Context: an optimization exercise on an open-source flow, tuned for small area, a short achievable clock period and few clock cycles per item. The choices shown serve that exercise and are no tape-out recipe.
RTL that was checked went through simulation tests only; none was proved equivalent to the original.
Some runs may be left out. An edit can pass the tests and still lose a function that they never use.
The RTL of runs 1, 3, 4 and 7 to 10 was laid out without a check of its function.
Power and IR-drop figures of this design are not reliable: the tool's default activity estimate is inflated in some of its runs.

**Run 1: where the registers sit**

Bar = 50 um. Other sequential cells in the stronger grey, the rest of the logic in the fainter grey.
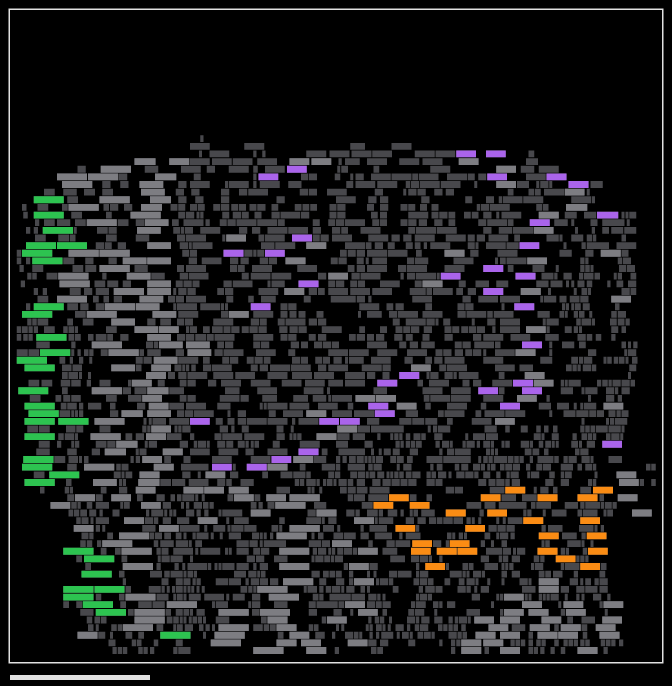
**Run 1: signal wires on met3**

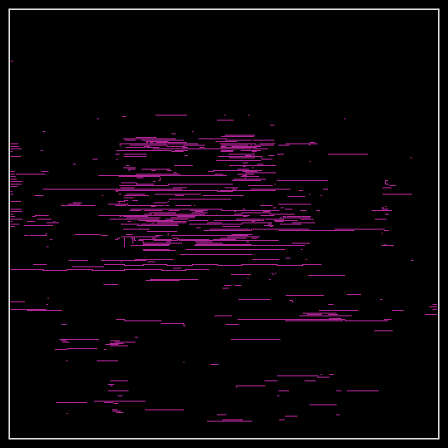
**Run 1: CTS result over the die**

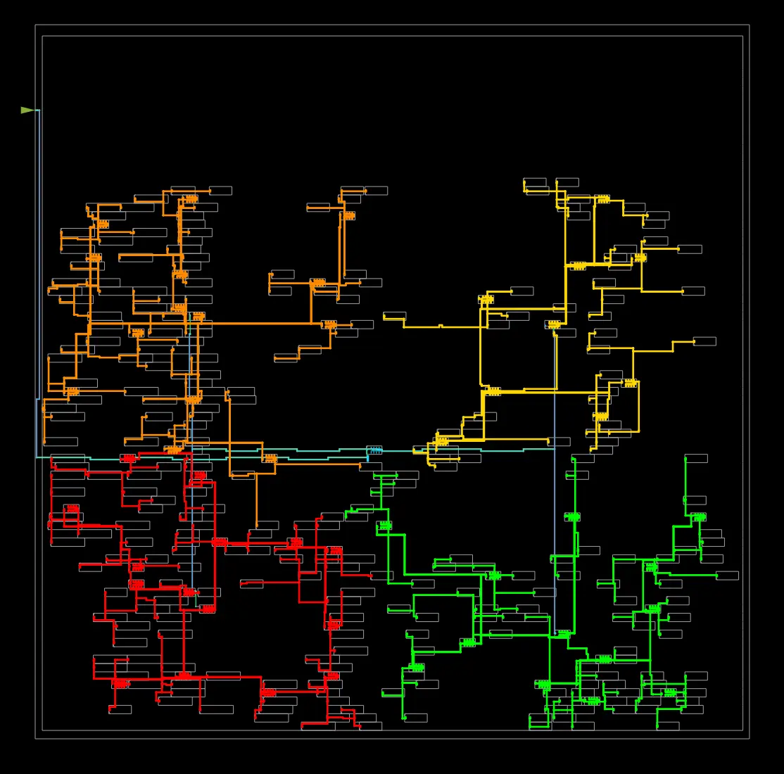
**Run 1: logic cells by family**

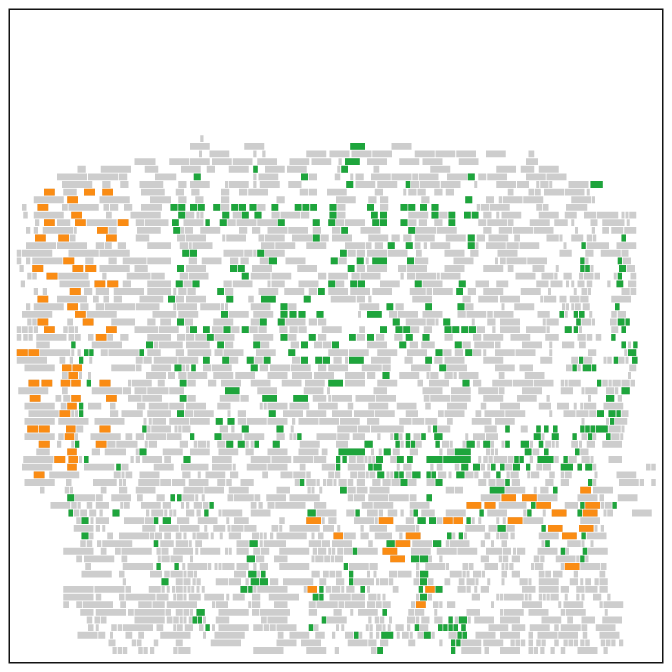
File: flow/design.v
`timescale 1ns / 1ps
module fpm(
  input clk,
  input rst,
  input [31:0] number_in,
  input number_a_valid,
  output number_a_ready,
  input number_b_valid,
  output number_b_ready,
  output [31:0] number_out,
  output result_valid
);
  reg phase;             
  reg nrm_a, nrm_b;      
  reg vx, vy, vz, vw;    
  reg slow;              
  reg rv;
  reg ar_q, br_q;        
  reg [31:0] ra, rb;
  reg        hb;         
  reg [23:0] mbq;        
  reg [4:0]  k;          
  reg [6:0]  bone, btwo, bneg;   
  reg [38:0] tsn, tcn;   
  reg        c13, stlo;  
  reg [9:0]  s1_e;       
  reg        s1_s, s1_nan, s1_inf, s1_zero, s1_slow;
  reg [25:0] sig;        
  reg [9:0]  e;          
  reg        le0;        
  reg        s2_s, s2_nan, s2_inf, s2_zero;
  reg [31:0] out;
  wire [7:0] ea = ra[30:23];
  wire [7:0] eb = rb[30:23];
  wire ha = |ea;
  wire hb_e = |eb;
  wire [23:0] ma = {ha, ra[22:0]};
  wire [23:0] mb = mbq;
  wire fa0 = ~|ra[22:0];
  wire fb0 = ~|rb[22:0];
  wire a_zero = ~ha & fa0;
  wire b_zero = ~hb_e & fb0;
  wire a_max = &ea;
  wire b_max = &eb;
  wire a_nan = a_max & ~fa0;
  wire b_nan = b_max & ~fb0;
  wire a_inf = a_max & fa0;
  wire b_inf = b_max & fb0;
  wire [7:0] ein = number_in[30:23];
  wire in_f0 = ~|number_in[22:0];
  wire in_sub = ~|ein & ~in_f0;
  wire in_spec = (~|ein & in_f0) | &ein;
  wire a_sub = ~ha & ~fa0;
  wire a_spec = a_zero | a_max;
  wire go_a = a_sub & ~in_sub & ~in_spec;
  wire go_b = in_sub & ~a_sub & ~a_spec;
  wire normalising = nrm_a | nrm_b;
  wire vx_next;
  wire a_fire = number_a_valid & ar_q;
  wire b_fire = number_b_valid & br_q;
  assign number_a_ready = ar_q;
  assign number_b_ready = br_q;
  assign result_valid = rv;
  assign number_out = out;
  assign vx_next = rst & ((b_fire & ~go_a & ~go_b) | (nrm_a & ra[22]) | (nrm_b & rb[22]));
  wire        hb_n = phase ? |ein : (hb | (nrm_b & rb[22]));
  wire        mb_keep = vx | nrm_a | nrm_b;
  wire [23:0] mb_n = phase ? {hb_n, number_in[22:0]} :
                     nrm_b ? {hb_n, rb[21:0], 1'b0} :
                     {hb, rb[22:0]} & {24{mb_keep}};
  wire [12:0] m_n = vx ? {2'b00, ma[23:13]} : (nrm_a ? {ra[11:0], 1'b0} : ra[12:0]);
  wire [14:0] m_x = {1'b0, m_n, 1'b0};
  wire [6:0] b_one, b_two, b_neg;
  genvar gi;
  generate
    for (gi = 0; gi < 7; gi = gi + 1) begin : g_booth
      assign b_one[gi] = m_x[2*gi+1] ^ m_x[2*gi];
      assign b_two[gi] = (m_x[2*gi+2] & ~m_x[2*gi+1] & ~m_x[2*gi]) |
                         (~m_x[2*gi+2] & m_x[2*gi+1] & m_x[2*gi]);
      assign b_neg[gi] = m_x[2*gi+2];
    end
  endgenerate
  wire [25:0] acc_s = ~tsn[38:13] & {26{~vx}};
  wire [25:0] acc_c = ~tcn[38:13] & {26{~vx}};
  wire [38:0] tree_sn, tree_cn;
  wire t1 = ~(((bone[0] & mb[0]) | (btwo[0] & 1'b0)) ^ bneg[0]);
  wire t2 = ~bneg[0];
  wire t3 = ~acc_s[0];
  wire t4 = ~acc_c[0];
  wire t5 = ~(((bone[0] & mb[1]) | (btwo[0] & mb[0])) ^ bneg[0]);
  wire t6 = ~acc_s[1];
  wire t7 = ~acc_c[1];
  wire t8 = ~(((bone[0] & mb[2]) | (btwo[0] & mb[1])) ^ bneg[0]);
  wire t9 = ~(((bone[1] & mb[0]) | (btwo[1] & 1'b0)) ^ bneg[1]);
  wire t10 = ~bneg[1];
  wire t11 = ~acc_s[2];
  wire t12 = ~acc_c[2];
  wire t13 = ~(((bone[0] & mb[3]) | (btwo[0] & mb[2])) ^ bneg[0]);
  wire t14 = ~(((bone[1] & mb[1]) | (btwo[1] & mb[0])) ^ bneg[1]);
  wire t15 = ~acc_s[3];
  wire t16 = ~acc_c[3];
  wire t17 = ~(((bone[0] & mb[4]) | (btwo[0] & mb[3])) ^ bneg[0]);
  wire t18 = ~(((bone[1] & mb[2]) | (btwo[1] & mb[1])) ^ bneg[1]);
  wire t19 = ~(((bone[2] & mb[0]) | (btwo[2] & 1'b0)) ^ bneg[2]);
  wire t20 = ~bneg[2];
  wire t21 = ~acc_s[4];
  wire t22 = ~acc_c[4];
  wire t23 = ~(((bone[0] & mb[5]) | (btwo[0] & mb[4])) ^ bneg[0]);
  wire t24 = ~(((bone[1] & mb[3]) | (btwo[1] & mb[2])) ^ bneg[1]);
  wire t25 = ~(((bone[2] & mb[1]) | (btwo[2] & mb[0])) ^ bneg[2]);
  wire t26 = ~acc_s[5];
  wire t27 = ~acc_c[5];
  wire t28 = ~(((bone[0] & mb[6]) | (btwo[0] & mb[5])) ^ bneg[0]);
  wire t29 = ~(((bone[1] & mb[4]) | (btwo[1] & mb[3])) ^ bneg[1]);
  wire t30 = ~(((bone[2] & mb[2]) | (btwo[2] & mb[1])) ^ bneg[2]);
  wire t31 = ~(((bone[3] & mb[0]) | (btwo[3] & 1'b0)) ^ bneg[3]);
  wire t32 = ~bneg[3];
  wire t33 = ~acc_s[6];
  wire t34 = ~acc_c[6];
  wire t35 = ~(((bone[0] & mb[7]) | (btwo[0] & mb[6])) ^ bneg[0]);
  wire t36 = ~(((bone[1] & mb[5]) | (btwo[1] & mb[4])) ^ bneg[1]);
  wire t37 = ~(((bone[2] & mb[3]) | (btwo[2] & mb[2])) ^ bneg[2]);
  wire t38 = ~(((bone[3] & mb[1]) | (btwo[3] & mb[0])) ^ bneg[3]);
  wire t39 = ~acc_s[7];
  wire t40 = ~acc_c[7];
  wire t41 = ~(((bone[0] & mb[8]) | (btwo[0] & mb[7])) ^ bneg[0]);
  wire t42 = ~(((bone[1] & mb[6]) | (btwo[1] & mb[5])) ^ bneg[1]);
  wire t43 = ~(((bone[2] & mb[4]) | (btwo[2] & mb[3])) ^ bneg[2]);
  wire t44 = ~(((bone[3] & mb[2]) | (btwo[3] & mb[1])) ^ bneg[3]);
  wire t45 = ~(((bone[4] & mb[0]) | (btwo[4] & 1'b0)) ^ bneg[4]);
  wire t46 = ~bneg[4];
  wire t47 = ~acc_s[8];
  wire t48 = ~acc_c[8];
  wire t49 = ~(((bone[0] & mb[9]) | (btwo[0] & mb[8])) ^ bneg[0]);
  wire t50 = ~(((bone[1] & mb[7]) | (btwo[1] & mb[6])) ^ bneg[1]);
  wire t51 = ~(((bone[2] & mb[5]) | (btwo[2] & mb[4])) ^ bneg[2]);
  wire t52 = ~(((bone[3] & mb[3]) | (btwo[3] & mb[2])) ^ bneg[3]);
  wire t53 = ~(((bone[4] & mb[1]) | (btwo[4] & mb[0])) ^ bneg[4]);
  wire t54 = ~acc_s[9];
  wire t55 = ~acc_c[9];
  wire t56 = ~(((bone[0] & mb[10]) | (btwo[0] & mb[9])) ^ bneg[0]);
  wire t57 = ~(((bone[1] & mb[8]) | (btwo[1] & mb[7])) ^ bneg[1]);
  wire t58 = ~(((bone[2] & mb[6]) | (btwo[2] & mb[5])) ^ bneg[2]);
  wire t59 = ~(((bone[3] & mb[4]) | (btwo[3] & mb[3])) ^ bneg[3]);
  wire t60 = ~(((bone[4] & mb[2]) | (btwo[4] & mb[1])) ^ bneg[4]);
  wire t61 = ~(((bone[5] & mb[0]) | (btwo[5] & 1'b0)) ^ bneg[5]);
  wire t62 = ~bneg[5];
  wire t63 = ~acc_s[10];
  wire t64 = ~acc_c[10];
  wire t65 = ~(((bone[0] & mb[11]) | (btwo[0] & mb[10])) ^ bneg[0]);
  wire t66 = ~(((bone[1] & mb[9]) | (btwo[1] & mb[8])) ^ bneg[1]);
  wire t67 = ~(((bone[2] & mb[7]) | (btwo[2] & mb[6])) ^ bneg[2]);
  wire t68 = ~(((bone[3] & mb[5]) | (btwo[3] & mb[4])) ^ bneg[3]);
  wire t69 = ~(((bone[4] & mb[3]) | (btwo[4] & mb[2])) ^ bneg[4]);
  wire t70 = ~(((bone[5] & mb[1]) | (btwo[5] & mb[0])) ^ bneg[5]);
  wire t71 = ~acc_s[11];
  wire t72 = ~acc_c[11];
  wire t73 = ~(((bone[0] & mb[12]) | (btwo[0] & mb[11])) ^ bneg[0]);
  wire t74 = ~(((bone[1] & mb[10]) | (btwo[1] & mb[9])) ^ bneg[1]);
  wire t75 = ~(((bone[2] & mb[8]) | (btwo[2] & mb[7])) ^ bneg[2]);
  wire t76 = ~(((bone[3] & mb[6]) | (btwo[3] & mb[5])) ^ bneg[3]);
  wire t77 = ~(((bone[4] & mb[4]) | (btwo[4] & mb[3])) ^ bneg[4]);
  wire t78 = ~(((bone[5] & mb[2]) | (btwo[5] & mb[1])) ^ bneg[5]);
  wire t79 = ~((((bone[6] & mb[0]) | (btwo[6] & 1'b0)) ^ bneg[6]) | acc_s[12]);
  wire t80 = ~(bneg[6] | acc_c[12]);
  wire t81 = ~(~vx);
  wire t82 = ~(((bone[0] & mb[13]) | (btwo[0] & mb[12])) ^ bneg[0]);
  wire t83 = ~(((bone[1] & mb[11]) | (btwo[1] & mb[10])) ^ bneg[1]);
  wire t84 = ~(((bone[2] & mb[9]) | (btwo[2] & mb[8])) ^ bneg[2]);
  wire t85 = ~(((bone[3] & mb[7]) | (btwo[3] & mb[6])) ^ bneg[3]);
  wire t86 = ~(((bone[4] & mb[5]) | (btwo[4] & mb[4])) ^ bneg[4]);
  wire t87 = ~(((bone[5] & mb[3]) | (btwo[5] & mb[2])) ^ bneg[5]);
  wire t88 = ~((((bone[6] & mb[1]) | (btwo[6] & mb[0])) ^ bneg[6]) | acc_s[13]);
  wire t89 = ~acc_c[13];
  wire t90 = ~(~vx);
  wire t91 = ~(((bone[0] & mb[14]) | (btwo[0] & mb[13])) ^ bneg[0]);
  wire t92 = ~(((bone[1] & mb[12]) | (btwo[1] & mb[11])) ^ bneg[1]);
  wire t93 = ~(((bone[2] & mb[10]) | (btwo[2] & mb[9])) ^ bneg[2]);
  wire t94 = ~(((bone[3] & mb[8]) | (btwo[3] & mb[7])) ^ bneg[3]);
  wire t95 = ~(((bone[4] & mb[6]) | (btwo[4] & mb[5])) ^ bneg[4]);
  wire t96 = ~(((bone[5] & mb[4]) | (btwo[5] & mb[3])) ^ bneg[5]);
  wire t97 = ~((((bone[6] & mb[2]) | (btwo[6] & mb[1])) ^ bneg[6]) | acc_s[14]);
  wire t98 = ~acc_c[14];
  wire t99 = ~(((bone[0] & mb[15]) | (btwo[0] & mb[14])) ^ bneg[0]);
  wire t100 = ~(((bone[1] & mb[13]) | (btwo[1] & mb[12])) ^ bneg[1]);
  wire t101 = ~(((bone[2] & mb[11]) | (btwo[2] & mb[10])) ^ bneg[2]);
  wire t102 = ~(((bone[3] & mb[9]) | (btwo[3] & mb[8])) ^ bneg[3]);
  wire t103 = ~(((bone[4] & mb[7]) | (btwo[4] & mb[6])) ^ bneg[4]);
  wire t104 = ~(((bone[5] & mb[5]) | (btwo[5] & mb[4])) ^ bneg[5]);
  wire t105 = ~((((bone[6] & mb[3]) | (btwo[6] & mb[2])) ^ bneg[6]) | acc_s[15]);
  wire t106 = ~acc_c[15];
  wire t107 = ~(~vx);
  wire t108 = ~(((bone[0] & mb[16]) | (btwo[0] & mb[15])) ^ bneg[0]);
  wire t109 = ~(((bone[1] & mb[14]) | (btwo[1] & mb[13])) ^ bneg[1]);
  wire t110 = ~(((bone[2] & mb[12]) | (btwo[2] & mb[11])) ^ bneg[2]);
  wire t111 = ~(((bone[3] & mb[10]) | (btwo[3] & mb[9])) ^ bneg[3]);
  wire t112 = ~(((bone[4] & mb[8]) | (btwo[4] & mb[7])) ^ bneg[4]);
  wire t113 = ~(((bone[5] & mb[6]) | (btwo[5] & mb[5])) ^ bneg[5]);
  wire t114 = ~((((bone[6] & mb[4]) | (btwo[6] & mb[3])) ^ bneg[6]) | acc_s[16]);
  wire t115 = ~acc_c[16];
  wire t116 = ~(((bone[0] & mb[17]) | (btwo[0] & mb[16])) ^ bneg[0]);
  wire t117 = ~(((bone[1] & mb[15]) | (btwo[1] & mb[14])) ^ bneg[1]);
  wire t118 = ~(((bone[2] & mb[13]) | (btwo[2] & mb[12])) ^ bneg[2]);
  wire t119 = ~(((bone[3] & mb[11]) | (btwo[3] & mb[10])) ^ bneg[3]);
  wire t120 = ~(((bone[4] & mb[9]) | (btwo[4] & mb[8])) ^ bneg[4]);
  wire t121 = ~(((bone[5] & mb[7]) | (btwo[5] & mb[6])) ^ bneg[5]);
  wire t122 = ~((((bone[6] & mb[5]) | (btwo[6] & mb[4])) ^ bneg[6]) | acc_s[17]);
  wire t123 = ~acc_c[17];
  wire t124 = ~(~vx);
  wire t125 = ~(((bone[0] & mb[18]) | (btwo[0] & mb[17])) ^ bneg[0]);
  wire t126 = ~(((bone[1] & mb[16]) | (btwo[1] & mb[15])) ^ bneg[1]);
  wire t127 = ~(((bone[2] & mb[14]) | (btwo[2] & mb[13])) ^ bneg[2]);
  wire t128 = ~(((bone[3] & mb[12]) | (btwo[3] & mb[11])) ^ bneg[3]);
  wire t129 = ~(((bone[4] & mb[10]) | (btwo[4] & mb[9])) ^ bneg[4]);
  wire t130 = ~(((bone[5] & mb[8]) | (btwo[5] & mb[7])) ^ bneg[5]);
  wire t131 = ~((((bone[6] & mb[6]) | (btwo[6] & mb[5])) ^ bneg[6]) | acc_s[18]);
  wire t132 = ~acc_c[18];
  wire t133 = ~(((bone[0] & mb[19]) | (btwo[0] & mb[18])) ^ bneg[0]);
  wire t134 = ~(((bone[1] & mb[17]) | (btwo[1] & mb[16])) ^ bneg[1]);
  wire t135 = ~(((bone[2] & mb[15]) | (btwo[2] & mb[14])) ^ bneg[2]);
  wire t136 = ~(((bone[3] & mb[13]) | (btwo[3] & mb[12])) ^ bneg[3]);
  wire t137 = ~(((bone[4] & mb[11]) | (btwo[4] & mb[10])) ^ bneg[4]);
  wire t138 = ~(((bone[5] & mb[9]) | (btwo[5] & mb[8])) ^ bneg[5]);
  wire t139 = ~((((bone[6] & mb[7]) | (btwo[6] & mb[6])) ^ bneg[6]) | acc_s[19]);
  wire t140 = ~acc_c[19];
  wire t141 = ~(~vx);
  wire t142 = ~(((bone[0] & mb[20]) | (btwo[0] & mb[19])) ^ bneg[0]);
  wire t143 = ~(((bone[1] & mb[18]) | (btwo[1] & mb[17])) ^ bneg[1]);
  wire t144 = ~(((bone[2] & mb[16]) | (btwo[2] & mb[15])) ^ bneg[2]);
  wire t145 = ~(((bone[3] & mb[14]) | (btwo[3] & mb[13])) ^ bneg[3]);
  wire t146 = ~(((bone[4] & mb[12]) | (btwo[4] & mb[11])) ^ bneg[4]);
  wire t147 = ~(((bone[5] & mb[10]) | (btwo[5] & mb[9])) ^ bneg[5]);
  wire t148 = ~((((bone[6] & mb[8]) | (btwo[6] & mb[7])) ^ bneg[6]) | acc_s[20]);
  wire t149 = ~acc_c[20];
  wire t150 = ~(((bone[0] & mb[21]) | (btwo[0] & mb[20])) ^ bneg[0]);
  wire t151 = ~(((bone[1] & mb[19]) | (btwo[1] & mb[18])) ^ bneg[1]);
  wire t152 = ~(((bone[2] & mb[17]) | (btwo[2] & mb[16])) ^ bneg[2]);
  wire t153 = ~(((bone[3] & mb[15]) | (btwo[3] & mb[14])) ^ bneg[3]);
  wire t154 = ~(((bone[4] & mb[13]) | (btwo[4] & mb[12])) ^ bneg[4]);
  wire t155 = ~(((bone[5] & mb[11]) | (btwo[5] & mb[10])) ^ bneg[5]);
  wire t156 = ~((((bone[6] & mb[9]) | (btwo[6] & mb[8])) ^ bneg[6]) | acc_s[21]);
  wire t157 = ~acc_c[21];
  wire t158 = ~(~vx);
  wire t159 = ~(((bone[0] & mb[22]) | (btwo[0] & mb[21])) ^ bneg[0]);
  wire t160 = ~(((bone[1] & mb[20]) | (btwo[1] & mb[19])) ^ bneg[1]);
  wire t161 = ~(((bone[2] & mb[18]) | (btwo[2] & mb[17])) ^ bneg[2]);
  wire t162 = ~(((bone[3] & mb[16]) | (btwo[3] & mb[15])) ^ bneg[3]);
  wire t163 = ~(((bone[4] & mb[14]) | (btwo[4] & mb[13])) ^ bneg[4]);
  wire t164 = ~(((bone[5] & mb[12]) | (btwo[5] & mb[11])) ^ bneg[5]);
  wire t165 = ~((((bone[6] & mb[10]) | (btwo[6] & mb[9])) ^ bneg[6]) | acc_s[22]);
  wire t166 = ~acc_c[22];
  wire t167 = ~(((bone[0] & mb[23]) | (btwo[0] & mb[22])) ^ bneg[0]);
  wire t168 = ~(((bone[1] & mb[21]) | (btwo[1] & mb[20])) ^ bneg[1]);
  wire t169 = ~(((bone[2] & mb[19]) | (btwo[2] & mb[18])) ^ bneg[2]);
  wire t170 = ~(((bone[3] & mb[17]) | (btwo[3] & mb[16])) ^ bneg[3]);
  wire t171 = ~(((bone[4] & mb[15]) | (btwo[4] & mb[14])) ^ bneg[4]);
  wire t172 = ~(((bone[5] & mb[13]) | (btwo[5] & mb[12])) ^ bneg[5]);
  wire t173 = ~((((bone[6] & mb[11]) | (btwo[6] & mb[10])) ^ bneg[6]) | acc_s[23]);
  wire t174 = ~acc_c[23];
  wire t175 = ~(~vx);
  wire t176 = ~(((bone[0] & 1'b0) | (btwo[0] & mb[23])) ^ bneg[0]);
  wire t177 = ~(((bone[1] & mb[22]) | (btwo[1] & mb[21])) ^ bneg[1]);
  wire t178 = ~(((bone[2] & mb[20]) | (btwo[2] & mb[19])) ^ bneg[2]);
  wire t179 = ~(((bone[3] & mb[18]) | (btwo[3] & mb[17])) ^ bneg[3]);
  wire t180 = ~(((bone[4] & mb[16]) | (btwo[4] & mb[15])) ^ bneg[4]);
  wire t181 = ~(((bone[5] & mb[14]) | (btwo[5] & mb[13])) ^ bneg[5]);
  wire t182 = ~((((bone[6] & mb[12]) | (btwo[6] & mb[11])) ^ bneg[6]) | acc_s[24]);
  wire t183 = ~acc_c[24];
  wire t184 = ~(~bneg[0]);
  wire t185 = ~(((bone[1] & mb[23]) | (btwo[1] & mb[22])) ^ bneg[1]);
  wire t186 = ~(((bone[2] & mb[21]) | (btwo[2] & mb[20])) ^ bneg[2]);
  wire t187 = ~(((bone[3] & mb[19]) | (btwo[3] & mb[18])) ^ bneg[3]);
  wire t188 = ~(((bone[4] & mb[17]) | (btwo[4] & mb[16])) ^ bneg[4]);
  wire t189 = ~(((bone[5] & mb[15]) | (btwo[5] & mb[14])) ^ bneg[5]);
  wire t190 = ~((((bone[6] & mb[13]) | (btwo[6] & mb[12])) ^ bneg[6]) | acc_s[25]);
  wire t191 = ~acc_c[25];
  wire t192 = ~(((bone[1] & 1'b0) | (btwo[1] & mb[23])) ^ bneg[1]);
  wire t193 = ~(((bone[2] & mb[22]) | (btwo[2] & mb[21])) ^ bneg[2]);
  wire t194 = ~(((bone[3] & mb[20]) | (btwo[3] & mb[19])) ^ bneg[3]);
  wire t195 = ~(((bone[4] & mb[18]) | (btwo[4] & mb[17])) ^ bneg[4]);
  wire t196 = ~(((bone[5] & mb[16]) | (btwo[5] & mb[15])) ^ bneg[5]);
  wire t197 = ~((((bone[6] & mb[14]) | (btwo[6] & mb[13])) ^ bneg[6]) | (~vx));
  wire t198 = ~(~bneg[1]);
  wire t199 = ~(((bone[2] & mb[23]) | (btwo[2] & mb[22])) ^ bneg[2]);
  wire t200 = ~(((bone[3] & mb[21]) | (btwo[3] & mb[20])) ^ bneg[3]);
  wire t201 = ~(((bone[4] & mb[19]) | (btwo[4] & mb[18])) ^ bneg[4]);
  wire t202 = ~(((bone[5] & mb[17]) | (btwo[5] & mb[16])) ^ bneg[5]);
  wire t203 = ~(((bone[6] & mb[15]) | (btwo[6] & mb[14])) ^ bneg[6]);
  wire t204 = ~(((bone[2] & 1'b0) | (btwo[2] & mb[23])) ^ bneg[2]);
  wire t205 = ~(((bone[3] & mb[22]) | (btwo[3] & mb[21])) ^ bneg[3]);
  wire t206 = ~(((bone[4] & mb[20]) | (btwo[4] & mb[19])) ^ bneg[4]);
  wire t207 = ~(((bone[5] & mb[18]) | (btwo[5] & mb[17])) ^ bneg[5]);
  wire t208 = ~((((bone[6] & mb[16]) | (btwo[6] & mb[15])) ^ bneg[6]) | (~vx));
  wire t209 = ~(~bneg[2]);
  wire t210 = ~(((bone[3] & mb[23]) | (btwo[3] & mb[22])) ^ bneg[3]);
  wire t211 = ~(((bone[4] & mb[21]) | (btwo[4] & mb[20])) ^ bneg[4]);
  wire t212 = ~(((bone[5] & mb[19]) | (btwo[5] & mb[18])) ^ bneg[5]);
  wire t213 = ~(((bone[6] & mb[17]) | (btwo[6] & mb[16])) ^ bneg[6]);
  wire t214 = ~(((bone[3] & 1'b0) | (btwo[3] & mb[23])) ^ bneg[3]);
  wire t215 = ~(((bone[4] & mb[22]) | (btwo[4] & mb[21])) ^ bneg[4]);
  wire t216 = ~(((bone[5] & mb[20]) | (btwo[5] & mb[19])) ^ bneg[5]);
  wire t217 = ~((((bone[6] & mb[18]) | (btwo[6] & mb[17])) ^ bneg[6]) | (~vx));
  wire t218 = ~(~bneg[3]);
  wire t219 = ~(((bone[4] & mb[23]) | (btwo[4] & mb[22])) ^ bneg[4]);
  wire t220 = ~(((bone[5] & mb[21]) | (btwo[5] & mb[20])) ^ bneg[5]);
  wire t221 = ~(((bone[6] & mb[19]) | (btwo[6] & mb[18])) ^ bneg[6]);
  wire t222 = ~(((bone[4] & 1'b0) | (btwo[4] & mb[23])) ^ bneg[4]);
  wire t223 = ~(((bone[5] & mb[22]) | (btwo[5] & mb[21])) ^ bneg[5]);
  wire t224 = ~((((bone[6] & mb[20]) | (btwo[6] & mb[19])) ^ bneg[6]) | (~vx));
  wire t225 = ~(~bneg[4]);
  wire t226 = ~(((bone[5] & mb[23]) | (btwo[5] & mb[22])) ^ bneg[5]);
  wire t227 = ~(((bone[6] & mb[21]) | (btwo[6] & mb[20])) ^ bneg[6]);
  wire t228 = ~(((bone[5] & 1'b0) | (btwo[5] & mb[23])) ^ bneg[5]);
  wire t229 = ~((((bone[6] & mb[22]) | (btwo[6] & mb[21])) ^ bneg[6]) | (~vx));
  wire t230 = ~(~bneg[5]);
  wire t231 = ~(((bone[6] & mb[23]) | (btwo[6] & mb[22])) ^ bneg[6]);
  wire t232 = ~(((bone[6] & 1'b0) | (btwo[6] & mb[23])) ^ bneg[6]);
  wire t233 = ~(~bneg[6]);
  wire t234, t235;
  fpm_fa u_t234 (.a(t28), .b(t29), .c(1'b1), .s(t234), .co(t235));
  wire t236, t237;
  fpm_fa u_t236 (.a(t35), .b(t36), .c(1'b1), .s(t236), .co(t237));
  wire t238, t239;
  fpm_fa u_t238 (.a(t41), .b(t42), .c(t43), .s(t238), .co(t239));
  wire t240, t241;
  fpm_fa u_t240 (.a(t44), .b(t45), .c(1'b1), .s(t240), .co(t241));
  wire t242, t243;
  fpm_fa u_t242 (.a(t49), .b(t50), .c(t51), .s(t242), .co(t243));
  wire t244, t245;
  fpm_fa u_t244 (.a(t52), .b(t53), .c(1'b1), .s(t244), .co(t245));
  wire t246, t247;
  fpm_fa u_t246 (.a(t56), .b(t57), .c(t58), .s(t246), .co(t247));
  wire t248, t249;
  fpm_fa u_t248 (.a(t59), .b(t60), .c(t61), .s(t248), .co(t249));
  wire t250, t251;
  fpm_fa u_t250 (.a(t62), .b(t63), .c(1'b1), .s(t250), .co(t251));
  wire t252, t253;
  fpm_fa u_t252 (.a(t65), .b(t66), .c(t67), .s(t252), .co(t253));
  wire t254, t255;
  fpm_fa u_t254 (.a(t68), .b(t69), .c(t70), .s(t254), .co(t255));
  wire t256, t257;
  fpm_fa u_t256 (.a(t71), .b(t72), .c(1'b1), .s(t256), .co(t257));
  wire t258, t259;
  fpm_fa u_t258 (.a(t73), .b(t74), .c(t75), .s(t258), .co(t259));
  wire t260, t261;
  fpm_fa u_t260 (.a(t76), .b(t77), .c(t78), .s(t260), .co(t261));
  wire t262, t263;
  fpm_fa u_t262 (.a(t79), .b(t80), .c(t81), .s(t262), .co(t263));
  wire t264, t265;
  fpm_fa u_t264 (.a(t82), .b(t83), .c(t84), .s(t264), .co(t265));
  wire t266, t267;
  fpm_fa u_t266 (.a(t85), .b(t86), .c(t87), .s(t266), .co(t267));
  wire t268, t269;
  fpm_fa u_t268 (.a(t88), .b(t89), .c(t90), .s(t268), .co(t269));
  wire t270, t271;
  fpm_fa u_t270 (.a(t91), .b(t92), .c(t93), .s(t270), .co(t271));
  wire t272, t273;
  fpm_fa u_t272 (.a(t94), .b(t95), .c(t96), .s(t272), .co(t273));
  wire t274, t275;
  fpm_fa u_t274 (.a(t97), .b(t98), .c(1'b1), .s(t274), .co(t275));
  wire t276, t277;
  fpm_fa u_t276 (.a(t99), .b(t100), .c(t101), .s(t276), .co(t277));
  wire t278, t279;
  fpm_fa u_t278 (.a(t102), .b(t103), .c(t104), .s(t278), .co(t279));
  wire t280, t281;
  fpm_fa u_t280 (.a(t105), .b(t106), .c(t107), .s(t280), .co(t281));
  wire t282, t283;
  fpm_fa u_t282 (.a(t108), .b(t109), .c(t110), .s(t282), .co(t283));
  wire t284, t285;
  fpm_fa u_t284 (.a(t111), .b(t112), .c(t113), .s(t284), .co(t285));
  wire t286, t287;
  fpm_fa u_t286 (.a(t114), .b(t115), .c(1'b1), .s(t286), .co(t287));
  wire t288, t289;
  fpm_fa u_t288 (.a(t116), .b(t117), .c(t118), .s(t288), .co(t289));
  wire t290, t291;
  fpm_fa u_t290 (.a(t119), .b(t120), .c(t121), .s(t290), .co(t291));
  wire t292, t293;
  fpm_fa u_t292 (.a(t122), .b(t123), .c(t124), .s(t292), .co(t293));
  wire t294, t295;
  fpm_fa u_t294 (.a(t125), .b(t126), .c(t127), .s(t294), .co(t295));
  wire t296, t297;
  fpm_fa u_t296 (.a(t128), .b(t129), .c(t130), .s(t296), .co(t297));
  wire t298, t299;
  fpm_fa u_t298 (.a(t131), .b(t132), .c(1'b1), .s(t298), .co(t299));
  wire t300, t301;
  fpm_fa u_t300 (.a(t133), .b(t134), .c(t135), .s(t300), .co(t301));
  wire t302, t303;
  fpm_fa u_t302 (.a(t136), .b(t137), .c(t138), .s(t302), .co(t303));
  wire t304, t305;
  fpm_fa u_t304 (.a(t139), .b(t140), .c(t141), .s(t304), .co(t305));
  wire t306, t307;
  fpm_fa u_t306 (.a(t142), .b(t143), .c(t144), .s(t306), .co(t307));
  wire t308, t309;
  fpm_fa u_t308 (.a(t145), .b(t146), .c(t147), .s(t308), .co(t309));
  wire t310, t311;
  fpm_fa u_t310 (.a(t148), .b(t149), .c(1'b1), .s(t310), .co(t311));
  wire t312, t313;
  fpm_fa u_t312 (.a(t150), .b(t151), .c(t152), .s(t312), .co(t313));
  wire t314, t315;
  fpm_fa u_t314 (.a(t153), .b(t154), .c(t155), .s(t314), .co(t315));
  wire t316, t317;
  fpm_fa u_t316 (.a(t156), .b(t157), .c(t158), .s(t316), .co(t317));
  wire t318, t319;
  fpm_fa u_t318 (.a(t159), .b(t160), .c(t161), .s(t318), .co(t319));
  wire t320, t321;
  fpm_fa u_t320 (.a(t162), .b(t163), .c(t164), .s(t320), .co(t321));
  wire t322, t323;
  fpm_fa u_t322 (.a(t165), .b(t166), .c(1'b1), .s(t322), .co(t323));
  wire t324, t325;
  fpm_fa u_t324 (.a(t167), .b(t168), .c(t169), .s(t324), .co(t325));
  wire t326, t327;
  fpm_fa u_t326 (.a(t170), .b(t171), .c(t172), .s(t326), .co(t327));
  wire t328, t329;
  fpm_fa u_t328 (.a(t173), .b(t174), .c(t175), .s(t328), .co(t329));
  wire t330, t331;
  fpm_fa u_t330 (.a(t176), .b(t177), .c(t178), .s(t330), .co(t331));
  wire t332, t333;
  fpm_fa u_t332 (.a(t179), .b(t180), .c(t181), .s(t332), .co(t333));
  wire t334, t335;
  fpm_fa u_t334 (.a(t182), .b(t183), .c(1'b1), .s(t334), .co(t335));
  wire t336, t337;
  fpm_fa u_t336 (.a(t184), .b(t185), .c(t186), .s(t336), .co(t337));
  wire t338, t339;
  fpm_fa u_t338 (.a(t187), .b(t188), .c(t189), .s(t338), .co(t339));
  wire t340, t341;
  fpm_fa u_t340 (.a(t190), .b(t191), .c(1'b1), .s(t340), .co(t341));
  wire t342, t343;
  fpm_fa u_t342 (.a(t192), .b(t193), .c(t194), .s(t342), .co(t343));
  wire t344, t345;
  fpm_fa u_t344 (.a(t195), .b(t196), .c(1'b1), .s(t344), .co(t345));
  wire t346, t347;
  fpm_fa u_t346 (.a(t198), .b(t199), .c(t200), .s(t346), .co(t347));
  wire t348, t349;
  fpm_fa u_t348 (.a(t8), .b(t9), .c(1'b1), .s(t348), .co(t349));
  wire t350, t351;
  fpm_fa u_t350 (.a(t13), .b(t14), .c(1'b1), .s(t350), .co(t351));
  wire t352, t353;
  fpm_fa u_t352 (.a(t17), .b(t18), .c(t19), .s(t352), .co(t353));
  wire t354, t355;
  fpm_fa u_t354 (.a(t20), .b(t21), .c(1'b1), .s(t354), .co(t355));
  wire t356, t357;
  fpm_fa u_t356 (.a(t23), .b(t24), .c(t25), .s(t356), .co(t357));
  wire t358, t359;
  fpm_fa u_t358 (.a(t26), .b(t27), .c(1'b1), .s(t358), .co(t359));
  wire t360, t361;
  fpm_fa u_t360 (.a(t234), .b(t30), .c(t31), .s(t360), .co(t361));
  wire t362, t363;
  fpm_fa u_t362 (.a(t32), .b(t33), .c(t34), .s(t362), .co(t363));
  wire t364, t365;
  fpm_fa u_t364 (.a(t235), .b(t236), .c(t37), .s(t364), .co(t365));
  wire t366, t367;
  fpm_fa u_t366 (.a(t38), .b(t39), .c(t40), .s(t366), .co(t367));
  wire t368, t369;
  fpm_fa u_t368 (.a(t237), .b(t238), .c(t240), .s(t368), .co(t369));
  wire t370, t371;
  fpm_fa u_t370 (.a(t46), .b(t47), .c(t48), .s(t370), .co(t371));
  wire t372, t373;
  fpm_fa u_t372 (.a(t239), .b(t241), .c(t242), .s(t372), .co(t373));
  wire t374, t375;
  fpm_fa u_t374 (.a(t244), .b(t54), .c(t55), .s(t374), .co(t375));
  wire t376, t377;
  fpm_fa u_t376 (.a(t243), .b(t245), .c(t246), .s(t376), .co(t377));
  wire t378, t379;
  fpm_fa u_t378 (.a(t248), .b(t250), .c(t64), .s(t378), .co(t379));
  wire t380, t381;
  fpm_fa u_t380 (.a(t247), .b(t249), .c(t251), .s(t380), .co(t381));
  wire t382, t383;
  fpm_fa u_t382 (.a(t252), .b(t254), .c(t256), .s(t382), .co(t383));
  wire t384, t385;
  fpm_fa u_t384 (.a(t253), .b(t255), .c(t257), .s(t384), .co(t385));
  wire t386, t387;
  fpm_fa u_t386 (.a(t258), .b(t260), .c(t262), .s(t386), .co(t387));
  wire t388, t389;
  fpm_fa u_t388 (.a(t259), .b(t261), .c(t263), .s(t388), .co(t389));
  wire t390, t391;
  fpm_fa u_t390 (.a(t264), .b(t266), .c(t268), .s(t390), .co(t391));
  wire t392, t393;
  fpm_fa u_t392 (.a(t265), .b(t267), .c(t269), .s(t392), .co(t393));
  wire t394, t395;
  fpm_fa u_t394 (.a(t270), .b(t272), .c(t274), .s(t394), .co(t395));
  wire t396, t397;
  fpm_fa u_t396 (.a(t271), .b(t273), .c(t275), .s(t396), .co(t397));
  wire t398, t399;
  fpm_fa u_t398 (.a(t276), .b(t278), .c(t280), .s(t398), .co(t399));
  wire t400, t401;
  fpm_fa u_t400 (.a(t277), .b(t279), .c(t281), .s(t400), .co(t401));
  wire t402, t403;
  fpm_fa u_t402 (.a(t282), .b(t284), .c(t286), .s(t402), .co(t403));
  wire t404, t405;
  fpm_fa u_t404 (.a(t283), .b(t285), .c(t287), .s(t404), .co(t405));
  wire t406, t407;
  fpm_fa u_t406 (.a(t288), .b(t290), .c(t292), .s(t406), .co(t407));
  wire t408, t409;
  fpm_fa u_t408 (.a(t289), .b(t291), .c(t293), .s(t408), .co(t409));
  wire t410, t411;
  fpm_fa u_t410 (.a(t294), .b(t296), .c(t298), .s(t410), .co(t411));
  wire t412, t413;
  fpm_fa u_t412 (.a(t295), .b(t297), .c(t299), .s(t412), .co(t413));
  wire t414, t415;
  fpm_fa u_t414 (.a(t300), .b(t302), .c(t304), .s(t414), .co(t415));
  wire t416, t417;
  fpm_fa u_t416 (.a(t301), .b(t303), .c(t305), .s(t416), .co(t417));
  wire t418, t419;
  fpm_fa u_t418 (.a(t306), .b(t308), .c(t310), .s(t418), .co(t419));
  wire t420, t421;
  fpm_fa u_t420 (.a(t307), .b(t309), .c(t311), .s(t420), .co(t421));
  wire t422, t423;
  fpm_fa u_t422 (.a(t312), .b(t314), .c(t316), .s(t422), .co(t423));
  wire t424, t425;
  fpm_fa u_t424 (.a(t313), .b(t315), .c(t317), .s(t424), .co(t425));
  wire t426, t427;
  fpm_fa u_t426 (.a(t318), .b(t320), .c(t322), .s(t426), .co(t427));
  wire t428, t429;
  fpm_fa u_t428 (.a(t319), .b(t321), .c(t323), .s(t428), .co(t429));
  wire t430, t431;
  fpm_fa u_t430 (.a(t324), .b(t326), .c(t328), .s(t430), .co(t431));
  wire t432, t433;
  fpm_fa u_t432 (.a(t325), .b(t327), .c(t329), .s(t432), .co(t433));
  wire t434, t435;
  fpm_fa u_t434 (.a(t330), .b(t332), .c(t334), .s(t434), .co(t435));
  wire t436, t437;
  fpm_fa u_t436 (.a(t331), .b(t333), .c(t335), .s(t436), .co(t437));
  wire t438, t439;
  fpm_fa u_t438 (.a(t336), .b(t338), .c(t340), .s(t438), .co(t439));
  wire t440, t441;
  fpm_fa u_t440 (.a(t337), .b(t339), .c(t341), .s(t440), .co(t441));
  wire t442, t443;
  fpm_fa u_t442 (.a(t342), .b(t344), .c(t197), .s(t442), .co(t443));
  wire t444, t445;
  fpm_fa u_t444 (.a(t343), .b(t345), .c(t346), .s(t444), .co(t445));
  wire t446, t447;
  fpm_fa u_t446 (.a(t201), .b(t202), .c(t203), .s(t446), .co(t447));
  wire t448, t449;
  fpm_fa u_t448 (.a(t347), .b(t204), .c(t205), .s(t448), .co(t449));
  wire t450, t451;
  fpm_fa u_t450 (.a(t206), .b(t207), .c(t208), .s(t450), .co(t451));
  wire t452, t453;
  fpm_fa u_t452 (.a(t209), .b(t210), .c(t211), .s(t452), .co(t453));
  wire t454, t455;
  fpm_fa u_t454 (.a(t212), .b(t213), .c(1'b1), .s(t454), .co(t455));
  wire t456, t457;
  fpm_fa u_t456 (.a(t214), .b(t215), .c(t216), .s(t456), .co(t457));
  wire t458, t459;
  fpm_fa u_t458 (.a(t218), .b(t219), .c(1'b1), .s(t458), .co(t459));
  wire t460, t461;
  fpm_fa u_t460 (.a(t1), .b(t2), .c(1'b1), .s(t460), .co(t461));
  wire t462, t463;
  fpm_fa u_t462 (.a(t5), .b(t6), .c(1'b1), .s(t462), .co(t463));
  wire t464, t465;
  fpm_fa u_t464 (.a(t348), .b(t10), .c(t11), .s(t464), .co(t465));
  wire t466, t467;
  fpm_fa u_t466 (.a(t349), .b(t350), .c(t15), .s(t466), .co(t467));
  wire t468, t469;
  fpm_fa u_t468 (.a(t351), .b(t352), .c(t354), .s(t468), .co(t469));
  wire t470, t471;
  fpm_fa u_t470 (.a(t353), .b(t355), .c(t356), .s(t470), .co(t471));
  wire t472, t473;
  fpm_fa u_t472 (.a(t357), .b(t359), .c(t360), .s(t472), .co(t473));
  wire t474, t475;
  fpm_fa u_t474 (.a(t361), .b(t363), .c(t364), .s(t474), .co(t475));
  wire t476, t477;
  fpm_fa u_t476 (.a(t365), .b(t367), .c(t368), .s(t476), .co(t477));
  wire t478, t479;
  fpm_fa u_t478 (.a(t369), .b(t371), .c(t372), .s(t478), .co(t479));
  wire t480, t481;
  fpm_fa u_t480 (.a(t373), .b(t375), .c(t376), .s(t480), .co(t481));
  wire t482, t483;
  fpm_fa u_t482 (.a(t377), .b(t379), .c(t380), .s(t482), .co(t483));
  wire t484, t485;
  fpm_fa u_t484 (.a(t381), .b(t383), .c(t384), .s(t484), .co(t485));
  wire t486, t487;
  fpm_fa u_t486 (.a(t385), .b(t387), .c(t388), .s(t486), .co(t487));
  wire t488, t489;
  fpm_fa u_t488 (.a(t389), .b(t391), .c(t392), .s(t488), .co(t489));
  wire t490, t491;
  fpm_fa u_t490 (.a(t393), .b(t395), .c(t396), .s(t490), .co(t491));
  wire t492, t493;
  fpm_fa u_t492 (.a(t397), .b(t399), .c(t400), .s(t492), .co(t493));
  wire t494, t495;
  fpm_fa u_t494 (.a(t401), .b(t403), .c(t404), .s(t494), .co(t495));
  wire t496, t497;
  fpm_fa u_t496 (.a(t405), .b(t407), .c(t408), .s(t496), .co(t497));
  wire t498, t499;
  fpm_fa u_t498 (.a(t409), .b(t411), .c(t412), .s(t498), .co(t499));
  wire t500, t501;
  fpm_fa u_t500 (.a(t413), .b(t415), .c(t416), .s(t500), .co(t501));
  wire t502, t503;
  fpm_fa u_t502 (.a(t417), .b(t419), .c(t420), .s(t502), .co(t503));
  wire t504, t505;
  fpm_fa u_t504 (.a(t421), .b(t423), .c(t424), .s(t504), .co(t505));
  wire t506, t507;
  fpm_fa u_t506 (.a(t425), .b(t427), .c(t428), .s(t506), .co(t507));
  wire t508, t509;
  fpm_fa u_t508 (.a(t429), .b(t431), .c(t432), .s(t508), .co(t509));
  wire t510, t511;
  fpm_fa u_t510 (.a(t433), .b(t435), .c(t436), .s(t510), .co(t511));
  wire t512, t513;
  fpm_fa u_t512 (.a(t437), .b(t439), .c(t440), .s(t512), .co(t513));
  wire t514, t515;
  fpm_fa u_t514 (.a(t441), .b(t443), .c(t444), .s(t514), .co(t515));
  wire t516, t517;
  fpm_fa u_t516 (.a(t445), .b(t447), .c(t448), .s(t516), .co(t517));
  wire t518, t519;
  fpm_fa u_t518 (.a(t449), .b(t451), .c(t452), .s(t518), .co(t519));
  wire t520, t521;
  fpm_fa u_t520 (.a(t453), .b(t455), .c(t456), .s(t520), .co(t521));
  wire t522, t523;
  fpm_fa u_t522 (.a(t457), .b(t458), .c(t220), .s(t522), .co(t523));
  wire t524, t525;
  fpm_fa u_t524 (.a(t459), .b(t222), .c(t223), .s(t524), .co(t525));
  wire t526, t527;
  fpm_fa u_t526 (.a(t225), .b(t226), .c(1'b1), .s(t526), .co(t527));
  wire t528, t529;
  fpm_fa u_t528 (.a(t460), .b(t3), .c(1'b1), .s(t528), .co(t529));
  wire t530, t531;
  fpm_fa u_t530 (.a(t461), .b(t462), .c(t7), .s(t530), .co(t531));
  wire t532, t533;
  fpm_fa u_t532 (.a(t463), .b(t464), .c(t12), .s(t532), .co(t533));
  wire t534, t535;
  fpm_fa u_t534 (.a(t465), .b(t466), .c(t16), .s(t534), .co(t535));
  wire t536, t537;
  fpm_fa u_t536 (.a(t467), .b(t468), .c(t22), .s(t536), .co(t537));
  wire t538, t539;
  fpm_fa u_t538 (.a(t469), .b(t470), .c(t358), .s(t538), .co(t539));
  wire t540, t541;
  fpm_fa u_t540 (.a(t471), .b(t472), .c(t362), .s(t540), .co(t541));
  wire t542, t543;
  fpm_fa u_t542 (.a(t473), .b(t474), .c(t366), .s(t542), .co(t543));
  wire t544, t545;
  fpm_fa u_t544 (.a(t475), .b(t476), .c(t370), .s(t544), .co(t545));
  wire t546, t547;
  fpm_fa u_t546 (.a(t477), .b(t478), .c(t374), .s(t546), .co(t547));
  wire t548, t549;
  fpm_fa u_t548 (.a(t479), .b(t480), .c(t378), .s(t548), .co(t549));
  wire t550, t551;
  fpm_fa u_t550 (.a(t481), .b(t482), .c(t382), .s(t550), .co(t551));
  wire t552, t553;
  fpm_fa u_t552 (.a(t483), .b(t484), .c(t386), .s(t552), .co(t553));
  wire t554, t555;
  fpm_fa u_t554 (.a(t485), .b(t486), .c(t390), .s(t554), .co(t555));
  wire t556, t557;
  fpm_fa u_t556 (.a(t487), .b(t488), .c(t394), .s(t556), .co(t557));
  wire t558, t559;
  fpm_fa u_t558 (.a(t489), .b(t490), .c(t398), .s(t558), .co(t559));
  wire t560, t561;
  fpm_fa u_t560 (.a(t491), .b(t492), .c(t402), .s(t560), .co(t561));
  wire t562, t563;
  fpm_fa u_t562 (.a(t493), .b(t494), .c(t406), .s(t562), .co(t563));
  wire t564, t565;
  fpm_fa u_t564 (.a(t495), .b(t496), .c(t410), .s(t564), .co(t565));
  wire t566, t567;
  fpm_fa u_t566 (.a(t497), .b(t498), .c(t414), .s(t566), .co(t567));
  wire t568, t569;
  fpm_fa u_t568 (.a(t499), .b(t500), .c(t418), .s(t568), .co(t569));
  wire t570, t571;
  fpm_fa u_t570 (.a(t501), .b(t502), .c(t422), .s(t570), .co(t571));
  wire t572, t573;
  fpm_fa u_t572 (.a(t503), .b(t504), .c(t426), .s(t572), .co(t573));
  wire t574, t575;
  fpm_fa u_t574 (.a(t505), .b(t506), .c(t430), .s(t574), .co(t575));
  wire t576, t577;
  fpm_fa u_t576 (.a(t507), .b(t508), .c(t434), .s(t576), .co(t577));
  wire t578, t579;
  fpm_fa u_t578 (.a(t509), .b(t510), .c(t438), .s(t578), .co(t579));
  wire t580, t581;
  fpm_fa u_t580 (.a(t511), .b(t512), .c(t442), .s(t580), .co(t581));
  wire t582, t583;
  fpm_fa u_t582 (.a(t513), .b(t514), .c(t446), .s(t582), .co(t583));
  wire t584, t585;
  fpm_fa u_t584 (.a(t515), .b(t516), .c(t450), .s(t584), .co(t585));
  wire t586, t587;
  fpm_fa u_t586 (.a(t517), .b(t518), .c(t454), .s(t586), .co(t587));
  wire t588, t589;
  fpm_fa u_t588 (.a(t519), .b(t520), .c(t217), .s(t588), .co(t589));
  wire t590, t591;
  fpm_fa u_t590 (.a(t521), .b(t522), .c(t221), .s(t590), .co(t591));
  wire t592, t593;
  fpm_fa u_t592 (.a(t523), .b(t524), .c(t224), .s(t592), .co(t593));
  wire t594, t595;
  fpm_fa u_t594 (.a(t525), .b(t526), .c(t227), .s(t594), .co(t595));
  wire t596, t597;
  fpm_fa u_t596 (.a(t527), .b(t228), .c(t229), .s(t596), .co(t597));
  wire t598, t599;
  fpm_fa u_t598 (.a(t230), .b(t231), .c(1'b1), .s(t598), .co(t599));
  assign tree_sn = {1'b1, t233, t599, t597, t595, t593, t591, t589, t587, t585, t583, t581, t579, t577, t575, t573, t571, t569, t567, t565, t563, t561, t559, t557, t555, t553, t551, t549, t547, t545, t543, t541, t539, t537, t535, t533, t531, t529, t528};
  assign tree_cn = {1'b1, 1'b1, t232, t598, t596, t594, t592, t590, t588, t586, t584, t582, t580, t578, t576, t574, t572, t570, t568, t566, t564, t562, t560, t558, t556, t554, t552, t550, t548, t546, t544, t542, t540, t538, t536, t534, t532, t530, t4};
  wire [9:0] ex = {2'b00, ea | {7'd0, ~ha}} + {2'b00, eb | {7'd0, ~hb_e}} - 10'd126 - {5'd0, k};
  wire x_nan = a_nan | b_nan | (a_inf & b_zero) | (b_inf & a_zero);
  wire x_inf = (a_inf | b_inf) & ~x_nan;
  wire x_zero = (a_zero | b_zero) & ~x_nan & ~x_inf;
  wire [13:0] lo = {1'b0, ~tsn[12:0]} + {1'b0, ~tcn[12:0]};
  wire [34:0] phn = tsn[34:0] + tcn[34:0] + {34'd0, ~c13};
  wire [34:0] ph = ~phn;   
  wire        p47 = ph[34];
  wire [25:0] sig_z = p47 ? {ph[34:10], stlo | |ph[9:0]} : {ph[33:9], stlo | |ph[8:0]};
  wire [9:0]  s1_em1 = s1_e - 10'd1;
  wire [9:0]  e_z = p47 ? s1_e : s1_em1;
  wire        le0_z = p47 ? (s1_e[9] | (s1_e == 10'd0)) : (s1_em1[9] | (s1_em1 == 10'd0));
  wire busy = vw & ~s2_nan & ~s2_inf & ~s2_zero & le0;
  wire [22:0] mant = sig[24:2];
  wire        inc  = sig[1] & (sig[0] | mant[0]);
  wire [9:0]  fe   = e & {10{sig[25]}};
  wire [32:0] rnd  = {fe, mant} + {32'd0, inc};
  wire        ovf  = rnd[32:23] >= 10'd255;
  wire [31:0] res_w = s2_nan  ? {s2_s, 31'h7fc00000} :
                      s2_zero ? {s2_s, 31'd0} :
                      (s2_inf | ovf) ? {s2_s, 8'hff, 23'd0} :
                      {s2_s, rnd[30:0]};
  wire phase_n = a_fire | (phase & ~b_fire);
  wire nrm_a_n = b_fire ? go_a : (nrm_a & ~ra[22]);
  wire nrm_b_n = b_fire ? go_b : (nrm_b & ~rb[22]);
  wire [8:0] esum = {1'b0, ea | {7'd0, ~ha}} + {1'b0, eb | {7'd0, ~hb_e}};
  wire slow_set = vx & ((k != 5'd0) | (esum <= 9'd127));
  wire slow_n = slow_set | (slow & ~(vw & ~busy & ~vx & ~vy & ~vz & ~normalising));
  always @(posedge clk) begin
    if (ar_q)
      ra <= number_in;
    else if (nrm_a) begin
      ra[22:0] <= {ra[21:0], 1'b0};
      if (ra[22]) ra[30:23] <= 8'd1;
    end
    if (phase)
      rb <= number_in;
    else if (nrm_b) begin
      rb[22:0] <= {rb[21:0], 1'b0};
      if (rb[22]) rb[30:23] <= 8'd1;
    end
    if (phase)
      k <= 5'd0;
    else if (normalising)
      k <= k + 5'd1;
    if (vx) begin
      s1_e <= ex;
      s1_s <= (ra[31] ^ rb[31]) & ~(a_nan | b_nan);
      s1_nan <= x_nan;
      s1_inf <= x_inf;
      s1_zero <= x_zero;
    end
    tsn <= tree_sn;
    tcn <= tree_cn;
    c13 <= lo[13];
    stlo <= |lo[12:0];
    bone <= b_one;
    btwo <= b_two;
    bneg <= b_neg;
    mbq <= mb_n;
    hb <= hb_n;
    if (!busy) begin
      sig <= sig_z;
      e <= e_z;
      le0 <= le0_z;
      s2_s <= s1_s;
    end else begin
      sig <= {1'b0, sig[25:2], sig[1] | sig[0]};
      e <= e + 10'd1;
      le0 <= e[9];
    end
    s2_nan <= s1_nan & ~busy;
    s2_inf <= s1_inf & ~busy;
    s2_zero <= s1_zero & ~busy;
    out <= res_w;
    if (rst == 0) begin
      phase <= 1'b0;
      nrm_a <= 1'b0;
      nrm_b <= 1'b0;
      vx <= 1'b0;
      vy <= 1'b0;
      vz <= 1'b0;
      vw <= 1'b0;
      slow <= 1'b0;
      rv <= 1'b0;
      ar_q <= 1'b1;      
      br_q <= 1'b0;
    end else begin
      phase <= phase_n;
      nrm_a <= nrm_a_n;
      nrm_b <= nrm_b_n;
      vx <= vx_next;
      vy <= vx;
      vz <= vy;
      vw <= vz | busy;
      rv <= vw & ~busy;
      slow <= slow_n;
      ar_q <= ~phase_n & ~nrm_a_n & ~nrm_b_n;
      br_q <= phase_n & ~slow_n;
    end
  end
endmodule
module fpm_fa(input a, input b, input c, output s, output co);
  assign s = a ^ b ^ c;
  assign co = (a & b) | (a & c) | (b & c);
endmodule
File: flow/flow/run.sh
#!/bin/bash
set -euo pipefail
bash standard.sh SETUP_SLACK_MARGIN=5.75 BUFFER_PORTS_ARGS=-buffer_cell\ sky130_fd_sc_hd__buf_2 CTS_ARGS=-sink_clustering_enable\ -repair_clock_nets\ -dont_use_dummy_load\ -buf_list\ sky130_fd_sc_hd__clkbuf_8\ -sink_clustering_size\ 25 finish > standard.log 2>&1
File: flow/standard.sh
#!/bin/bash
# synth_recipe.tcl (not shown) runs the flow's synth.tcl, then flattens the netlist and writes it again
# the make line also repeats each setting of config.mk as NAME=value (left out here)
make -C /OpenROAD-flow-scripts/flow DESIGN_CONFIG=/design/flow/config.mk WORK_HOME=/design/flow/orfs CLKGATE_MAP_FILE= SYNTH_SCRIPT=/design/flow/synth_recipe.tcl "${@:-finish}"
File: flow/config.mk
export PLATFORM = sky130hd
export DESIGN_NAME = fpm
export DESIGN_NICKNAME = fpm
export VERILOG_FILES = /design/flow/design.v
export SDC_FILE = /design/flow/constraint.sdc
export NUM_CORES = 4
export LEC_CHECK = 0
export CAP_MARGIN = 20
export CORE_MARGIN = 2
export CORE_UTILIZATION = 40
export SETUP_SLACK_MARGIN = 5
export SLEW_MARGIN = 20
export SYNTH_HIERARCHICAL = 1
File: flow/constraint.sdc
create_clock -name core_clock -period 9.0 [get_ports {clk}]
set_input_delay 1.8000 -clock core_clock [delete_from_list [all_inputs] [get_ports {clk}]]
set_output_delay 1.8000 -clock core_clock [all_outputs]
set_load 0.01 [all_outputs]
==> results.cfg, run 1 <==
[status]
outcome = complete, no violations

[clocking]
cts_hold_buf = 0
postCtsSetupRepairBufs = 13
clkTransAtPathRegs_ns = 0.06
cts_root_buf = clkbuf_8
cts_resized = 61
clock_latency_ns = 0.65

[finish]
syn2layout_area_growth_pct = 11.9
finalInstanceArea_um2 = 23300
top_area_cell_class = multi-input combinational cells
seq_area_um2 = 6660
utilization = 0.453
multi_input_comb_area_um2 = 13800
nets = 2412
fillers = 4864
antenna_cells = 1
layout_commonest_cell = xnor2_1
seq_share = 0.286
bufAreaShareNonClock = 0.0383
fin_cells = 2784
nClkBuffers = 52
drive_gt1_frac = 0.175
clkCellAreaFrac = 0.0307

[critical_path]
cpMaxStageDelayCell = fa_2
r2r_slack_ns = 5.70
worstSetupStartpoint = tsn[0]
end_kind = flip-flop
critical_path_required_ns = 9.55
critPathKind = reg2reg
start_kind = flip-flop
crit_family = compound AO/OA/AOI/OAI gates
crit_path_cell_trace = fa_2 > inv_2 > fa_2 > and2b_2 > o31a_1 > o211ai_2 > a2111oi_4 > buf_4 > or3_4 > nand3_4 > buf_6 > buf_12 > mux2_1 > a21oi_1
arrival_ns = 3.85
critPathMaxFanout = 8
timing.rr.start = tsn[0]

[detailed_routing]
drt-initial-drc-count = 1172
viasPerCell = 5.67
met2_length_um = 27500
num_vias = 15800
drc_errors = 0
wl_met3_um = 4550

[logic_synthesis]
yosys.area_share.simple = 0.114
yosysTopAreaCellShare = 0.201
synth_fa_ha_area_frac = 0.232
avgSynthCellArea_um2 = 10.3
synth_top_family_by_area = adder cells
synthArstFlopShare = 0
synth_edf_count = 79
seq_area_frac_synth = 0.315
yosysMostFrequentCell = xnor2_1
synth_compound_area_frac = 0.146
syn_area_um2 = 20800
synthMuxAreaShare = 0.0440
netlist_instances = 2029
synthDistinctLibCells = 78
ys.flop_type = dfxtp_1

[die]
die_x_um = 232
start_util = 0.405
dieArea_um2 = 53900
core_area_um2 = 51400
rows = 83

[timing]
finalHoldViolCount = 0
setup_viol = 0
worst_pin_slew_ns = 0.977
min_period_ns = 3.30
tns_ns = 0
min_period_over_period = 0.367
whs_ns = 0.348
clock_skew_ns = 0.0877

[global_routing]
overflow = 0
use_met1 = 0.284
top_usage_layer = met2
grt_pass1_vias = 16100
grt_use_met3 = 0.0344
grtUsageTotal = 0.215
met2_usage = 0.348

[place]
place_congestion = 0.902
dp_cells = 2694
dp_hpwl_um = 40500
placed_cell_area_um2 = 21700

[worst_hold_path]
hold_path_end = out[31]
min_path_type = reg2reg

[run]
drv_cap = 0
Back to the opening pictures, 'where the registers sit':
Key: orange = sig [sequential cells 26, where bottom right]; purple = tsn [sequential cells 37]; green = ra [sequential cells 32]
Another 193 sequential cells are not coloured.

Back to the opening pictures, 'signal wires on met3':
The wires run mostly horizontal. 219 nets have wire on it. The layer holds 7.7% of the routed length. The longest straight run is 81.9 um.

Back to the opening pictures, 'CTS result over the die':
sequential cells: 288
number of CTS-inserted buffers: 52

Back to the opening pictures, 'logic cells by family':
Key: green = aoi and oai cells [cells 372]; orange = mux cells [cells 82]

**Run 1: zoomed window**

Bar = 10 um. Region (104, 150) to (129, 175) um. Cells in grey, sequential cells in the stronger grey; small squares are vias.
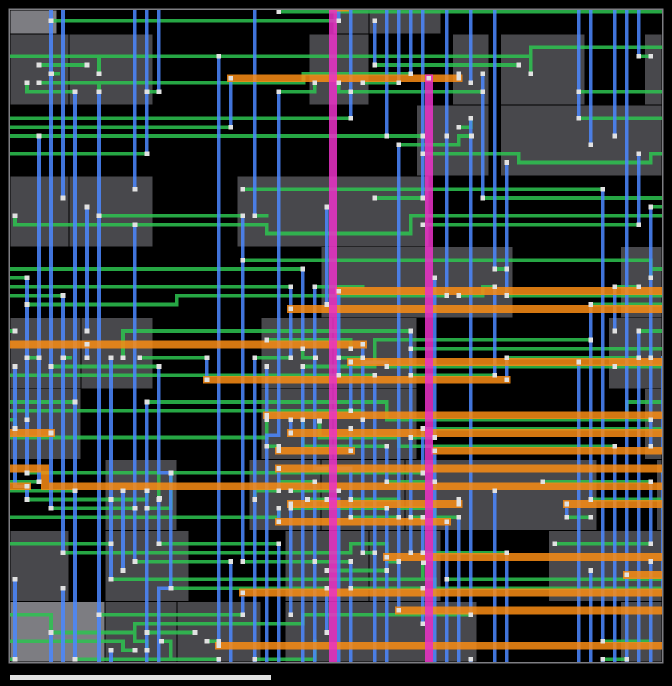

## Run 2: files that changed since run 1, shown whole
removed: flow/flow/run.sh
removed: flow/standard.sh
==> flow/design.v <==
`timescale 1ns / 1ps
module fpm(
  input clk,
  input rst,
  input [31:0] number_in,
  input number_a_valid,
  output number_a_ready,
  input number_b_valid,
  output number_b_ready,
  output [31:0] number_out,
  output result_valid
);
  reg phase;             
  reg nrm_a, nrm_b;      
  reg vx, vy, vz, vw;    
  reg slow;              
  reg rv;
  reg [31:0] ra, rb;
  reg [4:0]  k;          
  reg [11:0] ahi;        
  reg [35:0] ts, tc;     
  reg        c12, stlo;  
  reg [9:0]  s1_e;       
  reg        s1_s, s1_nan, s1_inf, s1_zero, s1_slow;
  reg [26:0] r;          
  reg [9:0]  e;
  reg        s2_s, s2_nan, s2_inf, s2_zero;
  reg [31:0] out;
  wire [7:0] ea = ra[30:23];
  wire [7:0] eb = rb[30:23];
  wire ha = |ea;
  wire hb = |eb;
  wire [23:0] ma = {ha, ra[22:0]};
  wire [23:0] mb = {hb, rb[22:0]};
  wire fa0 = ~|ra[22:0];
  wire fb0 = ~|rb[22:0];
  wire a_zero = ~ha & fa0;
  wire b_zero = ~hb & fb0;
  wire a_max = &ea;
  wire b_max = &eb;
  wire a_nan = a_max & ~fa0;
  wire b_nan = b_max & ~fb0;
  wire a_inf = a_max & fa0;
  wire b_inf = b_max & fb0;
  wire [7:0] ein = number_in[30:23];
  wire in_f0 = ~|number_in[22:0];
  wire in_sub = ~|ein & ~in_f0;
  wire in_spec = (~|ein & in_f0) | &ein;
  wire a_sub = ~ha & ~fa0;
  wire a_spec = a_zero | a_max;
  wire go_a = a_sub & ~in_sub & ~in_spec;
  wire go_b = in_sub & ~a_sub & ~a_spec;
  wire normalising = nrm_a | nrm_b;
  wire a_fire = number_a_valid & ~phase & ~normalising;
  wire b_fire = number_b_valid & phase & ~slow;
  assign number_a_ready = ~phase & ~normalising;
  assign number_b_ready = phase & ~slow;
  assign result_valid = rv;
  assign number_out = out;
  wire [11:0] mm    = vx ? ma[11:0] : ahi;
  wire [23:0] acc_s = vx ? 24'd0 : ts[35:12];
  wire [23:0] acc_c = vx ? 24'd0 : tc[35:12];
  wire [35:0] tree_s, tree_c;
  wire [287:0] pp;
  genvar gj;
  generate
    for (gj = 0; gj < 12; gj = gj + 1) begin : g_pp
      assign pp[24*gj +: 24] = mb & {24{mm[gj]}};
    end
  endgenerate
  wire t1, t2;
  fpm_ha u_t1 (.a(pp[11]), .b(pp[34]), .s(t1), .co(t2));
  wire t3, t4;
  fpm_fa u_t3 (.a(pp[12]), .b(pp[35]), .c(pp[58]), .s(t3), .co(t4));
  wire t5, t6;
  fpm_fa u_t5 (.a(pp[13]), .b(pp[36]), .c(pp[59]), .s(t5), .co(t6));
  wire t7, t8;
  fpm_fa u_t7 (.a(pp[14]), .b(pp[37]), .c(pp[60]), .s(t7), .co(t8));
  wire t9, t10;
  fpm_fa u_t9 (.a(pp[15]), .b(pp[38]), .c(pp[61]), .s(t9), .co(t10));
  wire t11, t12;
  fpm_fa u_t11 (.a(pp[16]), .b(pp[39]), .c(pp[62]), .s(t11), .co(t12));
  wire t13, t14;
  fpm_fa u_t13 (.a(pp[17]), .b(pp[40]), .c(pp[63]), .s(t13), .co(t14));
  wire t15, t16;
  fpm_fa u_t15 (.a(pp[18]), .b(pp[41]), .c(pp[64]), .s(t15), .co(t16));
  wire t17, t18;
  fpm_fa u_t17 (.a(pp[19]), .b(pp[42]), .c(pp[65]), .s(t17), .co(t18));
  wire t19, t20;
  fpm_fa u_t19 (.a(pp[20]), .b(pp[43]), .c(pp[66]), .s(t19), .co(t20));
  wire t21, t22;
  fpm_fa u_t21 (.a(pp[21]), .b(pp[44]), .c(pp[67]), .s(t21), .co(t22));
  wire t23, t24;
  fpm_fa u_t23 (.a(pp[22]), .b(pp[45]), .c(pp[68]), .s(t23), .co(t24));
  wire t25, t26;
  fpm_fa u_t25 (.a(pp[23]), .b(pp[46]), .c(pp[69]), .s(t25), .co(t26));
  wire t27, t28;
  fpm_ha u_t27 (.a(pp[7]), .b(pp[30]), .s(t27), .co(t28));
  wire t29, t30;
  fpm_fa u_t29 (.a(pp[8]), .b(pp[31]), .c(pp[54]), .s(t29), .co(t30));
  wire t31, t32;
  fpm_ha u_t31 (.a(pp[77]), .b(pp[100]), .s(t31), .co(t32));
  wire t33, t34;
  fpm_fa u_t33 (.a(pp[9]), .b(pp[32]), .c(pp[55]), .s(t33), .co(t34));
  wire t35, t36;
  fpm_fa u_t35 (.a(pp[78]), .b(pp[101]), .c(pp[124]), .s(t35), .co(t36));
  wire t37, t38;
  fpm_ha u_t37 (.a(pp[147]), .b(pp[170]), .s(t37), .co(t38));
  wire t39, t40;
  fpm_fa u_t39 (.a(pp[10]), .b(pp[33]), .c(pp[56]), .s(t39), .co(t40));
  wire t41, t42;
  fpm_fa u_t41 (.a(pp[79]), .b(pp[102]), .c(pp[125]), .s(t41), .co(t42));
  wire t43, t44;
  fpm_fa u_t43 (.a(pp[148]), .b(pp[171]), .c(pp[194]), .s(t43), .co(t44));
  wire t45, t46;
  fpm_ha u_t45 (.a(pp[217]), .b(pp[240]), .s(t45), .co(t46));
  wire t47, t48;
  fpm_fa u_t47 (.a(t1), .b(pp[57]), .c(pp[80]), .s(t47), .co(t48));
  wire t49, t50;
  fpm_fa u_t49 (.a(pp[103]), .b(pp[126]), .c(pp[149]), .s(t49), .co(t50));
  wire t51, t52;
  fpm_fa u_t51 (.a(pp[172]), .b(pp[195]), .c(pp[218]), .s(t51), .co(t52));
  wire t53, t54;
  fpm_fa u_t53 (.a(pp[241]), .b(pp[264]), .c(acc_s[11]), .s(t53), .co(t54));
  wire t55, t56;
  fpm_fa u_t55 (.a(t2), .b(t3), .c(pp[81]), .s(t55), .co(t56));
  wire t57, t58;
  fpm_fa u_t57 (.a(pp[104]), .b(pp[127]), .c(pp[150]), .s(t57), .co(t58));
  wire t59, t60;
  fpm_fa u_t59 (.a(pp[173]), .b(pp[196]), .c(pp[219]), .s(t59), .co(t60));
  wire t61, t62;
  fpm_fa u_t61 (.a(pp[242]), .b(pp[265]), .c(acc_s[12]), .s(t61), .co(t62));
  wire t63, t64;
  fpm_fa u_t63 (.a(t4), .b(t5), .c(pp[82]), .s(t63), .co(t64));
  wire t65, t66;
  fpm_fa u_t65 (.a(pp[105]), .b(pp[128]), .c(pp[151]), .s(t65), .co(t66));
  wire t67, t68;
  fpm_fa u_t67 (.a(pp[174]), .b(pp[197]), .c(pp[220]), .s(t67), .co(t68));
  wire t69, t70;
  fpm_fa u_t69 (.a(pp[243]), .b(pp[266]), .c(acc_s[13]), .s(t69), .co(t70));
  wire t71, t72;
  fpm_fa u_t71 (.a(t6), .b(t7), .c(pp[83]), .s(t71), .co(t72));
  wire t73, t74;
  fpm_fa u_t73 (.a(pp[106]), .b(pp[129]), .c(pp[152]), .s(t73), .co(t74));
  wire t75, t76;
  fpm_fa u_t75 (.a(pp[175]), .b(pp[198]), .c(pp[221]), .s(t75), .co(t76));
  wire t77, t78;
  fpm_fa u_t77 (.a(pp[244]), .b(pp[267]), .c(acc_s[14]), .s(t77), .co(t78));
  wire t79, t80;
  fpm_fa u_t79 (.a(t8), .b(t9), .c(pp[84]), .s(t79), .co(t80));
  wire t81, t82;
  fpm_fa u_t81 (.a(pp[107]), .b(pp[130]), .c(pp[153]), .s(t81), .co(t82));
  wire t83, t84;
  fpm_fa u_t83 (.a(pp[176]), .b(pp[199]), .c(pp[222]), .s(t83), .co(t84));
  wire t85, t86;
  fpm_fa u_t85 (.a(pp[245]), .b(pp[268]), .c(acc_s[15]), .s(t85), .co(t86));
  wire t87, t88;
  fpm_fa u_t87 (.a(t10), .b(t11), .c(pp[85]), .s(t87), .co(t88));
  wire t89, t90;
  fpm_fa u_t89 (.a(pp[108]), .b(pp[131]), .c(pp[154]), .s(t89), .co(t90));
  wire t91, t92;
  fpm_fa u_t91 (.a(pp[177]), .b(pp[200]), .c(pp[223]), .s(t91), .co(t92));
  wire t93, t94;
  fpm_fa u_t93 (.a(pp[246]), .b(pp[269]), .c(acc_s[16]), .s(t93), .co(t94));
  wire t95, t96;
  fpm_fa u_t95 (.a(t12), .b(t13), .c(pp[86]), .s(t95), .co(t96));
  wire t97, t98;
  fpm_fa u_t97 (.a(pp[109]), .b(pp[132]), .c(pp[155]), .s(t97), .co(t98));
  wire t99, t100;
  fpm_fa u_t99 (.a(pp[178]), .b(pp[201]), .c(pp[224]), .s(t99), .co(t100));
  wire t101, t102;
  fpm_fa u_t101 (.a(pp[247]), .b(pp[270]), .c(acc_s[17]), .s(t101), .co(t102));
  wire t103, t104;
  fpm_fa u_t103 (.a(t14), .b(t15), .c(pp[87]), .s(t103), .co(t104));
  wire t105, t106;
  fpm_fa u_t105 (.a(pp[110]), .b(pp[133]), .c(pp[156]), .s(t105), .co(t106));
  wire t107, t108;
  fpm_fa u_t107 (.a(pp[179]), .b(pp[202]), .c(pp[225]), .s(t107), .co(t108));
  wire t109, t110;
  fpm_fa u_t109 (.a(pp[248]), .b(pp[271]), .c(acc_s[18]), .s(t109), .co(t110));
  wire t111, t112;
  fpm_fa u_t111 (.a(t16), .b(t17), .c(pp[88]), .s(t111), .co(t112));
  wire t113, t114;
  fpm_fa u_t113 (.a(pp[111]), .b(pp[134]), .c(pp[157]), .s(t113), .co(t114));
  wire t115, t116;
  fpm_fa u_t115 (.a(pp[180]), .b(pp[203]), .c(pp[226]), .s(t115), .co(t116));
  wire t117, t118;
  fpm_fa u_t117 (.a(pp[249]), .b(pp[272]), .c(acc_s[19]), .s(t117), .co(t118));
  wire t119, t120;
  fpm_fa u_t119 (.a(t18), .b(t19), .c(pp[89]), .s(t119), .co(t120));
  wire t121, t122;
  fpm_fa u_t121 (.a(pp[112]), .b(pp[135]), .c(pp[158]), .s(t121), .co(t122));
  wire t123, t124;
  fpm_fa u_t123 (.a(pp[181]), .b(pp[204]), .c(pp[227]), .s(t123), .co(t124));
  wire t125, t126;
  fpm_fa u_t125 (.a(pp[250]), .b(pp[273]), .c(acc_s[20]), .s(t125), .co(t126));
  wire t127, t128;
  fpm_fa u_t127 (.a(t20), .b(t21), .c(pp[90]), .s(t127), .co(t128));
  wire t129, t130;
  fpm_fa u_t129 (.a(pp[113]), .b(pp[136]), .c(pp[159]), .s(t129), .co(t130));
  wire t131, t132;
  fpm_fa u_t131 (.a(pp[182]), .b(pp[205]), .c(pp[228]), .s(t131), .co(t132));
  wire t133, t134;
  fpm_fa u_t133 (.a(pp[251]), .b(pp[274]), .c(acc_s[21]), .s(t133), .co(t134));
  wire t135, t136;
  fpm_fa u_t135 (.a(t22), .b(t23), .c(pp[91]), .s(t135), .co(t136));
  wire t137, t138;
  fpm_fa u_t137 (.a(pp[114]), .b(pp[137]), .c(pp[160]), .s(t137), .co(t138));
  wire t139, t140;
  fpm_fa u_t139 (.a(pp[183]), .b(pp[206]), .c(pp[229]), .s(t139), .co(t140));
  wire t141, t142;
  fpm_fa u_t141 (.a(pp[252]), .b(pp[275]), .c(acc_s[22]), .s(t141), .co(t142));
  wire t143, t144;
  fpm_fa u_t143 (.a(t24), .b(t25), .c(pp[92]), .s(t143), .co(t144));
  wire t145, t146;
  fpm_fa u_t145 (.a(pp[115]), .b(pp[138]), .c(pp[161]), .s(t145), .co(t146));
  wire t147, t148;
  fpm_fa u_t147 (.a(pp[184]), .b(pp[207]), .c(pp[230]), .s(t147), .co(t148));
  wire t149, t150;
  fpm_fa u_t149 (.a(pp[253]), .b(pp[276]), .c(acc_s[23]), .s(t149), .co(t150));
  wire t151, t152;
  fpm_fa u_t151 (.a(t26), .b(pp[47]), .c(pp[70]), .s(t151), .co(t152));
  wire t153, t154;
  fpm_fa u_t153 (.a(pp[93]), .b(pp[116]), .c(pp[139]), .s(t153), .co(t154));
  wire t155, t156;
  fpm_fa u_t155 (.a(pp[162]), .b(pp[185]), .c(pp[208]), .s(t155), .co(t156));
  wire t157, t158;
  fpm_ha u_t157 (.a(pp[231]), .b(pp[254]), .s(t157), .co(t158));
  wire t159, t160;
  fpm_fa u_t159 (.a(pp[71]), .b(pp[94]), .c(pp[117]), .s(t159), .co(t160));
  wire t161, t162;
  fpm_fa u_t161 (.a(pp[140]), .b(pp[163]), .c(pp[186]), .s(t161), .co(t162));
  wire t163, t164;
  fpm_ha u_t163 (.a(pp[209]), .b(pp[232]), .s(t163), .co(t164));
  wire t165, t166;
  fpm_fa u_t165 (.a(pp[95]), .b(pp[118]), .c(pp[141]), .s(t165), .co(t166));
  wire t167, t168;
  fpm_ha u_t167 (.a(pp[164]), .b(pp[187]), .s(t167), .co(t168));
  wire t169, t170;
  fpm_ha u_t169 (.a(pp[119]), .b(pp[142]), .s(t169), .co(t170));
  wire t171, t172;
  fpm_ha u_t171 (.a(pp[4]), .b(pp[27]), .s(t171), .co(t172));
  wire t173, t174;
  fpm_fa u_t173 (.a(pp[5]), .b(pp[28]), .c(pp[51]), .s(t173), .co(t174));
  wire t175, t176;
  fpm_ha u_t175 (.a(pp[74]), .b(pp[97]), .s(t175), .co(t176));
  wire t177, t178;
  fpm_fa u_t177 (.a(pp[6]), .b(pp[29]), .c(pp[52]), .s(t177), .co(t178));
  wire t179, t180;
  fpm_fa u_t179 (.a(pp[75]), .b(pp[98]), .c(pp[121]), .s(t179), .co(t180));
  wire t181, t182;
  fpm_ha u_t181 (.a(pp[144]), .b(acc_s[6]), .s(t181), .co(t182));
  wire t183, t184;
  fpm_fa u_t183 (.a(t27), .b(pp[53]), .c(pp[76]), .s(t183), .co(t184));
  wire t185, t186;
  fpm_fa u_t185 (.a(pp[99]), .b(pp[122]), .c(pp[145]), .s(t185), .co(t186));
  wire t187, t188;
  fpm_fa u_t187 (.a(pp[168]), .b(acc_s[7]), .c(acc_c[7]), .s(t187), .co(t188));
  wire t189, t190;
  fpm_fa u_t189 (.a(t28), .b(t29), .c(t31), .s(t189), .co(t190));
  wire t191, t192;
  fpm_fa u_t191 (.a(pp[123]), .b(pp[146]), .c(pp[169]), .s(t191), .co(t192));
  wire t193, t194;
  fpm_fa u_t193 (.a(pp[192]), .b(acc_s[8]), .c(acc_c[8]), .s(t193), .co(t194));
  wire t195, t196;
  fpm_fa u_t195 (.a(t30), .b(t32), .c(t33), .s(t195), .co(t196));
  wire t197, t198;
  fpm_fa u_t197 (.a(t35), .b(t37), .c(pp[193]), .s(t197), .co(t198));
  wire t199, t200;
  fpm_fa u_t199 (.a(pp[216]), .b(acc_s[9]), .c(acc_c[9]), .s(t199), .co(t200));
  wire t201, t202;
  fpm_fa u_t201 (.a(t34), .b(t36), .c(t38), .s(t201), .co(t202));
  wire t203, t204;
  fpm_fa u_t203 (.a(t39), .b(t41), .c(t43), .s(t203), .co(t204));
  wire t205, t206;
  fpm_fa u_t205 (.a(t45), .b(acc_s[10]), .c(acc_c[10]), .s(t205), .co(t206));
  wire t207, t208;
  fpm_fa u_t207 (.a(t40), .b(t42), .c(t44), .s(t207), .co(t208));
  wire t209, t210;
  fpm_fa u_t209 (.a(t46), .b(t47), .c(t49), .s(t209), .co(t210));
  wire t211, t212;
  fpm_fa u_t211 (.a(t51), .b(t53), .c(acc_c[11]), .s(t211), .co(t212));
  wire t213, t214;
  fpm_fa u_t213 (.a(t48), .b(t50), .c(t52), .s(t213), .co(t214));
  wire t215, t216;
  fpm_fa u_t215 (.a(t54), .b(t55), .c(t57), .s(t215), .co(t216));
  wire t217, t218;
  fpm_fa u_t217 (.a(t59), .b(t61), .c(acc_c[12]), .s(t217), .co(t218));
  wire t219, t220;
  fpm_fa u_t219 (.a(t56), .b(t58), .c(t60), .s(t219), .co(t220));
  wire t221, t222;
  fpm_fa u_t221 (.a(t62), .b(t63), .c(t65), .s(t221), .co(t222));
  wire t223, t224;
  fpm_fa u_t223 (.a(t67), .b(t69), .c(acc_c[13]), .s(t223), .co(t224));
  wire t225, t226;
  fpm_fa u_t225 (.a(t64), .b(t66), .c(t68), .s(t225), .co(t226));
  wire t227, t228;
  fpm_fa u_t227 (.a(t70), .b(t71), .c(t73), .s(t227), .co(t228));
  wire t229, t230;
  fpm_fa u_t229 (.a(t75), .b(t77), .c(acc_c[14]), .s(t229), .co(t230));
  wire t231, t232;
  fpm_fa u_t231 (.a(t72), .b(t74), .c(t76), .s(t231), .co(t232));
  wire t233, t234;
  fpm_fa u_t233 (.a(t78), .b(t79), .c(t81), .s(t233), .co(t234));
  wire t235, t236;
  fpm_fa u_t235 (.a(t83), .b(t85), .c(acc_c[15]), .s(t235), .co(t236));
  wire t237, t238;
  fpm_fa u_t237 (.a(t80), .b(t82), .c(t84), .s(t237), .co(t238));
  wire t239, t240;
  fpm_fa u_t239 (.a(t86), .b(t87), .c(t89), .s(t239), .co(t240));
  wire t241, t242;
  fpm_fa u_t241 (.a(t91), .b(t93), .c(acc_c[16]), .s(t241), .co(t242));
  wire t243, t244;
  fpm_fa u_t243 (.a(t88), .b(t90), .c(t92), .s(t243), .co(t244));
  wire t245, t246;
  fpm_fa u_t245 (.a(t94), .b(t95), .c(t97), .s(t245), .co(t246));
  wire t247, t248;
  fpm_fa u_t247 (.a(t99), .b(t101), .c(acc_c[17]), .s(t247), .co(t248));
  wire t249, t250;
  fpm_fa u_t249 (.a(t96), .b(t98), .c(t100), .s(t249), .co(t250));
  wire t251, t252;
  fpm_fa u_t251 (.a(t102), .b(t103), .c(t105), .s(t251), .co(t252));
  wire t253, t254;
  fpm_fa u_t253 (.a(t107), .b(t109), .c(acc_c[18]), .s(t253), .co(t254));
  wire t255, t256;
  fpm_fa u_t255 (.a(t104), .b(t106), .c(t108), .s(t255), .co(t256));
  wire t257, t258;
  fpm_fa u_t257 (.a(t110), .b(t111), .c(t113), .s(t257), .co(t258));
  wire t259, t260;
  fpm_fa u_t259 (.a(t115), .b(t117), .c(acc_c[19]), .s(t259), .co(t260));
  wire t261, t262;
  fpm_fa u_t261 (.a(t112), .b(t114), .c(t116), .s(t261), .co(t262));
  wire t263, t264;
  fpm_fa u_t263 (.a(t118), .b(t119), .c(t121), .s(t263), .co(t264));
  wire t265, t266;
  fpm_fa u_t265 (.a(t123), .b(t125), .c(acc_c[20]), .s(t265), .co(t266));
  wire t267, t268;
  fpm_fa u_t267 (.a(t120), .b(t122), .c(t124), .s(t267), .co(t268));
  wire t269, t270;
  fpm_fa u_t269 (.a(t126), .b(t127), .c(t129), .s(t269), .co(t270));
  wire t271, t272;
  fpm_fa u_t271 (.a(t131), .b(t133), .c(acc_c[21]), .s(t271), .co(t272));
  wire t273, t274;
  fpm_fa u_t273 (.a(t128), .b(t130), .c(t132), .s(t273), .co(t274));
  wire t275, t276;
  fpm_fa u_t275 (.a(t134), .b(t135), .c(t137), .s(t275), .co(t276));
  wire t277, t278;
  fpm_fa u_t277 (.a(t139), .b(t141), .c(acc_c[22]), .s(t277), .co(t278));
  wire t279, t280;
  fpm_fa u_t279 (.a(t136), .b(t138), .c(t140), .s(t279), .co(t280));
  wire t281, t282;
  fpm_fa u_t281 (.a(t142), .b(t143), .c(t145), .s(t281), .co(t282));
  wire t283, t284;
  fpm_fa u_t283 (.a(t147), .b(t149), .c(acc_c[23]), .s(t283), .co(t284));
  wire t285, t286;
  fpm_fa u_t285 (.a(t144), .b(t146), .c(t148), .s(t285), .co(t286));
  wire t287, t288;
  fpm_fa u_t287 (.a(t150), .b(t151), .c(t153), .s(t287), .co(t288));
  wire t289, t290;
  fpm_fa u_t289 (.a(t155), .b(t157), .c(pp[277]), .s(t289), .co(t290));
  wire t291, t292;
  fpm_fa u_t291 (.a(t152), .b(t154), .c(t156), .s(t291), .co(t292));
  wire t293, t294;
  fpm_fa u_t293 (.a(t158), .b(t159), .c(t161), .s(t293), .co(t294));
  wire t295, t296;
  fpm_fa u_t295 (.a(t163), .b(pp[255]), .c(pp[278]), .s(t295), .co(t296));
  wire t297, t298;
  fpm_fa u_t297 (.a(t160), .b(t162), .c(t164), .s(t297), .co(t298));
  wire t299, t300;
  fpm_fa u_t299 (.a(t165), .b(t167), .c(pp[210]), .s(t299), .co(t300));
  wire t301, t302;
  fpm_fa u_t301 (.a(pp[233]), .b(pp[256]), .c(pp[279]), .s(t301), .co(t302));
  wire t303, t304;
  fpm_fa u_t303 (.a(t166), .b(t168), .c(t169), .s(t303), .co(t304));
  wire t305, t306;
  fpm_fa u_t305 (.a(pp[165]), .b(pp[188]), .c(pp[211]), .s(t305), .co(t306));
  wire t307, t308;
  fpm_fa u_t307 (.a(pp[234]), .b(pp[257]), .c(pp[280]), .s(t307), .co(t308));
  wire t309, t310;
  fpm_fa u_t309 (.a(t170), .b(pp[143]), .c(pp[166]), .s(t309), .co(t310));
  wire t311, t312;
  fpm_fa u_t311 (.a(pp[189]), .b(pp[212]), .c(pp[235]), .s(t311), .co(t312));
  wire t313, t314;
  fpm_ha u_t313 (.a(pp[258]), .b(pp[281]), .s(t313), .co(t314));
  wire t315, t316;
  fpm_fa u_t315 (.a(pp[167]), .b(pp[190]), .c(pp[213]), .s(t315), .co(t316));
  wire t317, t318;
  fpm_ha u_t317 (.a(pp[236]), .b(pp[259]), .s(t317), .co(t318));
  wire t319, t320;
  fpm_ha u_t319 (.a(pp[191]), .b(pp[214]), .s(t319), .co(t320));
  wire t321, t322;
  fpm_ha u_t321 (.a(pp[2]), .b(pp[25]), .s(t321), .co(t322));
  wire t323, t324;
  fpm_fa u_t323 (.a(pp[3]), .b(pp[26]), .c(pp[49]), .s(t323), .co(t324));
  wire t325, t326;
  fpm_ha u_t325 (.a(pp[72]), .b(acc_s[3]), .s(t325), .co(t326));
  wire t327, t328;
  fpm_fa u_t327 (.a(t171), .b(pp[50]), .c(pp[73]), .s(t327), .co(t328));
  wire t329, t330;
  fpm_fa u_t329 (.a(pp[96]), .b(acc_s[4]), .c(acc_c[4]), .s(t329), .co(t330));
  wire t331, t332;
  fpm_fa u_t331 (.a(t172), .b(t173), .c(t175), .s(t331), .co(t332));
  wire t333, t334;
  fpm_fa u_t333 (.a(pp[120]), .b(acc_s[5]), .c(acc_c[5]), .s(t333), .co(t334));
  wire t335, t336;
  fpm_fa u_t335 (.a(t174), .b(t176), .c(t177), .s(t335), .co(t336));
  wire t337, t338;
  fpm_fa u_t337 (.a(t179), .b(t181), .c(acc_c[6]), .s(t337), .co(t338));
  wire t339, t340;
  fpm_fa u_t339 (.a(t178), .b(t180), .c(t182), .s(t339), .co(t340));
  wire t341, t342;
  fpm_fa u_t341 (.a(t183), .b(t185), .c(t187), .s(t341), .co(t342));
  wire t343, t344;
  fpm_fa u_t343 (.a(t184), .b(t186), .c(t188), .s(t343), .co(t344));
  wire t345, t346;
  fpm_fa u_t345 (.a(t189), .b(t191), .c(t193), .s(t345), .co(t346));
  wire t347, t348;
  fpm_fa u_t347 (.a(t190), .b(t192), .c(t194), .s(t347), .co(t348));
  wire t349, t350;
  fpm_fa u_t349 (.a(t195), .b(t197), .c(t199), .s(t349), .co(t350));
  wire t351, t352;
  fpm_fa u_t351 (.a(t196), .b(t198), .c(t200), .s(t351), .co(t352));
  wire t353, t354;
  fpm_fa u_t353 (.a(t201), .b(t203), .c(t205), .s(t353), .co(t354));
  wire t355, t356;
  fpm_fa u_t355 (.a(t202), .b(t204), .c(t206), .s(t355), .co(t356));
  wire t357, t358;
  fpm_fa u_t357 (.a(t207), .b(t209), .c(t211), .s(t357), .co(t358));
  wire t359, t360;
  fpm_fa u_t359 (.a(t208), .b(t210), .c(t212), .s(t359), .co(t360));
  wire t361, t362;
  fpm_fa u_t361 (.a(t213), .b(t215), .c(t217), .s(t361), .co(t362));
  wire t363, t364;
  fpm_fa u_t363 (.a(t214), .b(t216), .c(t218), .s(t363), .co(t364));
  wire t365, t366;
  fpm_fa u_t365 (.a(t219), .b(t221), .c(t223), .s(t365), .co(t366));
  wire t367, t368;
  fpm_fa u_t367 (.a(t220), .b(t222), .c(t224), .s(t367), .co(t368));
  wire t369, t370;
  fpm_fa u_t369 (.a(t225), .b(t227), .c(t229), .s(t369), .co(t370));
  wire t371, t372;
  fpm_fa u_t371 (.a(t226), .b(t228), .c(t230), .s(t371), .co(t372));
  wire t373, t374;
  fpm_fa u_t373 (.a(t231), .b(t233), .c(t235), .s(t373), .co(t374));
  wire t375, t376;
  fpm_fa u_t375 (.a(t232), .b(t234), .c(t236), .s(t375), .co(t376));
  wire t377, t378;
  fpm_fa u_t377 (.a(t237), .b(t239), .c(t241), .s(t377), .co(t378));
  wire t379, t380;
  fpm_fa u_t379 (.a(t238), .b(t240), .c(t242), .s(t379), .co(t380));
  wire t381, t382;
  fpm_fa u_t381 (.a(t243), .b(t245), .c(t247), .s(t381), .co(t382));
  wire t383, t384;
  fpm_fa u_t383 (.a(t244), .b(t246), .c(t248), .s(t383), .co(t384));
  wire t385, t386;
  fpm_fa u_t385 (.a(t249), .b(t251), .c(t253), .s(t385), .co(t386));
  wire t387, t388;
  fpm_fa u_t387 (.a(t250), .b(t252), .c(t254), .s(t387), .co(t388));
  wire t389, t390;
  fpm_fa u_t389 (.a(t255), .b(t257), .c(t259), .s(t389), .co(t390));
  wire t391, t392;
  fpm_fa u_t391 (.a(t256), .b(t258), .c(t260), .s(t391), .co(t392));
  wire t393, t394;
  fpm_fa u_t393 (.a(t261), .b(t263), .c(t265), .s(t393), .co(t394));
  wire t395, t396;
  fpm_fa u_t395 (.a(t262), .b(t264), .c(t266), .s(t395), .co(t396));
  wire t397, t398;
  fpm_fa u_t397 (.a(t267), .b(t269), .c(t271), .s(t397), .co(t398));
  wire t399, t400;
  fpm_fa u_t399 (.a(t268), .b(t270), .c(t272), .s(t399), .co(t400));
  wire t401, t402;
  fpm_fa u_t401 (.a(t273), .b(t275), .c(t277), .s(t401), .co(t402));
  wire t403, t404;
  fpm_fa u_t403 (.a(t274), .b(t276), .c(t278), .s(t403), .co(t404));
  wire t405, t406;
  fpm_fa u_t405 (.a(t279), .b(t281), .c(t283), .s(t405), .co(t406));
  wire t407, t408;
  fpm_fa u_t407 (.a(t280), .b(t282), .c(t284), .s(t407), .co(t408));
  wire t409, t410;
  fpm_fa u_t409 (.a(t285), .b(t287), .c(t289), .s(t409), .co(t410));
  wire t411, t412;
  fpm_fa u_t411 (.a(t286), .b(t288), .c(t290), .s(t411), .co(t412));
  wire t413, t414;
  fpm_fa u_t413 (.a(t291), .b(t293), .c(t295), .s(t413), .co(t414));
  wire t415, t416;
  fpm_fa u_t415 (.a(t292), .b(t294), .c(t296), .s(t415), .co(t416));
  wire t417, t418;
  fpm_fa u_t417 (.a(t297), .b(t299), .c(t301), .s(t417), .co(t418));
  wire t419, t420;
  fpm_fa u_t419 (.a(t298), .b(t300), .c(t302), .s(t419), .co(t420));
  wire t421, t422;
  fpm_fa u_t421 (.a(t303), .b(t305), .c(t307), .s(t421), .co(t422));
  wire t423, t424;
  fpm_fa u_t423 (.a(t304), .b(t306), .c(t308), .s(t423), .co(t424));
  wire t425, t426;
  fpm_fa u_t425 (.a(t309), .b(t311), .c(t313), .s(t425), .co(t426));
  wire t427, t428;
  fpm_fa u_t427 (.a(t310), .b(t312), .c(t314), .s(t427), .co(t428));
  wire t429, t430;
  fpm_fa u_t429 (.a(t315), .b(t317), .c(pp[282]), .s(t429), .co(t430));
  wire t431, t432;
  fpm_fa u_t431 (.a(t316), .b(t318), .c(t319), .s(t431), .co(t432));
  wire t433, t434;
  fpm_fa u_t433 (.a(pp[237]), .b(pp[260]), .c(pp[283]), .s(t433), .co(t434));
  wire t435, t436;
  fpm_fa u_t435 (.a(t320), .b(pp[215]), .c(pp[238]), .s(t435), .co(t436));
  wire t437, t438;
  fpm_ha u_t437 (.a(pp[261]), .b(pp[284]), .s(t437), .co(t438));
  wire t439, t440;
  fpm_ha u_t439 (.a(pp[239]), .b(pp[262]), .s(t439), .co(t440));
  wire t441, t442;
  fpm_ha u_t441 (.a(pp[1]), .b(pp[24]), .s(t441), .co(t442));
  wire t443, t444;
  fpm_fa u_t443 (.a(t321), .b(pp[48]), .c(acc_s[2]), .s(t443), .co(t444));
  wire t445, t446;
  fpm_fa u_t445 (.a(t322), .b(t323), .c(t325), .s(t445), .co(t446));
  wire t447, t448;
  fpm_fa u_t447 (.a(t324), .b(t326), .c(t327), .s(t447), .co(t448));
  wire t449, t450;
  fpm_fa u_t449 (.a(t328), .b(t330), .c(t331), .s(t449), .co(t450));
  wire t451, t452;
  fpm_fa u_t451 (.a(t332), .b(t334), .c(t335), .s(t451), .co(t452));
  wire t453, t454;
  fpm_fa u_t453 (.a(t336), .b(t338), .c(t339), .s(t453), .co(t454));
  wire t455, t456;
  fpm_fa u_t455 (.a(t340), .b(t342), .c(t343), .s(t455), .co(t456));
  wire t457, t458;
  fpm_fa u_t457 (.a(t344), .b(t346), .c(t347), .s(t457), .co(t458));
  wire t459, t460;
  fpm_fa u_t459 (.a(t348), .b(t350), .c(t351), .s(t459), .co(t460));
  wire t461, t462;
  fpm_fa u_t461 (.a(t352), .b(t354), .c(t355), .s(t461), .co(t462));
  wire t463, t464;
  fpm_fa u_t463 (.a(t356), .b(t358), .c(t359), .s(t463), .co(t464));
  wire t465, t466;
  fpm_fa u_t465 (.a(t360), .b(t362), .c(t363), .s(t465), .co(t466));
  wire t467, t468;
  fpm_fa u_t467 (.a(t364), .b(t366), .c(t367), .s(t467), .co(t468));
  wire t469, t470;
  fpm_fa u_t469 (.a(t368), .b(t370), .c(t371), .s(t469), .co(t470));
  wire t471, t472;
  fpm_fa u_t471 (.a(t372), .b(t374), .c(t375), .s(t471), .co(t472));
  wire t473, t474;
  fpm_fa u_t473 (.a(t376), .b(t378), .c(t379), .s(t473), .co(t474));
  wire t475, t476;
  fpm_fa u_t475 (.a(t380), .b(t382), .c(t383), .s(t475), .co(t476));
  wire t477, t478;
  fpm_fa u_t477 (.a(t384), .b(t386), .c(t387), .s(t477), .co(t478));
  wire t479, t480;
  fpm_fa u_t479 (.a(t388), .b(t390), .c(t391), .s(t479), .co(t480));
  wire t481, t482;
  fpm_fa u_t481 (.a(t392), .b(t394), .c(t395), .s(t481), .co(t482));
  wire t483, t484;
  fpm_fa u_t483 (.a(t396), .b(t398), .c(t399), .s(t483), .co(t484));
  wire t485, t486;
  fpm_fa u_t485 (.a(t400), .b(t402), .c(t403), .s(t485), .co(t486));
  wire t487, t488;
  fpm_fa u_t487 (.a(t404), .b(t406), .c(t407), .s(t487), .co(t488));
  wire t489, t490;
  fpm_fa u_t489 (.a(t408), .b(t410), .c(t411), .s(t489), .co(t490));
  wire t491, t492;
  fpm_fa u_t491 (.a(t412), .b(t414), .c(t415), .s(t491), .co(t492));
  wire t493, t494;
  fpm_fa u_t493 (.a(t416), .b(t418), .c(t419), .s(t493), .co(t494));
  wire t495, t496;
  fpm_fa u_t495 (.a(t420), .b(t422), .c(t423), .s(t495), .co(t496));
  wire t497, t498;
  fpm_fa u_t497 (.a(t424), .b(t426), .c(t427), .s(t497), .co(t498));
  wire t499, t500;
  fpm_fa u_t499 (.a(t428), .b(t430), .c(t431), .s(t499), .co(t500));
  wire t501, t502;
  fpm_fa u_t501 (.a(t432), .b(t434), .c(t435), .s(t501), .co(t502));
  wire t503, t504;
  fpm_fa u_t503 (.a(t436), .b(t438), .c(t439), .s(t503), .co(t504));
  wire t505, t506;
  fpm_ha u_t505 (.a(t440), .b(pp[263]), .s(t505), .co(t506));
  wire t507, t508;
  fpm_ha u_t507 (.a(pp[0]), .b(acc_s[0]), .s(t507), .co(t508));
  wire t509, t510;
  fpm_fa u_t509 (.a(t441), .b(acc_s[1]), .c(acc_c[1]), .s(t509), .co(t510));
  wire t511, t512;
  fpm_fa u_t511 (.a(t442), .b(t443), .c(acc_c[2]), .s(t511), .co(t512));
  wire t513, t514;
  fpm_fa u_t513 (.a(t444), .b(t445), .c(acc_c[3]), .s(t513), .co(t514));
  wire t515, t516;
  fpm_fa u_t515 (.a(t446), .b(t447), .c(t329), .s(t515), .co(t516));
  wire t517, t518;
  fpm_fa u_t517 (.a(t448), .b(t449), .c(t333), .s(t517), .co(t518));
  wire t519, t520;
  fpm_fa u_t519 (.a(t450), .b(t451), .c(t337), .s(t519), .co(t520));
  wire t521, t522;
  fpm_fa u_t521 (.a(t452), .b(t453), .c(t341), .s(t521), .co(t522));
  wire t523, t524;
  fpm_fa u_t523 (.a(t454), .b(t455), .c(t345), .s(t523), .co(t524));
  wire t525, t526;
  fpm_fa u_t525 (.a(t456), .b(t457), .c(t349), .s(t525), .co(t526));
  wire t527, t528;
  fpm_fa u_t527 (.a(t458), .b(t459), .c(t353), .s(t527), .co(t528));
  wire t529, t530;
  fpm_fa u_t529 (.a(t460), .b(t461), .c(t357), .s(t529), .co(t530));
  wire t531, t532;
  fpm_fa u_t531 (.a(t462), .b(t463), .c(t361), .s(t531), .co(t532));
  wire t533, t534;
  fpm_fa u_t533 (.a(t464), .b(t465), .c(t365), .s(t533), .co(t534));
  wire t535, t536;
  fpm_fa u_t535 (.a(t466), .b(t467), .c(t369), .s(t535), .co(t536));
  wire t537, t538;
  fpm_fa u_t537 (.a(t468), .b(t469), .c(t373), .s(t537), .co(t538));
  wire t539, t540;
  fpm_fa u_t539 (.a(t470), .b(t471), .c(t377), .s(t539), .co(t540));
  wire t541, t542;
  fpm_fa u_t541 (.a(t472), .b(t473), .c(t381), .s(t541), .co(t542));
  wire t543, t544;
  fpm_fa u_t543 (.a(t474), .b(t475), .c(t385), .s(t543), .co(t544));
  wire t545, t546;
  fpm_fa u_t545 (.a(t476), .b(t477), .c(t389), .s(t545), .co(t546));
  wire t547, t548;
  fpm_fa u_t547 (.a(t478), .b(t479), .c(t393), .s(t547), .co(t548));
  wire t549, t550;
  fpm_fa u_t549 (.a(t480), .b(t481), .c(t397), .s(t549), .co(t550));
  wire t551, t552;
  fpm_fa u_t551 (.a(t482), .b(t483), .c(t401), .s(t551), .co(t552));
  wire t553, t554;
  fpm_fa u_t553 (.a(t484), .b(t485), .c(t405), .s(t553), .co(t554));
  wire t555, t556;
  fpm_fa u_t555 (.a(t486), .b(t487), .c(t409), .s(t555), .co(t556));
  wire t557, t558;
  fpm_fa u_t557 (.a(t488), .b(t489), .c(t413), .s(t557), .co(t558));
  wire t559, t560;
  fpm_fa u_t559 (.a(t490), .b(t491), .c(t417), .s(t559), .co(t560));
  wire t561, t562;
  fpm_fa u_t561 (.a(t492), .b(t493), .c(t421), .s(t561), .co(t562));
  wire t563, t564;
  fpm_fa u_t563 (.a(t494), .b(t495), .c(t425), .s(t563), .co(t564));
  wire t565, t566;
  fpm_fa u_t565 (.a(t496), .b(t497), .c(t429), .s(t565), .co(t566));
  wire t567, t568;
  fpm_fa u_t567 (.a(t498), .b(t499), .c(t433), .s(t567), .co(t568));
  wire t569, t570;
  fpm_fa u_t569 (.a(t500), .b(t501), .c(t437), .s(t569), .co(t570));
  wire t571, t572;
  fpm_fa u_t571 (.a(t502), .b(t503), .c(pp[285]), .s(t571), .co(t572));
  wire t573, t574;
  fpm_fa u_t573 (.a(t504), .b(t505), .c(pp[286]), .s(t573), .co(t574));
  wire t575, t576;
  fpm_ha u_t575 (.a(t506), .b(pp[287]), .s(t575), .co(t576));
  assign tree_s = {t576, t574, t572, t570, t568, t566, t564, t562, t560, t558, t556, t554, t552, t550, t548, t546, t544, t542, t540, t538, t536, t534, t532, t530, t528, t526, t524, t522, t520, t518, t516, t514, t512, t510, t508, t507};
  assign tree_c = {1'b0, t575, t573, t571, t569, t567, t565, t563, t561, t559, t557, t555, t553, t551, t549, t547, t545, t543, t541, t539, t537, t535, t533, t531, t529, t527, t525, t523, t521, t519, t517, t515, t513, t511, t509, acc_c[0]};
  wire [9:0] ex = {2'b00, ea | {7'd0, ~ha}} + {2'b00, eb | {7'd0, ~hb}} - 10'd126 - {5'd0, k};
  wire x_nan = a_nan | b_nan | (a_inf & b_zero) | (b_inf & a_zero);
  wire x_inf = (a_inf | b_inf) & ~x_nan;
  wire x_zero = (a_zero | b_zero) & ~x_nan & ~x_inf;
  wire [12:0] lo = {1'b0, ts[11:0]} + {1'b0, tc[11:0]};
  wire [35:0] ph = ts + tc + {35'd0, c12};
  wire busy = vw & ~s2_nan & ~s2_inf & ~s2_zero & (e[9] | (e == 10'd0));
  wire        e_one = (e == 10'd1);
  wire        hi   = r[26] | e_one;
  wire [22:0] mant = hi ? r[25:3] : r[24:2];
  wire        g    = hi ? r[2] : r[1];
  wire        st   = hi ? (r[1] | r[0]) : r[0];
  wire [9:0]  fe   = r[26] ? e : (e_one ? 10'd0 : e - 10'd1);
  wire        inc  = g & (st | mant[0]);
  wire [32:0] rnd  = {fe, mant} + {32'd0, inc};
  wire        ovf  = rnd[32:23] >= 10'd255;
  wire [31:0] res_w = s2_nan  ? {s2_s, 31'h7fc00000} :
                       s2_zero ? {s2_s, 31'd0} :
                       (s2_inf | ovf) ? {s2_s, 8'hff, 23'd0} :
                       {s2_s, rnd[30:0]};
  always @(posedge clk) begin
    if (a_fire)
      ra <= number_in;
    else if (nrm_a) begin
      ra[22:0] <= {ra[21:0], 1'b0};
      if (ra[22]) ra[30:23] <= 8'd1;
    end
    if (b_fire)
      rb <= number_in;
    else if (nrm_b) begin
      rb[22:0] <= {rb[21:0], 1'b0};
      if (rb[22]) rb[30:23] <= 8'd1;
    end
    if (b_fire)
      k <= 5'd0;
    else if (normalising)
      k <= k + 5'd1;
    if (vx) begin
      s1_e <= ex;
      s1_s <= (ra[31] ^ rb[31]) & ~(a_nan | b_nan);
      s1_nan <= x_nan;
      s1_inf <= x_inf;
      s1_zero <= x_zero;
    end
    ts <= tree_s;
    tc <= tree_c;
    ahi <= ma[23:12];
    c12 <= lo[12];
    stlo <= |lo[11:0];
    if (!busy) begin
      r <= {ph[35:10], stlo | |ph[9:0]};
      e <= s1_e;
      s2_s <= s1_s;
    end else begin
      r <= {1'b0, r[26:2], r[1] | r[0]};
      e <= e + 10'd1;
    end
    s2_nan <= s1_nan & ~busy;
    s2_inf <= s1_inf & ~busy;
    s2_zero <= s1_zero & ~busy;
    out <= res_w;
    if (rst == 0) begin
      phase <= 1'b0;
      nrm_a <= 1'b0;
      nrm_b <= 1'b0;
      vx <= 1'b0;
      vy <= 1'b0;
      vz <= 1'b0;
      vw <= 1'b0;
      slow <= 1'b0;
      rv <= 1'b0;
    end else begin
      if (a_fire) phase <= 1'b1;
      else if (b_fire) phase <= 1'b0;
      if (b_fire) begin
        nrm_a <= go_a;
        nrm_b <= go_b;
      end else begin
        if (nrm_a & ra[22]) nrm_a <= 1'b0;
        if (nrm_b & rb[22]) nrm_b <= 1'b0;
      end
      vx <= (b_fire & ~go_a & ~go_b) | (nrm_a & ra[22]) | (nrm_b & rb[22]);
      vy <= vx;
      vz <= vy;
      vw <= vz | busy;
      rv <= vw & ~busy;
      if (vx & ~x_nan & ~x_inf & ~x_zero & (ex[9] | (ex == 10'd0)))
        slow <= 1'b1;
      else if (vw & ~busy & ~vy & ~vz)
        slow <= 1'b0;        
    end
  end
endmodule
module fpm_fa(input a, input b, input c, output s, output co);
  assign s = a ^ b ^ c;
  assign co = (a & b) | (a & c) | (b & c);
endmodule
module fpm_ha(input a, input b, output s, output co);
  assign s = a ^ b;
  assign co = a & b;
endmodule
==> flow/run.sh <==
#!/bin/bash
# synth_recipe.tcl (not shown) runs the flow's synth.tcl, then flattens the netlist and writes it again
# the make line also repeats each setting of config.mk as NAME=value (left out here)
make -C /OpenROAD-flow-scripts/flow DESIGN_CONFIG=/design/flow/config.mk WORK_HOME=/design/flow/orfs CLKGATE_MAP_FILE= SYNTH_SCRIPT=/design/flow/synth_recipe.tcl finish
==> flow/config.mk <==
export PLATFORM = sky130hd
export DESIGN_NAME = fpm
export DESIGN_NICKNAME = fpm
export VERILOG_FILES = /design/flow/design.v
export SDC_FILE = /design/flow/constraint.sdc
export NUM_CORES = 4
export LEC_CHECK = 0
export CAP_MARGIN = 20
export CORE_MARGIN = 2
export CORE_UTILIZATION = 40
export SETUP_SLACK_MARGIN = 2
export SLEW_MARGIN = 20
export SYNTH_HIERARCHICAL = 1
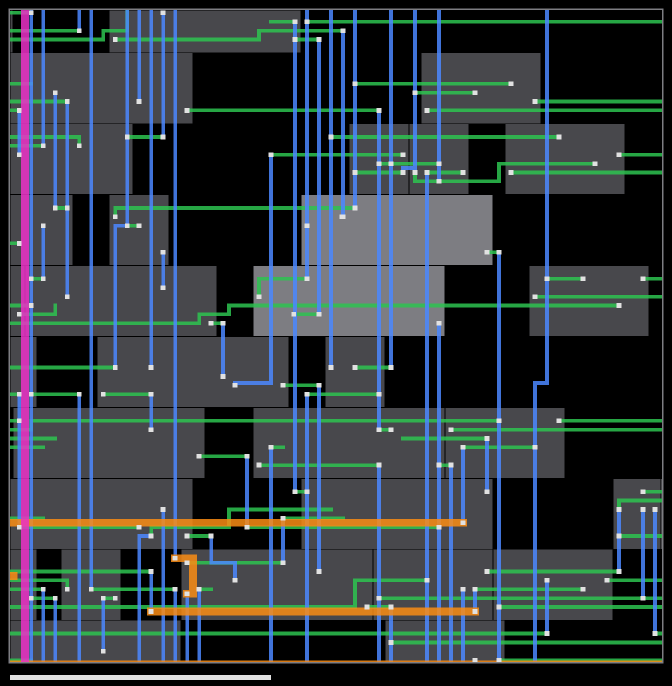
**Above:** run 2 (zoomed window).
Bar = 10 um. Region (102, 148) to (127, 173) um. Cells in grey, sequential cells in the stronger grey; small squares are vias.
Key: blue = M2; green = M1; orange = M3; magenta = M4
Sequential cells in the window: 2. Netlist names of flops here include tc (1), ts (1). 26 logic cells have their middle in the window. Most frequent: fa_1 (11), ha_1 (7), nor2b_1 (5).

==> run 2 against run 1 <==
Clock skew down 0.074 ns. Flip-flop and latch count down 38. Die area down 2.5%. Register-to-register slack worse by 2.2 ns. Area after synthesis down 2.5%. Cell count down 4.1%. Largest cell class unchanged. Synthesized cell count down 2.6%. Still clean on timing, DRC and antenna. First-iteration DRC count down 14%.
==> results.cfg, run 2 <==
[status]
outcome = complete, no violations

[die]
die_x_um = 229
rows = 82
dieArea_um2 = 52500
core_area_um2 = 50100

[run]
drv_cap = 0

[timing]
clock_skew_ns = 0.0136
tns_ns = 0
finalHoldViolCount = 0
min_period_over_period = 0.612
min_period_ns = 5.51
worst_pin_slew_ns = 1.11

[global_routing]
use_met1 = 0.274
met2_usage = 0.340
grtUsageTotal = 0.207
overflow = 0
top_usage_layer = met2

[logic_synthesis]
synth_edf_count = 79
netlist_instances = 1976
ys.flop_type = dfxtp_1
avgSynthCellArea_um2 = 10.3
synth_fa_ha_area_frac = 0.320
yosysTopAreaCellShare = 0.270
syn_area_um2 = 20300
synth_top_family_by_area = adder cells
synthDistinctLibCells = 75
synth_compound_area_frac = 0.0870
yosys.area_share.simple = 0.214
synthArstFlopShare = 0

[finish]
finalInstanceArea_um2 = 22800
seq_share = 0.255
fin_cells = 2671
syn2layout_area_growth_pct = 12.2
utilization = 0.455
drive_gt1_frac = 0.0665
nClkBuffers = 44
antenna_cells = 0
multi_input_comb_area_um2 = 13900
top_area_cell_class = multi-input combinational cells
fillers = 4767
seq_area_um2 = 5800
seq_cells = 250
bufAreaShareNonClock = 0.0369
clkCellAreaFrac = 0.0495

[critical_path]
critPathMaxFanout = 29
critPathKind = reg2reg
end_kind = flip-flop
timing.rr.start = e[0]
r2r_slack_ns = 3.49
worstSetupStartpoint = e[0]
crit_path_cell_trace = ha_1 > or4b_4 > o31ai_4 > buf_4 > nand2_1 > a21boi_0 > ha_1 > nand2_1 > nor4_1 > nand3_1 > o41ai_1 > a221oi_1 > and3_1 > a211o_1 > or3_4 > a311oi_1
arrival_ns = 5.93

[clocking]
cts_resized = 0
cts_hold_buf = 0
numCtsBuffers = 34
clock_latency_ns = 0.54
cts_root_buf = clkbuf_16
postCtsSetupRepairBufs = 0
clkTransAtPathRegs_ns = 0.06

[detailed_routing]
num_vias = 14300
viasPerCell = 5.35
drc_errors = 0

[worst_hold_path]
hold_path_end = out[31]
min_path_type = reg2reg

[place]
place_congestion = 0.864
dp_cells = 2608
Testbench counts for the RTL of run 2, summed over its fixed seeds: cycles 6,440, items 3,200.
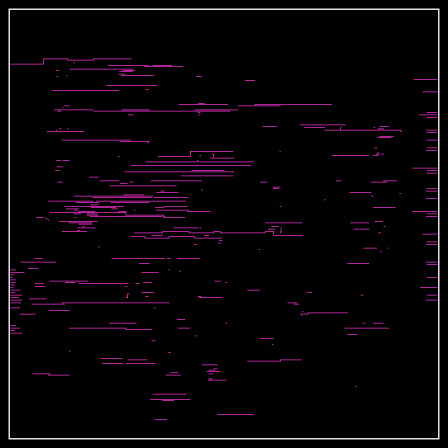
**Above:** run 2 (signal wires on met3).
The longest straight run is 73.1 um. The layer carries 2,850 um of wire.

**Run 2: logic cells by family**

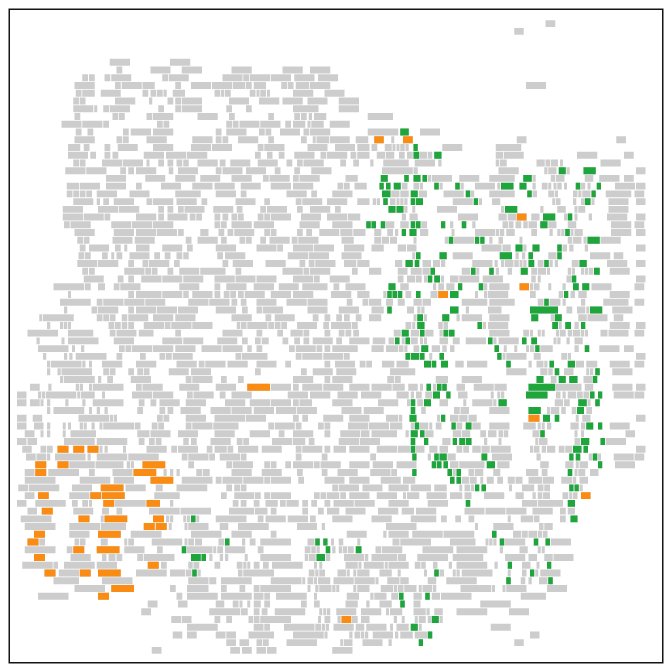

--- run 3 (changed files replaced; the others as in run 2) ---
removed: flow/run.sh
==> flow/design.v <==
`timescale 1ns / 1ps
module fpm(
  input clk,
  input rst,
  input [31:0] number_in,
  input number_a_valid,
  output number_a_ready,
  input number_b_valid,
  output number_b_ready,
  output [31:0] number_out,
  output result_valid
);
  reg phase;             
  reg nrm_a, nrm_b;      
  reg vx, vy, vz, vw;    
  reg slow;              
  reg rv;
  reg ar_q, br_q;        
  reg [31:0] ra, rb;
  reg        hb;         
  reg [4:0]  k;          
  reg [12:0] mm;         
  reg [36:0] tsn, tcn;   
  reg        c11, stlo;  
  reg [9:0]  s1_e;       
  reg        s1_s, s1_nan, s1_inf, s1_zero;
  reg [25:0] sig;        
  reg [9:0]  e;          
  reg        le0;        
  reg        s2_s, s2_nan, s2_inf, s2_zero;
  reg [31:0] out;
  wire [7:0] ea = ra[30:23];
  wire [7:0] eb = rb[30:23];
  wire ha = |ea;
  wire hb_e = |eb;
  wire [23:0] ma = {ha, ra[22:0]};
  wire [23:0] mb = {hb, rb[22:0]};
  wire fa0 = ~|ra[22:0];
  wire fb0 = ~|rb[22:0];
  wire a_zero = ~ha & fa0;
  wire b_zero = ~hb_e & fb0;
  wire a_max = &ea;
  wire b_max = &eb;
  wire a_nan = a_max & ~fa0;
  wire b_nan = b_max & ~fb0;
  wire a_inf = a_max & fa0;
  wire b_inf = b_max & fb0;
  wire [7:0] ein = number_in[30:23];
  wire in_f0 = ~|number_in[22:0];
  wire in_sub = ~|ein & ~in_f0;
  wire in_spec = (~|ein & in_f0) | &ein;
  wire a_sub = ~ha & ~fa0;
  wire a_spec = a_zero | a_max;
  wire go_a = a_sub & ~in_sub & ~in_spec;
  wire go_b = in_sub & ~a_sub & ~a_spec;
  wire normalising = nrm_a | nrm_b;
  wire vx_next;
  wire a_fire = number_a_valid & ar_q;
  wire b_fire = number_b_valid & br_q;
  assign number_a_ready = ar_q;
  assign number_b_ready = br_q;
  assign result_valid = rv;
  assign number_out = out;
  assign vx_next = rst & ((b_fire & ~go_a & ~go_b) | (nrm_a & ra[22]) | (nrm_b & rb[22]));
  wire [25:0] acc_s = ~tsn[36:11] & {26{~vx}};
  wire [25:0] acc_c = ~tcn[36:11] & {26{~vx}};
  wire [36:0] tree_sn, tree_cn;
  wire t1 = ~((mb[0] & mm[0]) | (acc_s[0]));
  wire t2 = ~(acc_c[0]);
  wire t3 = ~((mb[1] & mm[0]) | (acc_s[1]));
  wire t4 = ~((mb[0] & mm[1]) | (acc_c[1]));
  wire t5 = ~((mb[2] & mm[0]) | (acc_s[2]));
  wire t6 = ~((mb[1] & mm[1]) | (acc_c[2]));
  wire t7 = ~(mb[0] & mm[2]);
  wire t8 = ~((mb[3] & mm[0]) | (acc_s[3]));
  wire t9 = ~((mb[2] & mm[1]) | (acc_c[3]));
  wire t10 = ~(mb[1] & mm[2]);
  wire t11 = ~(mb[0] & mm[3]);
  wire t12 = ~((mb[4] & mm[0]) | (acc_s[4]));
  wire t13 = ~((mb[3] & mm[1]) | (acc_c[4]));
  wire t14 = ~(mb[2] & mm[2]);
  wire t15 = ~(mb[1] & mm[3]);
  wire t16 = ~(mb[0] & mm[4]);
  wire t17 = ~((mb[5] & mm[0]) | (acc_s[5]));
  wire t18 = ~((mb[4] & mm[1]) | (acc_c[5]));
  wire t19 = ~(mb[3] & mm[2]);
  wire t20 = ~(mb[2] & mm[3]);
  wire t21 = ~(mb[1] & mm[4]);
  wire t22 = ~(mb[0] & mm[5]);
  wire t23 = ~((mb[6] & mm[0]) | (acc_s[6]));
  wire t24 = ~((mb[5] & mm[1]) | (acc_c[6]));
  wire t25 = ~(mb[4] & mm[2]);
  wire t26 = ~(mb[3] & mm[3]);
  wire t27 = ~(mb[2] & mm[4]);
  wire t28 = ~(mb[1] & mm[5]);
  wire t29 = ~(mb[0] & mm[6]);
  wire t30 = ~((mb[7] & mm[0]) | (acc_s[7]));
  wire t31 = ~((mb[6] & mm[1]) | (acc_c[7]));
  wire t32 = ~(mb[5] & mm[2]);
  wire t33 = ~(mb[4] & mm[3]);
  wire t34 = ~(mb[3] & mm[4]);
  wire t35 = ~(mb[2] & mm[5]);
  wire t36 = ~(mb[1] & mm[6]);
  wire t37 = ~(mb[0] & mm[7]);
  wire t38 = ~((mb[8] & mm[0]) | (acc_s[8]));
  wire t39 = ~((mb[7] & mm[1]) | (acc_c[8]));
  wire t40 = ~(mb[6] & mm[2]);
  wire t41 = ~(mb[5] & mm[3]);
  wire t42 = ~(mb[4] & mm[4]);
  wire t43 = ~(mb[3] & mm[5]);
  wire t44 = ~(mb[2] & mm[6]);
  wire t45 = ~(mb[1] & mm[7]);
  wire t46 = ~(mb[0] & mm[8]);
  wire t47 = ~((mb[9] & mm[0]) | (acc_s[9]));
  wire t48 = ~((mb[8] & mm[1]) | (acc_c[9]));
  wire t49 = ~(mb[7] & mm[2]);
  wire t50 = ~(mb[6] & mm[3]);
  wire t51 = ~(mb[5] & mm[4]);
  wire t52 = ~(mb[4] & mm[5]);
  wire t53 = ~(mb[3] & mm[6]);
  wire t54 = ~(mb[2] & mm[7]);
  wire t55 = ~(mb[1] & mm[8]);
  wire t56 = ~(mb[0] & mm[9]);
  wire t57 = ~((mb[10] & mm[0]) | (acc_s[10]));
  wire t58 = ~((mb[9] & mm[1]) | (acc_c[10]));
  wire t59 = ~(mb[8] & mm[2]);
  wire t60 = ~(mb[7] & mm[3]);
  wire t61 = ~(mb[6] & mm[4]);
  wire t62 = ~(mb[5] & mm[5]);
  wire t63 = ~(mb[4] & mm[6]);
  wire t64 = ~(mb[3] & mm[7]);
  wire t65 = ~(mb[2] & mm[8]);
  wire t66 = ~(mb[1] & mm[9]);
  wire t67 = ~(mb[0] & mm[10]);
  wire t68 = ~((mb[11] & mm[0]) | (acc_s[11]));
  wire t69 = ~((mb[10] & mm[1]) | (acc_c[11]));
  wire t70 = ~(mb[9] & mm[2]);
  wire t71 = ~(mb[8] & mm[3]);
  wire t72 = ~(mb[7] & mm[4]);
  wire t73 = ~(mb[6] & mm[5]);
  wire t74 = ~(mb[5] & mm[6]);
  wire t75 = ~(mb[4] & mm[7]);
  wire t76 = ~(mb[3] & mm[8]);
  wire t77 = ~(mb[2] & mm[9]);
  wire t78 = ~(mb[1] & mm[10]);
  wire t79 = ~(mb[0] & mm[11]);
  wire t80 = ~((mb[12] & mm[0]) | (acc_s[12]));
  wire t81 = ~((mb[11] & mm[1]) | (acc_c[12]));
  wire t82 = ~(mb[10] & mm[2]);
  wire t83 = ~(mb[9] & mm[3]);
  wire t84 = ~(mb[8] & mm[4]);
  wire t85 = ~(mb[7] & mm[5]);
  wire t86 = ~(mb[6] & mm[6]);
  wire t87 = ~(mb[5] & mm[7]);
  wire t88 = ~(mb[4] & mm[8]);
  wire t89 = ~(mb[3] & mm[9]);
  wire t90 = ~(mb[2] & mm[10]);
  wire t91 = ~(mb[1] & mm[11]);
  wire t92 = ~(mb[0] & mm[12]);
  wire t93 = ~((mb[13] & mm[0]) | (acc_s[13]));
  wire t94 = ~((mb[12] & mm[1]) | (acc_c[13]));
  wire t95 = ~(mb[11] & mm[2]);
  wire t96 = ~(mb[10] & mm[3]);
  wire t97 = ~(mb[9] & mm[4]);
  wire t98 = ~(mb[8] & mm[5]);
  wire t99 = ~(mb[7] & mm[6]);
  wire t100 = ~(mb[6] & mm[7]);
  wire t101 = ~(mb[5] & mm[8]);
  wire t102 = ~(mb[4] & mm[9]);
  wire t103 = ~(mb[3] & mm[10]);
  wire t104 = ~(mb[2] & mm[11]);
  wire t105 = ~(mb[1] & mm[12]);
  wire t106 = ~((mb[14] & mm[0]) | (acc_s[14]));
  wire t107 = ~((mb[13] & mm[1]) | (acc_c[14]));
  wire t108 = ~(mb[12] & mm[2]);
  wire t109 = ~(mb[11] & mm[3]);
  wire t110 = ~(mb[10] & mm[4]);
  wire t111 = ~(mb[9] & mm[5]);
  wire t112 = ~(mb[8] & mm[6]);
  wire t113 = ~(mb[7] & mm[7]);
  wire t114 = ~(mb[6] & mm[8]);
  wire t115 = ~(mb[5] & mm[9]);
  wire t116 = ~(mb[4] & mm[10]);
  wire t117 = ~(mb[3] & mm[11]);
  wire t118 = ~(mb[2] & mm[12]);
  wire t119 = ~((mb[15] & mm[0]) | (acc_s[15]));
  wire t120 = ~((mb[14] & mm[1]) | (acc_c[15]));
  wire t121 = ~(mb[13] & mm[2]);
  wire t122 = ~(mb[12] & mm[3]);
  wire t123 = ~(mb[11] & mm[4]);
  wire t124 = ~(mb[10] & mm[5]);
  wire t125 = ~(mb[9] & mm[6]);
  wire t126 = ~(mb[8] & mm[7]);
  wire t127 = ~(mb[7] & mm[8]);
  wire t128 = ~(mb[6] & mm[9]);
  wire t129 = ~(mb[5] & mm[10]);
  wire t130 = ~(mb[4] & mm[11]);
  wire t131 = ~(mb[3] & mm[12]);
  wire t132 = ~((mb[16] & mm[0]) | (acc_s[16]));
  wire t133 = ~((mb[15] & mm[1]) | (acc_c[16]));
  wire t134 = ~(mb[14] & mm[2]);
  wire t135 = ~(mb[13] & mm[3]);
  wire t136 = ~(mb[12] & mm[4]);
  wire t137 = ~(mb[11] & mm[5]);
  wire t138 = ~(mb[10] & mm[6]);
  wire t139 = ~(mb[9] & mm[7]);
  wire t140 = ~(mb[8] & mm[8]);
  wire t141 = ~(mb[7] & mm[9]);
  wire t142 = ~(mb[6] & mm[10]);
  wire t143 = ~(mb[5] & mm[11]);
  wire t144 = ~(mb[4] & mm[12]);
  wire t145 = ~((mb[17] & mm[0]) | (acc_s[17]));
  wire t146 = ~((mb[16] & mm[1]) | (acc_c[17]));
  wire t147 = ~(mb[15] & mm[2]);
  wire t148 = ~(mb[14] & mm[3]);
  wire t149 = ~(mb[13] & mm[4]);
  wire t150 = ~(mb[12] & mm[5]);
  wire t151 = ~(mb[11] & mm[6]);
  wire t152 = ~(mb[10] & mm[7]);
  wire t153 = ~(mb[9] & mm[8]);
  wire t154 = ~(mb[8] & mm[9]);
  wire t155 = ~(mb[7] & mm[10]);
  wire t156 = ~(mb[6] & mm[11]);
  wire t157 = ~(mb[5] & mm[12]);
  wire t158 = ~((mb[18] & mm[0]) | (acc_s[18]));
  wire t159 = ~((mb[17] & mm[1]) | (acc_c[18]));
  wire t160 = ~(mb[16] & mm[2]);
  wire t161 = ~(mb[15] & mm[3]);
  wire t162 = ~(mb[14] & mm[4]);
  wire t163 = ~(mb[13] & mm[5]);
  wire t164 = ~(mb[12] & mm[6]);
  wire t165 = ~(mb[11] & mm[7]);
  wire t166 = ~(mb[10] & mm[8]);
  wire t167 = ~(mb[9] & mm[9]);
  wire t168 = ~(mb[8] & mm[10]);
  wire t169 = ~(mb[7] & mm[11]);
  wire t170 = ~(mb[6] & mm[12]);
  wire t171 = ~((mb[19] & mm[0]) | (acc_s[19]));
  wire t172 = ~((mb[18] & mm[1]) | (acc_c[19]));
  wire t173 = ~(mb[17] & mm[2]);
  wire t174 = ~(mb[16] & mm[3]);
  wire t175 = ~(mb[15] & mm[4]);
  wire t176 = ~(mb[14] & mm[5]);
  wire t177 = ~(mb[13] & mm[6]);
  wire t178 = ~(mb[12] & mm[7]);
  wire t179 = ~(mb[11] & mm[8]);
  wire t180 = ~(mb[10] & mm[9]);
  wire t181 = ~(mb[9] & mm[10]);
  wire t182 = ~(mb[8] & mm[11]);
  wire t183 = ~(mb[7] & mm[12]);
  wire t184 = ~((mb[20] & mm[0]) | (acc_s[20]));
  wire t185 = ~((mb[19] & mm[1]) | (acc_c[20]));
  wire t186 = ~(mb[18] & mm[2]);
  wire t187 = ~(mb[17] & mm[3]);
  wire t188 = ~(mb[16] & mm[4]);
  wire t189 = ~(mb[15] & mm[5]);
  wire t190 = ~(mb[14] & mm[6]);
  wire t191 = ~(mb[13] & mm[7]);
  wire t192 = ~(mb[12] & mm[8]);
  wire t193 = ~(mb[11] & mm[9]);
  wire t194 = ~(mb[10] & mm[10]);
  wire t195 = ~(mb[9] & mm[11]);
  wire t196 = ~(mb[8] & mm[12]);
  wire t197 = ~((mb[21] & mm[0]) | (acc_s[21]));
  wire t198 = ~((mb[20] & mm[1]) | (acc_c[21]));
  wire t199 = ~(mb[19] & mm[2]);
  wire t200 = ~(mb[18] & mm[3]);
  wire t201 = ~(mb[17] & mm[4]);
  wire t202 = ~(mb[16] & mm[5]);
  wire t203 = ~(mb[15] & mm[6]);
  wire t204 = ~(mb[14] & mm[7]);
  wire t205 = ~(mb[13] & mm[8]);
  wire t206 = ~(mb[12] & mm[9]);
  wire t207 = ~(mb[11] & mm[10]);
  wire t208 = ~(mb[10] & mm[11]);
  wire t209 = ~(mb[9] & mm[12]);
  wire t210 = ~((mb[22] & mm[0]) | (acc_s[22]));
  wire t211 = ~((mb[21] & mm[1]) | (acc_c[22]));
  wire t212 = ~(mb[20] & mm[2]);
  wire t213 = ~(mb[19] & mm[3]);
  wire t214 = ~(mb[18] & mm[4]);
  wire t215 = ~(mb[17] & mm[5]);
  wire t216 = ~(mb[16] & mm[6]);
  wire t217 = ~(mb[15] & mm[7]);
  wire t218 = ~(mb[14] & mm[8]);
  wire t219 = ~(mb[13] & mm[9]);
  wire t220 = ~(mb[12] & mm[10]);
  wire t221 = ~(mb[11] & mm[11]);
  wire t222 = ~(mb[10] & mm[12]);
  wire t223 = ~((mb[23] & mm[0]) | (acc_s[23]));
  wire t224 = ~((mb[22] & mm[1]) | (acc_c[23]));
  wire t225 = ~(mb[21] & mm[2]);
  wire t226 = ~(mb[20] & mm[3]);
  wire t227 = ~(mb[19] & mm[4]);
  wire t228 = ~(mb[18] & mm[5]);
  wire t229 = ~(mb[17] & mm[6]);
  wire t230 = ~(mb[16] & mm[7]);
  wire t231 = ~(mb[15] & mm[8]);
  wire t232 = ~(mb[14] & mm[9]);
  wire t233 = ~(mb[13] & mm[10]);
  wire t234 = ~(mb[12] & mm[11]);
  wire t235 = ~(mb[11] & mm[12]);
  wire t236 = ~((mb[23] & mm[1]) | (acc_s[24]));
  wire t237 = ~(mb[22] & mm[2]);
  wire t238 = ~(mb[21] & mm[3]);
  wire t239 = ~(mb[20] & mm[4]);
  wire t240 = ~(mb[19] & mm[5]);
  wire t241 = ~(mb[18] & mm[6]);
  wire t242 = ~(mb[17] & mm[7]);
  wire t243 = ~(mb[16] & mm[8]);
  wire t244 = ~(mb[15] & mm[9]);
  wire t245 = ~(mb[14] & mm[10]);
  wire t246 = ~(mb[13] & mm[11]);
  wire t247 = ~(mb[12] & mm[12]);
  wire t248 = ~(acc_c[24]);
  wire t249 = ~(mb[23] & mm[2]);
  wire t250 = ~(mb[22] & mm[3]);
  wire t251 = ~(mb[21] & mm[4]);
  wire t252 = ~(mb[20] & mm[5]);
  wire t253 = ~(mb[19] & mm[6]);
  wire t254 = ~(mb[18] & mm[7]);
  wire t255 = ~(mb[17] & mm[8]);
  wire t256 = ~(mb[16] & mm[9]);
  wire t257 = ~(mb[15] & mm[10]);
  wire t258 = ~(mb[14] & mm[11]);
  wire t259 = ~(mb[13] & mm[12]);
  wire t260 = ~(acc_s[25]);
  wire t261 = ~(acc_c[25]);
  wire t262 = ~(mb[23] & mm[3]);
  wire t263 = ~(mb[22] & mm[4]);
  wire t264 = ~(mb[21] & mm[5]);
  wire t265 = ~(mb[20] & mm[6]);
  wire t266 = ~(mb[19] & mm[7]);
  wire t267 = ~(mb[18] & mm[8]);
  wire t268 = ~(mb[17] & mm[9]);
  wire t269 = ~(mb[16] & mm[10]);
  wire t270 = ~(mb[15] & mm[11]);
  wire t271 = ~(mb[14] & mm[12]);
  wire t272 = ~(mb[23] & mm[4]);
  wire t273 = ~(mb[22] & mm[5]);
  wire t274 = ~(mb[21] & mm[6]);
  wire t275 = ~(mb[20] & mm[7]);
  wire t276 = ~(mb[19] & mm[8]);
  wire t277 = ~(mb[18] & mm[9]);
  wire t278 = ~(mb[17] & mm[10]);
  wire t279 = ~(mb[16] & mm[11]);
  wire t280 = ~(mb[15] & mm[12]);
  wire t281 = ~(mb[23] & mm[5]);
  wire t282 = ~(mb[22] & mm[6]);
  wire t283 = ~(mb[21] & mm[7]);
  wire t284 = ~(mb[20] & mm[8]);
  wire t285 = ~(mb[19] & mm[9]);
  wire t286 = ~(mb[18] & mm[10]);
  wire t287 = ~(mb[17] & mm[11]);
  wire t288 = ~(mb[16] & mm[12]);
  wire t289 = ~(mb[23] & mm[6]);
  wire t290 = ~(mb[22] & mm[7]);
  wire t291 = ~(mb[21] & mm[8]);
  wire t292 = ~(mb[20] & mm[9]);
  wire t293 = ~(mb[19] & mm[10]);
  wire t294 = ~(mb[18] & mm[11]);
  wire t295 = ~(mb[17] & mm[12]);
  wire t296 = ~(mb[23] & mm[7]);
  wire t297 = ~(mb[22] & mm[8]);
  wire t298 = ~(mb[21] & mm[9]);
  wire t299 = ~(mb[20] & mm[10]);
  wire t300 = ~(mb[19] & mm[11]);
  wire t301 = ~(mb[18] & mm[12]);
  wire t302 = ~(mb[23] & mm[8]);
  wire t303 = ~(mb[22] & mm[9]);
  wire t304 = ~(mb[21] & mm[10]);
  wire t305 = ~(mb[20] & mm[11]);
  wire t306 = ~(mb[19] & mm[12]);
  wire t307 = ~(mb[23] & mm[9]);
  wire t308 = ~(mb[22] & mm[10]);
  wire t309 = ~(mb[21] & mm[11]);
  wire t310 = ~(mb[20] & mm[12]);
  wire t311 = ~(mb[23] & mm[10]);
  wire t312 = ~(mb[22] & mm[11]);
  wire t313 = ~(mb[21] & mm[12]);
  wire t314 = ~(mb[23] & mm[11]);
  wire t315 = ~(mb[22] & mm[12]);
  wire t316 = ~(mb[23] & mm[12]);
  wire t317, t318;
  fpm_fa u_t317 (.a(t47), .b(t48), .c(1'b1), .s(t317), .co(t318));
  wire t319, t320;
  fpm_fa u_t319 (.a(t57), .b(t58), .c(t59), .s(t319), .co(t320));
  wire t321, t322;
  fpm_fa u_t321 (.a(t60), .b(t61), .c(1'b1), .s(t321), .co(t322));
  wire t323, t324;
  fpm_fa u_t323 (.a(t68), .b(t69), .c(t70), .s(t323), .co(t324));
  wire t325, t326;
  fpm_fa u_t325 (.a(t71), .b(t72), .c(t73), .s(t325), .co(t326));
  wire t327, t328;
  fpm_fa u_t327 (.a(t74), .b(t75), .c(1'b1), .s(t327), .co(t328));
  wire t329, t330;
  fpm_fa u_t329 (.a(t80), .b(t81), .c(t82), .s(t329), .co(t330));
  wire t331, t332;
  fpm_fa u_t331 (.a(t83), .b(t84), .c(t85), .s(t331), .co(t332));
  wire t333, t334;
  fpm_fa u_t333 (.a(t86), .b(t87), .c(t88), .s(t333), .co(t334));
  wire t335, t336;
  fpm_fa u_t335 (.a(t89), .b(t90), .c(1'b1), .s(t335), .co(t336));
  wire t337, t338;
  fpm_fa u_t337 (.a(t93), .b(t94), .c(t95), .s(t337), .co(t338));
  wire t339, t340;
  fpm_fa u_t339 (.a(t96), .b(t97), .c(t98), .s(t339), .co(t340));
  wire t341, t342;
  fpm_fa u_t341 (.a(t99), .b(t100), .c(t101), .s(t341), .co(t342));
  wire t343, t344;
  fpm_fa u_t343 (.a(t102), .b(t103), .c(t104), .s(t343), .co(t344));
  wire t345, t346;
  fpm_fa u_t345 (.a(t106), .b(t107), .c(t108), .s(t345), .co(t346));
  wire t347, t348;
  fpm_fa u_t347 (.a(t109), .b(t110), .c(t111), .s(t347), .co(t348));
  wire t349, t350;
  fpm_fa u_t349 (.a(t112), .b(t113), .c(t114), .s(t349), .co(t350));
  wire t351, t352;
  fpm_fa u_t351 (.a(t115), .b(t116), .c(t117), .s(t351), .co(t352));
  wire t353, t354;
  fpm_fa u_t353 (.a(t119), .b(t120), .c(t121), .s(t353), .co(t354));
  wire t355, t356;
  fpm_fa u_t355 (.a(t122), .b(t123), .c(t124), .s(t355), .co(t356));
  wire t357, t358;
  fpm_fa u_t357 (.a(t125), .b(t126), .c(t127), .s(t357), .co(t358));
  wire t359, t360;
  fpm_fa u_t359 (.a(t128), .b(t129), .c(t130), .s(t359), .co(t360));
  wire t361, t362;
  fpm_fa u_t361 (.a(t132), .b(t133), .c(t134), .s(t361), .co(t362));
  wire t363, t364;
  fpm_fa u_t363 (.a(t135), .b(t136), .c(t137), .s(t363), .co(t364));
  wire t365, t366;
  fpm_fa u_t365 (.a(t138), .b(t139), .c(t140), .s(t365), .co(t366));
  wire t367, t368;
  fpm_fa u_t367 (.a(t141), .b(t142), .c(t143), .s(t367), .co(t368));
  wire t369, t370;
  fpm_fa u_t369 (.a(t145), .b(t146), .c(t147), .s(t369), .co(t370));
  wire t371, t372;
  fpm_fa u_t371 (.a(t148), .b(t149), .c(t150), .s(t371), .co(t372));
  wire t373, t374;
  fpm_fa u_t373 (.a(t151), .b(t152), .c(t153), .s(t373), .co(t374));
  wire t375, t376;
  fpm_fa u_t375 (.a(t154), .b(t155), .c(t156), .s(t375), .co(t376));
  wire t377, t378;
  fpm_fa u_t377 (.a(t158), .b(t159), .c(t160), .s(t377), .co(t378));
  wire t379, t380;
  fpm_fa u_t379 (.a(t161), .b(t162), .c(t163), .s(t379), .co(t380));
  wire t381, t382;
  fpm_fa u_t381 (.a(t164), .b(t165), .c(t166), .s(t381), .co(t382));
  wire t383, t384;
  fpm_fa u_t383 (.a(t167), .b(t168), .c(t169), .s(t383), .co(t384));
  wire t385, t386;
  fpm_fa u_t385 (.a(t171), .b(t172), .c(t173), .s(t385), .co(t386));
  wire t387, t388;
  fpm_fa u_t387 (.a(t174), .b(t175), .c(t176), .s(t387), .co(t388));
  wire t389, t390;
  fpm_fa u_t389 (.a(t177), .b(t178), .c(t179), .s(t389), .co(t390));
  wire t391, t392;
  fpm_fa u_t391 (.a(t180), .b(t181), .c(t182), .s(t391), .co(t392));
  wire t393, t394;
  fpm_fa u_t393 (.a(t184), .b(t185), .c(t186), .s(t393), .co(t394));
  wire t395, t396;
  fpm_fa u_t395 (.a(t187), .b(t188), .c(t189), .s(t395), .co(t396));
  wire t397, t398;
  fpm_fa u_t397 (.a(t190), .b(t191), .c(t192), .s(t397), .co(t398));
  wire t399, t400;
  fpm_fa u_t399 (.a(t193), .b(t194), .c(t195), .s(t399), .co(t400));
  wire t401, t402;
  fpm_fa u_t401 (.a(t197), .b(t198), .c(t199), .s(t401), .co(t402));
  wire t403, t404;
  fpm_fa u_t403 (.a(t200), .b(t201), .c(t202), .s(t403), .co(t404));
  wire t405, t406;
  fpm_fa u_t405 (.a(t203), .b(t204), .c(t205), .s(t405), .co(t406));
  wire t407, t408;
  fpm_fa u_t407 (.a(t206), .b(t207), .c(t208), .s(t407), .co(t408));
  wire t409, t410;
  fpm_fa u_t409 (.a(t210), .b(t211), .c(t212), .s(t409), .co(t410));
  wire t411, t412;
  fpm_fa u_t411 (.a(t213), .b(t214), .c(t215), .s(t411), .co(t412));
  wire t413, t414;
  fpm_fa u_t413 (.a(t216), .b(t217), .c(t218), .s(t413), .co(t414));
  wire t415, t416;
  fpm_fa u_t415 (.a(t219), .b(t220), .c(t221), .s(t415), .co(t416));
  wire t417, t418;
  fpm_fa u_t417 (.a(t223), .b(t224), .c(t225), .s(t417), .co(t418));
  wire t419, t420;
  fpm_fa u_t419 (.a(t226), .b(t227), .c(t228), .s(t419), .co(t420));
  wire t421, t422;
  fpm_fa u_t421 (.a(t229), .b(t230), .c(t231), .s(t421), .co(t422));
  wire t423, t424;
  fpm_fa u_t423 (.a(t232), .b(t233), .c(t234), .s(t423), .co(t424));
  wire t425, t426;
  fpm_fa u_t425 (.a(t236), .b(t237), .c(t238), .s(t425), .co(t426));
  wire t427, t428;
  fpm_fa u_t427 (.a(t239), .b(t240), .c(t241), .s(t427), .co(t428));
  wire t429, t430;
  fpm_fa u_t429 (.a(t242), .b(t243), .c(t244), .s(t429), .co(t430));
  wire t431, t432;
  fpm_fa u_t431 (.a(t245), .b(t246), .c(t247), .s(t431), .co(t432));
  wire t433, t434;
  fpm_fa u_t433 (.a(t249), .b(t250), .c(t251), .s(t433), .co(t434));
  wire t435, t436;
  fpm_fa u_t435 (.a(t252), .b(t253), .c(t254), .s(t435), .co(t436));
  wire t437, t438;
  fpm_fa u_t437 (.a(t255), .b(t256), .c(t257), .s(t437), .co(t438));
  wire t439, t440;
  fpm_fa u_t439 (.a(t258), .b(t259), .c(t260), .s(t439), .co(t440));
  wire t441, t442;
  fpm_fa u_t441 (.a(t262), .b(t263), .c(t264), .s(t441), .co(t442));
  wire t443, t444;
  fpm_fa u_t443 (.a(t265), .b(t266), .c(t267), .s(t443), .co(t444));
  wire t445, t446;
  fpm_fa u_t445 (.a(t268), .b(t269), .c(1'b1), .s(t445), .co(t446));
  wire t447, t448;
  fpm_fa u_t447 (.a(t272), .b(t273), .c(t274), .s(t447), .co(t448));
  wire t449, t450;
  fpm_fa u_t449 (.a(t275), .b(t276), .c(1'b1), .s(t449), .co(t450));
  wire t451, t452;
  fpm_fa u_t451 (.a(t281), .b(t282), .c(1'b1), .s(t451), .co(t452));
  wire t453, t454;
  fpm_fa u_t453 (.a(t23), .b(t24), .c(1'b1), .s(t453), .co(t454));
  wire t455, t456;
  fpm_fa u_t455 (.a(t30), .b(t31), .c(t32), .s(t455), .co(t456));
  wire t457, t458;
  fpm_fa u_t457 (.a(t33), .b(t34), .c(1'b1), .s(t457), .co(t458));
  wire t459, t460;
  fpm_fa u_t459 (.a(t38), .b(t39), .c(t40), .s(t459), .co(t460));
  wire t461, t462;
  fpm_fa u_t461 (.a(t41), .b(t42), .c(t43), .s(t461), .co(t462));
  wire t463, t464;
  fpm_fa u_t463 (.a(t44), .b(t45), .c(1'b1), .s(t463), .co(t464));
  wire t465, t466;
  fpm_fa u_t465 (.a(t317), .b(t49), .c(t50), .s(t465), .co(t466));
  wire t467, t468;
  fpm_fa u_t467 (.a(t51), .b(t52), .c(t53), .s(t467), .co(t468));
  wire t469, t470;
  fpm_fa u_t469 (.a(t54), .b(t55), .c(t56), .s(t469), .co(t470));
  wire t471, t472;
  fpm_fa u_t471 (.a(t318), .b(t319), .c(t321), .s(t471), .co(t472));
  wire t473, t474;
  fpm_fa u_t473 (.a(t62), .b(t63), .c(t64), .s(t473), .co(t474));
  wire t475, t476;
  fpm_fa u_t475 (.a(t65), .b(t66), .c(t67), .s(t475), .co(t476));
  wire t477, t478;
  fpm_fa u_t477 (.a(t320), .b(t322), .c(t323), .s(t477), .co(t478));
  wire t479, t480;
  fpm_fa u_t479 (.a(t325), .b(t327), .c(t76), .s(t479), .co(t480));
  wire t481, t482;
  fpm_fa u_t481 (.a(t77), .b(t78), .c(t79), .s(t481), .co(t482));
  wire t483, t484;
  fpm_fa u_t483 (.a(t324), .b(t326), .c(t328), .s(t483), .co(t484));
  wire t485, t486;
  fpm_fa u_t485 (.a(t329), .b(t331), .c(t333), .s(t485), .co(t486));
  wire t487, t488;
  fpm_fa u_t487 (.a(t335), .b(t91), .c(t92), .s(t487), .co(t488));
  wire t489, t490;
  fpm_fa u_t489 (.a(t330), .b(t332), .c(t334), .s(t489), .co(t490));
  wire t491, t492;
  fpm_fa u_t491 (.a(t336), .b(t337), .c(t339), .s(t491), .co(t492));
  wire t493, t494;
  fpm_fa u_t493 (.a(t341), .b(t343), .c(t105), .s(t493), .co(t494));
  wire t495, t496;
  fpm_fa u_t495 (.a(t338), .b(t340), .c(t342), .s(t495), .co(t496));
  wire t497, t498;
  fpm_fa u_t497 (.a(t344), .b(t345), .c(t347), .s(t497), .co(t498));
  wire t499, t500;
  fpm_fa u_t499 (.a(t349), .b(t351), .c(t118), .s(t499), .co(t500));
  wire t501, t502;
  fpm_fa u_t501 (.a(t346), .b(t348), .c(t350), .s(t501), .co(t502));
  wire t503, t504;
  fpm_fa u_t503 (.a(t352), .b(t353), .c(t355), .s(t503), .co(t504));
  wire t505, t506;
  fpm_fa u_t505 (.a(t357), .b(t359), .c(t131), .s(t505), .co(t506));
  wire t507, t508;
  fpm_fa u_t507 (.a(t354), .b(t356), .c(t358), .s(t507), .co(t508));
  wire t509, t510;
  fpm_fa u_t509 (.a(t360), .b(t361), .c(t363), .s(t509), .co(t510));
  wire t511, t512;
  fpm_fa u_t511 (.a(t365), .b(t367), .c(t144), .s(t511), .co(t512));
  wire t513, t514;
  fpm_fa u_t513 (.a(t362), .b(t364), .c(t366), .s(t513), .co(t514));
  wire t515, t516;
  fpm_fa u_t515 (.a(t368), .b(t369), .c(t371), .s(t515), .co(t516));
  wire t517, t518;
  fpm_fa u_t517 (.a(t373), .b(t375), .c(t157), .s(t517), .co(t518));
  wire t519, t520;
  fpm_fa u_t519 (.a(t370), .b(t372), .c(t374), .s(t519), .co(t520));
  wire t521, t522;
  fpm_fa u_t521 (.a(t376), .b(t377), .c(t379), .s(t521), .co(t522));
  wire t523, t524;
  fpm_fa u_t523 (.a(t381), .b(t383), .c(t170), .s(t523), .co(t524));
  wire t525, t526;
  fpm_fa u_t525 (.a(t378), .b(t380), .c(t382), .s(t525), .co(t526));
  wire t527, t528;
  fpm_fa u_t527 (.a(t384), .b(t385), .c(t387), .s(t527), .co(t528));
  wire t529, t530;
  fpm_fa u_t529 (.a(t389), .b(t391), .c(t183), .s(t529), .co(t530));
  wire t531, t532;
  fpm_fa u_t531 (.a(t386), .b(t388), .c(t390), .s(t531), .co(t532));
  wire t533, t534;
  fpm_fa u_t533 (.a(t392), .b(t393), .c(t395), .s(t533), .co(t534));
  wire t535, t536;
  fpm_fa u_t535 (.a(t397), .b(t399), .c(t196), .s(t535), .co(t536));
  wire t537, t538;
  fpm_fa u_t537 (.a(t394), .b(t396), .c(t398), .s(t537), .co(t538));
  wire t539, t540;
  fpm_fa u_t539 (.a(t400), .b(t401), .c(t403), .s(t539), .co(t540));
  wire t541, t542;
  fpm_fa u_t541 (.a(t405), .b(t407), .c(t209), .s(t541), .co(t542));
  wire t543, t544;
  fpm_fa u_t543 (.a(t402), .b(t404), .c(t406), .s(t543), .co(t544));
  wire t545, t546;
  fpm_fa u_t545 (.a(t408), .b(t409), .c(t411), .s(t545), .co(t546));
  wire t547, t548;
  fpm_fa u_t547 (.a(t413), .b(t415), .c(t222), .s(t547), .co(t548));
  wire t549, t550;
  fpm_fa u_t549 (.a(t410), .b(t412), .c(t414), .s(t549), .co(t550));
  wire t551, t552;
  fpm_fa u_t551 (.a(t416), .b(t417), .c(t419), .s(t551), .co(t552));
  wire t553, t554;
  fpm_fa u_t553 (.a(t421), .b(t423), .c(t235), .s(t553), .co(t554));
  wire t555, t556;
  fpm_fa u_t555 (.a(t418), .b(t420), .c(t422), .s(t555), .co(t556));
  wire t557, t558;
  fpm_fa u_t557 (.a(t424), .b(t425), .c(t427), .s(t557), .co(t558));
  wire t559, t560;
  fpm_fa u_t559 (.a(t429), .b(t431), .c(t248), .s(t559), .co(t560));
  wire t561, t562;
  fpm_fa u_t561 (.a(t426), .b(t428), .c(t430), .s(t561), .co(t562));
  wire t563, t564;
  fpm_fa u_t563 (.a(t432), .b(t433), .c(t435), .s(t563), .co(t564));
  wire t565, t566;
  fpm_fa u_t565 (.a(t437), .b(t439), .c(t261), .s(t565), .co(t566));
  wire t567, t568;
  fpm_fa u_t567 (.a(t434), .b(t436), .c(t438), .s(t567), .co(t568));
  wire t569, t570;
  fpm_fa u_t569 (.a(t440), .b(t441), .c(t443), .s(t569), .co(t570));
  wire t571, t572;
  fpm_fa u_t571 (.a(t445), .b(t270), .c(t271), .s(t571), .co(t572));
  wire t573, t574;
  fpm_fa u_t573 (.a(t442), .b(t444), .c(t446), .s(t573), .co(t574));
  wire t575, t576;
  fpm_fa u_t575 (.a(t447), .b(t449), .c(t277), .s(t575), .co(t576));
  wire t577, t578;
  fpm_fa u_t577 (.a(t278), .b(t279), .c(t280), .s(t577), .co(t578));
  wire t579, t580;
  fpm_fa u_t579 (.a(t448), .b(t450), .c(t451), .s(t579), .co(t580));
  wire t581, t582;
  fpm_fa u_t581 (.a(t283), .b(t284), .c(t285), .s(t581), .co(t582));
  wire t583, t584;
  fpm_fa u_t583 (.a(t286), .b(t287), .c(t288), .s(t583), .co(t584));
  wire t585, t586;
  fpm_fa u_t585 (.a(t452), .b(t289), .c(t290), .s(t585), .co(t586));
  wire t587, t588;
  fpm_fa u_t587 (.a(t291), .b(t292), .c(t293), .s(t587), .co(t588));
  wire t589, t590;
  fpm_fa u_t589 (.a(t294), .b(t295), .c(1'b1), .s(t589), .co(t590));
  wire t591, t592;
  fpm_fa u_t591 (.a(t296), .b(t297), .c(t298), .s(t591), .co(t592));
  wire t593, t594;
  fpm_fa u_t593 (.a(t299), .b(t300), .c(1'b1), .s(t593), .co(t594));
  wire t595, t596;
  fpm_fa u_t595 (.a(t302), .b(t303), .c(1'b1), .s(t595), .co(t596));
  wire t597, t598;
  fpm_fa u_t597 (.a(t12), .b(t13), .c(1'b1), .s(t597), .co(t598));
  wire t599, t600;
  fpm_fa u_t599 (.a(t17), .b(t18), .c(t19), .s(t599), .co(t600));
  wire t601, t602;
  fpm_fa u_t601 (.a(t20), .b(t21), .c(1'b1), .s(t601), .co(t602));
  wire t603, t604;
  fpm_fa u_t603 (.a(t453), .b(t25), .c(t26), .s(t603), .co(t604));
  wire t605, t606;
  fpm_fa u_t605 (.a(t27), .b(t28), .c(t29), .s(t605), .co(t606));
  wire t607, t608;
  fpm_fa u_t607 (.a(t454), .b(t455), .c(t457), .s(t607), .co(t608));
  wire t609, t610;
  fpm_fa u_t609 (.a(t35), .b(t36), .c(t37), .s(t609), .co(t610));
  wire t611, t612;
  fpm_fa u_t611 (.a(t456), .b(t458), .c(t459), .s(t611), .co(t612));
  wire t613, t614;
  fpm_fa u_t613 (.a(t461), .b(t463), .c(t46), .s(t613), .co(t614));
  wire t615, t616;
  fpm_fa u_t615 (.a(t460), .b(t462), .c(t464), .s(t615), .co(t616));
  wire t617, t618;
  fpm_fa u_t617 (.a(t465), .b(t467), .c(t469), .s(t617), .co(t618));
  wire t619, t620;
  fpm_fa u_t619 (.a(t466), .b(t468), .c(t470), .s(t619), .co(t620));
  wire t621, t622;
  fpm_fa u_t621 (.a(t471), .b(t473), .c(t475), .s(t621), .co(t622));
  wire t623, t624;
  fpm_fa u_t623 (.a(t472), .b(t474), .c(t476), .s(t623), .co(t624));
  wire t625, t626;
  fpm_fa u_t625 (.a(t477), .b(t479), .c(t481), .s(t625), .co(t626));
  wire t627, t628;
  fpm_fa u_t627 (.a(t478), .b(t480), .c(t482), .s(t627), .co(t628));
  wire t629, t630;
  fpm_fa u_t629 (.a(t483), .b(t485), .c(t487), .s(t629), .co(t630));
  wire t631, t632;
  fpm_fa u_t631 (.a(t484), .b(t486), .c(t488), .s(t631), .co(t632));
  wire t633, t634;
  fpm_fa u_t633 (.a(t489), .b(t491), .c(t493), .s(t633), .co(t634));
  wire t635, t636;
  fpm_fa u_t635 (.a(t490), .b(t492), .c(t494), .s(t635), .co(t636));
  wire t637, t638;
  fpm_fa u_t637 (.a(t495), .b(t497), .c(t499), .s(t637), .co(t638));
  wire t639, t640;
  fpm_fa u_t639 (.a(t496), .b(t498), .c(t500), .s(t639), .co(t640));
  wire t641, t642;
  fpm_fa u_t641 (.a(t501), .b(t503), .c(t505), .s(t641), .co(t642));
  wire t643, t644;
  fpm_fa u_t643 (.a(t502), .b(t504), .c(t506), .s(t643), .co(t644));
  wire t645, t646;
  fpm_fa u_t645 (.a(t507), .b(t509), .c(t511), .s(t645), .co(t646));
  wire t647, t648;
  fpm_fa u_t647 (.a(t508), .b(t510), .c(t512), .s(t647), .co(t648));
  wire t649, t650;
  fpm_fa u_t649 (.a(t513), .b(t515), .c(t517), .s(t649), .co(t650));
  wire t651, t652;
  fpm_fa u_t651 (.a(t514), .b(t516), .c(t518), .s(t651), .co(t652));
  wire t653, t654;
  fpm_fa u_t653 (.a(t519), .b(t521), .c(t523), .s(t653), .co(t654));
  wire t655, t656;
  fpm_fa u_t655 (.a(t520), .b(t522), .c(t524), .s(t655), .co(t656));
  wire t657, t658;
  fpm_fa u_t657 (.a(t525), .b(t527), .c(t529), .s(t657), .co(t658));
  wire t659, t660;
  fpm_fa u_t659 (.a(t526), .b(t528), .c(t530), .s(t659), .co(t660));
  wire t661, t662;
  fpm_fa u_t661 (.a(t531), .b(t533), .c(t535), .s(t661), .co(t662));
  wire t663, t664;
  fpm_fa u_t663 (.a(t532), .b(t534), .c(t536), .s(t663), .co(t664));
  wire t665, t666;
  fpm_fa u_t665 (.a(t537), .b(t539), .c(t541), .s(t665), .co(t666));
  wire t667, t668;
  fpm_fa u_t667 (.a(t538), .b(t540), .c(t542), .s(t667), .co(t668));
  wire t669, t670;
  fpm_fa u_t669 (.a(t543), .b(t545), .c(t547), .s(t669), .co(t670));
  wire t671, t672;
  fpm_fa u_t671 (.a(t544), .b(t546), .c(t548), .s(t671), .co(t672));
  wire t673, t674;
  fpm_fa u_t673 (.a(t549), .b(t551), .c(t553), .s(t673), .co(t674));
  wire t675, t676;
  fpm_fa u_t675 (.a(t550), .b(t552), .c(t554), .s(t675), .co(t676));
  wire t677, t678;
  fpm_fa u_t677 (.a(t555), .b(t557), .c(t559), .s(t677), .co(t678));
  wire t679, t680;
  fpm_fa u_t679 (.a(t556), .b(t558), .c(t560), .s(t679), .co(t680));
  wire t681, t682;
  fpm_fa u_t681 (.a(t561), .b(t563), .c(t565), .s(t681), .co(t682));
  wire t683, t684;
  fpm_fa u_t683 (.a(t562), .b(t564), .c(t566), .s(t683), .co(t684));
  wire t685, t686;
  fpm_fa u_t685 (.a(t567), .b(t569), .c(t571), .s(t685), .co(t686));
  wire t687, t688;
  fpm_fa u_t687 (.a(t568), .b(t570), .c(t572), .s(t687), .co(t688));
  wire t689, t690;
  fpm_fa u_t689 (.a(t573), .b(t575), .c(t577), .s(t689), .co(t690));
  wire t691, t692;
  fpm_fa u_t691 (.a(t574), .b(t576), .c(t578), .s(t691), .co(t692));
  wire t693, t694;
  fpm_fa u_t693 (.a(t579), .b(t581), .c(t583), .s(t693), .co(t694));
  wire t695, t696;
  fpm_fa u_t695 (.a(t580), .b(t582), .c(t584), .s(t695), .co(t696));
  wire t697, t698;
  fpm_fa u_t697 (.a(t585), .b(t587), .c(t589), .s(t697), .co(t698));
  wire t699, t700;
  fpm_fa u_t699 (.a(t586), .b(t588), .c(t590), .s(t699), .co(t700));
  wire t701, t702;
  fpm_fa u_t701 (.a(t591), .b(t593), .c(t301), .s(t701), .co(t702));
  wire t703, t704;
  fpm_fa u_t703 (.a(t592), .b(t594), .c(t595), .s(t703), .co(t704));
  wire t705, t706;
  fpm_fa u_t705 (.a(t304), .b(t305), .c(t306), .s(t705), .co(t706));
  wire t707, t708;
  fpm_fa u_t707 (.a(t596), .b(t307), .c(t308), .s(t707), .co(t708));
  wire t709, t710;
  fpm_fa u_t709 (.a(t309), .b(t310), .c(1'b1), .s(t709), .co(t710));
  wire t711, t712;
  fpm_fa u_t711 (.a(t311), .b(t312), .c(1'b1), .s(t711), .co(t712));
  wire t713, t714;
  fpm_fa u_t713 (.a(t8), .b(t9), .c(1'b1), .s(t713), .co(t714));
  wire t715, t716;
  fpm_fa u_t715 (.a(t597), .b(t14), .c(t15), .s(t715), .co(t716));
  wire t717, t718;
  fpm_fa u_t717 (.a(t598), .b(t599), .c(t601), .s(t717), .co(t718));
  wire t719, t720;
  fpm_fa u_t719 (.a(t600), .b(t602), .c(t603), .s(t719), .co(t720));
  wire t721, t722;
  fpm_fa u_t721 (.a(t604), .b(t606), .c(t607), .s(t721), .co(t722));
  wire t723, t724;
  fpm_fa u_t723 (.a(t608), .b(t610), .c(t611), .s(t723), .co(t724));
  wire t725, t726;
  fpm_fa u_t725 (.a(t612), .b(t614), .c(t615), .s(t725), .co(t726));
  wire t727, t728;
  fpm_fa u_t727 (.a(t616), .b(t618), .c(t619), .s(t727), .co(t728));
  wire t729, t730;
  fpm_fa u_t729 (.a(t620), .b(t622), .c(t623), .s(t729), .co(t730));
  wire t731, t732;
  fpm_fa u_t731 (.a(t624), .b(t626), .c(t627), .s(t731), .co(t732));
  wire t733, t734;
  fpm_fa u_t733 (.a(t628), .b(t630), .c(t631), .s(t733), .co(t734));
  wire t735, t736;
  fpm_fa u_t735 (.a(t632), .b(t634), .c(t635), .s(t735), .co(t736));
  wire t737, t738;
  fpm_fa u_t737 (.a(t636), .b(t638), .c(t639), .s(t737), .co(t738));
  wire t739, t740;
  fpm_fa u_t739 (.a(t640), .b(t642), .c(t643), .s(t739), .co(t740));
  wire t741, t742;
  fpm_fa u_t741 (.a(t644), .b(t646), .c(t647), .s(t741), .co(t742));
  wire t743, t744;
  fpm_fa u_t743 (.a(t648), .b(t650), .c(t651), .s(t743), .co(t744));
  wire t745, t746;
  fpm_fa u_t745 (.a(t652), .b(t654), .c(t655), .s(t745), .co(t746));
  wire t747, t748;
  fpm_fa u_t747 (.a(t656), .b(t658), .c(t659), .s(t747), .co(t748));
  wire t749, t750;
  fpm_fa u_t749 (.a(t660), .b(t662), .c(t663), .s(t749), .co(t750));
  wire t751, t752;
  fpm_fa u_t751 (.a(t664), .b(t666), .c(t667), .s(t751), .co(t752));
  wire t753, t754;
  fpm_fa u_t753 (.a(t668), .b(t670), .c(t671), .s(t753), .co(t754));
  wire t755, t756;
  fpm_fa u_t755 (.a(t672), .b(t674), .c(t675), .s(t755), .co(t756));
  wire t757, t758;
  fpm_fa u_t757 (.a(t676), .b(t678), .c(t679), .s(t757), .co(t758));
  wire t759, t760;
  fpm_fa u_t759 (.a(t680), .b(t682), .c(t683), .s(t759), .co(t760));
  wire t761, t762;
  fpm_fa u_t761 (.a(t684), .b(t686), .c(t687), .s(t761), .co(t762));
  wire t763, t764;
  fpm_fa u_t763 (.a(t688), .b(t690), .c(t691), .s(t763), .co(t764));
  wire t765, t766;
  fpm_fa u_t765 (.a(t692), .b(t694), .c(t695), .s(t765), .co(t766));
  wire t767, t768;
  fpm_fa u_t767 (.a(t696), .b(t698), .c(t699), .s(t767), .co(t768));
  wire t769, t770;
  fpm_fa u_t769 (.a(t700), .b(t702), .c(t703), .s(t769), .co(t770));
  wire t771, t772;
  fpm_fa u_t771 (.a(t704), .b(t706), .c(t707), .s(t771), .co(t772));
  wire t773, t774;
  fpm_fa u_t773 (.a(t708), .b(t710), .c(t711), .s(t773), .co(t774));
  wire t775, t776;
  fpm_fa u_t775 (.a(t712), .b(t314), .c(1'b1), .s(t775), .co(t776));
  wire t777, t778;
  fpm_fa u_t777 (.a(t5), .b(t6), .c(1'b1), .s(t777), .co(t778));
  wire t779, t780;
  fpm_fa u_t779 (.a(t713), .b(t10), .c(t11), .s(t779), .co(t780));
  wire t781, t782;
  fpm_fa u_t781 (.a(t714), .b(t715), .c(t16), .s(t781), .co(t782));
  wire t783, t784;
  fpm_fa u_t783 (.a(t716), .b(t717), .c(t22), .s(t783), .co(t784));
  wire t785, t786;
  fpm_fa u_t785 (.a(t718), .b(t719), .c(t605), .s(t785), .co(t786));
  wire t787, t788;
  fpm_fa u_t787 (.a(t720), .b(t721), .c(t609), .s(t787), .co(t788));
  wire t789, t790;
  fpm_fa u_t789 (.a(t722), .b(t723), .c(t613), .s(t789), .co(t790));
  wire t791, t792;
  fpm_fa u_t791 (.a(t724), .b(t725), .c(t617), .s(t791), .co(t792));
  wire t793, t794;
  fpm_fa u_t793 (.a(t726), .b(t727), .c(t621), .s(t793), .co(t794));
  wire t795, t796;
  fpm_fa u_t795 (.a(t728), .b(t729), .c(t625), .s(t795), .co(t796));
  wire t797, t798;
  fpm_fa u_t797 (.a(t730), .b(t731), .c(t629), .s(t797), .co(t798));
  wire t799, t800;
  fpm_fa u_t799 (.a(t732), .b(t733), .c(t633), .s(t799), .co(t800));
  wire t801, t802;
  fpm_fa u_t801 (.a(t734), .b(t735), .c(t637), .s(t801), .co(t802));
  wire t803, t804;
  fpm_fa u_t803 (.a(t736), .b(t737), .c(t641), .s(t803), .co(t804));
  wire t805, t806;
  fpm_fa u_t805 (.a(t738), .b(t739), .c(t645), .s(t805), .co(t806));
  wire t807, t808;
  fpm_fa u_t807 (.a(t740), .b(t741), .c(t649), .s(t807), .co(t808));
  wire t809, t810;
  fpm_fa u_t809 (.a(t742), .b(t743), .c(t653), .s(t809), .co(t810));
  wire t811, t812;
  fpm_fa u_t811 (.a(t744), .b(t745), .c(t657), .s(t811), .co(t812));
  wire t813, t814;
  fpm_fa u_t813 (.a(t746), .b(t747), .c(t661), .s(t813), .co(t814));
  wire t815, t816;
  fpm_fa u_t815 (.a(t748), .b(t749), .c(t665), .s(t815), .co(t816));
  wire t817, t818;
  fpm_fa u_t817 (.a(t750), .b(t751), .c(t669), .s(t817), .co(t818));
  wire t819, t820;
  fpm_fa u_t819 (.a(t752), .b(t753), .c(t673), .s(t819), .co(t820));
  wire t821, t822;
  fpm_fa u_t821 (.a(t754), .b(t755), .c(t677), .s(t821), .co(t822));
  wire t823, t824;
  fpm_fa u_t823 (.a(t756), .b(t757), .c(t681), .s(t823), .co(t824));
  wire t825, t826;
  fpm_fa u_t825 (.a(t758), .b(t759), .c(t685), .s(t825), .co(t826));
  wire t827, t828;
  fpm_fa u_t827 (.a(t760), .b(t761), .c(t689), .s(t827), .co(t828));
  wire t829, t830;
  fpm_fa u_t829 (.a(t762), .b(t763), .c(t693), .s(t829), .co(t830));
  wire t831, t832;
  fpm_fa u_t831 (.a(t764), .b(t765), .c(t697), .s(t831), .co(t832));
  wire t833, t834;
  fpm_fa u_t833 (.a(t766), .b(t767), .c(t701), .s(t833), .co(t834));
  wire t835, t836;
  fpm_fa u_t835 (.a(t768), .b(t769), .c(t705), .s(t835), .co(t836));
  wire t837, t838;
  fpm_fa u_t837 (.a(t770), .b(t771), .c(t709), .s(t837), .co(t838));
  wire t839, t840;
  fpm_fa u_t839 (.a(t772), .b(t773), .c(t313), .s(t839), .co(t840));
  wire t841, t842;
  fpm_fa u_t841 (.a(t774), .b(t775), .c(t315), .s(t841), .co(t842));
  wire t843, t844;
  fpm_fa u_t843 (.a(t776), .b(t316), .c(1'b1), .s(t843), .co(t844));
  assign tree_sn = {t844, t842, t840, t838, t836, t834, t832, t830, t828, t826, t824, t822, t820, t818, t816, t814, t812, t810, t808, t806, t804, t802, t800, t798, t796, t794, t792, t790, t788, t786, t784, t782, t780, t778, t777, t3, t1};
  assign tree_cn = {1'b1, t843, t841, t839, t837, t835, t833, t831, t829, t827, t825, t823, t821, t819, t817, t815, t813, t811, t809, t807, t805, t803, t801, t799, t797, t795, t793, t791, t789, t787, t785, t783, t781, t779, t7, t4, t2};
  wire [9:0] ex = {2'b00, ea | {7'd0, ~ha}} + {2'b00, eb | {7'd0, ~hb_e}} - 10'd126 - {5'd0, k};
  wire x_nan = a_nan | b_nan | (a_inf & b_zero) | (b_inf & a_zero);
  wire x_inf = (a_inf | b_inf) & ~x_nan;
  wire x_zero = (a_zero | b_zero) & ~x_nan & ~x_inf;
  wire [10:0] lo_a = ~tsn[10:0];
  wire [10:0] lo_b = ~tcn[10:0];
  wire [10:0] lo_p = lo_a ^ lo_b;
  wire [10:0] lo_g = lo_a & lo_b;
  wire [10:0] lo_k = lo_a | lo_b;
  wire [11:0] lo_c;
  assign lo_c[0] = 1'b0;
  genvar gl;
  generate
    for (gl = 0; gl < 11; gl = gl + 1) begin : g_lo
      assign lo_c[gl+1] = lo_g[gl] | (lo_p[gl] & lo_c[gl]);
    end
  endgenerate
  wire lo_nz = |(lo_p ^ {lo_k[9:0], 1'b0});
  wire c11n = ~c11;
  wire [36:0] phn_p = tsn[36:0] ^ tcn[36:0];
  wire [36:0] phn_g0 = tsn[36:0] & tcn[36:0];
  wire phn_g1_1 = phn_g0[0] | (phn_p[0] & c11n);
  wire phn_g1_3 = phn_g0[2] | (phn_p[2] & phn_g0[1]);
  wire phn_q1_3 = phn_p[2] & phn_p[1];
  wire phn_g1_5 = phn_g0[4] | (phn_p[4] & phn_g0[3]);
  wire phn_q1_5 = phn_p[4] & phn_p[3];
  wire phn_g1_7 = phn_g0[6] | (phn_p[6] & phn_g0[5]);
  wire phn_q1_7 = phn_p[6] & phn_p[5];
  wire phn_g1_9 = phn_g0[8] | (phn_p[8] & phn_g0[7]);
  wire phn_q1_9 = phn_p[8] & phn_p[7];
  wire phn_g1_11 = phn_g0[10] | (phn_p[10] & phn_g0[9]);
  wire phn_q1_11 = phn_p[10] & phn_p[9];
  wire phn_g1_13 = phn_g0[12] | (phn_p[12] & phn_g0[11]);
  wire phn_q1_13 = phn_p[12] & phn_p[11];
  wire phn_g1_15 = phn_g0[14] | (phn_p[14] & phn_g0[13]);
  wire phn_q1_15 = phn_p[14] & phn_p[13];
  wire phn_g1_17 = phn_g0[16] | (phn_p[16] & phn_g0[15]);
  wire phn_q1_17 = phn_p[16] & phn_p[15];
  wire phn_g1_19 = phn_g0[18] | (phn_p[18] & phn_g0[17]);
  wire phn_q1_19 = phn_p[18] & phn_p[17];
  wire phn_g1_21 = phn_g0[20] | (phn_p[20] & phn_g0[19]);
  wire phn_q1_21 = phn_p[20] & phn_p[19];
  wire phn_g1_23 = phn_g0[22] | (phn_p[22] & phn_g0[21]);
  wire phn_q1_23 = phn_p[22] & phn_p[21];
  wire phn_g1_25 = phn_g0[24] | (phn_p[24] & phn_g0[23]);
  wire phn_q1_25 = phn_p[24] & phn_p[23];
  wire phn_g1_27 = phn_g0[26] | (phn_p[26] & phn_g0[25]);
  wire phn_q1_27 = phn_p[26] & phn_p[25];
  wire phn_g1_29 = phn_g0[28] | (phn_p[28] & phn_g0[27]);
  wire phn_q1_29 = phn_p[28] & phn_p[27];
  wire phn_g1_31 = phn_g0[30] | (phn_p[30] & phn_g0[29]);
  wire phn_q1_31 = phn_p[30] & phn_p[29];
  wire phn_g1_33 = phn_g0[32] | (phn_p[32] & phn_g0[31]);
  wire phn_q1_33 = phn_p[32] & phn_p[31];
  wire phn_g1_35 = phn_g0[34] | (phn_p[34] & phn_g0[33]);
  wire phn_q1_35 = phn_p[34] & phn_p[33];
  wire phn_g1_37 = phn_g0[36] | (phn_p[36] & phn_g0[35]);
  wire phn_q1_37 = phn_p[36] & phn_p[35];
  wire phn_g2_2 = phn_g0[1] | (phn_p[1] & phn_g1_1);
  wire phn_g2_3 = phn_g1_3 | (phn_q1_3 & phn_g1_1);
  wire phn_g2_6 = phn_g0[5] | (phn_p[5] & phn_g1_5);
  wire phn_q2_6 = phn_p[5] & phn_q1_5;
  wire phn_g2_7 = phn_g1_7 | (phn_q1_7 & phn_g1_5);
  wire phn_q2_7 = phn_q1_7 & phn_q1_5;
  wire phn_g2_10 = phn_g0[9] | (phn_p[9] & phn_g1_9);
  wire phn_q2_10 = phn_p[9] & phn_q1_9;
  wire phn_g2_11 = phn_g1_11 | (phn_q1_11 & phn_g1_9);
  wire phn_q2_11 = phn_q1_11 & phn_q1_9;
  wire phn_g2_14 = phn_g0[13] | (phn_p[13] & phn_g1_13);
  wire phn_q2_14 = phn_p[13] & phn_q1_13;
  wire phn_g2_15 = phn_g1_15 | (phn_q1_15 & phn_g1_13);
  wire phn_q2_15 = phn_q1_15 & phn_q1_13;
  wire phn_g2_18 = phn_g0[17] | (phn_p[17] & phn_g1_17);
  wire phn_q2_18 = phn_p[17] & phn_q1_17;
  wire phn_g2_19 = phn_g1_19 | (phn_q1_19 & phn_g1_17);
  wire phn_q2_19 = phn_q1_19 & phn_q1_17;
  wire phn_g2_22 = phn_g0[21] | (phn_p[21] & phn_g1_21);
  wire phn_q2_22 = phn_p[21] & phn_q1_21;
  wire phn_g2_23 = phn_g1_23 | (phn_q1_23 & phn_g1_21);
  wire phn_q2_23 = phn_q1_23 & phn_q1_21;
  wire phn_g2_26 = phn_g0[25] | (phn_p[25] & phn_g1_25);
  wire phn_q2_26 = phn_p[25] & phn_q1_25;
  wire phn_g2_27 = phn_g1_27 | (phn_q1_27 & phn_g1_25);
  wire phn_q2_27 = phn_q1_27 & phn_q1_25;
  wire phn_g2_30 = phn_g0[29] | (phn_p[29] & phn_g1_29);
  wire phn_q2_30 = phn_p[29] & phn_q1_29;
  wire phn_g2_31 = phn_g1_31 | (phn_q1_31 & phn_g1_29);
  wire phn_q2_31 = phn_q1_31 & phn_q1_29;
  wire phn_g2_34 = phn_g0[33] | (phn_p[33] & phn_g1_33);
  wire phn_q2_34 = phn_p[33] & phn_q1_33;
  wire phn_g2_35 = phn_g1_35 | (phn_q1_35 & phn_g1_33);
  wire phn_q2_35 = phn_q1_35 & phn_q1_33;
  wire phn_g3_4 = phn_g0[3] | (phn_p[3] & phn_g2_3);
  wire phn_g3_5 = phn_g1_5 | (phn_q1_5 & phn_g2_3);
  wire phn_g3_6 = phn_g2_6 | (phn_q2_6 & phn_g2_3);
  wire phn_g3_7 = phn_g2_7 | (phn_q2_7 & phn_g2_3);
  wire phn_g3_12 = phn_g0[11] | (phn_p[11] & phn_g2_11);
  wire phn_q3_12 = phn_p[11] & phn_q2_11;
  wire phn_g3_13 = phn_g1_13 | (phn_q1_13 & phn_g2_11);
  wire phn_q3_13 = phn_q1_13 & phn_q2_11;
  wire phn_g3_14 = phn_g2_14 | (phn_q2_14 & phn_g2_11);
  wire phn_q3_14 = phn_q2_14 & phn_q2_11;
  wire phn_g3_15 = phn_g2_15 | (phn_q2_15 & phn_g2_11);
  wire phn_q3_15 = phn_q2_15 & phn_q2_11;
  wire phn_g3_20 = phn_g0[19] | (phn_p[19] & phn_g2_19);
  wire phn_q3_20 = phn_p[19] & phn_q2_19;
  wire phn_g3_21 = phn_g1_21 | (phn_q1_21 & phn_g2_19);
  wire phn_q3_21 = phn_q1_21 & phn_q2_19;
  wire phn_g3_22 = phn_g2_22 | (phn_q2_22 & phn_g2_19);
  wire phn_q3_22 = phn_q2_22 & phn_q2_19;
  wire phn_g3_23 = phn_g2_23 | (phn_q2_23 & phn_g2_19);
  wire phn_q3_23 = phn_q2_23 & phn_q2_19;
  wire phn_g3_28 = phn_g0[27] | (phn_p[27] & phn_g2_27);
  wire phn_q3_28 = phn_p[27] & phn_q2_27;
  wire phn_g3_29 = phn_g1_29 | (phn_q1_29 & phn_g2_27);
  wire phn_q3_29 = phn_q1_29 & phn_q2_27;
  wire phn_g3_30 = phn_g2_30 | (phn_q2_30 & phn_g2_27);
  wire phn_q3_30 = phn_q2_30 & phn_q2_27;
  wire phn_g3_31 = phn_g2_31 | (phn_q2_31 & phn_g2_27);
  wire phn_q3_31 = phn_q2_31 & phn_q2_27;
  wire phn_g3_36 = phn_g0[35] | (phn_p[35] & phn_g2_35);
  wire phn_q3_36 = phn_p[35] & phn_q2_35;
  wire phn_g3_37 = phn_g1_37 | (phn_q1_37 & phn_g2_35);
  wire phn_q3_37 = phn_q1_37 & phn_q2_35;
  wire phn_g4_8 = phn_g0[7] | (phn_p[7] & phn_g3_7);
  wire phn_g4_9 = phn_g1_9 | (phn_q1_9 & phn_g3_7);
  wire phn_g4_10 = phn_g2_10 | (phn_q2_10 & phn_g3_7);
  wire phn_g4_11 = phn_g2_11 | (phn_q2_11 & phn_g3_7);
  wire phn_g4_12 = phn_g3_12 | (phn_q3_12 & phn_g3_7);
  wire phn_g4_13 = phn_g3_13 | (phn_q3_13 & phn_g3_7);
  wire phn_g4_14 = phn_g3_14 | (phn_q3_14 & phn_g3_7);
  wire phn_g4_15 = phn_g3_15 | (phn_q3_15 & phn_g3_7);
  wire phn_g4_24 = phn_g0[23] | (phn_p[23] & phn_g3_23);
  wire phn_q4_24 = phn_p[23] & phn_q3_23;
  wire phn_g4_25 = phn_g1_25 | (phn_q1_25 & phn_g3_23);
  wire phn_q4_25 = phn_q1_25 & phn_q3_23;
  wire phn_g4_26 = phn_g2_26 | (phn_q2_26 & phn_g3_23);
  wire phn_q4_26 = phn_q2_26 & phn_q3_23;
  wire phn_g4_27 = phn_g2_27 | (phn_q2_27 & phn_g3_23);
  wire phn_q4_27 = phn_q2_27 & phn_q3_23;
  wire phn_g4_28 = phn_g3_28 | (phn_q3_28 & phn_g3_23);
  wire phn_q4_28 = phn_q3_28 & phn_q3_23;
  wire phn_g4_29 = phn_g3_29 | (phn_q3_29 & phn_g3_23);
  wire phn_q4_29 = phn_q3_29 & phn_q3_23;
  wire phn_g4_30 = phn_g3_30 | (phn_q3_30 & phn_g3_23);
  wire phn_q4_30 = phn_q3_30 & phn_q3_23;
  wire phn_g4_31 = phn_g3_31 | (phn_q3_31 & phn_g3_23);
  wire phn_q4_31 = phn_q3_31 & phn_q3_23;
  wire phn_g5_16 = phn_g0[15] | (phn_p[15] & phn_g4_15);
  wire phn_g5_17 = phn_g1_17 | (phn_q1_17 & phn_g4_15);
  wire phn_g5_18 = phn_g2_18 | (phn_q2_18 & phn_g4_15);
  wire phn_g5_19 = phn_g2_19 | (phn_q2_19 & phn_g4_15);
  wire phn_g5_20 = phn_g3_20 | (phn_q3_20 & phn_g4_15);
  wire phn_g5_21 = phn_g3_21 | (phn_q3_21 & phn_g4_15);
  wire phn_g5_22 = phn_g3_22 | (phn_q3_22 & phn_g4_15);
  wire phn_g5_23 = phn_g3_23 | (phn_q3_23 & phn_g4_15);
  wire phn_g5_24 = phn_g4_24 | (phn_q4_24 & phn_g4_15);
  wire phn_g5_25 = phn_g4_25 | (phn_q4_25 & phn_g4_15);
  wire phn_g5_26 = phn_g4_26 | (phn_q4_26 & phn_g4_15);
  wire phn_g5_27 = phn_g4_27 | (phn_q4_27 & phn_g4_15);
  wire phn_g5_28 = phn_g4_28 | (phn_q4_28 & phn_g4_15);
  wire phn_g5_29 = phn_g4_29 | (phn_q4_29 & phn_g4_15);
  wire phn_g5_30 = phn_g4_30 | (phn_q4_30 & phn_g4_15);
  wire phn_g5_31 = phn_g4_31 | (phn_q4_31 & phn_g4_15);
  wire phn_g6_32 = phn_g0[31] | (phn_p[31] & phn_g5_31);
  wire phn_g6_33 = phn_g1_33 | (phn_q1_33 & phn_g5_31);
  wire phn_g6_34 = phn_g2_34 | (phn_q2_34 & phn_g5_31);
  wire phn_g6_35 = phn_g2_35 | (phn_q2_35 & phn_g5_31);
  wire phn_g6_36 = phn_g3_36 | (phn_q3_36 & phn_g5_31);
  wire phn_g6_37 = phn_g3_37 | (phn_q3_37 & phn_g5_31);
  wire [36:0] phn = phn_p ^ {phn_g6_36, phn_g6_35, phn_g6_34, phn_g6_33, phn_g6_32, phn_g5_31, phn_g5_30, phn_g5_29, phn_g5_28, phn_g5_27, phn_g5_26, phn_g5_25, phn_g5_24, phn_g5_23, phn_g5_22, phn_g5_21, phn_g5_20, phn_g5_19, phn_g5_18, phn_g5_17, phn_g5_16, phn_g4_15, phn_g4_14, phn_g4_13, phn_g4_12, phn_g4_11, phn_g4_10, phn_g4_9, phn_g4_8, phn_g3_7, phn_g3_6, phn_g3_5, phn_g3_4, phn_g2_3, phn_g2_2, phn_g1_1, c11n};
  wire [36:0] ph = ~phn;   
  wire        p47 = ph[36];
  wire [25:0] sig_z = p47 ? {ph[36:12], stlo | |ph[11:0]} : {ph[35:11], stlo | |ph[10:0]};
  wire [9:0]  s1_ez;   
  wire s1_ez_0_1 = ~s1_e[1] & ~s1_e[0];
  wire s1_ez_0_3 = ~s1_e[3] & ~s1_e[2];
  wire s1_ez_0_5 = ~s1_e[5] & ~s1_e[4];
  wire s1_ez_0_7 = ~s1_e[7] & ~s1_e[6];
  wire s1_ez_0_9 = ~s1_e[9] & ~s1_e[8];
  wire s1_ez_1_2 = ~s1_e[2] & s1_ez_0_1;
  wire s1_ez_1_3 = s1_ez_0_3 & s1_ez_0_1;
  wire s1_ez_1_6 = ~s1_e[6] & s1_ez_0_5;
  wire s1_ez_1_7 = s1_ez_0_7 & s1_ez_0_5;
  wire s1_ez_2_4 = ~s1_e[4] & s1_ez_1_3;
  wire s1_ez_2_5 = s1_ez_0_5 & s1_ez_1_3;
  wire s1_ez_2_6 = s1_ez_1_6 & s1_ez_1_3;
  wire s1_ez_2_7 = s1_ez_1_7 & s1_ez_1_3;
  wire s1_ez_3_8 = ~s1_e[8] & s1_ez_2_7;
  wire s1_ez_3_9 = s1_ez_0_9 & s1_ez_2_7;
  assign s1_ez[0] = ~s1_e[0];
  assign s1_ez[1] = s1_ez_0_1;
  assign s1_ez[2] = s1_ez_1_2;
  assign s1_ez[3] = s1_ez_1_3;
  assign s1_ez[4] = s1_ez_2_4;
  assign s1_ez[5] = s1_ez_2_5;
  assign s1_ez[6] = s1_ez_2_6;
  assign s1_ez[7] = s1_ez_2_7;
  assign s1_ez[8] = s1_ez_3_8;
  assign s1_ez[9] = s1_ez_3_9;
  wire [9:0]  s1_em1 = s1_e ^ {s1_ez[8:0], 1'b1};
  wire [9:0]  e_z = p47 ? s1_e : s1_em1;
  wire        le0_z = s1_e[9] | (~|s1_e[8:1] & (~s1_e[0] | ~p47));
  wire [9:0]  e_ones;   
  wire e_ones_0_1 = e[1] & e[0];
  wire e_ones_0_3 = e[3] & e[2];
  wire e_ones_0_5 = e[5] & e[4];
  wire e_ones_0_7 = e[7] & e[6];
  wire e_ones_0_9 = e[9] & e[8];
  wire e_ones_1_2 = e[2] & e_ones_0_1;
  wire e_ones_1_3 = e_ones_0_3 & e_ones_0_1;
  wire e_ones_1_6 = e[6] & e_ones_0_5;
  wire e_ones_1_7 = e_ones_0_7 & e_ones_0_5;
  wire e_ones_2_4 = e[4] & e_ones_1_3;
  wire e_ones_2_5 = e_ones_0_5 & e_ones_1_3;
  wire e_ones_2_6 = e_ones_1_6 & e_ones_1_3;
  wire e_ones_2_7 = e_ones_1_7 & e_ones_1_3;
  wire e_ones_3_8 = e[8] & e_ones_2_7;
  wire e_ones_3_9 = e_ones_0_9 & e_ones_2_7;
  assign e_ones[0] = e[0];
  assign e_ones[1] = e_ones_0_1;
  assign e_ones[2] = e_ones_1_2;
  assign e_ones[3] = e_ones_1_3;
  assign e_ones[4] = e_ones_2_4;
  assign e_ones[5] = e_ones_2_5;
  assign e_ones[6] = e_ones_2_6;
  assign e_ones[7] = e_ones_2_7;
  assign e_ones[8] = e_ones_3_8;
  assign e_ones[9] = e_ones_3_9;
  wire [9:0]  e_inc = e ^ {e_ones[8:0], 1'b1};
  wire busy = vw & ~s2_nan & ~s2_inf & ~s2_zero & le0;
  wire [22:0] mant = sig[24:2];
  wire        inc  = sig[1] & (sig[0] | mant[0]);
  wire [9:0]  fe   = e & {10{sig[25]}};
  wire [22:0] mant_ones;   
  wire mant_ones_0_1 = mant[1] & mant[0];
  wire mant_ones_0_3 = mant[3] & mant[2];
  wire mant_ones_0_5 = mant[5] & mant[4];
  wire mant_ones_0_7 = mant[7] & mant[6];
  wire mant_ones_0_9 = mant[9] & mant[8];
  wire mant_ones_0_11 = mant[11] & mant[10];
  wire mant_ones_0_13 = mant[13] & mant[12];
  wire mant_ones_0_15 = mant[15] & mant[14];
  wire mant_ones_0_17 = mant[17] & mant[16];
  wire mant_ones_0_19 = mant[19] & mant[18];
  wire mant_ones_0_21 = mant[21] & mant[20];
  wire mant_ones_1_2 = mant[2] & mant_ones_0_1;
  wire mant_ones_1_3 = mant_ones_0_3 & mant_ones_0_1;
  wire mant_ones_1_6 = mant[6] & mant_ones_0_5;
  wire mant_ones_1_7 = mant_ones_0_7 & mant_ones_0_5;
  wire mant_ones_1_10 = mant[10] & mant_ones_0_9;
  wire mant_ones_1_11 = mant_ones_0_11 & mant_ones_0_9;
  wire mant_ones_1_14 = mant[14] & mant_ones_0_13;
  wire mant_ones_1_15 = mant_ones_0_15 & mant_ones_0_13;
  wire mant_ones_1_18 = mant[18] & mant_ones_0_17;
  wire mant_ones_1_19 = mant_ones_0_19 & mant_ones_0_17;
  wire mant_ones_1_22 = mant[22] & mant_ones_0_21;
  wire mant_ones_2_4 = mant[4] & mant_ones_1_3;
  wire mant_ones_2_5 = mant_ones_0_5 & mant_ones_1_3;
  wire mant_ones_2_6 = mant_ones_1_6 & mant_ones_1_3;
  wire mant_ones_2_7 = mant_ones_1_7 & mant_ones_1_3;
  wire mant_ones_2_12 = mant[12] & mant_ones_1_11;
  wire mant_ones_2_13 = mant_ones_0_13 & mant_ones_1_11;
  wire mant_ones_2_14 = mant_ones_1_14 & mant_ones_1_11;
  wire mant_ones_2_15 = mant_ones_1_15 & mant_ones_1_11;
  wire mant_ones_2_20 = mant[20] & mant_ones_1_19;
  wire mant_ones_2_21 = mant_ones_0_21 & mant_ones_1_19;
  wire mant_ones_2_22 = mant_ones_1_22 & mant_ones_1_19;
  wire mant_ones_3_8 = mant[8] & mant_ones_2_7;
  wire mant_ones_3_9 = mant_ones_0_9 & mant_ones_2_7;
  wire mant_ones_3_10 = mant_ones_1_10 & mant_ones_2_7;
  wire mant_ones_3_11 = mant_ones_1_11 & mant_ones_2_7;
  wire mant_ones_3_12 = mant_ones_2_12 & mant_ones_2_7;
  wire mant_ones_3_13 = mant_ones_2_13 & mant_ones_2_7;
  wire mant_ones_3_14 = mant_ones_2_14 & mant_ones_2_7;
  wire mant_ones_3_15 = mant_ones_2_15 & mant_ones_2_7;
  wire mant_ones_4_16 = mant[16] & mant_ones_3_15;
  wire mant_ones_4_17 = mant_ones_0_17 & mant_ones_3_15;
  wire mant_ones_4_18 = mant_ones_1_18 & mant_ones_3_15;
  wire mant_ones_4_19 = mant_ones_1_19 & mant_ones_3_15;
  wire mant_ones_4_20 = mant_ones_2_20 & mant_ones_3_15;
  wire mant_ones_4_21 = mant_ones_2_21 & mant_ones_3_15;
  wire mant_ones_4_22 = mant_ones_2_22 & mant_ones_3_15;
  assign mant_ones[0] = mant[0];
  assign mant_ones[1] = mant_ones_0_1;
  assign mant_ones[2] = mant_ones_1_2;
  assign mant_ones[3] = mant_ones_1_3;
  assign mant_ones[4] = mant_ones_2_4;
  assign mant_ones[5] = mant_ones_2_5;
  assign mant_ones[6] = mant_ones_2_6;
  assign mant_ones[7] = mant_ones_2_7;
  assign mant_ones[8] = mant_ones_3_8;
  assign mant_ones[9] = mant_ones_3_9;
  assign mant_ones[10] = mant_ones_3_10;
  assign mant_ones[11] = mant_ones_3_11;
  assign mant_ones[12] = mant_ones_3_12;
  assign mant_ones[13] = mant_ones_3_13;
  assign mant_ones[14] = mant_ones_3_14;
  assign mant_ones[15] = mant_ones_3_15;
  assign mant_ones[16] = mant_ones_4_16;
  assign mant_ones[17] = mant_ones_4_17;
  assign mant_ones[18] = mant_ones_4_18;
  assign mant_ones[19] = mant_ones_4_19;
  assign mant_ones[20] = mant_ones_4_20;
  assign mant_ones[21] = mant_ones_4_21;
  assign mant_ones[22] = mant_ones_4_22;
  wire [22:0] mant_r = mant ^ {mant_ones[21:0] & {22{inc}}, inc};
  wire        mant_co = inc & mant_ones[22];
  wire [9:0]  fe_r = mant_co ? (sig[25] ? e_inc : 10'd1) : fe;
  wire        ovf  = fe_r[9] | fe_r[8] | &fe_r[7:0];
  wire [31:0] res_w = s2_nan  ? {s2_s, 31'h7fc00000} :
                      s2_zero ? {s2_s, 31'd0} :
                      (s2_inf | ovf) ? {s2_s, 8'hff, 23'd0} :
                      {s2_s, fe_r[7:0], mant_r};
  wire phase_n = a_fire | (phase & ~b_fire);
  wire nrm_a_n = b_fire ? go_a : (nrm_a & ~ra[22]);
  wire nrm_b_n = b_fire ? go_b : (nrm_b & ~rb[22]);
  wire [7:0] ea1 = ea | {7'd0, ~ha};
  wire [7:0] eb1 = eb | {7'd0, ~hb_e};
  wire [7:0] es_c;
  assign es_c[0] = 1'b0;
  generate
    for (gl = 0; gl < 7; gl = gl + 1) begin : g_es
      assign es_c[gl+1] = (ea1[gl] & eb1[gl]) | ((ea1[gl] | eb1[gl]) & es_c[gl]);
    end
  endgenerate
  wire slow_set = vx & ((k != 5'd0) | (~ea1[7] & ~eb1[7] & ~es_c[7]));
  wire slow_n = slow_set | (slow & ~(vw & ~busy & ~vx & ~vy & ~vz & ~normalising));
  always @(posedge clk) begin
    if (ar_q)
      ra <= number_in;
    else if (nrm_a) begin
      ra[22:0] <= {ra[21:0], 1'b0};
      if (ra[22]) ra[30:23] <= 8'd1;
    end
    if (phase)
      rb <= number_in;
    else if (nrm_b) begin
      rb[22:0] <= {rb[21:0], 1'b0};
      if (rb[22]) rb[30:23] <= 8'd1;
    end
    if (phase)
      hb <= |ein;
    else if (nrm_b & rb[22])
      hb <= 1'b1;
    if (phase)
      k <= 5'd0;
    else if (normalising)
      k <= {k[4] ^ &k[3:0], k[3] ^ &k[2:0], k[2] ^ &k[1:0], k[1] ^ k[0], ~k[0]};
    if (vx) begin
      s1_e <= ex;
      s1_s <= (ra[31] ^ rb[31]) & ~(a_nan | b_nan);
      s1_nan <= x_nan;
      s1_inf <= x_inf;
      s1_zero <= x_zero;
    end
    tsn <= tree_sn;
    tcn <= tree_cn;
    c11 <= lo_c[11];
    stlo <= lo_nz;
    if (vx)
      mm <= {ma[23:13], 2'b00};
    else if (nrm_a)
      mm <= {ra[11:0], 1'b0};
    else
      mm <= ra[12:0];
    if (!busy) begin
      sig <= sig_z;
      e <= e_z;
      le0 <= le0_z;
      s2_s <= s1_s;
    end else begin
      sig <= {1'b0, sig[25:2], sig[1] | sig[0]};
      e <= e_inc;
      le0 <= e[9];
    end
    s2_nan <= s1_nan & ~busy;
    s2_inf <= s1_inf & ~busy;
    s2_zero <= s1_zero & ~busy;
    out <= res_w;
    if (rst == 0) begin
      phase <= 1'b0;
      nrm_a <= 1'b0;
      nrm_b <= 1'b0;
      vx <= 1'b0;
      vy <= 1'b0;
      vz <= 1'b0;
      vw <= 1'b0;
      slow <= 1'b0;
      rv <= 1'b0;
      ar_q <= 1'b1;      
      br_q <= 1'b0;
    end else begin
      phase <= phase_n;
      nrm_a <= nrm_a_n;
      nrm_b <= nrm_b_n;
      vx <= vx_next;
      vy <= vx;
      vz <= vy;
      vw <= vz | busy;
      rv <= vw & ~busy;
      slow <= slow_n;
      ar_q <= ~phase_n & ~nrm_a_n & ~nrm_b_n;
      br_q <= phase_n & ~slow_n;
    end
  end
endmodule
module fpm_fa(input a, input b, input c, output s, output co);
  assign s = a ^ b ^ c;
  assign co = (a & b) | (a & c) | (b & c);
endmodule
==> flow/flow/run.sh <==
#!/bin/bash
set -euo pipefail
bash standard.sh SETUP_SLACK_MARGIN=5.5 BUFFER_PORTS_ARGS=-buffer_cell\ sky130_fd_sc_hd__buf_1 CTS_ARGS=-sink_clustering_enable\ -repair_clock_nets\ -dont_use_dummy_load\ -buf_list\ sky130_fd_sc_hd__clkbuf_16\ -sink_clustering_size\ 30\ -sink_clustering_max_diameter\ 70 finish > standard.log 2>&1
==> flow/standard.sh <==
#!/bin/bash
# synth_recipe.tcl (not shown) runs the flow's synth.tcl, then flattens the netlist and writes it again
# the make line also repeats each setting of config.mk as NAME=value (left out here)
make -C /OpenROAD-flow-scripts/flow DESIGN_CONFIG=/design/flow/config.mk WORK_HOME=/design/flow/orfs CLKGATE_MAP_FILE= SYNTH_SCRIPT=/design/flow/synth_recipe.tcl "${@:-finish}"
==> flow/config.mk <==
export PLATFORM = sky130hd
export DESIGN_NAME = fpm
export DESIGN_NICKNAME = fpm
export VERILOG_FILES = /design/flow/design.v
export SDC_FILE = /design/flow/constraint.sdc
export NUM_CORES = 4
export LEC_CHECK = 0
export CAP_MARGIN = 20
export CORE_MARGIN = 2
export CORE_UTILIZATION = 40
export SETUP_SLACK_MARGIN = 5
export SLEW_MARGIN = 20
export SYNTH_HIERARCHICAL = 1
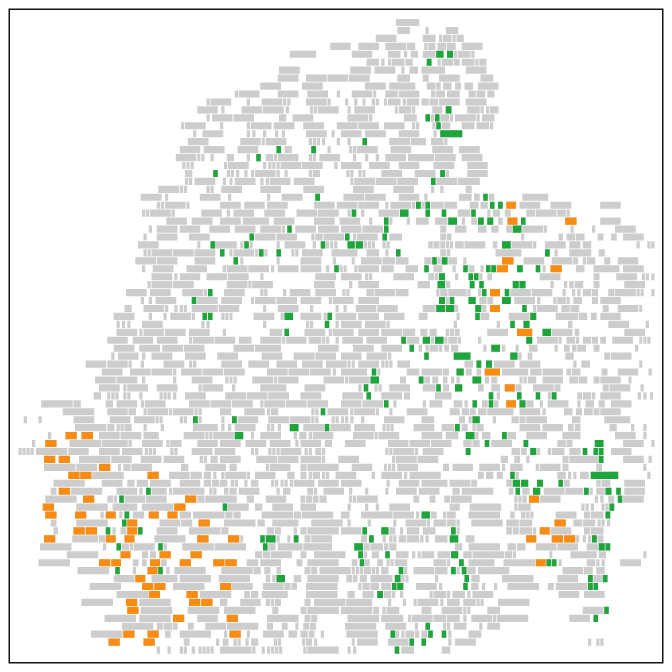
**Above:** run 3 (logic cells by family).
Key: orange = mux cells [cells 75]; green = aoi and oai cells [cells 205]

==> run 3 against run 2 <==
Still clean. Register-to-register slack improved by 2.0 ns. Die area decreased by 5.1%. Non-clock buffer count increased by 75. Worst hold slack improved by 0.031 ns. Sequential share of layout area increased by 1.9 points. Synthesized cell count decreased by 7.8%. Critical path type unchanged. Critical endpoint is now tcn[28].
==> results.cfg, run 3 <==
[die]
rows = 80
die_x_um = 223
core_area_um2 = 47500
dieArea_um2 = 49800

[critical_path]
critPathKind = reg2reg
arrival_ns = 3.88
end_kind = flip-flop
critPathMaxFanout = 23
timing.rr.start = vx
worstSetupStartpoint = vx

[timing]
min_period_ns = 3.46
finalHoldViolCount = 0
worst_pin_slew_ns = 0.893

[logic_synthesis]
avgSynthCellArea_um2 = 10.6
synthDistinctLibCells = 87
ys.flop_type = dfxtp_1
netlist_instances = 1822
yosys.area_share.simple = 0.156
synth_fa_ha_area_frac = 0.345
yosysTopAreaCellShare = 0.293
synthArstFlopShare = 0
syn_area_um2 = 19200
synth_top_family_by_area = adder cells

[place]
place_congestion = 0.856
dp_cells = 2462

[global_routing]
use_met1 = 0.288
top_usage_layer = met2
met2_usage = 0.343

[finish]
antenna_cells = 0
seq_cells = 256
utilization = 0.456
drive_gt1_frac = 0.122
seq_area_um2 = 5940
clkCellAreaFrac = 0.0266
fillers = 4408
bufAreaShareNonClock = 0.0591
finalInstanceArea_um2 = 21700
top_area_cell_class = multi-input combinational cells
syn2layout_area_growth_pct = 12.7
fin_cells = 2552

[status]
outcome = complete, no violations

[clocking]
clock_latency_ns = 0.57
clkTransAtPathRegs_ns = 0.06
numCtsBuffers = 23
cts_resized = 11

[worst_hold_path]
hold_path_end = out[31]
min_path_type = reg2reg

[detailed_routing]
viasPerCell = 5.50

[run]
drv_cap = 0
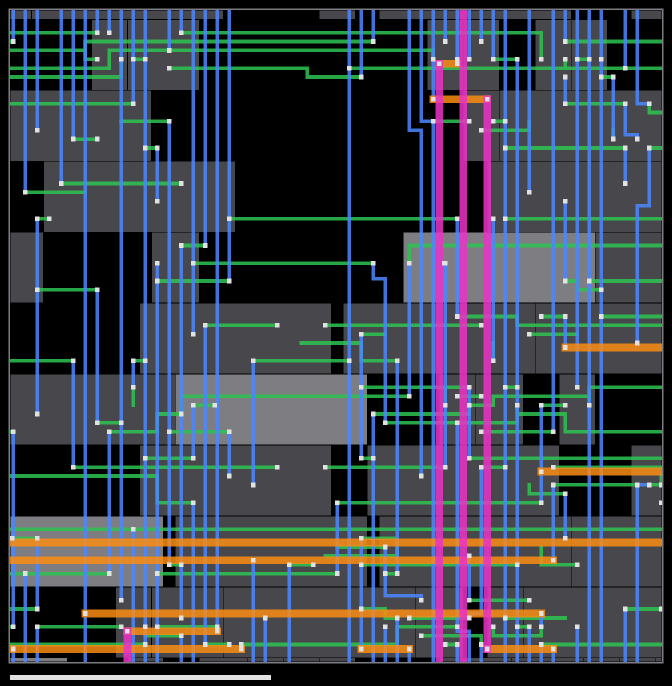
**Above:** run 3 (zoomed window).
Bar = 10 um. Region (99, 144) to (124, 169) um. Cells in grey, sequential cells in the stronger grey; small squares are vias.

**Run 3: where the registers sit**

Bar = 50 um. Other sequential cells in the stronger grey, the rest of the logic in the fainter grey.
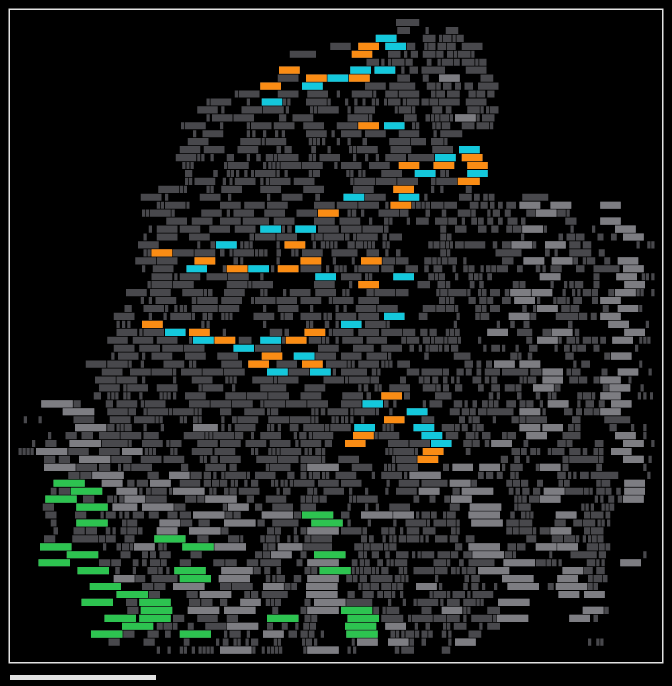

--- run 4 (diff from run 3) ---
==> flow/flow/run.sh (replaced) <==
#!/bin/bash
set -euo pipefail
bash standard.sh SETUP_SLACK_MARGIN=5.5 BUFFER_PORTS_ARGS=-buffer_cell\ sky130_fd_sc_hd__buf_1 CTS_ARGS=-sink_clustering_enable\ -repair_clock_nets\ -dont_use_dummy_load\ -buf_list\ sky130_fd_sc_hd__clkbuf_16\ -sink_clustering_size\ 35\ -sink_clustering_max_diameter\ 80 finish > standard.log 2>&1
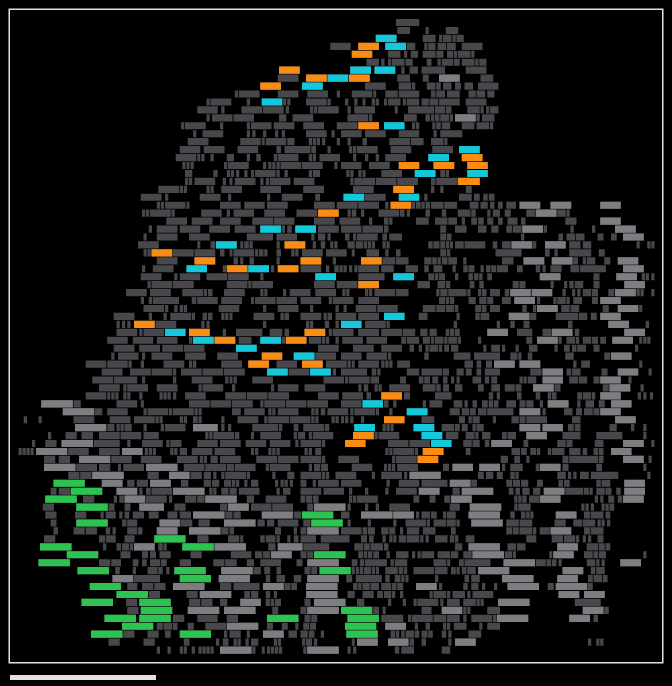
**Above:** run 4 (where the registers sit).
Bar = 50 um. Other sequential cells in the stronger grey, the rest of the logic in the fainter grey.
Key: cyan = tcn [sequential cells 36]; orange = tsn [sequential cells 37]; green = ra [sequential cells 32]
Another 151 sequential cells are not coloured.

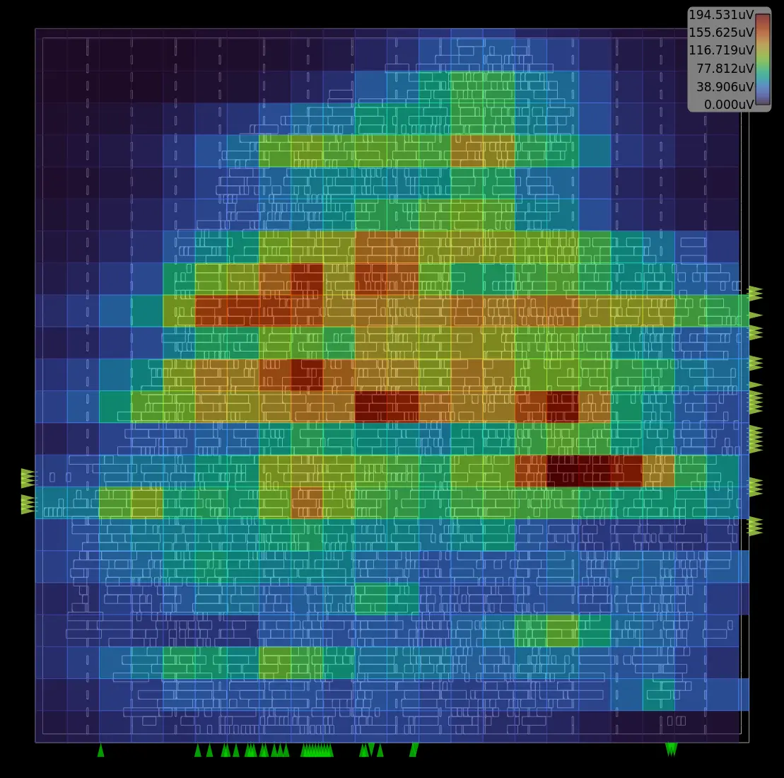
**Above:** run 4 (static IR drop).

==> run 4 against run 3 <==
Still clean on timing, DRC and antenna. Register-to-register slack improved by 0.03 ns. Largest cell class unchanged. First-iteration DRC count decreased by 22%. Worst hold slack worse by 0.0023 ns. Clock skew decreased by 0.021 ns. Fmax grew 0.74%. Area after synthesis is the same. Non-clock buffer count down 11.
==> results.cfg, run 4 <==
[die]
die_x_um = 223
core_area_um2 = 47500

[global_routing]
met2_usage = 0.347
use_met1 = 0.286
top_usage_layer = met2

[finish]
top_area_cell_class = multi-input combinational cells
seq_share = 0.276
antenna_cells = 0
clkCellAreaFrac = 0.0233
fin_cells = 2538
seq_cells = 256
utilization = 0.452
finalInstanceArea_um2 = 21500
syn2layout_area_growth_pct = 11.7
fillers = 4439
bufAreaShareNonClock = 0.0552
seq_area_um2 = 5940

[logic_synthesis]
yosys.area_share.simple = 0.156
synth_top_family_by_area = adder cells
ys.flop_type = dfxtp_1
synthDistinctLibCells = 87
seq_area_frac_synth = 0.308
syn_area_um2 = 19200
yosysTopAreaCellShare = 0.293
netlist_instances = 1822
avgSynthCellArea_um2 = 10.6
synth_fa_ha_area_frac = 0.345
synthArstFlopShare = 0

[clocking]
clkTransAtPathRegs_ns = 0.08
numCtsBuffers = 20
clock_latency_ns = 0.55
cts_resized = 10

[timing]
worst_pin_slew_ns = 0.860
min_period_ns = 3.44
finalHoldViolCount = 0

[run]
drv_cap = 0

[critical_path]
worstSetupStartpoint = vx
critPathMaxFanout = 23
critPathKind = reg2reg
arrival_ns = 3.85
cpMaxStageDelayCell = fa_2
end_kind = flip-flop

[detailed_routing]
viasPerCell = 5.50

[worst_hold_path]
hold_path_end = out[31]

[status]
outcome = complete, no violations

[place]
dp_cells = 2462
place_congestion = 0.856
**Run 4: zoomed window**

Bar = 10 um. Region (99, 144) to (124, 169) um. Cells in grey, sequential cells in the stronger grey; small squares are vias.
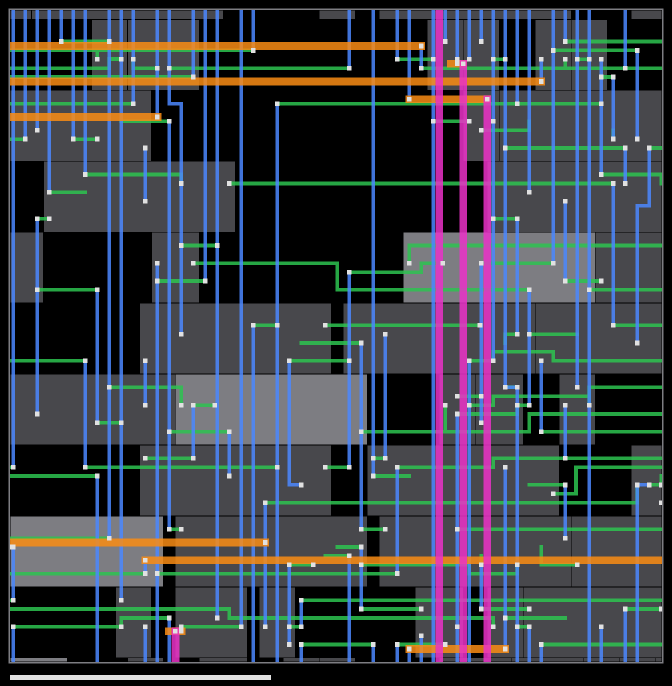

--- run 5: outline of the changes from run 4 ---
flow/design.v: 1324 -> 1060 lines; modules unchanged: 1
  fpm: edited, 1319 -> 1051 lines
  fpm_han: new, 4 lines
==> module fpm_han as of run 5 <==
module fpm_han(input an, input bn, output sn, output con);
  assign sn = ~(an ^ bn);
  assign con = an | bn;
endmodule
==> flow/run.sh (new file) <==
#!/bin/bash
# synth_recipe.tcl (not shown) runs the flow's synth.tcl, then flattens the netlist and writes it again
# the make line also repeats each setting of config.mk as NAME=value (left out here)
make -C /OpenROAD-flow-scripts/flow DESIGN_CONFIG=/design/flow/config.mk WORK_HOME=/design/flow/orfs CLKGATE_MAP_FILE= SYNTH_SCRIPT=/design/flow/synth_recipe.tcl finish
--- a/flow/config.mk
+++ b/flow/config.mk
@@ -9,5 +9,5 @@
 export CORE_MARGIN = 2
 export CORE_UTILIZATION = 40
-export SETUP_SLACK_MARGIN = 5
+export SETUP_SLACK_MARGIN = 4
 export SLEW_MARGIN = 20
 export SYNTH_HIERARCHICAL = 1
removed: flow/flow/run.sh
removed: flow/standard.sh
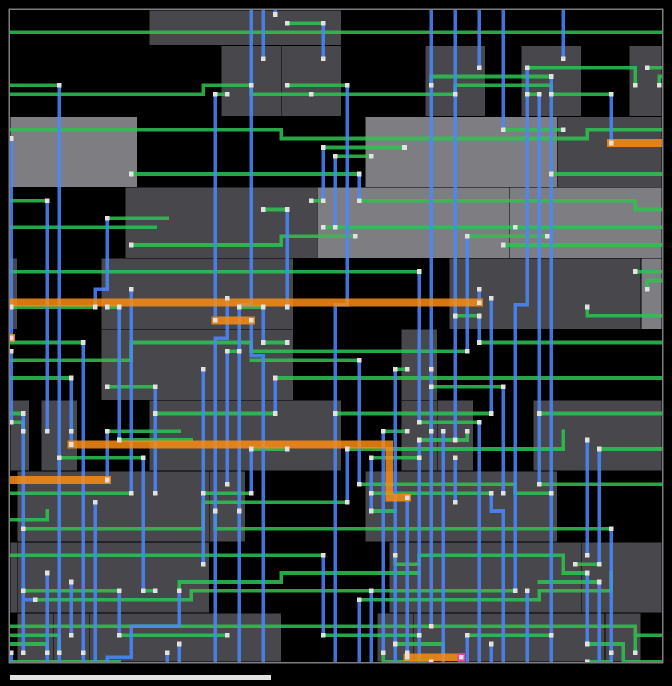
**Above:** run 5 (zoomed window).
Bar = 10 um. Region (100, 145) to (125, 170) um. Cells in grey, sequential cells in the stronger grey; small squares are vias.
Key: blue = M2; green = M1; magenta = M4; orange = M3
Most frequent: fa_1 (13), nand2_1 (10). Sequential cells in the window: 4. Netlist names of flops here include tcn (2), tsn (2). 31 logic cells have their middle in the window.

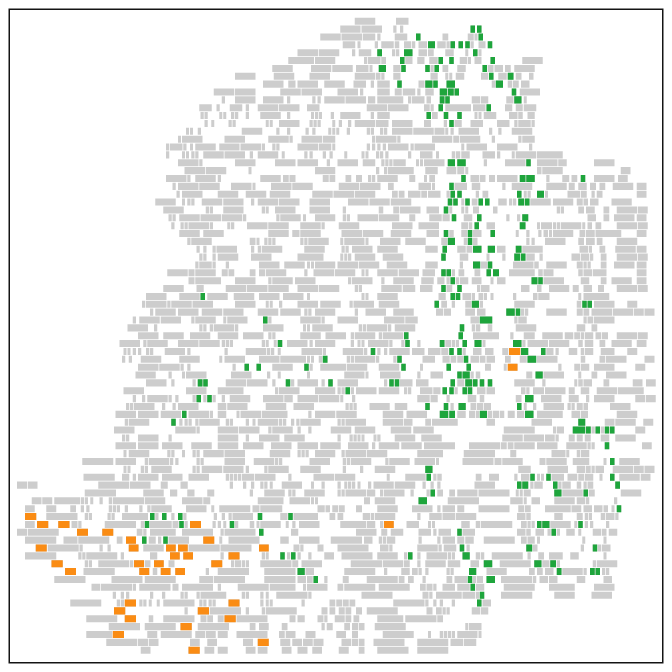
**Above:** run 5 (logic cells by family).
Key: green = aoi and oai cells [cells 215]; orange = mux cells [cells 37, where bottom left]

==> run 5 against run 4 <==
Area after synthesis grew 2.1%. Sequential share of layout area shrank 0.95 points. Critical path depth fell by 4. Wire length decreased by 2.0%. Register-to-register slack lost 0.65 ns.
==> results.cfg, run 5 <==
[status]
outcome = complete, no violations

[critical_path]
path_buf_inv = 1
critPathKind = reg2out
worstSetupStartpoint = nrm_a
arrival_ns = 2.72
critPathMaxFanout = 16
crit_family = simple AND/OR/NAND/NOR gates
end_kind = output port
cpMaxStageDelayCell = clkdlybuf4s50_1

[logic_synthesis]
yosys.area_share.simple = 0.183
ys.flop_type = dfxtp_1
syn_area_um2 = 19600
ys_seq_elements = 252
yosysTopAreaCellShare = 0.277
seq_area_frac_synth = 0.297
synth_area_leaders = fa_1, dfxtp_1, edfxtp_1, nand2_1, ha_1
synth_fa_ha_area_frac = 0.328
netlist_instances = 2029
synthArstFlopShare = 0
synthDistinctLibCells = 68
synth_top_family_by_area = adder cells
avgSynthCellArea_um2 = 9.68

[finish]
utilization = 0.449
finalInstanceArea_um2 = 21900
clkCellAreaFrac = 0.0473
seq_area_um2 = 5840
top_area_cell_class = multi-input combinational cells
fillers = 4626
syn2layout_area_growth_pct = 11.4
bufAreaShareNonClock = 0.0372
seq_cells = 252
antenna_cells = 0
seq_share = 0.267
fin_cells = 2727

[place]
dp_worst_setup_slack_ns = 4.51
place_congestion = 0.836

[detailed_routing]
viasPerCell = 5.38
met2_length_um = 24200

[worst_hold_path]
hold_path_end = out[31]
hold_path_depth = 0

[global_routing]
grt_use_met3 = 0.0376
use_met1 = 0.275
grtUsageTotal = 0.207
met2_usage = 0.349
top_usage_layer = met2

[die]
die_x_um = 226
core_area_um2 = 48700
ios = 71
dieHeight_um = 226

[timing]
min_period_ns = 4.52
worst_pin_slew_ns = 1.12
rsz0062_at_grt = no
finalHoldViolCount = 0
slew_headroom = 0.250

[clocking]
cts_max_level = 1
cts_root_buf = clkbuf_16
clkTransAtPathRegs_ns = 0.06
numCtsBuffers = 31
clock_latency_ns = 0.60
cts_resized = 0

[run]
drv_cap = 0
Testbench counts for the RTL of run 5, summed over its fixed seeds: cycles 6,440, items 3,200.
**Run 5: static IR drop**

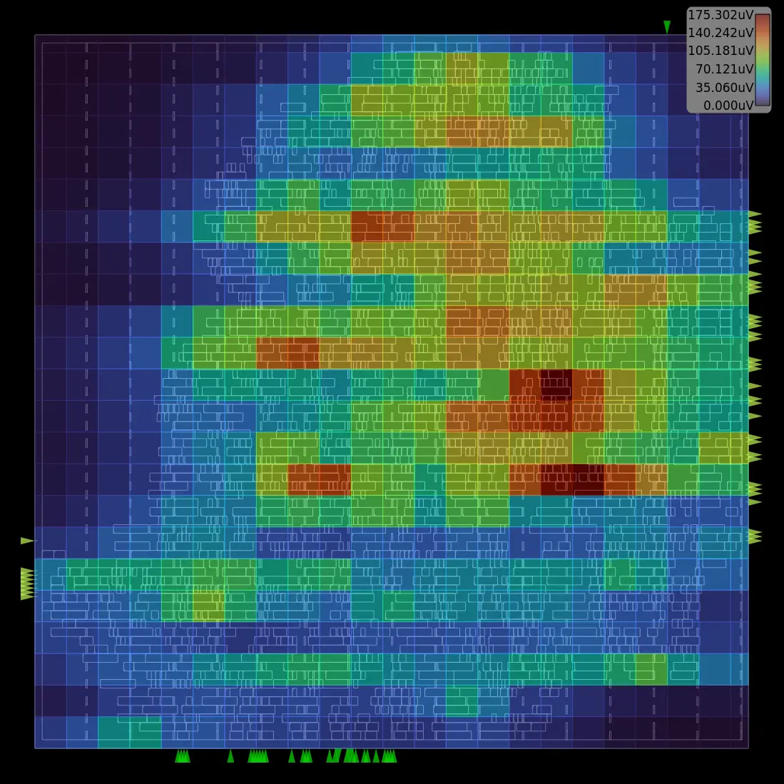

--- run 6 (diff from run 5) ---
--- a/flow/config.mk
+++ b/flow/config.mk
@@ -8,6 +8,6 @@
 export CAP_MARGIN = 20
 export CORE_MARGIN = 2
 export CORE_UTILIZATION = 40
-export SETUP_SLACK_MARGIN = 4
+export SETUP_SLACK_MARGIN = 5
 export SLEW_MARGIN = 20
 export SYNTH_HIERARCHICAL = 1
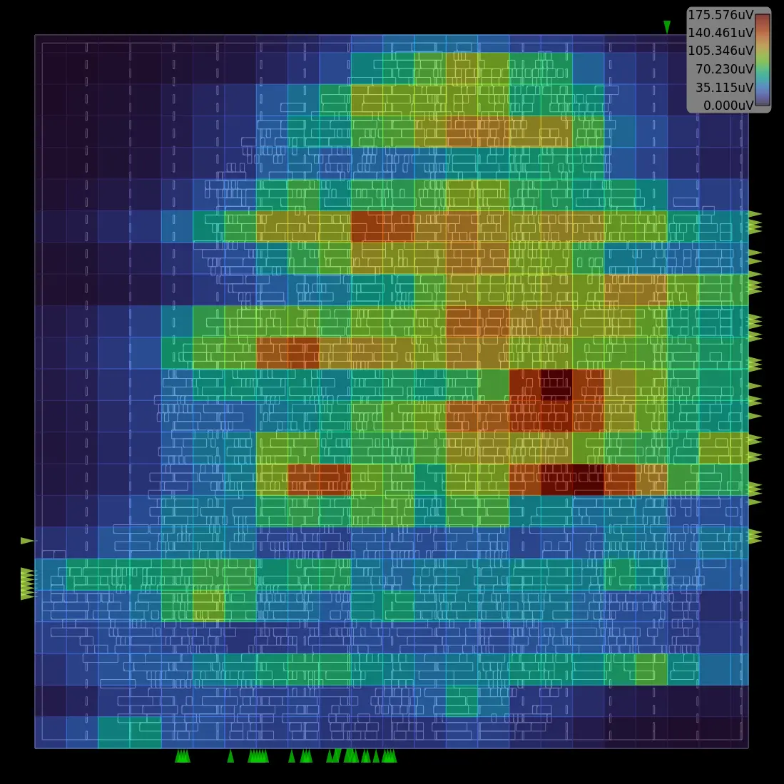
**Above:** run 6 (static IR drop).

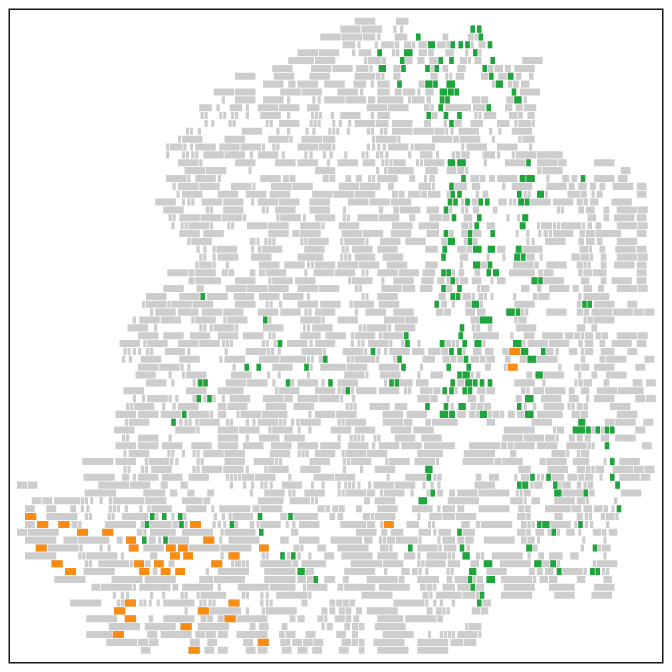
**Above:** run 6 (logic cells by family).
Key: green = aoi and oai cells [cells 215]; orange = mux cells [cells 37, where bottom left]

==> run 6 against run 5 <==
Global-route usage is essentially flat. Clock skew shrank 0.0047 ns. Synthesized cell count is the same. Flip-flop and latch count is the same. Critical path depth shrank 1. Design area grew 0.26%. Critical path type unchanged. Critical endpoint is now number_b_ready.
==> results.cfg, run 6 <==
[logic_synthesis]
synth_top_family_by_area = adder cells
ys_seq_elements = 252
synth_compound_area_frac = 0.0831
netlist_instances = 2029
syn_area_um2 = 19600
ys.flop_type = dfxtp_1
synth_area_leaders = fa_1, dfxtp_1, edfxtp_1, nand2_1, ha_1
synthDistinctLibCells = 68
seq_area_frac_synth = 0.297
yosysTopAreaCellShare = 0.277
synth_fa_ha_area_frac = 0.328
yosys.area_share.simple = 0.183
synthArstFlopShare = 0
avgSynthCellArea_um2 = 9.68

[global_routing]
use_met1 = 0.275
grtUsageTotal = 0.207
grt_pass1_vias = 15200
met2_usage = 0.349
top_usage_layer = met2
grt_use_met3 = 0.0376

[finish]
utilization = 0.450
nets = 2426
seq_share = 0.267
syn2layout_area_growth_pct = 11.7
seq_cells = 252
antenna_cells = 0
clkCellAreaFrac = 0.0472
nClkBuffers = 38
fin_cells = 2727
fillers = 4620
finalInstanceArea_um2 = 21900
seq_area_um2 = 5850
top_area_cell_class = multi-input combinational cells
layout_commonest_cell = nand2_1
bufAreaShareNonClock = 0.0371

[timing]
rsz0062_at_grt = yes
layout_setup_ws_ns = 5.04
slew_headroom = 0.328
min_period_ns = 3.96
fmax_mhz = 253
finalHoldViolCount = 0
worst_pin_slew_ns = 1.01

[place]
dp_worst_setup_slack_ns = 4.51
place_congestion = 0.836

[die]
rows = 81
dieArea_um2 = 50900
die_x_um = 226
dieHeight_um = 226
ios = 71
core_area_um2 = 48700

[clocking]
cts_max_level = 1
clock_latency_ns = 0.59
clkTransAtPathRegs_ns = 0.06
cts_root_buf = clkbuf_16
cts_resized = 5
numCtsBuffers = 31

[critical_path]
critPathMaxFanout = 10
end_kind = output port
critPathKind = reg2out
worstSetupStartpoint = phase
cp-endpoint = number_b_ready
cpMaxStageDelayCell = clkdlybuf4s50_1
arrival_ns = 2.16
crit_family = buffers and inverters
path_buf_inv = 1

[worst_hold_path]
hold_path_depth = 0
hold_path_end = out[31]

[run]
drv_cap = 0

[status]
outcome = complete, no violations

[detailed_routing]
met2_length_um = 24200
num_vias = 14700
viasPerCell = 5.37
wl_um = 51300
**Run 6: where the registers sit**

Bar = 50 um. Other sequential cells in the stronger grey, the rest of the logic in the fainter grey.
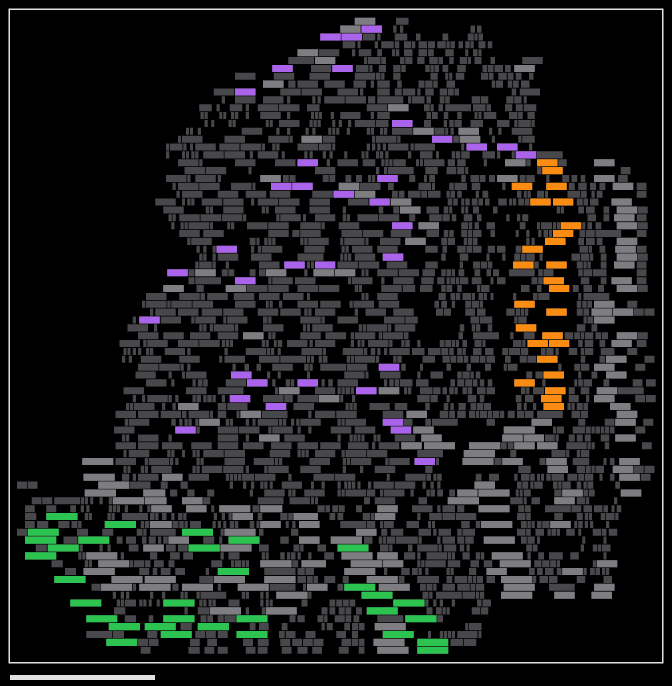

--- run 7 (diff from run 6) ---
--- a/flow/design.v
+++ b/flow/design.v
@@ -15,6 +15,7 @@
   reg vx, vy, vz, vw;    
   reg slow;              
   reg rv;
+  reg ar_q, br_q;        
   reg [31:0] ra, rb;
   reg [4:0]  k;          
   reg [12:0] mm;         
@@ -53,12 +54,17 @@
   wire go_b = in_sub & ~a_sub & ~a_spec;
   wire normalising = nrm_a | nrm_b;
   wire vx_next;
-  wire a_fire = number_a_valid & ~phase & ~normalising;
-  wire b_fire = number_b_valid & phase & ~slow;
-  assign number_a_ready = ~phase & ~normalising;
-  assign number_b_ready = phase & ~slow;
+  wire a_fire = number_a_valid & ar_q;
+  wire b_fire = number_b_valid & br_q;
+  assign number_a_ready = ar_q;
+  assign number_b_ready = br_q;
   assign result_valid = rv;
   assign number_out = out;
+  wire phase_n = a_fire | (phase & ~b_fire);
+  wire nrm_a_n = b_fire ? go_a : (nrm_a & ~ra[22]);
+  wire nrm_b_n = b_fire ? go_b : (nrm_b & ~rb[22]);
+  wire slow_set = vx & ~x_nan & ~x_inf & ~x_zero & (ex[9] | (ex[9:1] == 9'd0));
+  wire slow_n = slow_set | (slow & ~(vw & ~busy & ~vy & ~vz));
   assign vx_next = rst & ((b_fire & ~go_a & ~go_b) | (nrm_a & ra[22]) | (nrm_b & rb[22]));
   wire [23:0] acc_s = ~tsn[36:13] & {24{~vx}};
   wire [23:0] acc_c = ~tcn[36:13] & {24{~vx}};
@@ -1000,10 +1006,14 @@
     tcn <= tree_cn;
     c13 <= lo[13];
     stlo <= |lo[12:0];
-    if (vx_next)
-      mm <= nrm_a ? {ra[11:0], 1'b0} : ra[12:0];
-    else
+    if (b_fire)
+      mm <= ra[12:0];
+    else if (vx)
       mm <= {2'b00, ma[23:13]};
+    else if (nrm_a)
+      mm <= {ra[11:0], 1'b0};
+    else
+      mm <= ra[12:0];
     if (!busy) begin
       sig <= sig_z;
       e <= e_z;
@@ -1028,25 +1038,20 @@
       vw <= 1'b0;
       slow <= 1'b0;
       rv <= 1'b0;
+      ar_q <= 1'b1;      
+      br_q <= 1'b0;
     end else begin
-      if (a_fire) phase <= 1'b1;
-      else if (b_fire) phase <= 1'b0;
-      if (b_fire) begin
-        nrm_a <= go_a;
-        nrm_b <= go_b;
-      end else begin
-        if (nrm_a & ra[22]) nrm_a <= 1'b0;
-        if (nrm_b & rb[22]) nrm_b <= 1'b0;
-      end
+      phase <= phase_n;
+      nrm_a <= nrm_a_n;
+      nrm_b <= nrm_b_n;
       vx <= vx_next;
       vy <= vx;
       vz <= vy;
       vw <= vz | busy;
       rv <= vw & ~busy;
-      if (vx & ~x_nan & ~x_inf & ~x_zero & (ex[9] | (ex[9:1] == 9'd0)))
-        slow <= 1'b1;
-      else if (vw & ~busy & ~vy & ~vz)
-        slow <= 1'b0;        
+      slow <= slow_n;
+      ar_q <= ~phase_n & ~nrm_a_n & ~nrm_b_n;
+      br_q <= phase_n & ~slow_n;
     end
   end
 endmodule
==> flow/flow/run.sh (new file) <==
#!/bin/bash
set -euo pipefail
bash standard.sh SETUP_SLACK_MARGIN=6 finish > standard.log 2>&1
==> flow/standard.sh (new file) <==
#!/bin/bash
# synth_recipe.tcl (not shown) runs the flow's synth.tcl, then flattens the netlist and writes it again
# the make line also repeats each setting of config.mk as NAME=value (left out here)
make -C /OpenROAD-flow-scripts/flow DESIGN_CONFIG=/design/flow/config.mk WORK_HOME=/design/flow/orfs CLKGATE_MAP_FILE= SYNTH_SCRIPT=/design/flow/synth_recipe.tcl "${@:-finish}"
removed: flow/run.sh
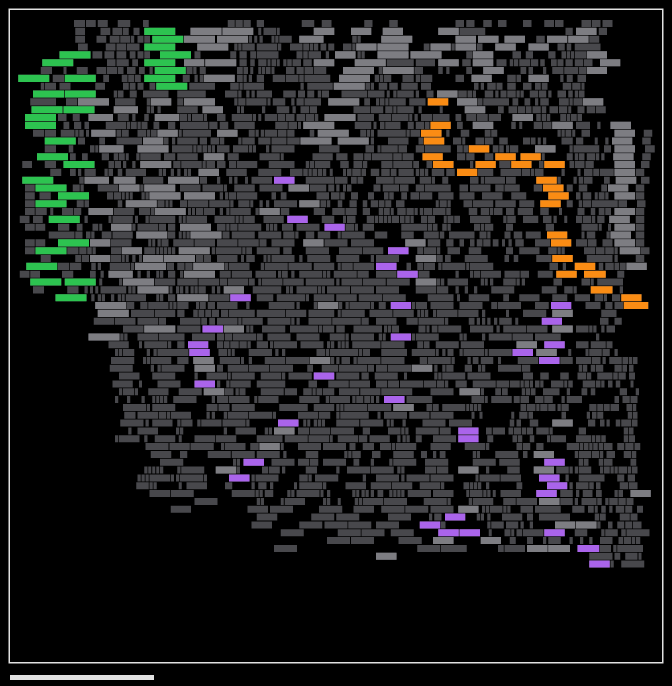
**Above:** run 7 (where the registers sit).
Bar = 50 um. Other sequential cells in the stronger grey, the rest of the logic in the fainter grey.
Key: purple = tsn [sequential cells 36]; orange = sig [sequential cells 26, where top right]; green = ra [sequential cells 32, where top left]
Another 160 sequential cells are not coloured.

==> run 7 against run 6 <==
Core utilization rose by 8.0 points. Largest cell class unchanged. Global-route usage rose by 3.0 points.
==> results.cfg, run 7 <==
[clocking]
clock_latency_ns = 0.58
cts_max_level = 1
clkTransAtPathRegs_ns = 0.06
cts_resized = 328
numCtsBuffers = 29
cts_root_buf = clkbuf_16

[timing]
slew_headroom = 0.408
finalHoldViolCount = 0
worst_pin_slew_ns = 0.886
min_period_ns = 3.64
fmax_mhz = 275
layout_setup_ws_ns = 5.36
rsz0062_at_grt = yes

[detailed_routing]
wl_um = 61400
viasPerCell = 5.46
num_vias = 15800
met2_length_um = 29100

[finish]
finalInstanceArea_um2 = 25900
clkCellAreaFrac = 0.0367
fin_cells = 2899
seq_cells = 254
seq_area_um2 = 5920
layout_commonest_cell = nand2_1
syn2layout_area_growth_pct = 30.9
fillers = 4129
top_area_cell_class = multi-input combinational cells
utilization = 0.530

[die]
dieHeight_um = 226
dieArea_um2 = 51200
ios = 71
rows = 81

[place]
place_congestion = 0.858

[logic_synthesis]
seq_area_frac_synth = 0.297
ys.flop_type = dfxtp_1
ys_seq_elements = 254
yosys.area_share.simple = 0.176
synth_compound_area_frac = 0.0861
netlist_instances = 2014
yosysTopAreaCellShare = 0.275
syn_area_um2 = 19800

[critical_path]
crit_family = adder cells
cpMaxStageDelayCell = fa_2
end_kind = flip-flop
cp-endpoint = tcn[24]
arrival_ns = 4.14

[worst_hold_path]
hold_path_depth = 0
hold_path_end = out[31]

[status]
outcome = complete, no violations

[run]
drv_cap = 0

[global_routing]
grtUsageTotal = 0.237
grt_pass1_vias = 16400
met2_usage = 0.398
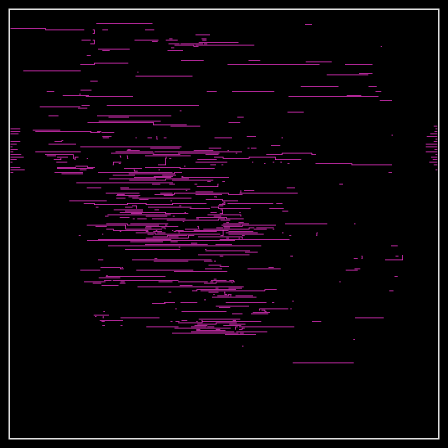
**Above:** run 7 (signal wires on met3).
248 nets have wire on it. The wires run mostly horizontal.

**Run 7: logic cells by family**

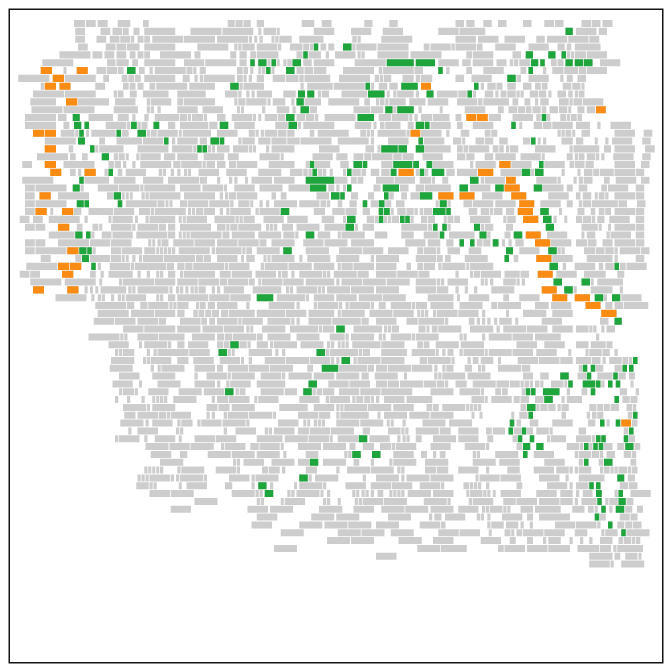

--- run 8 (diff from run 7) ---
==> flow/run.sh (new file) <==
#!/bin/bash
# synth_recipe.tcl (not shown) runs the flow's synth.tcl, then flattens the netlist and writes it again
# the make line also repeats each setting of config.mk as NAME=value (left out here)
make -C /OpenROAD-flow-scripts/flow DESIGN_CONFIG=/design/flow/config.mk WORK_HOME=/design/flow/orfs CLKGATE_MAP_FILE= SYNTH_SCRIPT=/design/flow/synth_recipe.tcl finish
removed: flow/flow/run.sh
removed: flow/standard.sh
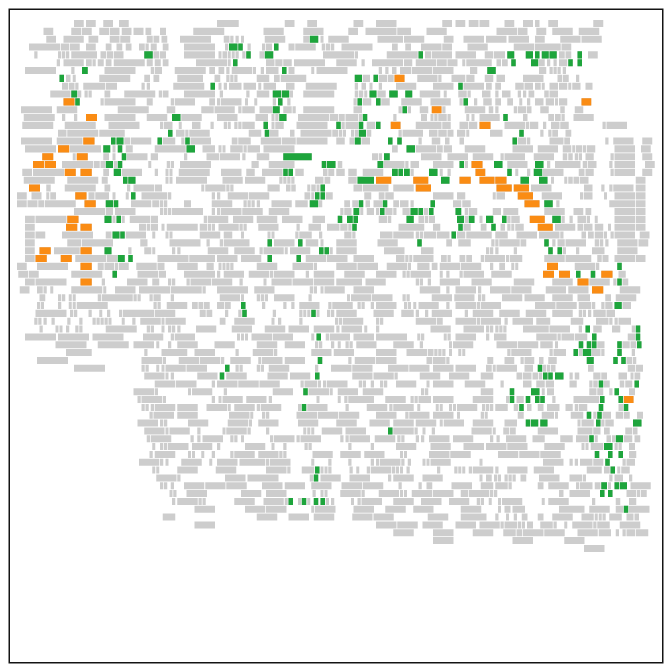
**Above:** run 8 (logic cells by family).
Key: green = aoi and oai cells [cells 214]; orange = mux cells [cells 48, where a horizontal strip, top]

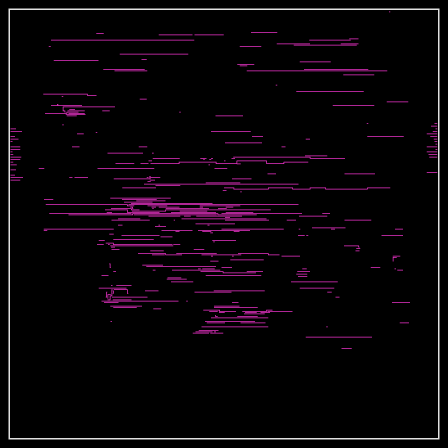
**Above:** run 8 (signal wires on met3).
The layer carries 3,650 um of wire. The longest straight run is 89.7 um. 165 nets have wire on it. The layer holds 7.0% of the routed length.

==> run 8 against run 7 <==
Clock skew is 0.011 ns lower. Clock-buffer cell count stayed put. Global-route usage is 3.0 points lower. First-iteration DRC count is 21% lower. Die area stayed put. Wire length is 15% lower. Fmax is 4.5% lower. Non-clock buffer count is 170 lower. Critical path depth is 1 lower. Flip-flop and latch count stayed put.
==> results.cfg, run 8 <==
[status]
outcome = complete, no violations

[die]
dieArea_um2 = 51200
dieHeight_um = 226
core_area_um2 = 48800
ios = 71
rows = 81

[clocking]
numCtsBuffers = 29
cts_max_path_buffers = 3
cts_max_level = 1
cts_root_buf = clkbuf_16
cts_tree = done
clkTransAtPathRegs_ns = 0.06
cts_resized = 1
cts_hold_buf = 0
clock_latency_ns = 0.58

[timing]
worst_pin_slew_ns = 1.04
rsz0062_at_grt = yes
whs_ns = 0.350
finalHoldViolCount = 0
min_period_ns = 3.81
layout_setup_ws_ns = 5.19
tns_ns = 0
slew_headroom = 0.308
fmax_mhz = 263

[global_routing]
grt_pass1_vias = 15100
overflow = 0
grtUsageTotal = 0.207
met2_usage = 0.352
grt_use_met3 = 0.0373

[logic_synthesis]
synth_edf_count = 79
yosys.area_share.simple = 0.176
yosysTopAreaCellShare = 0.275
ys_seq_elements = 254
netlist_instances = 2014
yosys.area.top_type = fa_1
synth_compound_area_frac = 0.0861
ys_warn_count = 7
seq_area_frac_synth = 0.297
ys.flop_type = dfxtp_1
syn_area_um2 = 19800
synthDistinctLibCells = 79

[detailed_routing]
num_vias = 14500
drtPass1Iterations = 5
viasPerCell = 5.33
wl_um = 52300
antenna_left = 0
met2_length_um = 25200
maxUsedRoutingLayer = met4

[critical_path]
end_kind = flip-flop
crit_family = adder cells
cpMaxStageDelayCell = fa_1
arrival_ns = 4.25
cp-endpoint = tcn[30]
r2r_slack_ns = 5.19
timing.rr.start = rb[26]

[finish]
multi_input_area_share = 0.590
fillers = 4730
buffers_excl_clock = 90
seq_cells = 254
utilization = 0.452
fin_cells = 2722
layout_commonest_cell = nand2_1
nClkBuffers = 39
clkCellAreaFrac = 0.0451
finalInstanceArea_um2 = 22100
seq_area_um2 = 5880
top_area_cell_class = multi-input combinational cells
syn2layout_area_growth_pct = 11.6

[run]
drv_cap = 0

[place]
place_congestion = 0.851
dp_cells = 2669

[worst_hold_path]
hold_path_end = out[31]
min_path_type = reg2reg
hold_path_depth = 0
**Run 8: zoomed window**

Bar = 10 um. Region (101, 146) to (126, 171) um. Cells in grey, sequential cells in the stronger grey; small squares are vias.
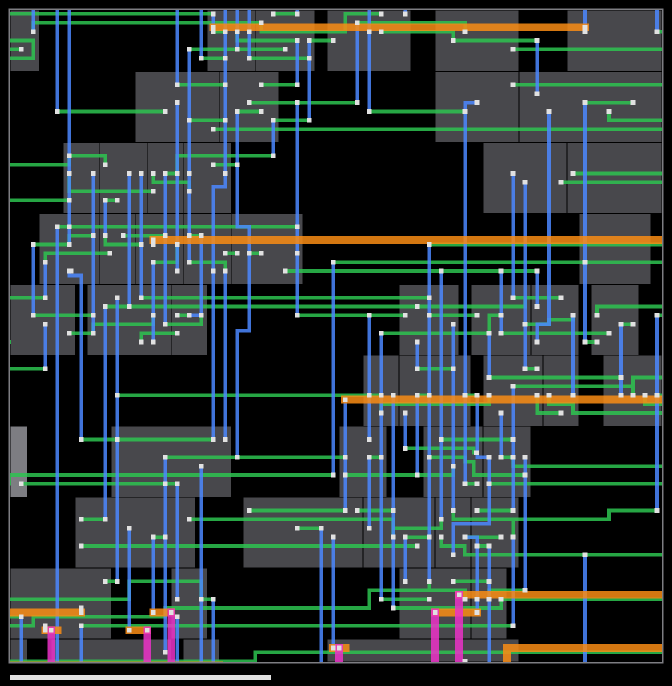

--- run 9 (diff from run 8) ---
--- a/flow/design.v
+++ b/flow/design.v
@@ -17,6 +17,7 @@
   reg rv;
   reg ar_q, br_q;        
   reg [31:0] ra, rb;
+  reg        hb;         
   reg [4:0]  k;          
   reg [12:0] mm;         
   reg [36:0] tsn, tcn;   
@@ -31,13 +32,13 @@
   wire [7:0] ea = ra[30:23];
   wire [7:0] eb = rb[30:23];
   wire ha = |ea;
-  wire hb = |eb;
+  wire hb_e = |eb;
   wire [23:0] ma = {ha, ra[22:0]};
   wire [23:0] mb = {hb, rb[22:0]};
   wire fa0 = ~|ra[22:0];
   wire fb0 = ~|rb[22:0];
   wire a_zero = ~ha & fa0;
-  wire b_zero = ~hb & fb0;
+  wire b_zero = ~hb_e & fb0;
   wire a_max = &ea;
   wire b_max = &eb;
   wire a_nan = a_max & ~fa0;
@@ -63,8 +64,9 @@
   wire phase_n = a_fire | (phase & ~b_fire);
   wire nrm_a_n = b_fire ? go_a : (nrm_a & ~ra[22]);
   wire nrm_b_n = b_fire ? go_b : (nrm_b & ~rb[22]);
-  wire slow_set = vx & ~x_nan & ~x_inf & ~x_zero & (ex[9] | (ex[9:1] == 9'd0));
-  wire slow_n = slow_set | (slow & ~(vw & ~busy & ~vy & ~vz));
+  wire [8:0] esum_in = {1'b0, ea | {7'd0, ~ha}} + {1'b0, ein | {7'd0, ~|ein}};
+  wire slow_set = b_fire & (go_a | go_b | (esum_in <= 9'd127));
+  wire slow_n = slow_set | (slow & ~(vw & ~busy & ~vx & ~vy & ~vz & ~normalising));
   assign vx_next = rst & ((b_fire & ~go_a & ~go_b) | (nrm_a & ra[22]) | (nrm_b & rb[22]));
   wire [23:0] acc_s = ~tsn[36:13] & {24{~vx}};
   wire [23:0] acc_c = ~tcn[36:13] & {24{~vx}};
@@ -956,7 +958,7 @@
   fpm_fa u_t884 (.a(t815), .b(t333), .c(t334), .s(t884), .co(t885));
   assign tree_sn = {1'b1, t885, t883, t881, t879, t877, t875, t873, t871, t869, t867, t865, t863, t861, t859, t857, t855, t853, t851, t849, t847, t845, t843, t841, t839, t837, t835, t833, t831, t829, t827, t825, t823, t821, t819, t817, t816};
   assign tree_cn = {1'b1, t335, t884, t882, t880, t878, t876, t874, t872, t870, t868, t866, t864, t862, t860, t858, t856, t854, t852, t850, t848, t846, t844, t842, t840, t838, t836, t834, t832, t830, t828, t826, t824, t822, t820, t818, t3};
-  wire [9:0] ex = {2'b00, ea | {7'd0, ~ha}} + {2'b00, eb | {7'd0, ~hb}} - 10'd126 - {5'd0, k};
+  wire [9:0] ex = {2'b00, ea | {7'd0, ~ha}} + {2'b00, eb | {7'd0, ~hb_e}} - 10'd126 - {5'd0, k};
   wire x_nan = a_nan | b_nan | (a_inf & b_zero) | (b_inf & a_zero);
   wire x_inf = (a_inf | b_inf) & ~x_nan;
   wire x_zero = (a_zero | b_zero) & ~x_nan & ~x_inf;
@@ -992,6 +994,10 @@
       if (rb[22]) rb[30:23] <= 8'd1;
     end
     if (b_fire)
+      hb <= |ein;
+    else if (nrm_b & rb[22])
+      hb <= 1'b1;
+    if (b_fire)
       k <= 5'd0;
     else if (normalising)
       k <= k + 5'd1;
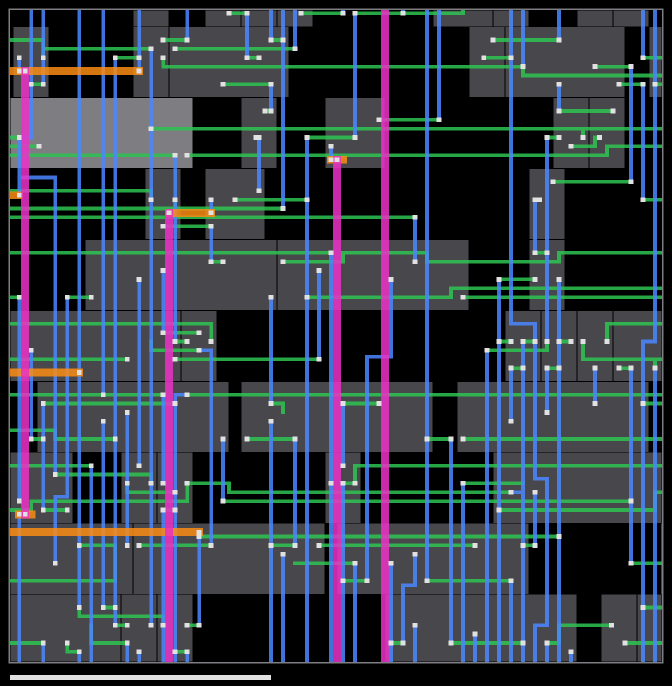
**Above:** run 9 (zoomed window).
Bar = 10 um. Region (102, 147) to (127, 172) um. Cells in grey, sequential cells in the stronger grey; small squares are vias.
Key: orange = M3; green = M1; blue = M2; magenta = M4
36 logic cells have their middle in the window. Sequential cells in the window: 1. Most frequent: nand2_1 (14), fa_1 (12), inv_1 (5). Netlist names of flops here include tcn (1).

==> run 9 against run 8 <==
Still clean. Critical path depth decreased by 2. Flip-flop and latch count increased by 1. Register-to-register slack improved by 0.03 ns. Clock-buffer cell count unchanged. Cell count increased by 2.0%. Design area increased by 1.8%. Setup slack improved by 0.028 ns. Fmax increased by 0.75%. Via count increased by 2.7%. Clock skew decreased by 0.0016 ns. Die area increased by 1.9%. Largest cell class unchanged.
==> results.cfg, run 9 <==
[detailed_routing]
antenna_left = 0
maxUsedRoutingLayer = met4
num_vias = 14900
wl_met3_um = 3680
viasPerCell = 5.37
met2_length_um = 25000
wl_um = 53800
drtPass1Iterations = 5

[critical_path]
cp-endpoint = tcn[19]
crit_family = adder cells
end_kind = flip-flop
arrival_ns = 4.24
timing.rr.start = rb[7]

[logic_synthesis]
yosys.area.top_type = fa_1
synthDistinctLibCells = 84
synth_edf_count = 80
yosysTopAreaCellShare = 0.271
netlist_instances = 2073
synth_compound_area_frac = 0.0852
ys_top_cells_by_count = nand2_1, fa_1, dfxtp_1, inv_1, nor2_1
yosys.area_share.simple = 0.186
ys_seq_elements = 255
seq_area_frac_synth = 0.293

[clocking]
clkTransAtPathRegs_ns = 0.06
numCtsBuffers = 30
cts_root_buf = clkbuf_16
cts_hold_buf = 0
cts_max_path_buffers = 3
cts_max_level = 1
cts_resized = 3
cts_tree = done
clock_latency_ns = 0.58

[die]
ios = 71
rows = 82
dieHeight_um = 229
core_area_um2 = 50000

[timing]
slew_headroom = 0.250
layout_setup_ws_ns = 5.22
min_period_ns = 3.78
tns_ns = 0
fmax_mhz = 265
whs_ns = 0.418
rsz0062_at_grt = no
finalHoldViolCount = 0
worst_pin_slew_ns = 1.12

[global_routing]
met2_usage = 0.343
overflow = 0
grtUsageTotal = 0.208
grt_pass1_vias = 15800

[finish]
utilization = 0.450
finalInstanceArea_um2 = 22500
multi_input_area_share = 0.593
clkCellAreaFrac = 0.0465
seq_area_um2 = 5910
seq_share = 0.263
comb.multi_input.count = 1575
seq_cells = 255
buffers_excl_clock = 88
fillers = 4796
layout_commonest_cell = nand2_1
fin_cells = 2777
nClkBuffers = 39

[status]
outcome = complete, no violations

[run]
drv_cap = 0

[place]
place_congestion = 0.852
dp_cells = 2722
placed_cell_area_um2 = 21400

[worst_hold_path]
hold_path_end = out[31]
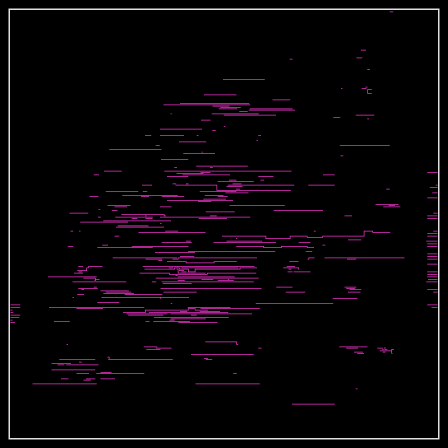
**Above:** run 9 (signal wires on met3).
The layer carries 3,680 um of wire. The wires run mostly horizontal. 171 nets have wire on it.

**Run 9: where the registers sit**

Bar = 50 um. Other sequential cells in the stronger grey, the rest of the logic in the fainter grey.
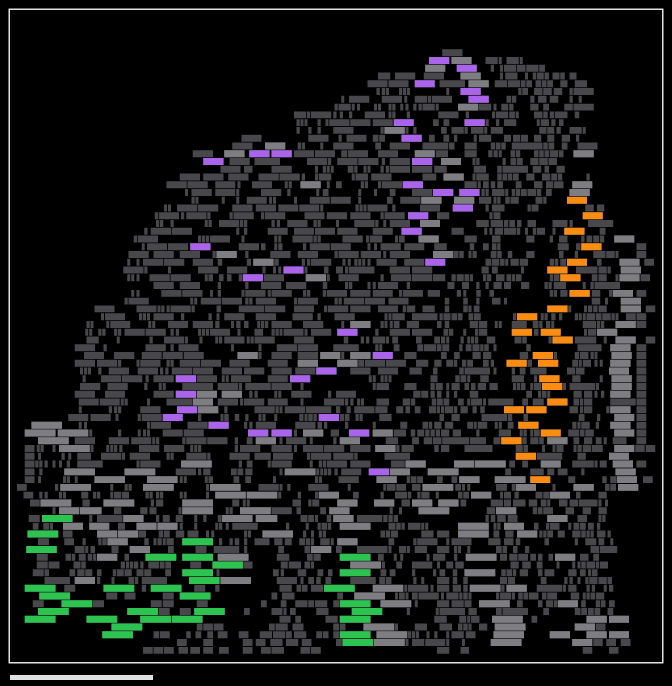

--- run 10 (diff from run 9) ---
==> flow/flow/run.sh (new file) <==
#!/bin/bash
set -euo pipefail
bash standard.sh SETUP_SLACK_MARGIN=5.5 finish > standard.log 2>&1
==> flow/standard.sh (new file) <==
#!/bin/bash
# synth_recipe.tcl (not shown) runs the flow's synth.tcl, then flattens the netlist and writes it again
# the make line also repeats each setting of config.mk as NAME=value (left out here)
make -C /OpenROAD-flow-scripts/flow DESIGN_CONFIG=/design/flow/config.mk WORK_HOME=/design/flow/orfs CLKGATE_MAP_FILE= SYNTH_SCRIPT=/design/flow/synth_recipe.tcl "${@:-finish}"
removed: flow/run.sh
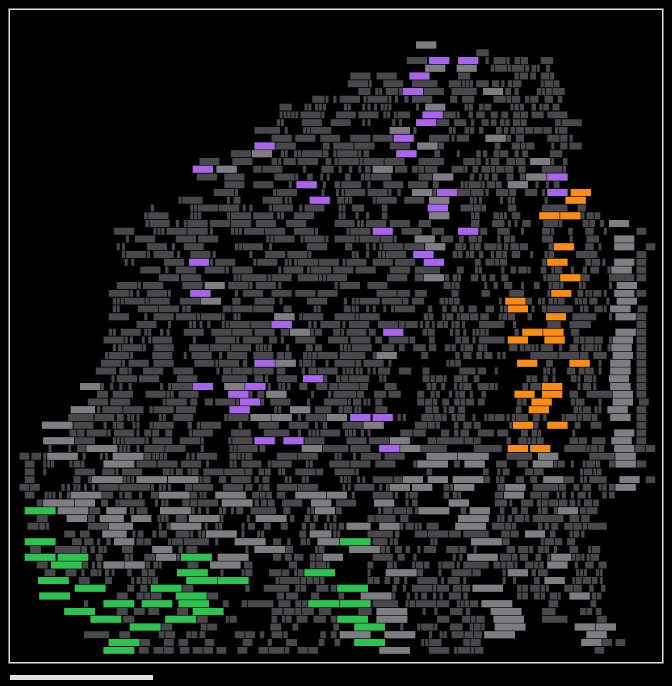
**Above:** run 10 (where the registers sit).
Bar = 50 um. Other sequential cells in the stronger grey, the rest of the logic in the fainter grey.
Register Area: 5930 um^2
fraction of area in registers: 0.253

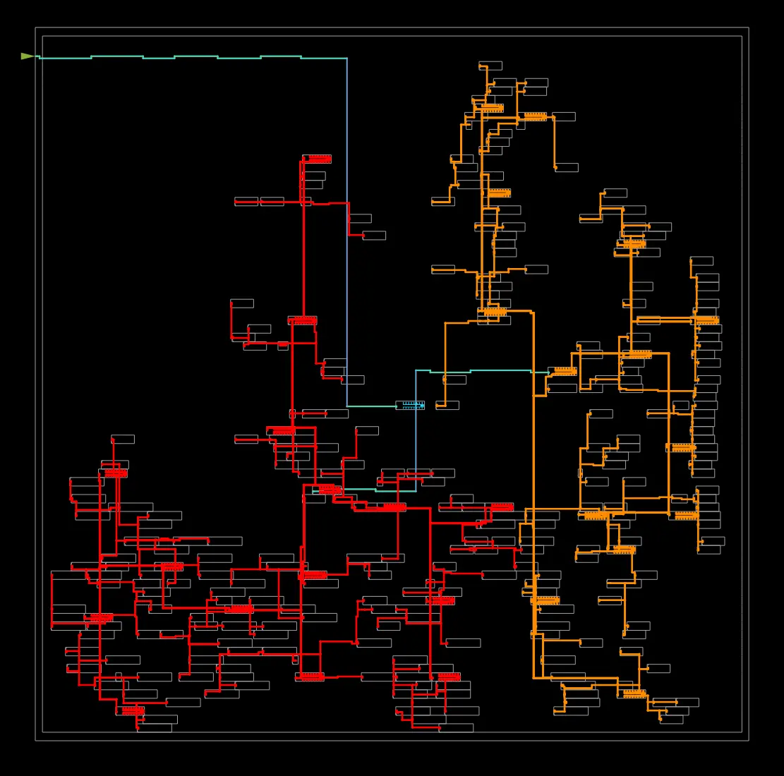
**Above:** run 10 (CTS result over the die).
sequential cells: 255
clk sinks: 255
number of CTS-inserted buffers: 30
Root Buffer: clkbuf_16

==> run 10 against run 9 <==
Design area grew 4.3%. Still clean. Setup slack gained 0.29 ns. Cell count grew 2.9%. Sequential share of layout area shrank 1.0 points. Core utilization grew 1.9 points.
==> results.cfg, run 10 <==
[logic_synthesis]
seq_area_frac_synth = 0.293
netlist_instances = 2073
yosys.area.top_type = fa_1
yosys.area_share.simple = 0.186
synth_compound_area_frac = 0.0852
synthDistinctLibCells = 84

[die]
core_area_um2 = 50000
rows = 82
dieHeight_um = 229

[clocking]
clock_latency_ns = 0.58
cts_resized = 35
cts_max_path_buffers = 3
cts_tree = done
cts_max_level = 1

[critical_path]
timing.rr.start = vx
cp-endpoint = slow
crit_family = simple AND/OR/NAND/NOR gates
end_kind = flip-flop

[detailed_routing]
antenna_left = 0
met2_length_um = 25500
num_vias = 15400
drtPass1Iterations = 5

[finish]
fin_cells = 2857
comb.multi_input.count = 1575
utilization = 0.469

[status]
outcome = complete, no violations

[global_routing]
overflow = 0
grt_pass1_vias = 15800
grtUsageTotal = 0.207

[place]
place_congestion = 0.887
dp_cells = 2718

[timing]
slew_headroom = 0.417
fmax_mhz = 287
tns_ns = 0
rsz0062_at_grt = yes

[run]
drv_cap = 0
**Run 10: signal wires on met3**

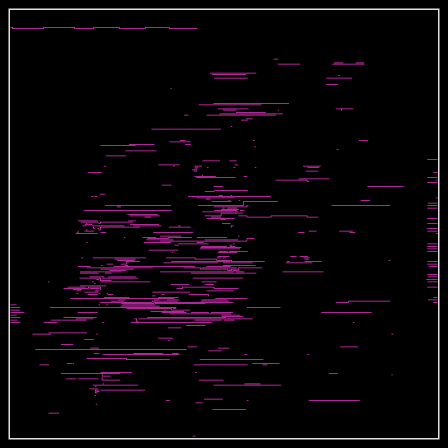

--- run 11 (diff from run 10) ---
--- a/flow/design.v
+++ b/flow/design.v
@@ -64,8 +64,8 @@
   wire phase_n = a_fire | (phase & ~b_fire);
   wire nrm_a_n = b_fire ? go_a : (nrm_a & ~ra[22]);
   wire nrm_b_n = b_fire ? go_b : (nrm_b & ~rb[22]);
-  wire [8:0] esum_in = {1'b0, ea | {7'd0, ~ha}} + {1'b0, ein | {7'd0, ~|ein}};
-  wire slow_set = b_fire & (go_a | go_b | (esum_in <= 9'd127));
+  wire [8:0] esum = {1'b0, ea | {7'd0, ~ha}} + {1'b0, eb | {7'd0, ~hb_e}};
+  wire slow_set = vx & ((k != 5'd0) | (esum <= 9'd127));
   wire slow_n = slow_set | (slow & ~(vw & ~busy & ~vx & ~vy & ~vz & ~normalising));
   assign vx_next = rst & ((b_fire & ~go_a & ~go_b) | (nrm_a & ra[22]) | (nrm_b & rb[22]));
   wire [23:0] acc_s = ~tsn[36:13] & {24{~vx}};
@@ -981,23 +981,23 @@
                       (s2_inf | ovf) ? {s2_s, 8'hff, 23'd0} :
                       {s2_s, rnd[30:0]};
   always @(posedge clk) begin
-    if (a_fire)
+    if (ar_q)
       ra <= number_in;
     else if (nrm_a) begin
       ra[22:0] <= {ra[21:0], 1'b0};
       if (ra[22]) ra[30:23] <= 8'd1;
     end
-    if (b_fire)
+    if (phase)
       rb <= number_in;
     else if (nrm_b) begin
       rb[22:0] <= {rb[21:0], 1'b0};
       if (rb[22]) rb[30:23] <= 8'd1;
     end
-    if (b_fire)
+    if (phase)
       hb <= |ein;
     else if (nrm_b & rb[22])
       hb <= 1'b1;
-    if (b_fire)
+    if (phase)
       k <= 5'd0;
     else if (normalising)
       k <= k + 5'd1;
@@ -1012,9 +1012,7 @@
     tcn <= tree_cn;
     c13 <= lo[13];
     stlo <= |lo[12:0];
-    if (b_fire)
-      mm <= ra[12:0];
-    else if (vx)
+    if (vx)
       mm <= {2'b00, ma[23:13]};
     else if (nrm_a)
       mm <= {ra[11:0], 1'b0};
==> flow/run.sh (new file) <==
#!/bin/bash
# synth_recipe.tcl (not shown) runs the flow's synth.tcl, then flattens the netlist and writes it again
# the make line also repeats each setting of config.mk as NAME=value (left out here)
make -C /OpenROAD-flow-scripts/flow DESIGN_CONFIG=/design/flow/config.mk WORK_HOME=/design/flow/orfs CLKGATE_MAP_FILE= SYNTH_SCRIPT=/design/flow/synth_recipe.tcl finish
--- a/flow/config.mk
+++ b/flow/config.mk
@@ -8,6 +8,7 @@
 export CAP_MARGIN = 20
 export CORE_MARGIN = 2
 export CORE_UTILIZATION = 40
+export CTS_BUF_LIST = sky130_fd_sc_hd__clkbuf_4
 export SETUP_SLACK_MARGIN = 5
 export SLEW_MARGIN = 20
 export SYNTH_HIERARCHICAL = 1
removed: flow/flow/run.sh
removed: flow/standard.sh
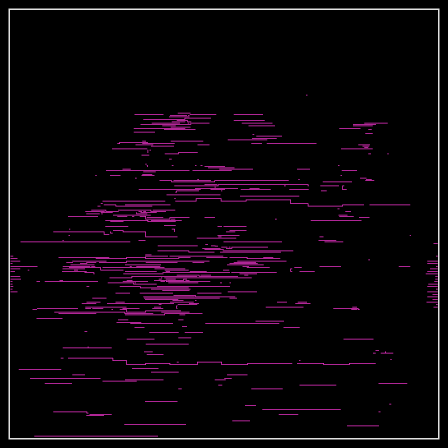
**Above:** run 11 (signal wires on met3).
met3 Use GR: 0.0568
DR vias: 15.1k
drt total wl: 55,700 um

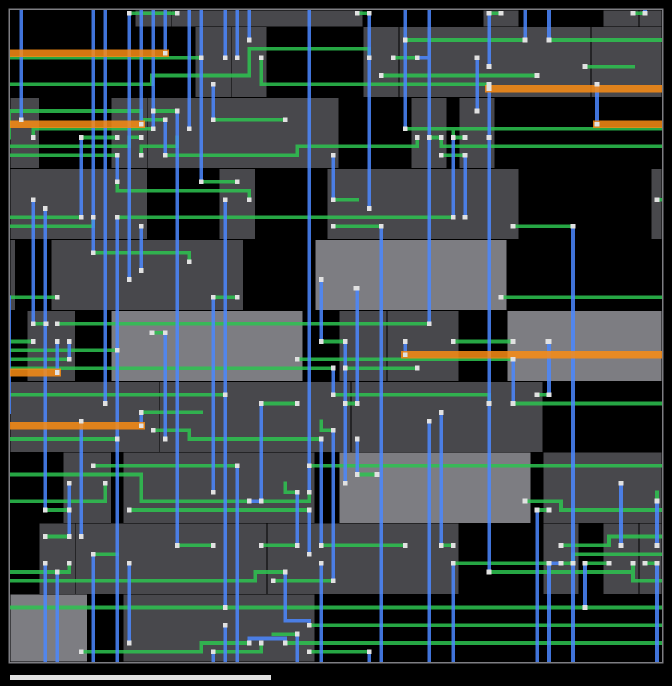
**Above:** run 11 (zoomed window).
Bar = 10 um. Region (101, 147) to (126, 172) um. Cells in grey, sequential cells in the stronger grey; small squares are vias.

==> run 11 against run 10 <==
Setup slack worse by 0.36 ns. Clock-buffer cell count up 69. Cell count down 1.8%. Wire length up 1.9%. Flip-flop and latch count unchanged. Core utilization down 2.2 points. Non-clock buffer count down 76. Die area down 0.51%.
==> results.cfg, run 11 <==
[status]
outcome = complete, no violations

[critical_path]
timing.rr.start = rb[10]
cp-endpoint = tcn[22]
crit_family = adder cells
end_kind = flip-flop
arrival_ns = 4.50

[finish]
layout_common_cells = nand2_1, fa_1, dfxtp_1
seq_area_um2 = 5910
utilization = 0.448
seq_share = 0.265
seq_cells = 255
comb.multi_input.count = 1518
fin_cells = 2806

[clocking]
cts_root_buf = clkbuf_4
clock_latency_ns = 0.80
numCtsBuffers = 72
cts_tree = done
cts_resized = 2
clock_sinks = 255

[global_routing]
grtUsageTotal = 0.215
overflow = 0
use_met1 = 0.277
grt_pass1_vias = 16000

[logic_synthesis]
synthMuxAreaShare = 0.0446
yosys.area_share.simple = 0.158
synthDistinctLibCells = 69
synth_compound_area_frac = 0.0844
seq_area_frac_synth = 0.294
yosys.area.top_type = fa_1

[run]
drv_cap = 0

[place]
dp_cells = 2669
place_congestion = 0.901

[timing]
slew_headroom = 0.359
tns_ns = 0
whs_ns = 0.366
rsz0062_at_grt = no
fmax_mhz = 260

[die]
core_area_um2 = 49900
rows = 82
dieHeight_um = 228

[detailed_routing]
met2_length_um = 25600
drtPass1Iterations = 6
antenna_left = 0
drc_errors = 0
Testbench counts for the RTL of run 11, summed over its fixed seeds: cycles 6,440, items 3,200.
**Run 11: logic cells by family**

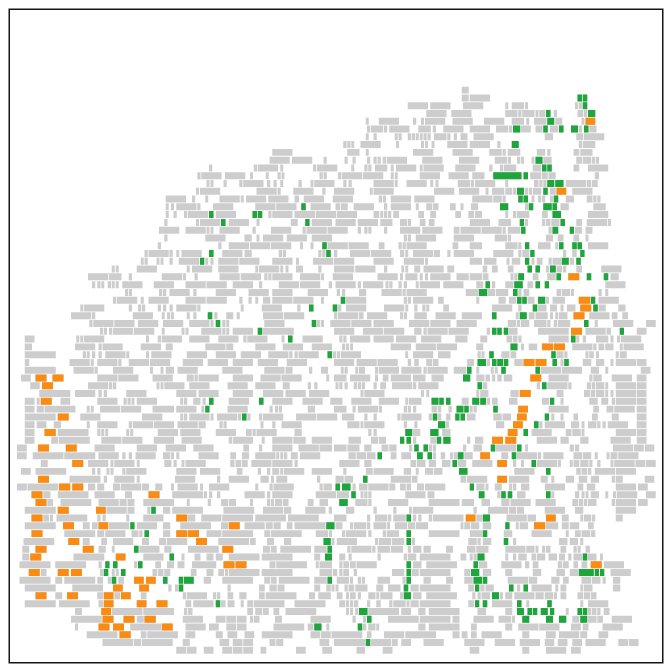

--- run 12 (diff from run 11) ---
==> flow/flow/run.sh (new file) <==
#!/bin/bash
set -euo pipefail
bash standard.sh SETUP_SLACK_MARGIN=5.5 "BUFFER_PORTS_ARGS=-buffer_cell sky130_fd_sc_hd__buf_2" finish > standard.log 2>&1
==> flow/standard.sh (new file) <==
#!/bin/bash
# synth_recipe.tcl (not shown) runs the flow's synth.tcl, then flattens the netlist and writes it again
# the make line also repeats each setting of config.mk as NAME=value (left out here)
make -C /OpenROAD-flow-scripts/flow DESIGN_CONFIG=/design/flow/config.mk WORK_HOME=/design/flow/orfs CLKGATE_MAP_FILE= SYNTH_SCRIPT=/design/flow/synth_recipe.tcl "${@:-finish}"
--- a/flow/config.mk
+++ b/flow/config.mk
@@ -8,7 +8,6 @@
 export CAP_MARGIN = 20
 export CORE_MARGIN = 2
 export CORE_UTILIZATION = 40
-export CTS_BUF_LIST = sky130_fd_sc_hd__clkbuf_4
 export SETUP_SLACK_MARGIN = 5
 export SLEW_MARGIN = 20
 export SYNTH_HIERARCHICAL = 1
removed: flow/run.sh
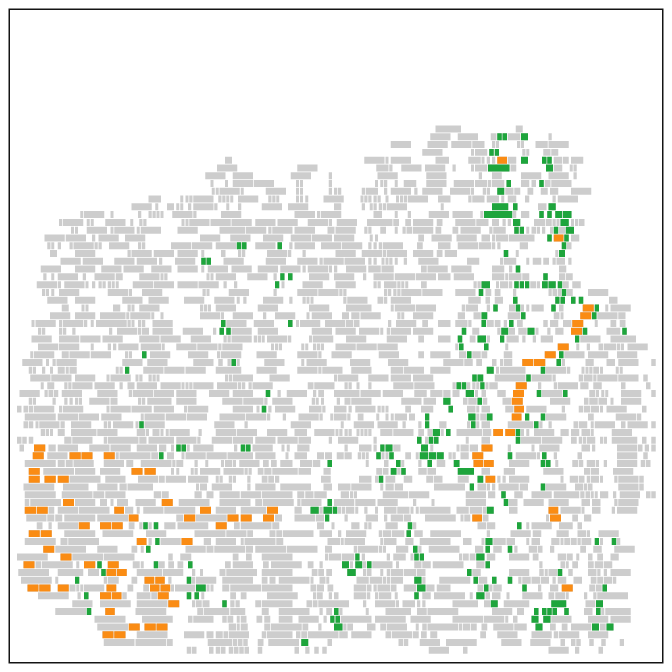
**Above:** run 12 (logic cells by family).
final std cells w/o fill: 2,786
most common cell after layout, fill and taps aside: nand2_1
multi-input logic portion of the cell area: 0.582

==> run 12 against run 11 <==
Still clean. Flip-flop and latch count is the same. Global-route usage decreased by 0.22 points. Area after synthesis stayed put. Design area up 2.2%. Critical path depth up 1. Sequential share of layout area fell by 0.55 points. Via count shrank 0.15%. Core utilization rose by 0.97 points. Fmax grew 13%. Clock skew is 0.022 ns lower. Setup slack improved by 0.45 ns. Critical path type unchanged. Largest cell class unchanged.
==> results.cfg, run 12 <==
[global_routing]
top_usage_layer = met2
overflow = 0
grtUsageTotal = 0.213
use_met1 = 0.278
grt_use_met3 = 0.0419
grt_pass1_vias = 15800

[detailed_routing]
antenna_left = 0
drtPass1Iterations = 7
met2_length_um = 25900
wl_um = 55500
wl_met3_um = 4320

[finish]
seq_share = 0.259
seq_area_um2 = 5910
layout_common_cells = nand2_1, fa_1, dfxtp_1
syn2layout_area_growth_pct = 13.7
comb.multi_input.count = 1519
seq_cells = 255

[timing]
whs_ns = 0.350
rsz0062_at_grt = yes
slew_headroom = 0.324
fmax_mhz = 294

[place]
place_congestion = 0.870

[logic_synthesis]
netlist_instances = 2012
synthDistinctLibCells = 69
yosys.area_share.simple = 0.158
synthMuxAreaShare = 0.0446
yosys.area.top_type = fa_1
seq_area_frac_synth = 0.294

[clocking]
cts_max_level = 1
cts_resized = 6
numCtsBuffers = 30
clock_sinks = 255
clock_latency_ns = 0.58
cts_tree = done

[die]
die_x_um = 228
dieHeight_um = 228
core_area_um2 = 49900
rows = 82

[critical_path]
cp-endpoint = tcn[23]
arrival_ns = 3.84
end_kind = flip-flop

[status]
outcome = complete, no violations
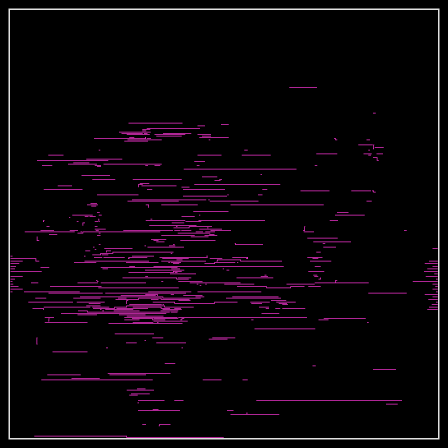
**Above:** run 12 (signal wires on met3).
The layer holds 7.8% of the routed length. 213 nets have wire on it.

**Run 12: CTS result over the die**

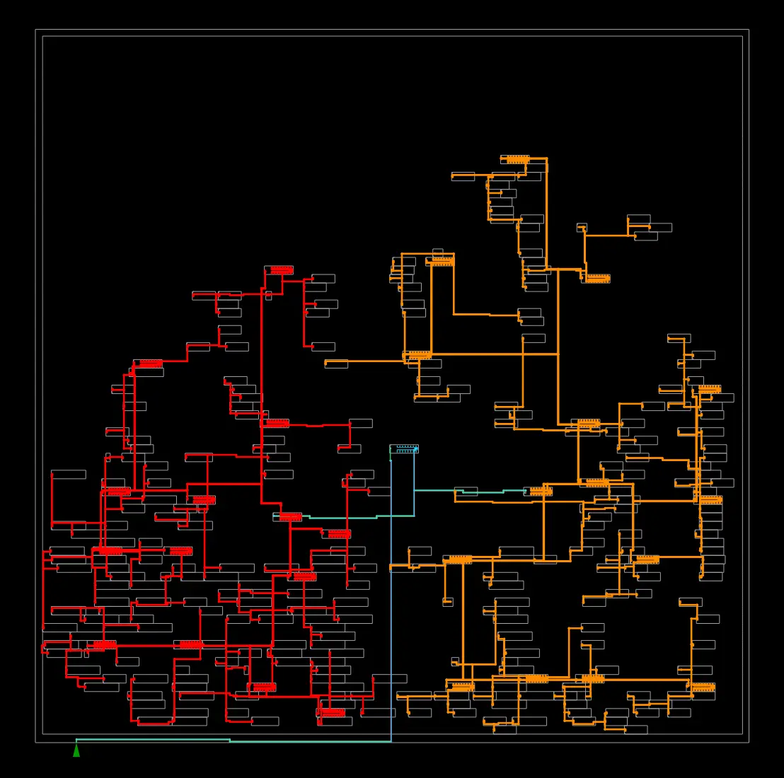

--- run 13 (diff from run 12) ---
==> flow/flow/run.sh (replaced) <==
#!/bin/bash
set -euo pipefail
bash standard.sh SETUP_SLACK_MARGIN=5.5 "BUFFER_PORTS_ARGS=-buffer_cell sky130_fd_sc_hd__buf_2" "CTS_ARGS=-sink_clustering_enable -repair_clock_nets -dont_use_dummy_load" finish > standard.log 2>&1
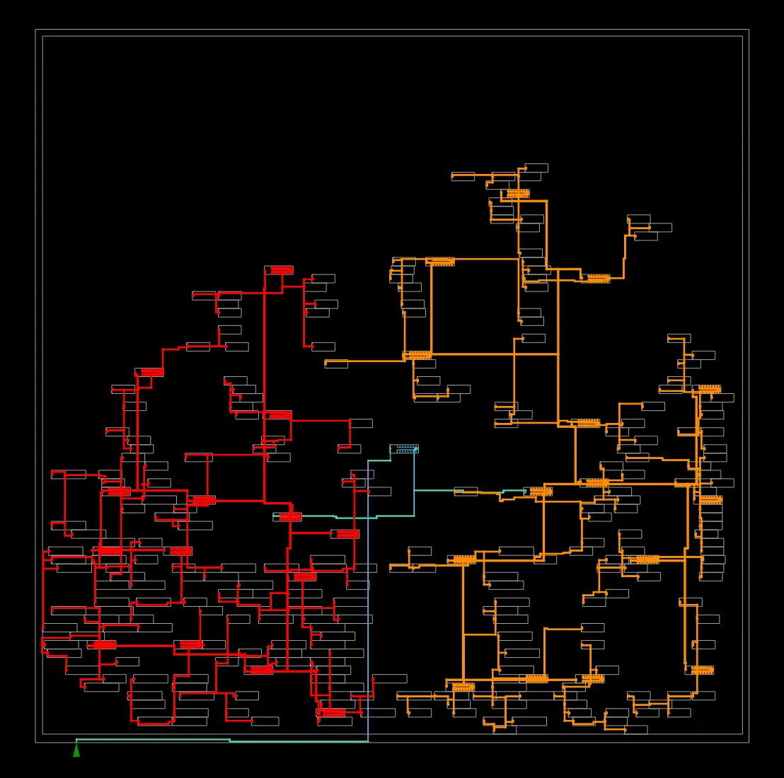
**Above:** run 13 (CTS result over the die).
H-tree depth: 1

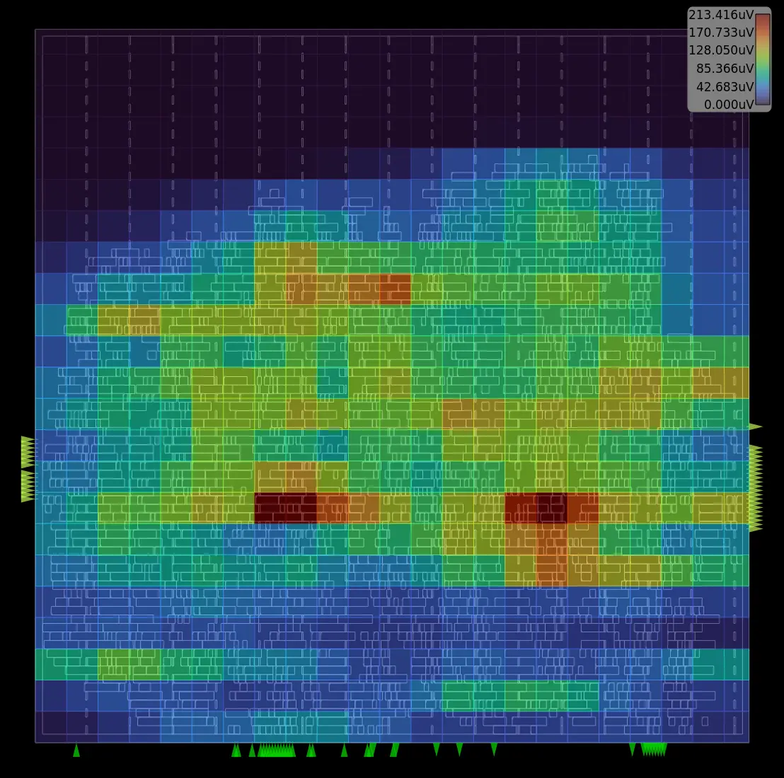
**Above:** run 13 (static IR drop).

==> run 13 against run 12 <==
First-iteration DRC count decreased by 0.69%. Die area unchanged. Design area decreased by 1.3%. Core utilization decreased by 0.59 points. Clock-buffer cell count decreased by 11. Worst hold slack got worse by 0.0023 ns. Setup slack got worse by 0.023 ns. Area after synthesis unchanged.
==> results.cfg, run 13 <==
[timing]
clock_skew_ns = 0.0420
rsz0062_at_grt = yes
slew_headroom = 0.317
fmax_mhz = 292

[finish]
fin_cells = 2762
layout_commonest_cell = nand2_1
seq_area_um2 = 5910
layout_common_cells = nand2_1, fa_1, dfxtp_1
seq_share = 0.263
comb.multi_input.count = 1519
syn2layout_area_growth_pct = 12.2
seq_cells = 255
multi_input_area_share = 0.590

[global_routing]
grt_pass1_wl_um = 87900
use_met1 = 0.278
top_usage_layer = met2
overflow = 0
grt_pass1_vias = 15800
grt_use_met3 = 0.0413

[logic_synthesis]
synth_fa_ha_area_frac = 0.328
synth-xor-area-share = 0.0428
synthDistinctLibCells = 69
yosys.area_share.simple = 0.158
yosys.area.top_type = fa_1
synthMuxAreaShare = 0.0446
syn_area_um2 = 20100
seq_area_frac_synth = 0.294
netlist_instances = 2012

[detailed_routing]
antenna_left = 0
drtPass1Iterations = 5
met2_length_um = 26100
num_vias = 15000
wl_met3_um = 3820

[critical_path]
arrival_ns = 3.84
end_kind = flip-flop
critical_path_required_ns = 9.42
cp-endpoint = tcn[20]
cp.depth = 7

[clocking]
clock_latency_ns = 0.58
clock_sinks = 255
numCtsBuffers = 30
cts_resized = 6
cts_tree = done

[die]
core_area_um2 = 49900
rows = 82
dieArea_um2 = 52000
die_x_um = 228
dieHeight_um = 228

[status]
outcome = complete, no violations

[what the ideal ports hide]
No port has a modelled driver above. Below, the same layouts with a new extraction and two added sets of constraints.
Step 1 (the two cells are an assumption about what drives the block):
set clk [get_ports {clk}]
set_driving_cell -lib_cell sky130_fd_sc_hd__clkbuf_16 $clk
set_driving_cell -lib_cell sky130_fd_sc_hd__buf_2 [delete_from_list [all_inputs] $clk]
Step 2 also shifts input and output timing later by t, the mid clock arrival at the registers, as if the neighbouring blocks saw the same clock.
Three values: ideal, step 1, step 2; two values: the first two.
run | shift t [ns] | slack for setup (ns) | worst data-port slew with drivers (ns)
run 1 | 0.654 | 5.699 / 5.699 / 5.482 | 0.04
run 2 | 0.593 | 3.491 / 3.491 / 3.491 | 0.04
run 3 | 0.584 | 5.537 / 5.537 / 5.537 | 0.03
run 4 | 0.577 | 5.563 / 5.563 / 5.563 | 0.03
run 5 | 0.639 | 4.483 / 4.425 / 4.523 | 0.05
run 6 | 0.635 | 5.040 / 4.982 / 4.814 | 0.05
run 7 | 0.629 | 5.364 / 5.364 / 5.364 | 0.04
run 8 | 0.619 | 5.192 / 5.192 / 4.833 | 0.05
run 9 | 0.631 | 5.220 / 5.220 / 4.696 | 0.04
run 10 | 0.630 | 5.514 / 5.537 / 4.907 | 0.06
run 11 | 0.828 | 5.154 / 5.154 / 5.110 | 0.04
run 12 | 0.618 | 5.602 / 5.602 / 5.527 | 0.04
run 13 | 0.609 | 5.579 / 5.579 / 5.483 | 0.04
After both steps setup and hold are still met in every run listed. The setup slack of run 10, which loses most, moves by +0.023 ns with the drivers and by -0.607 ns with both steps.
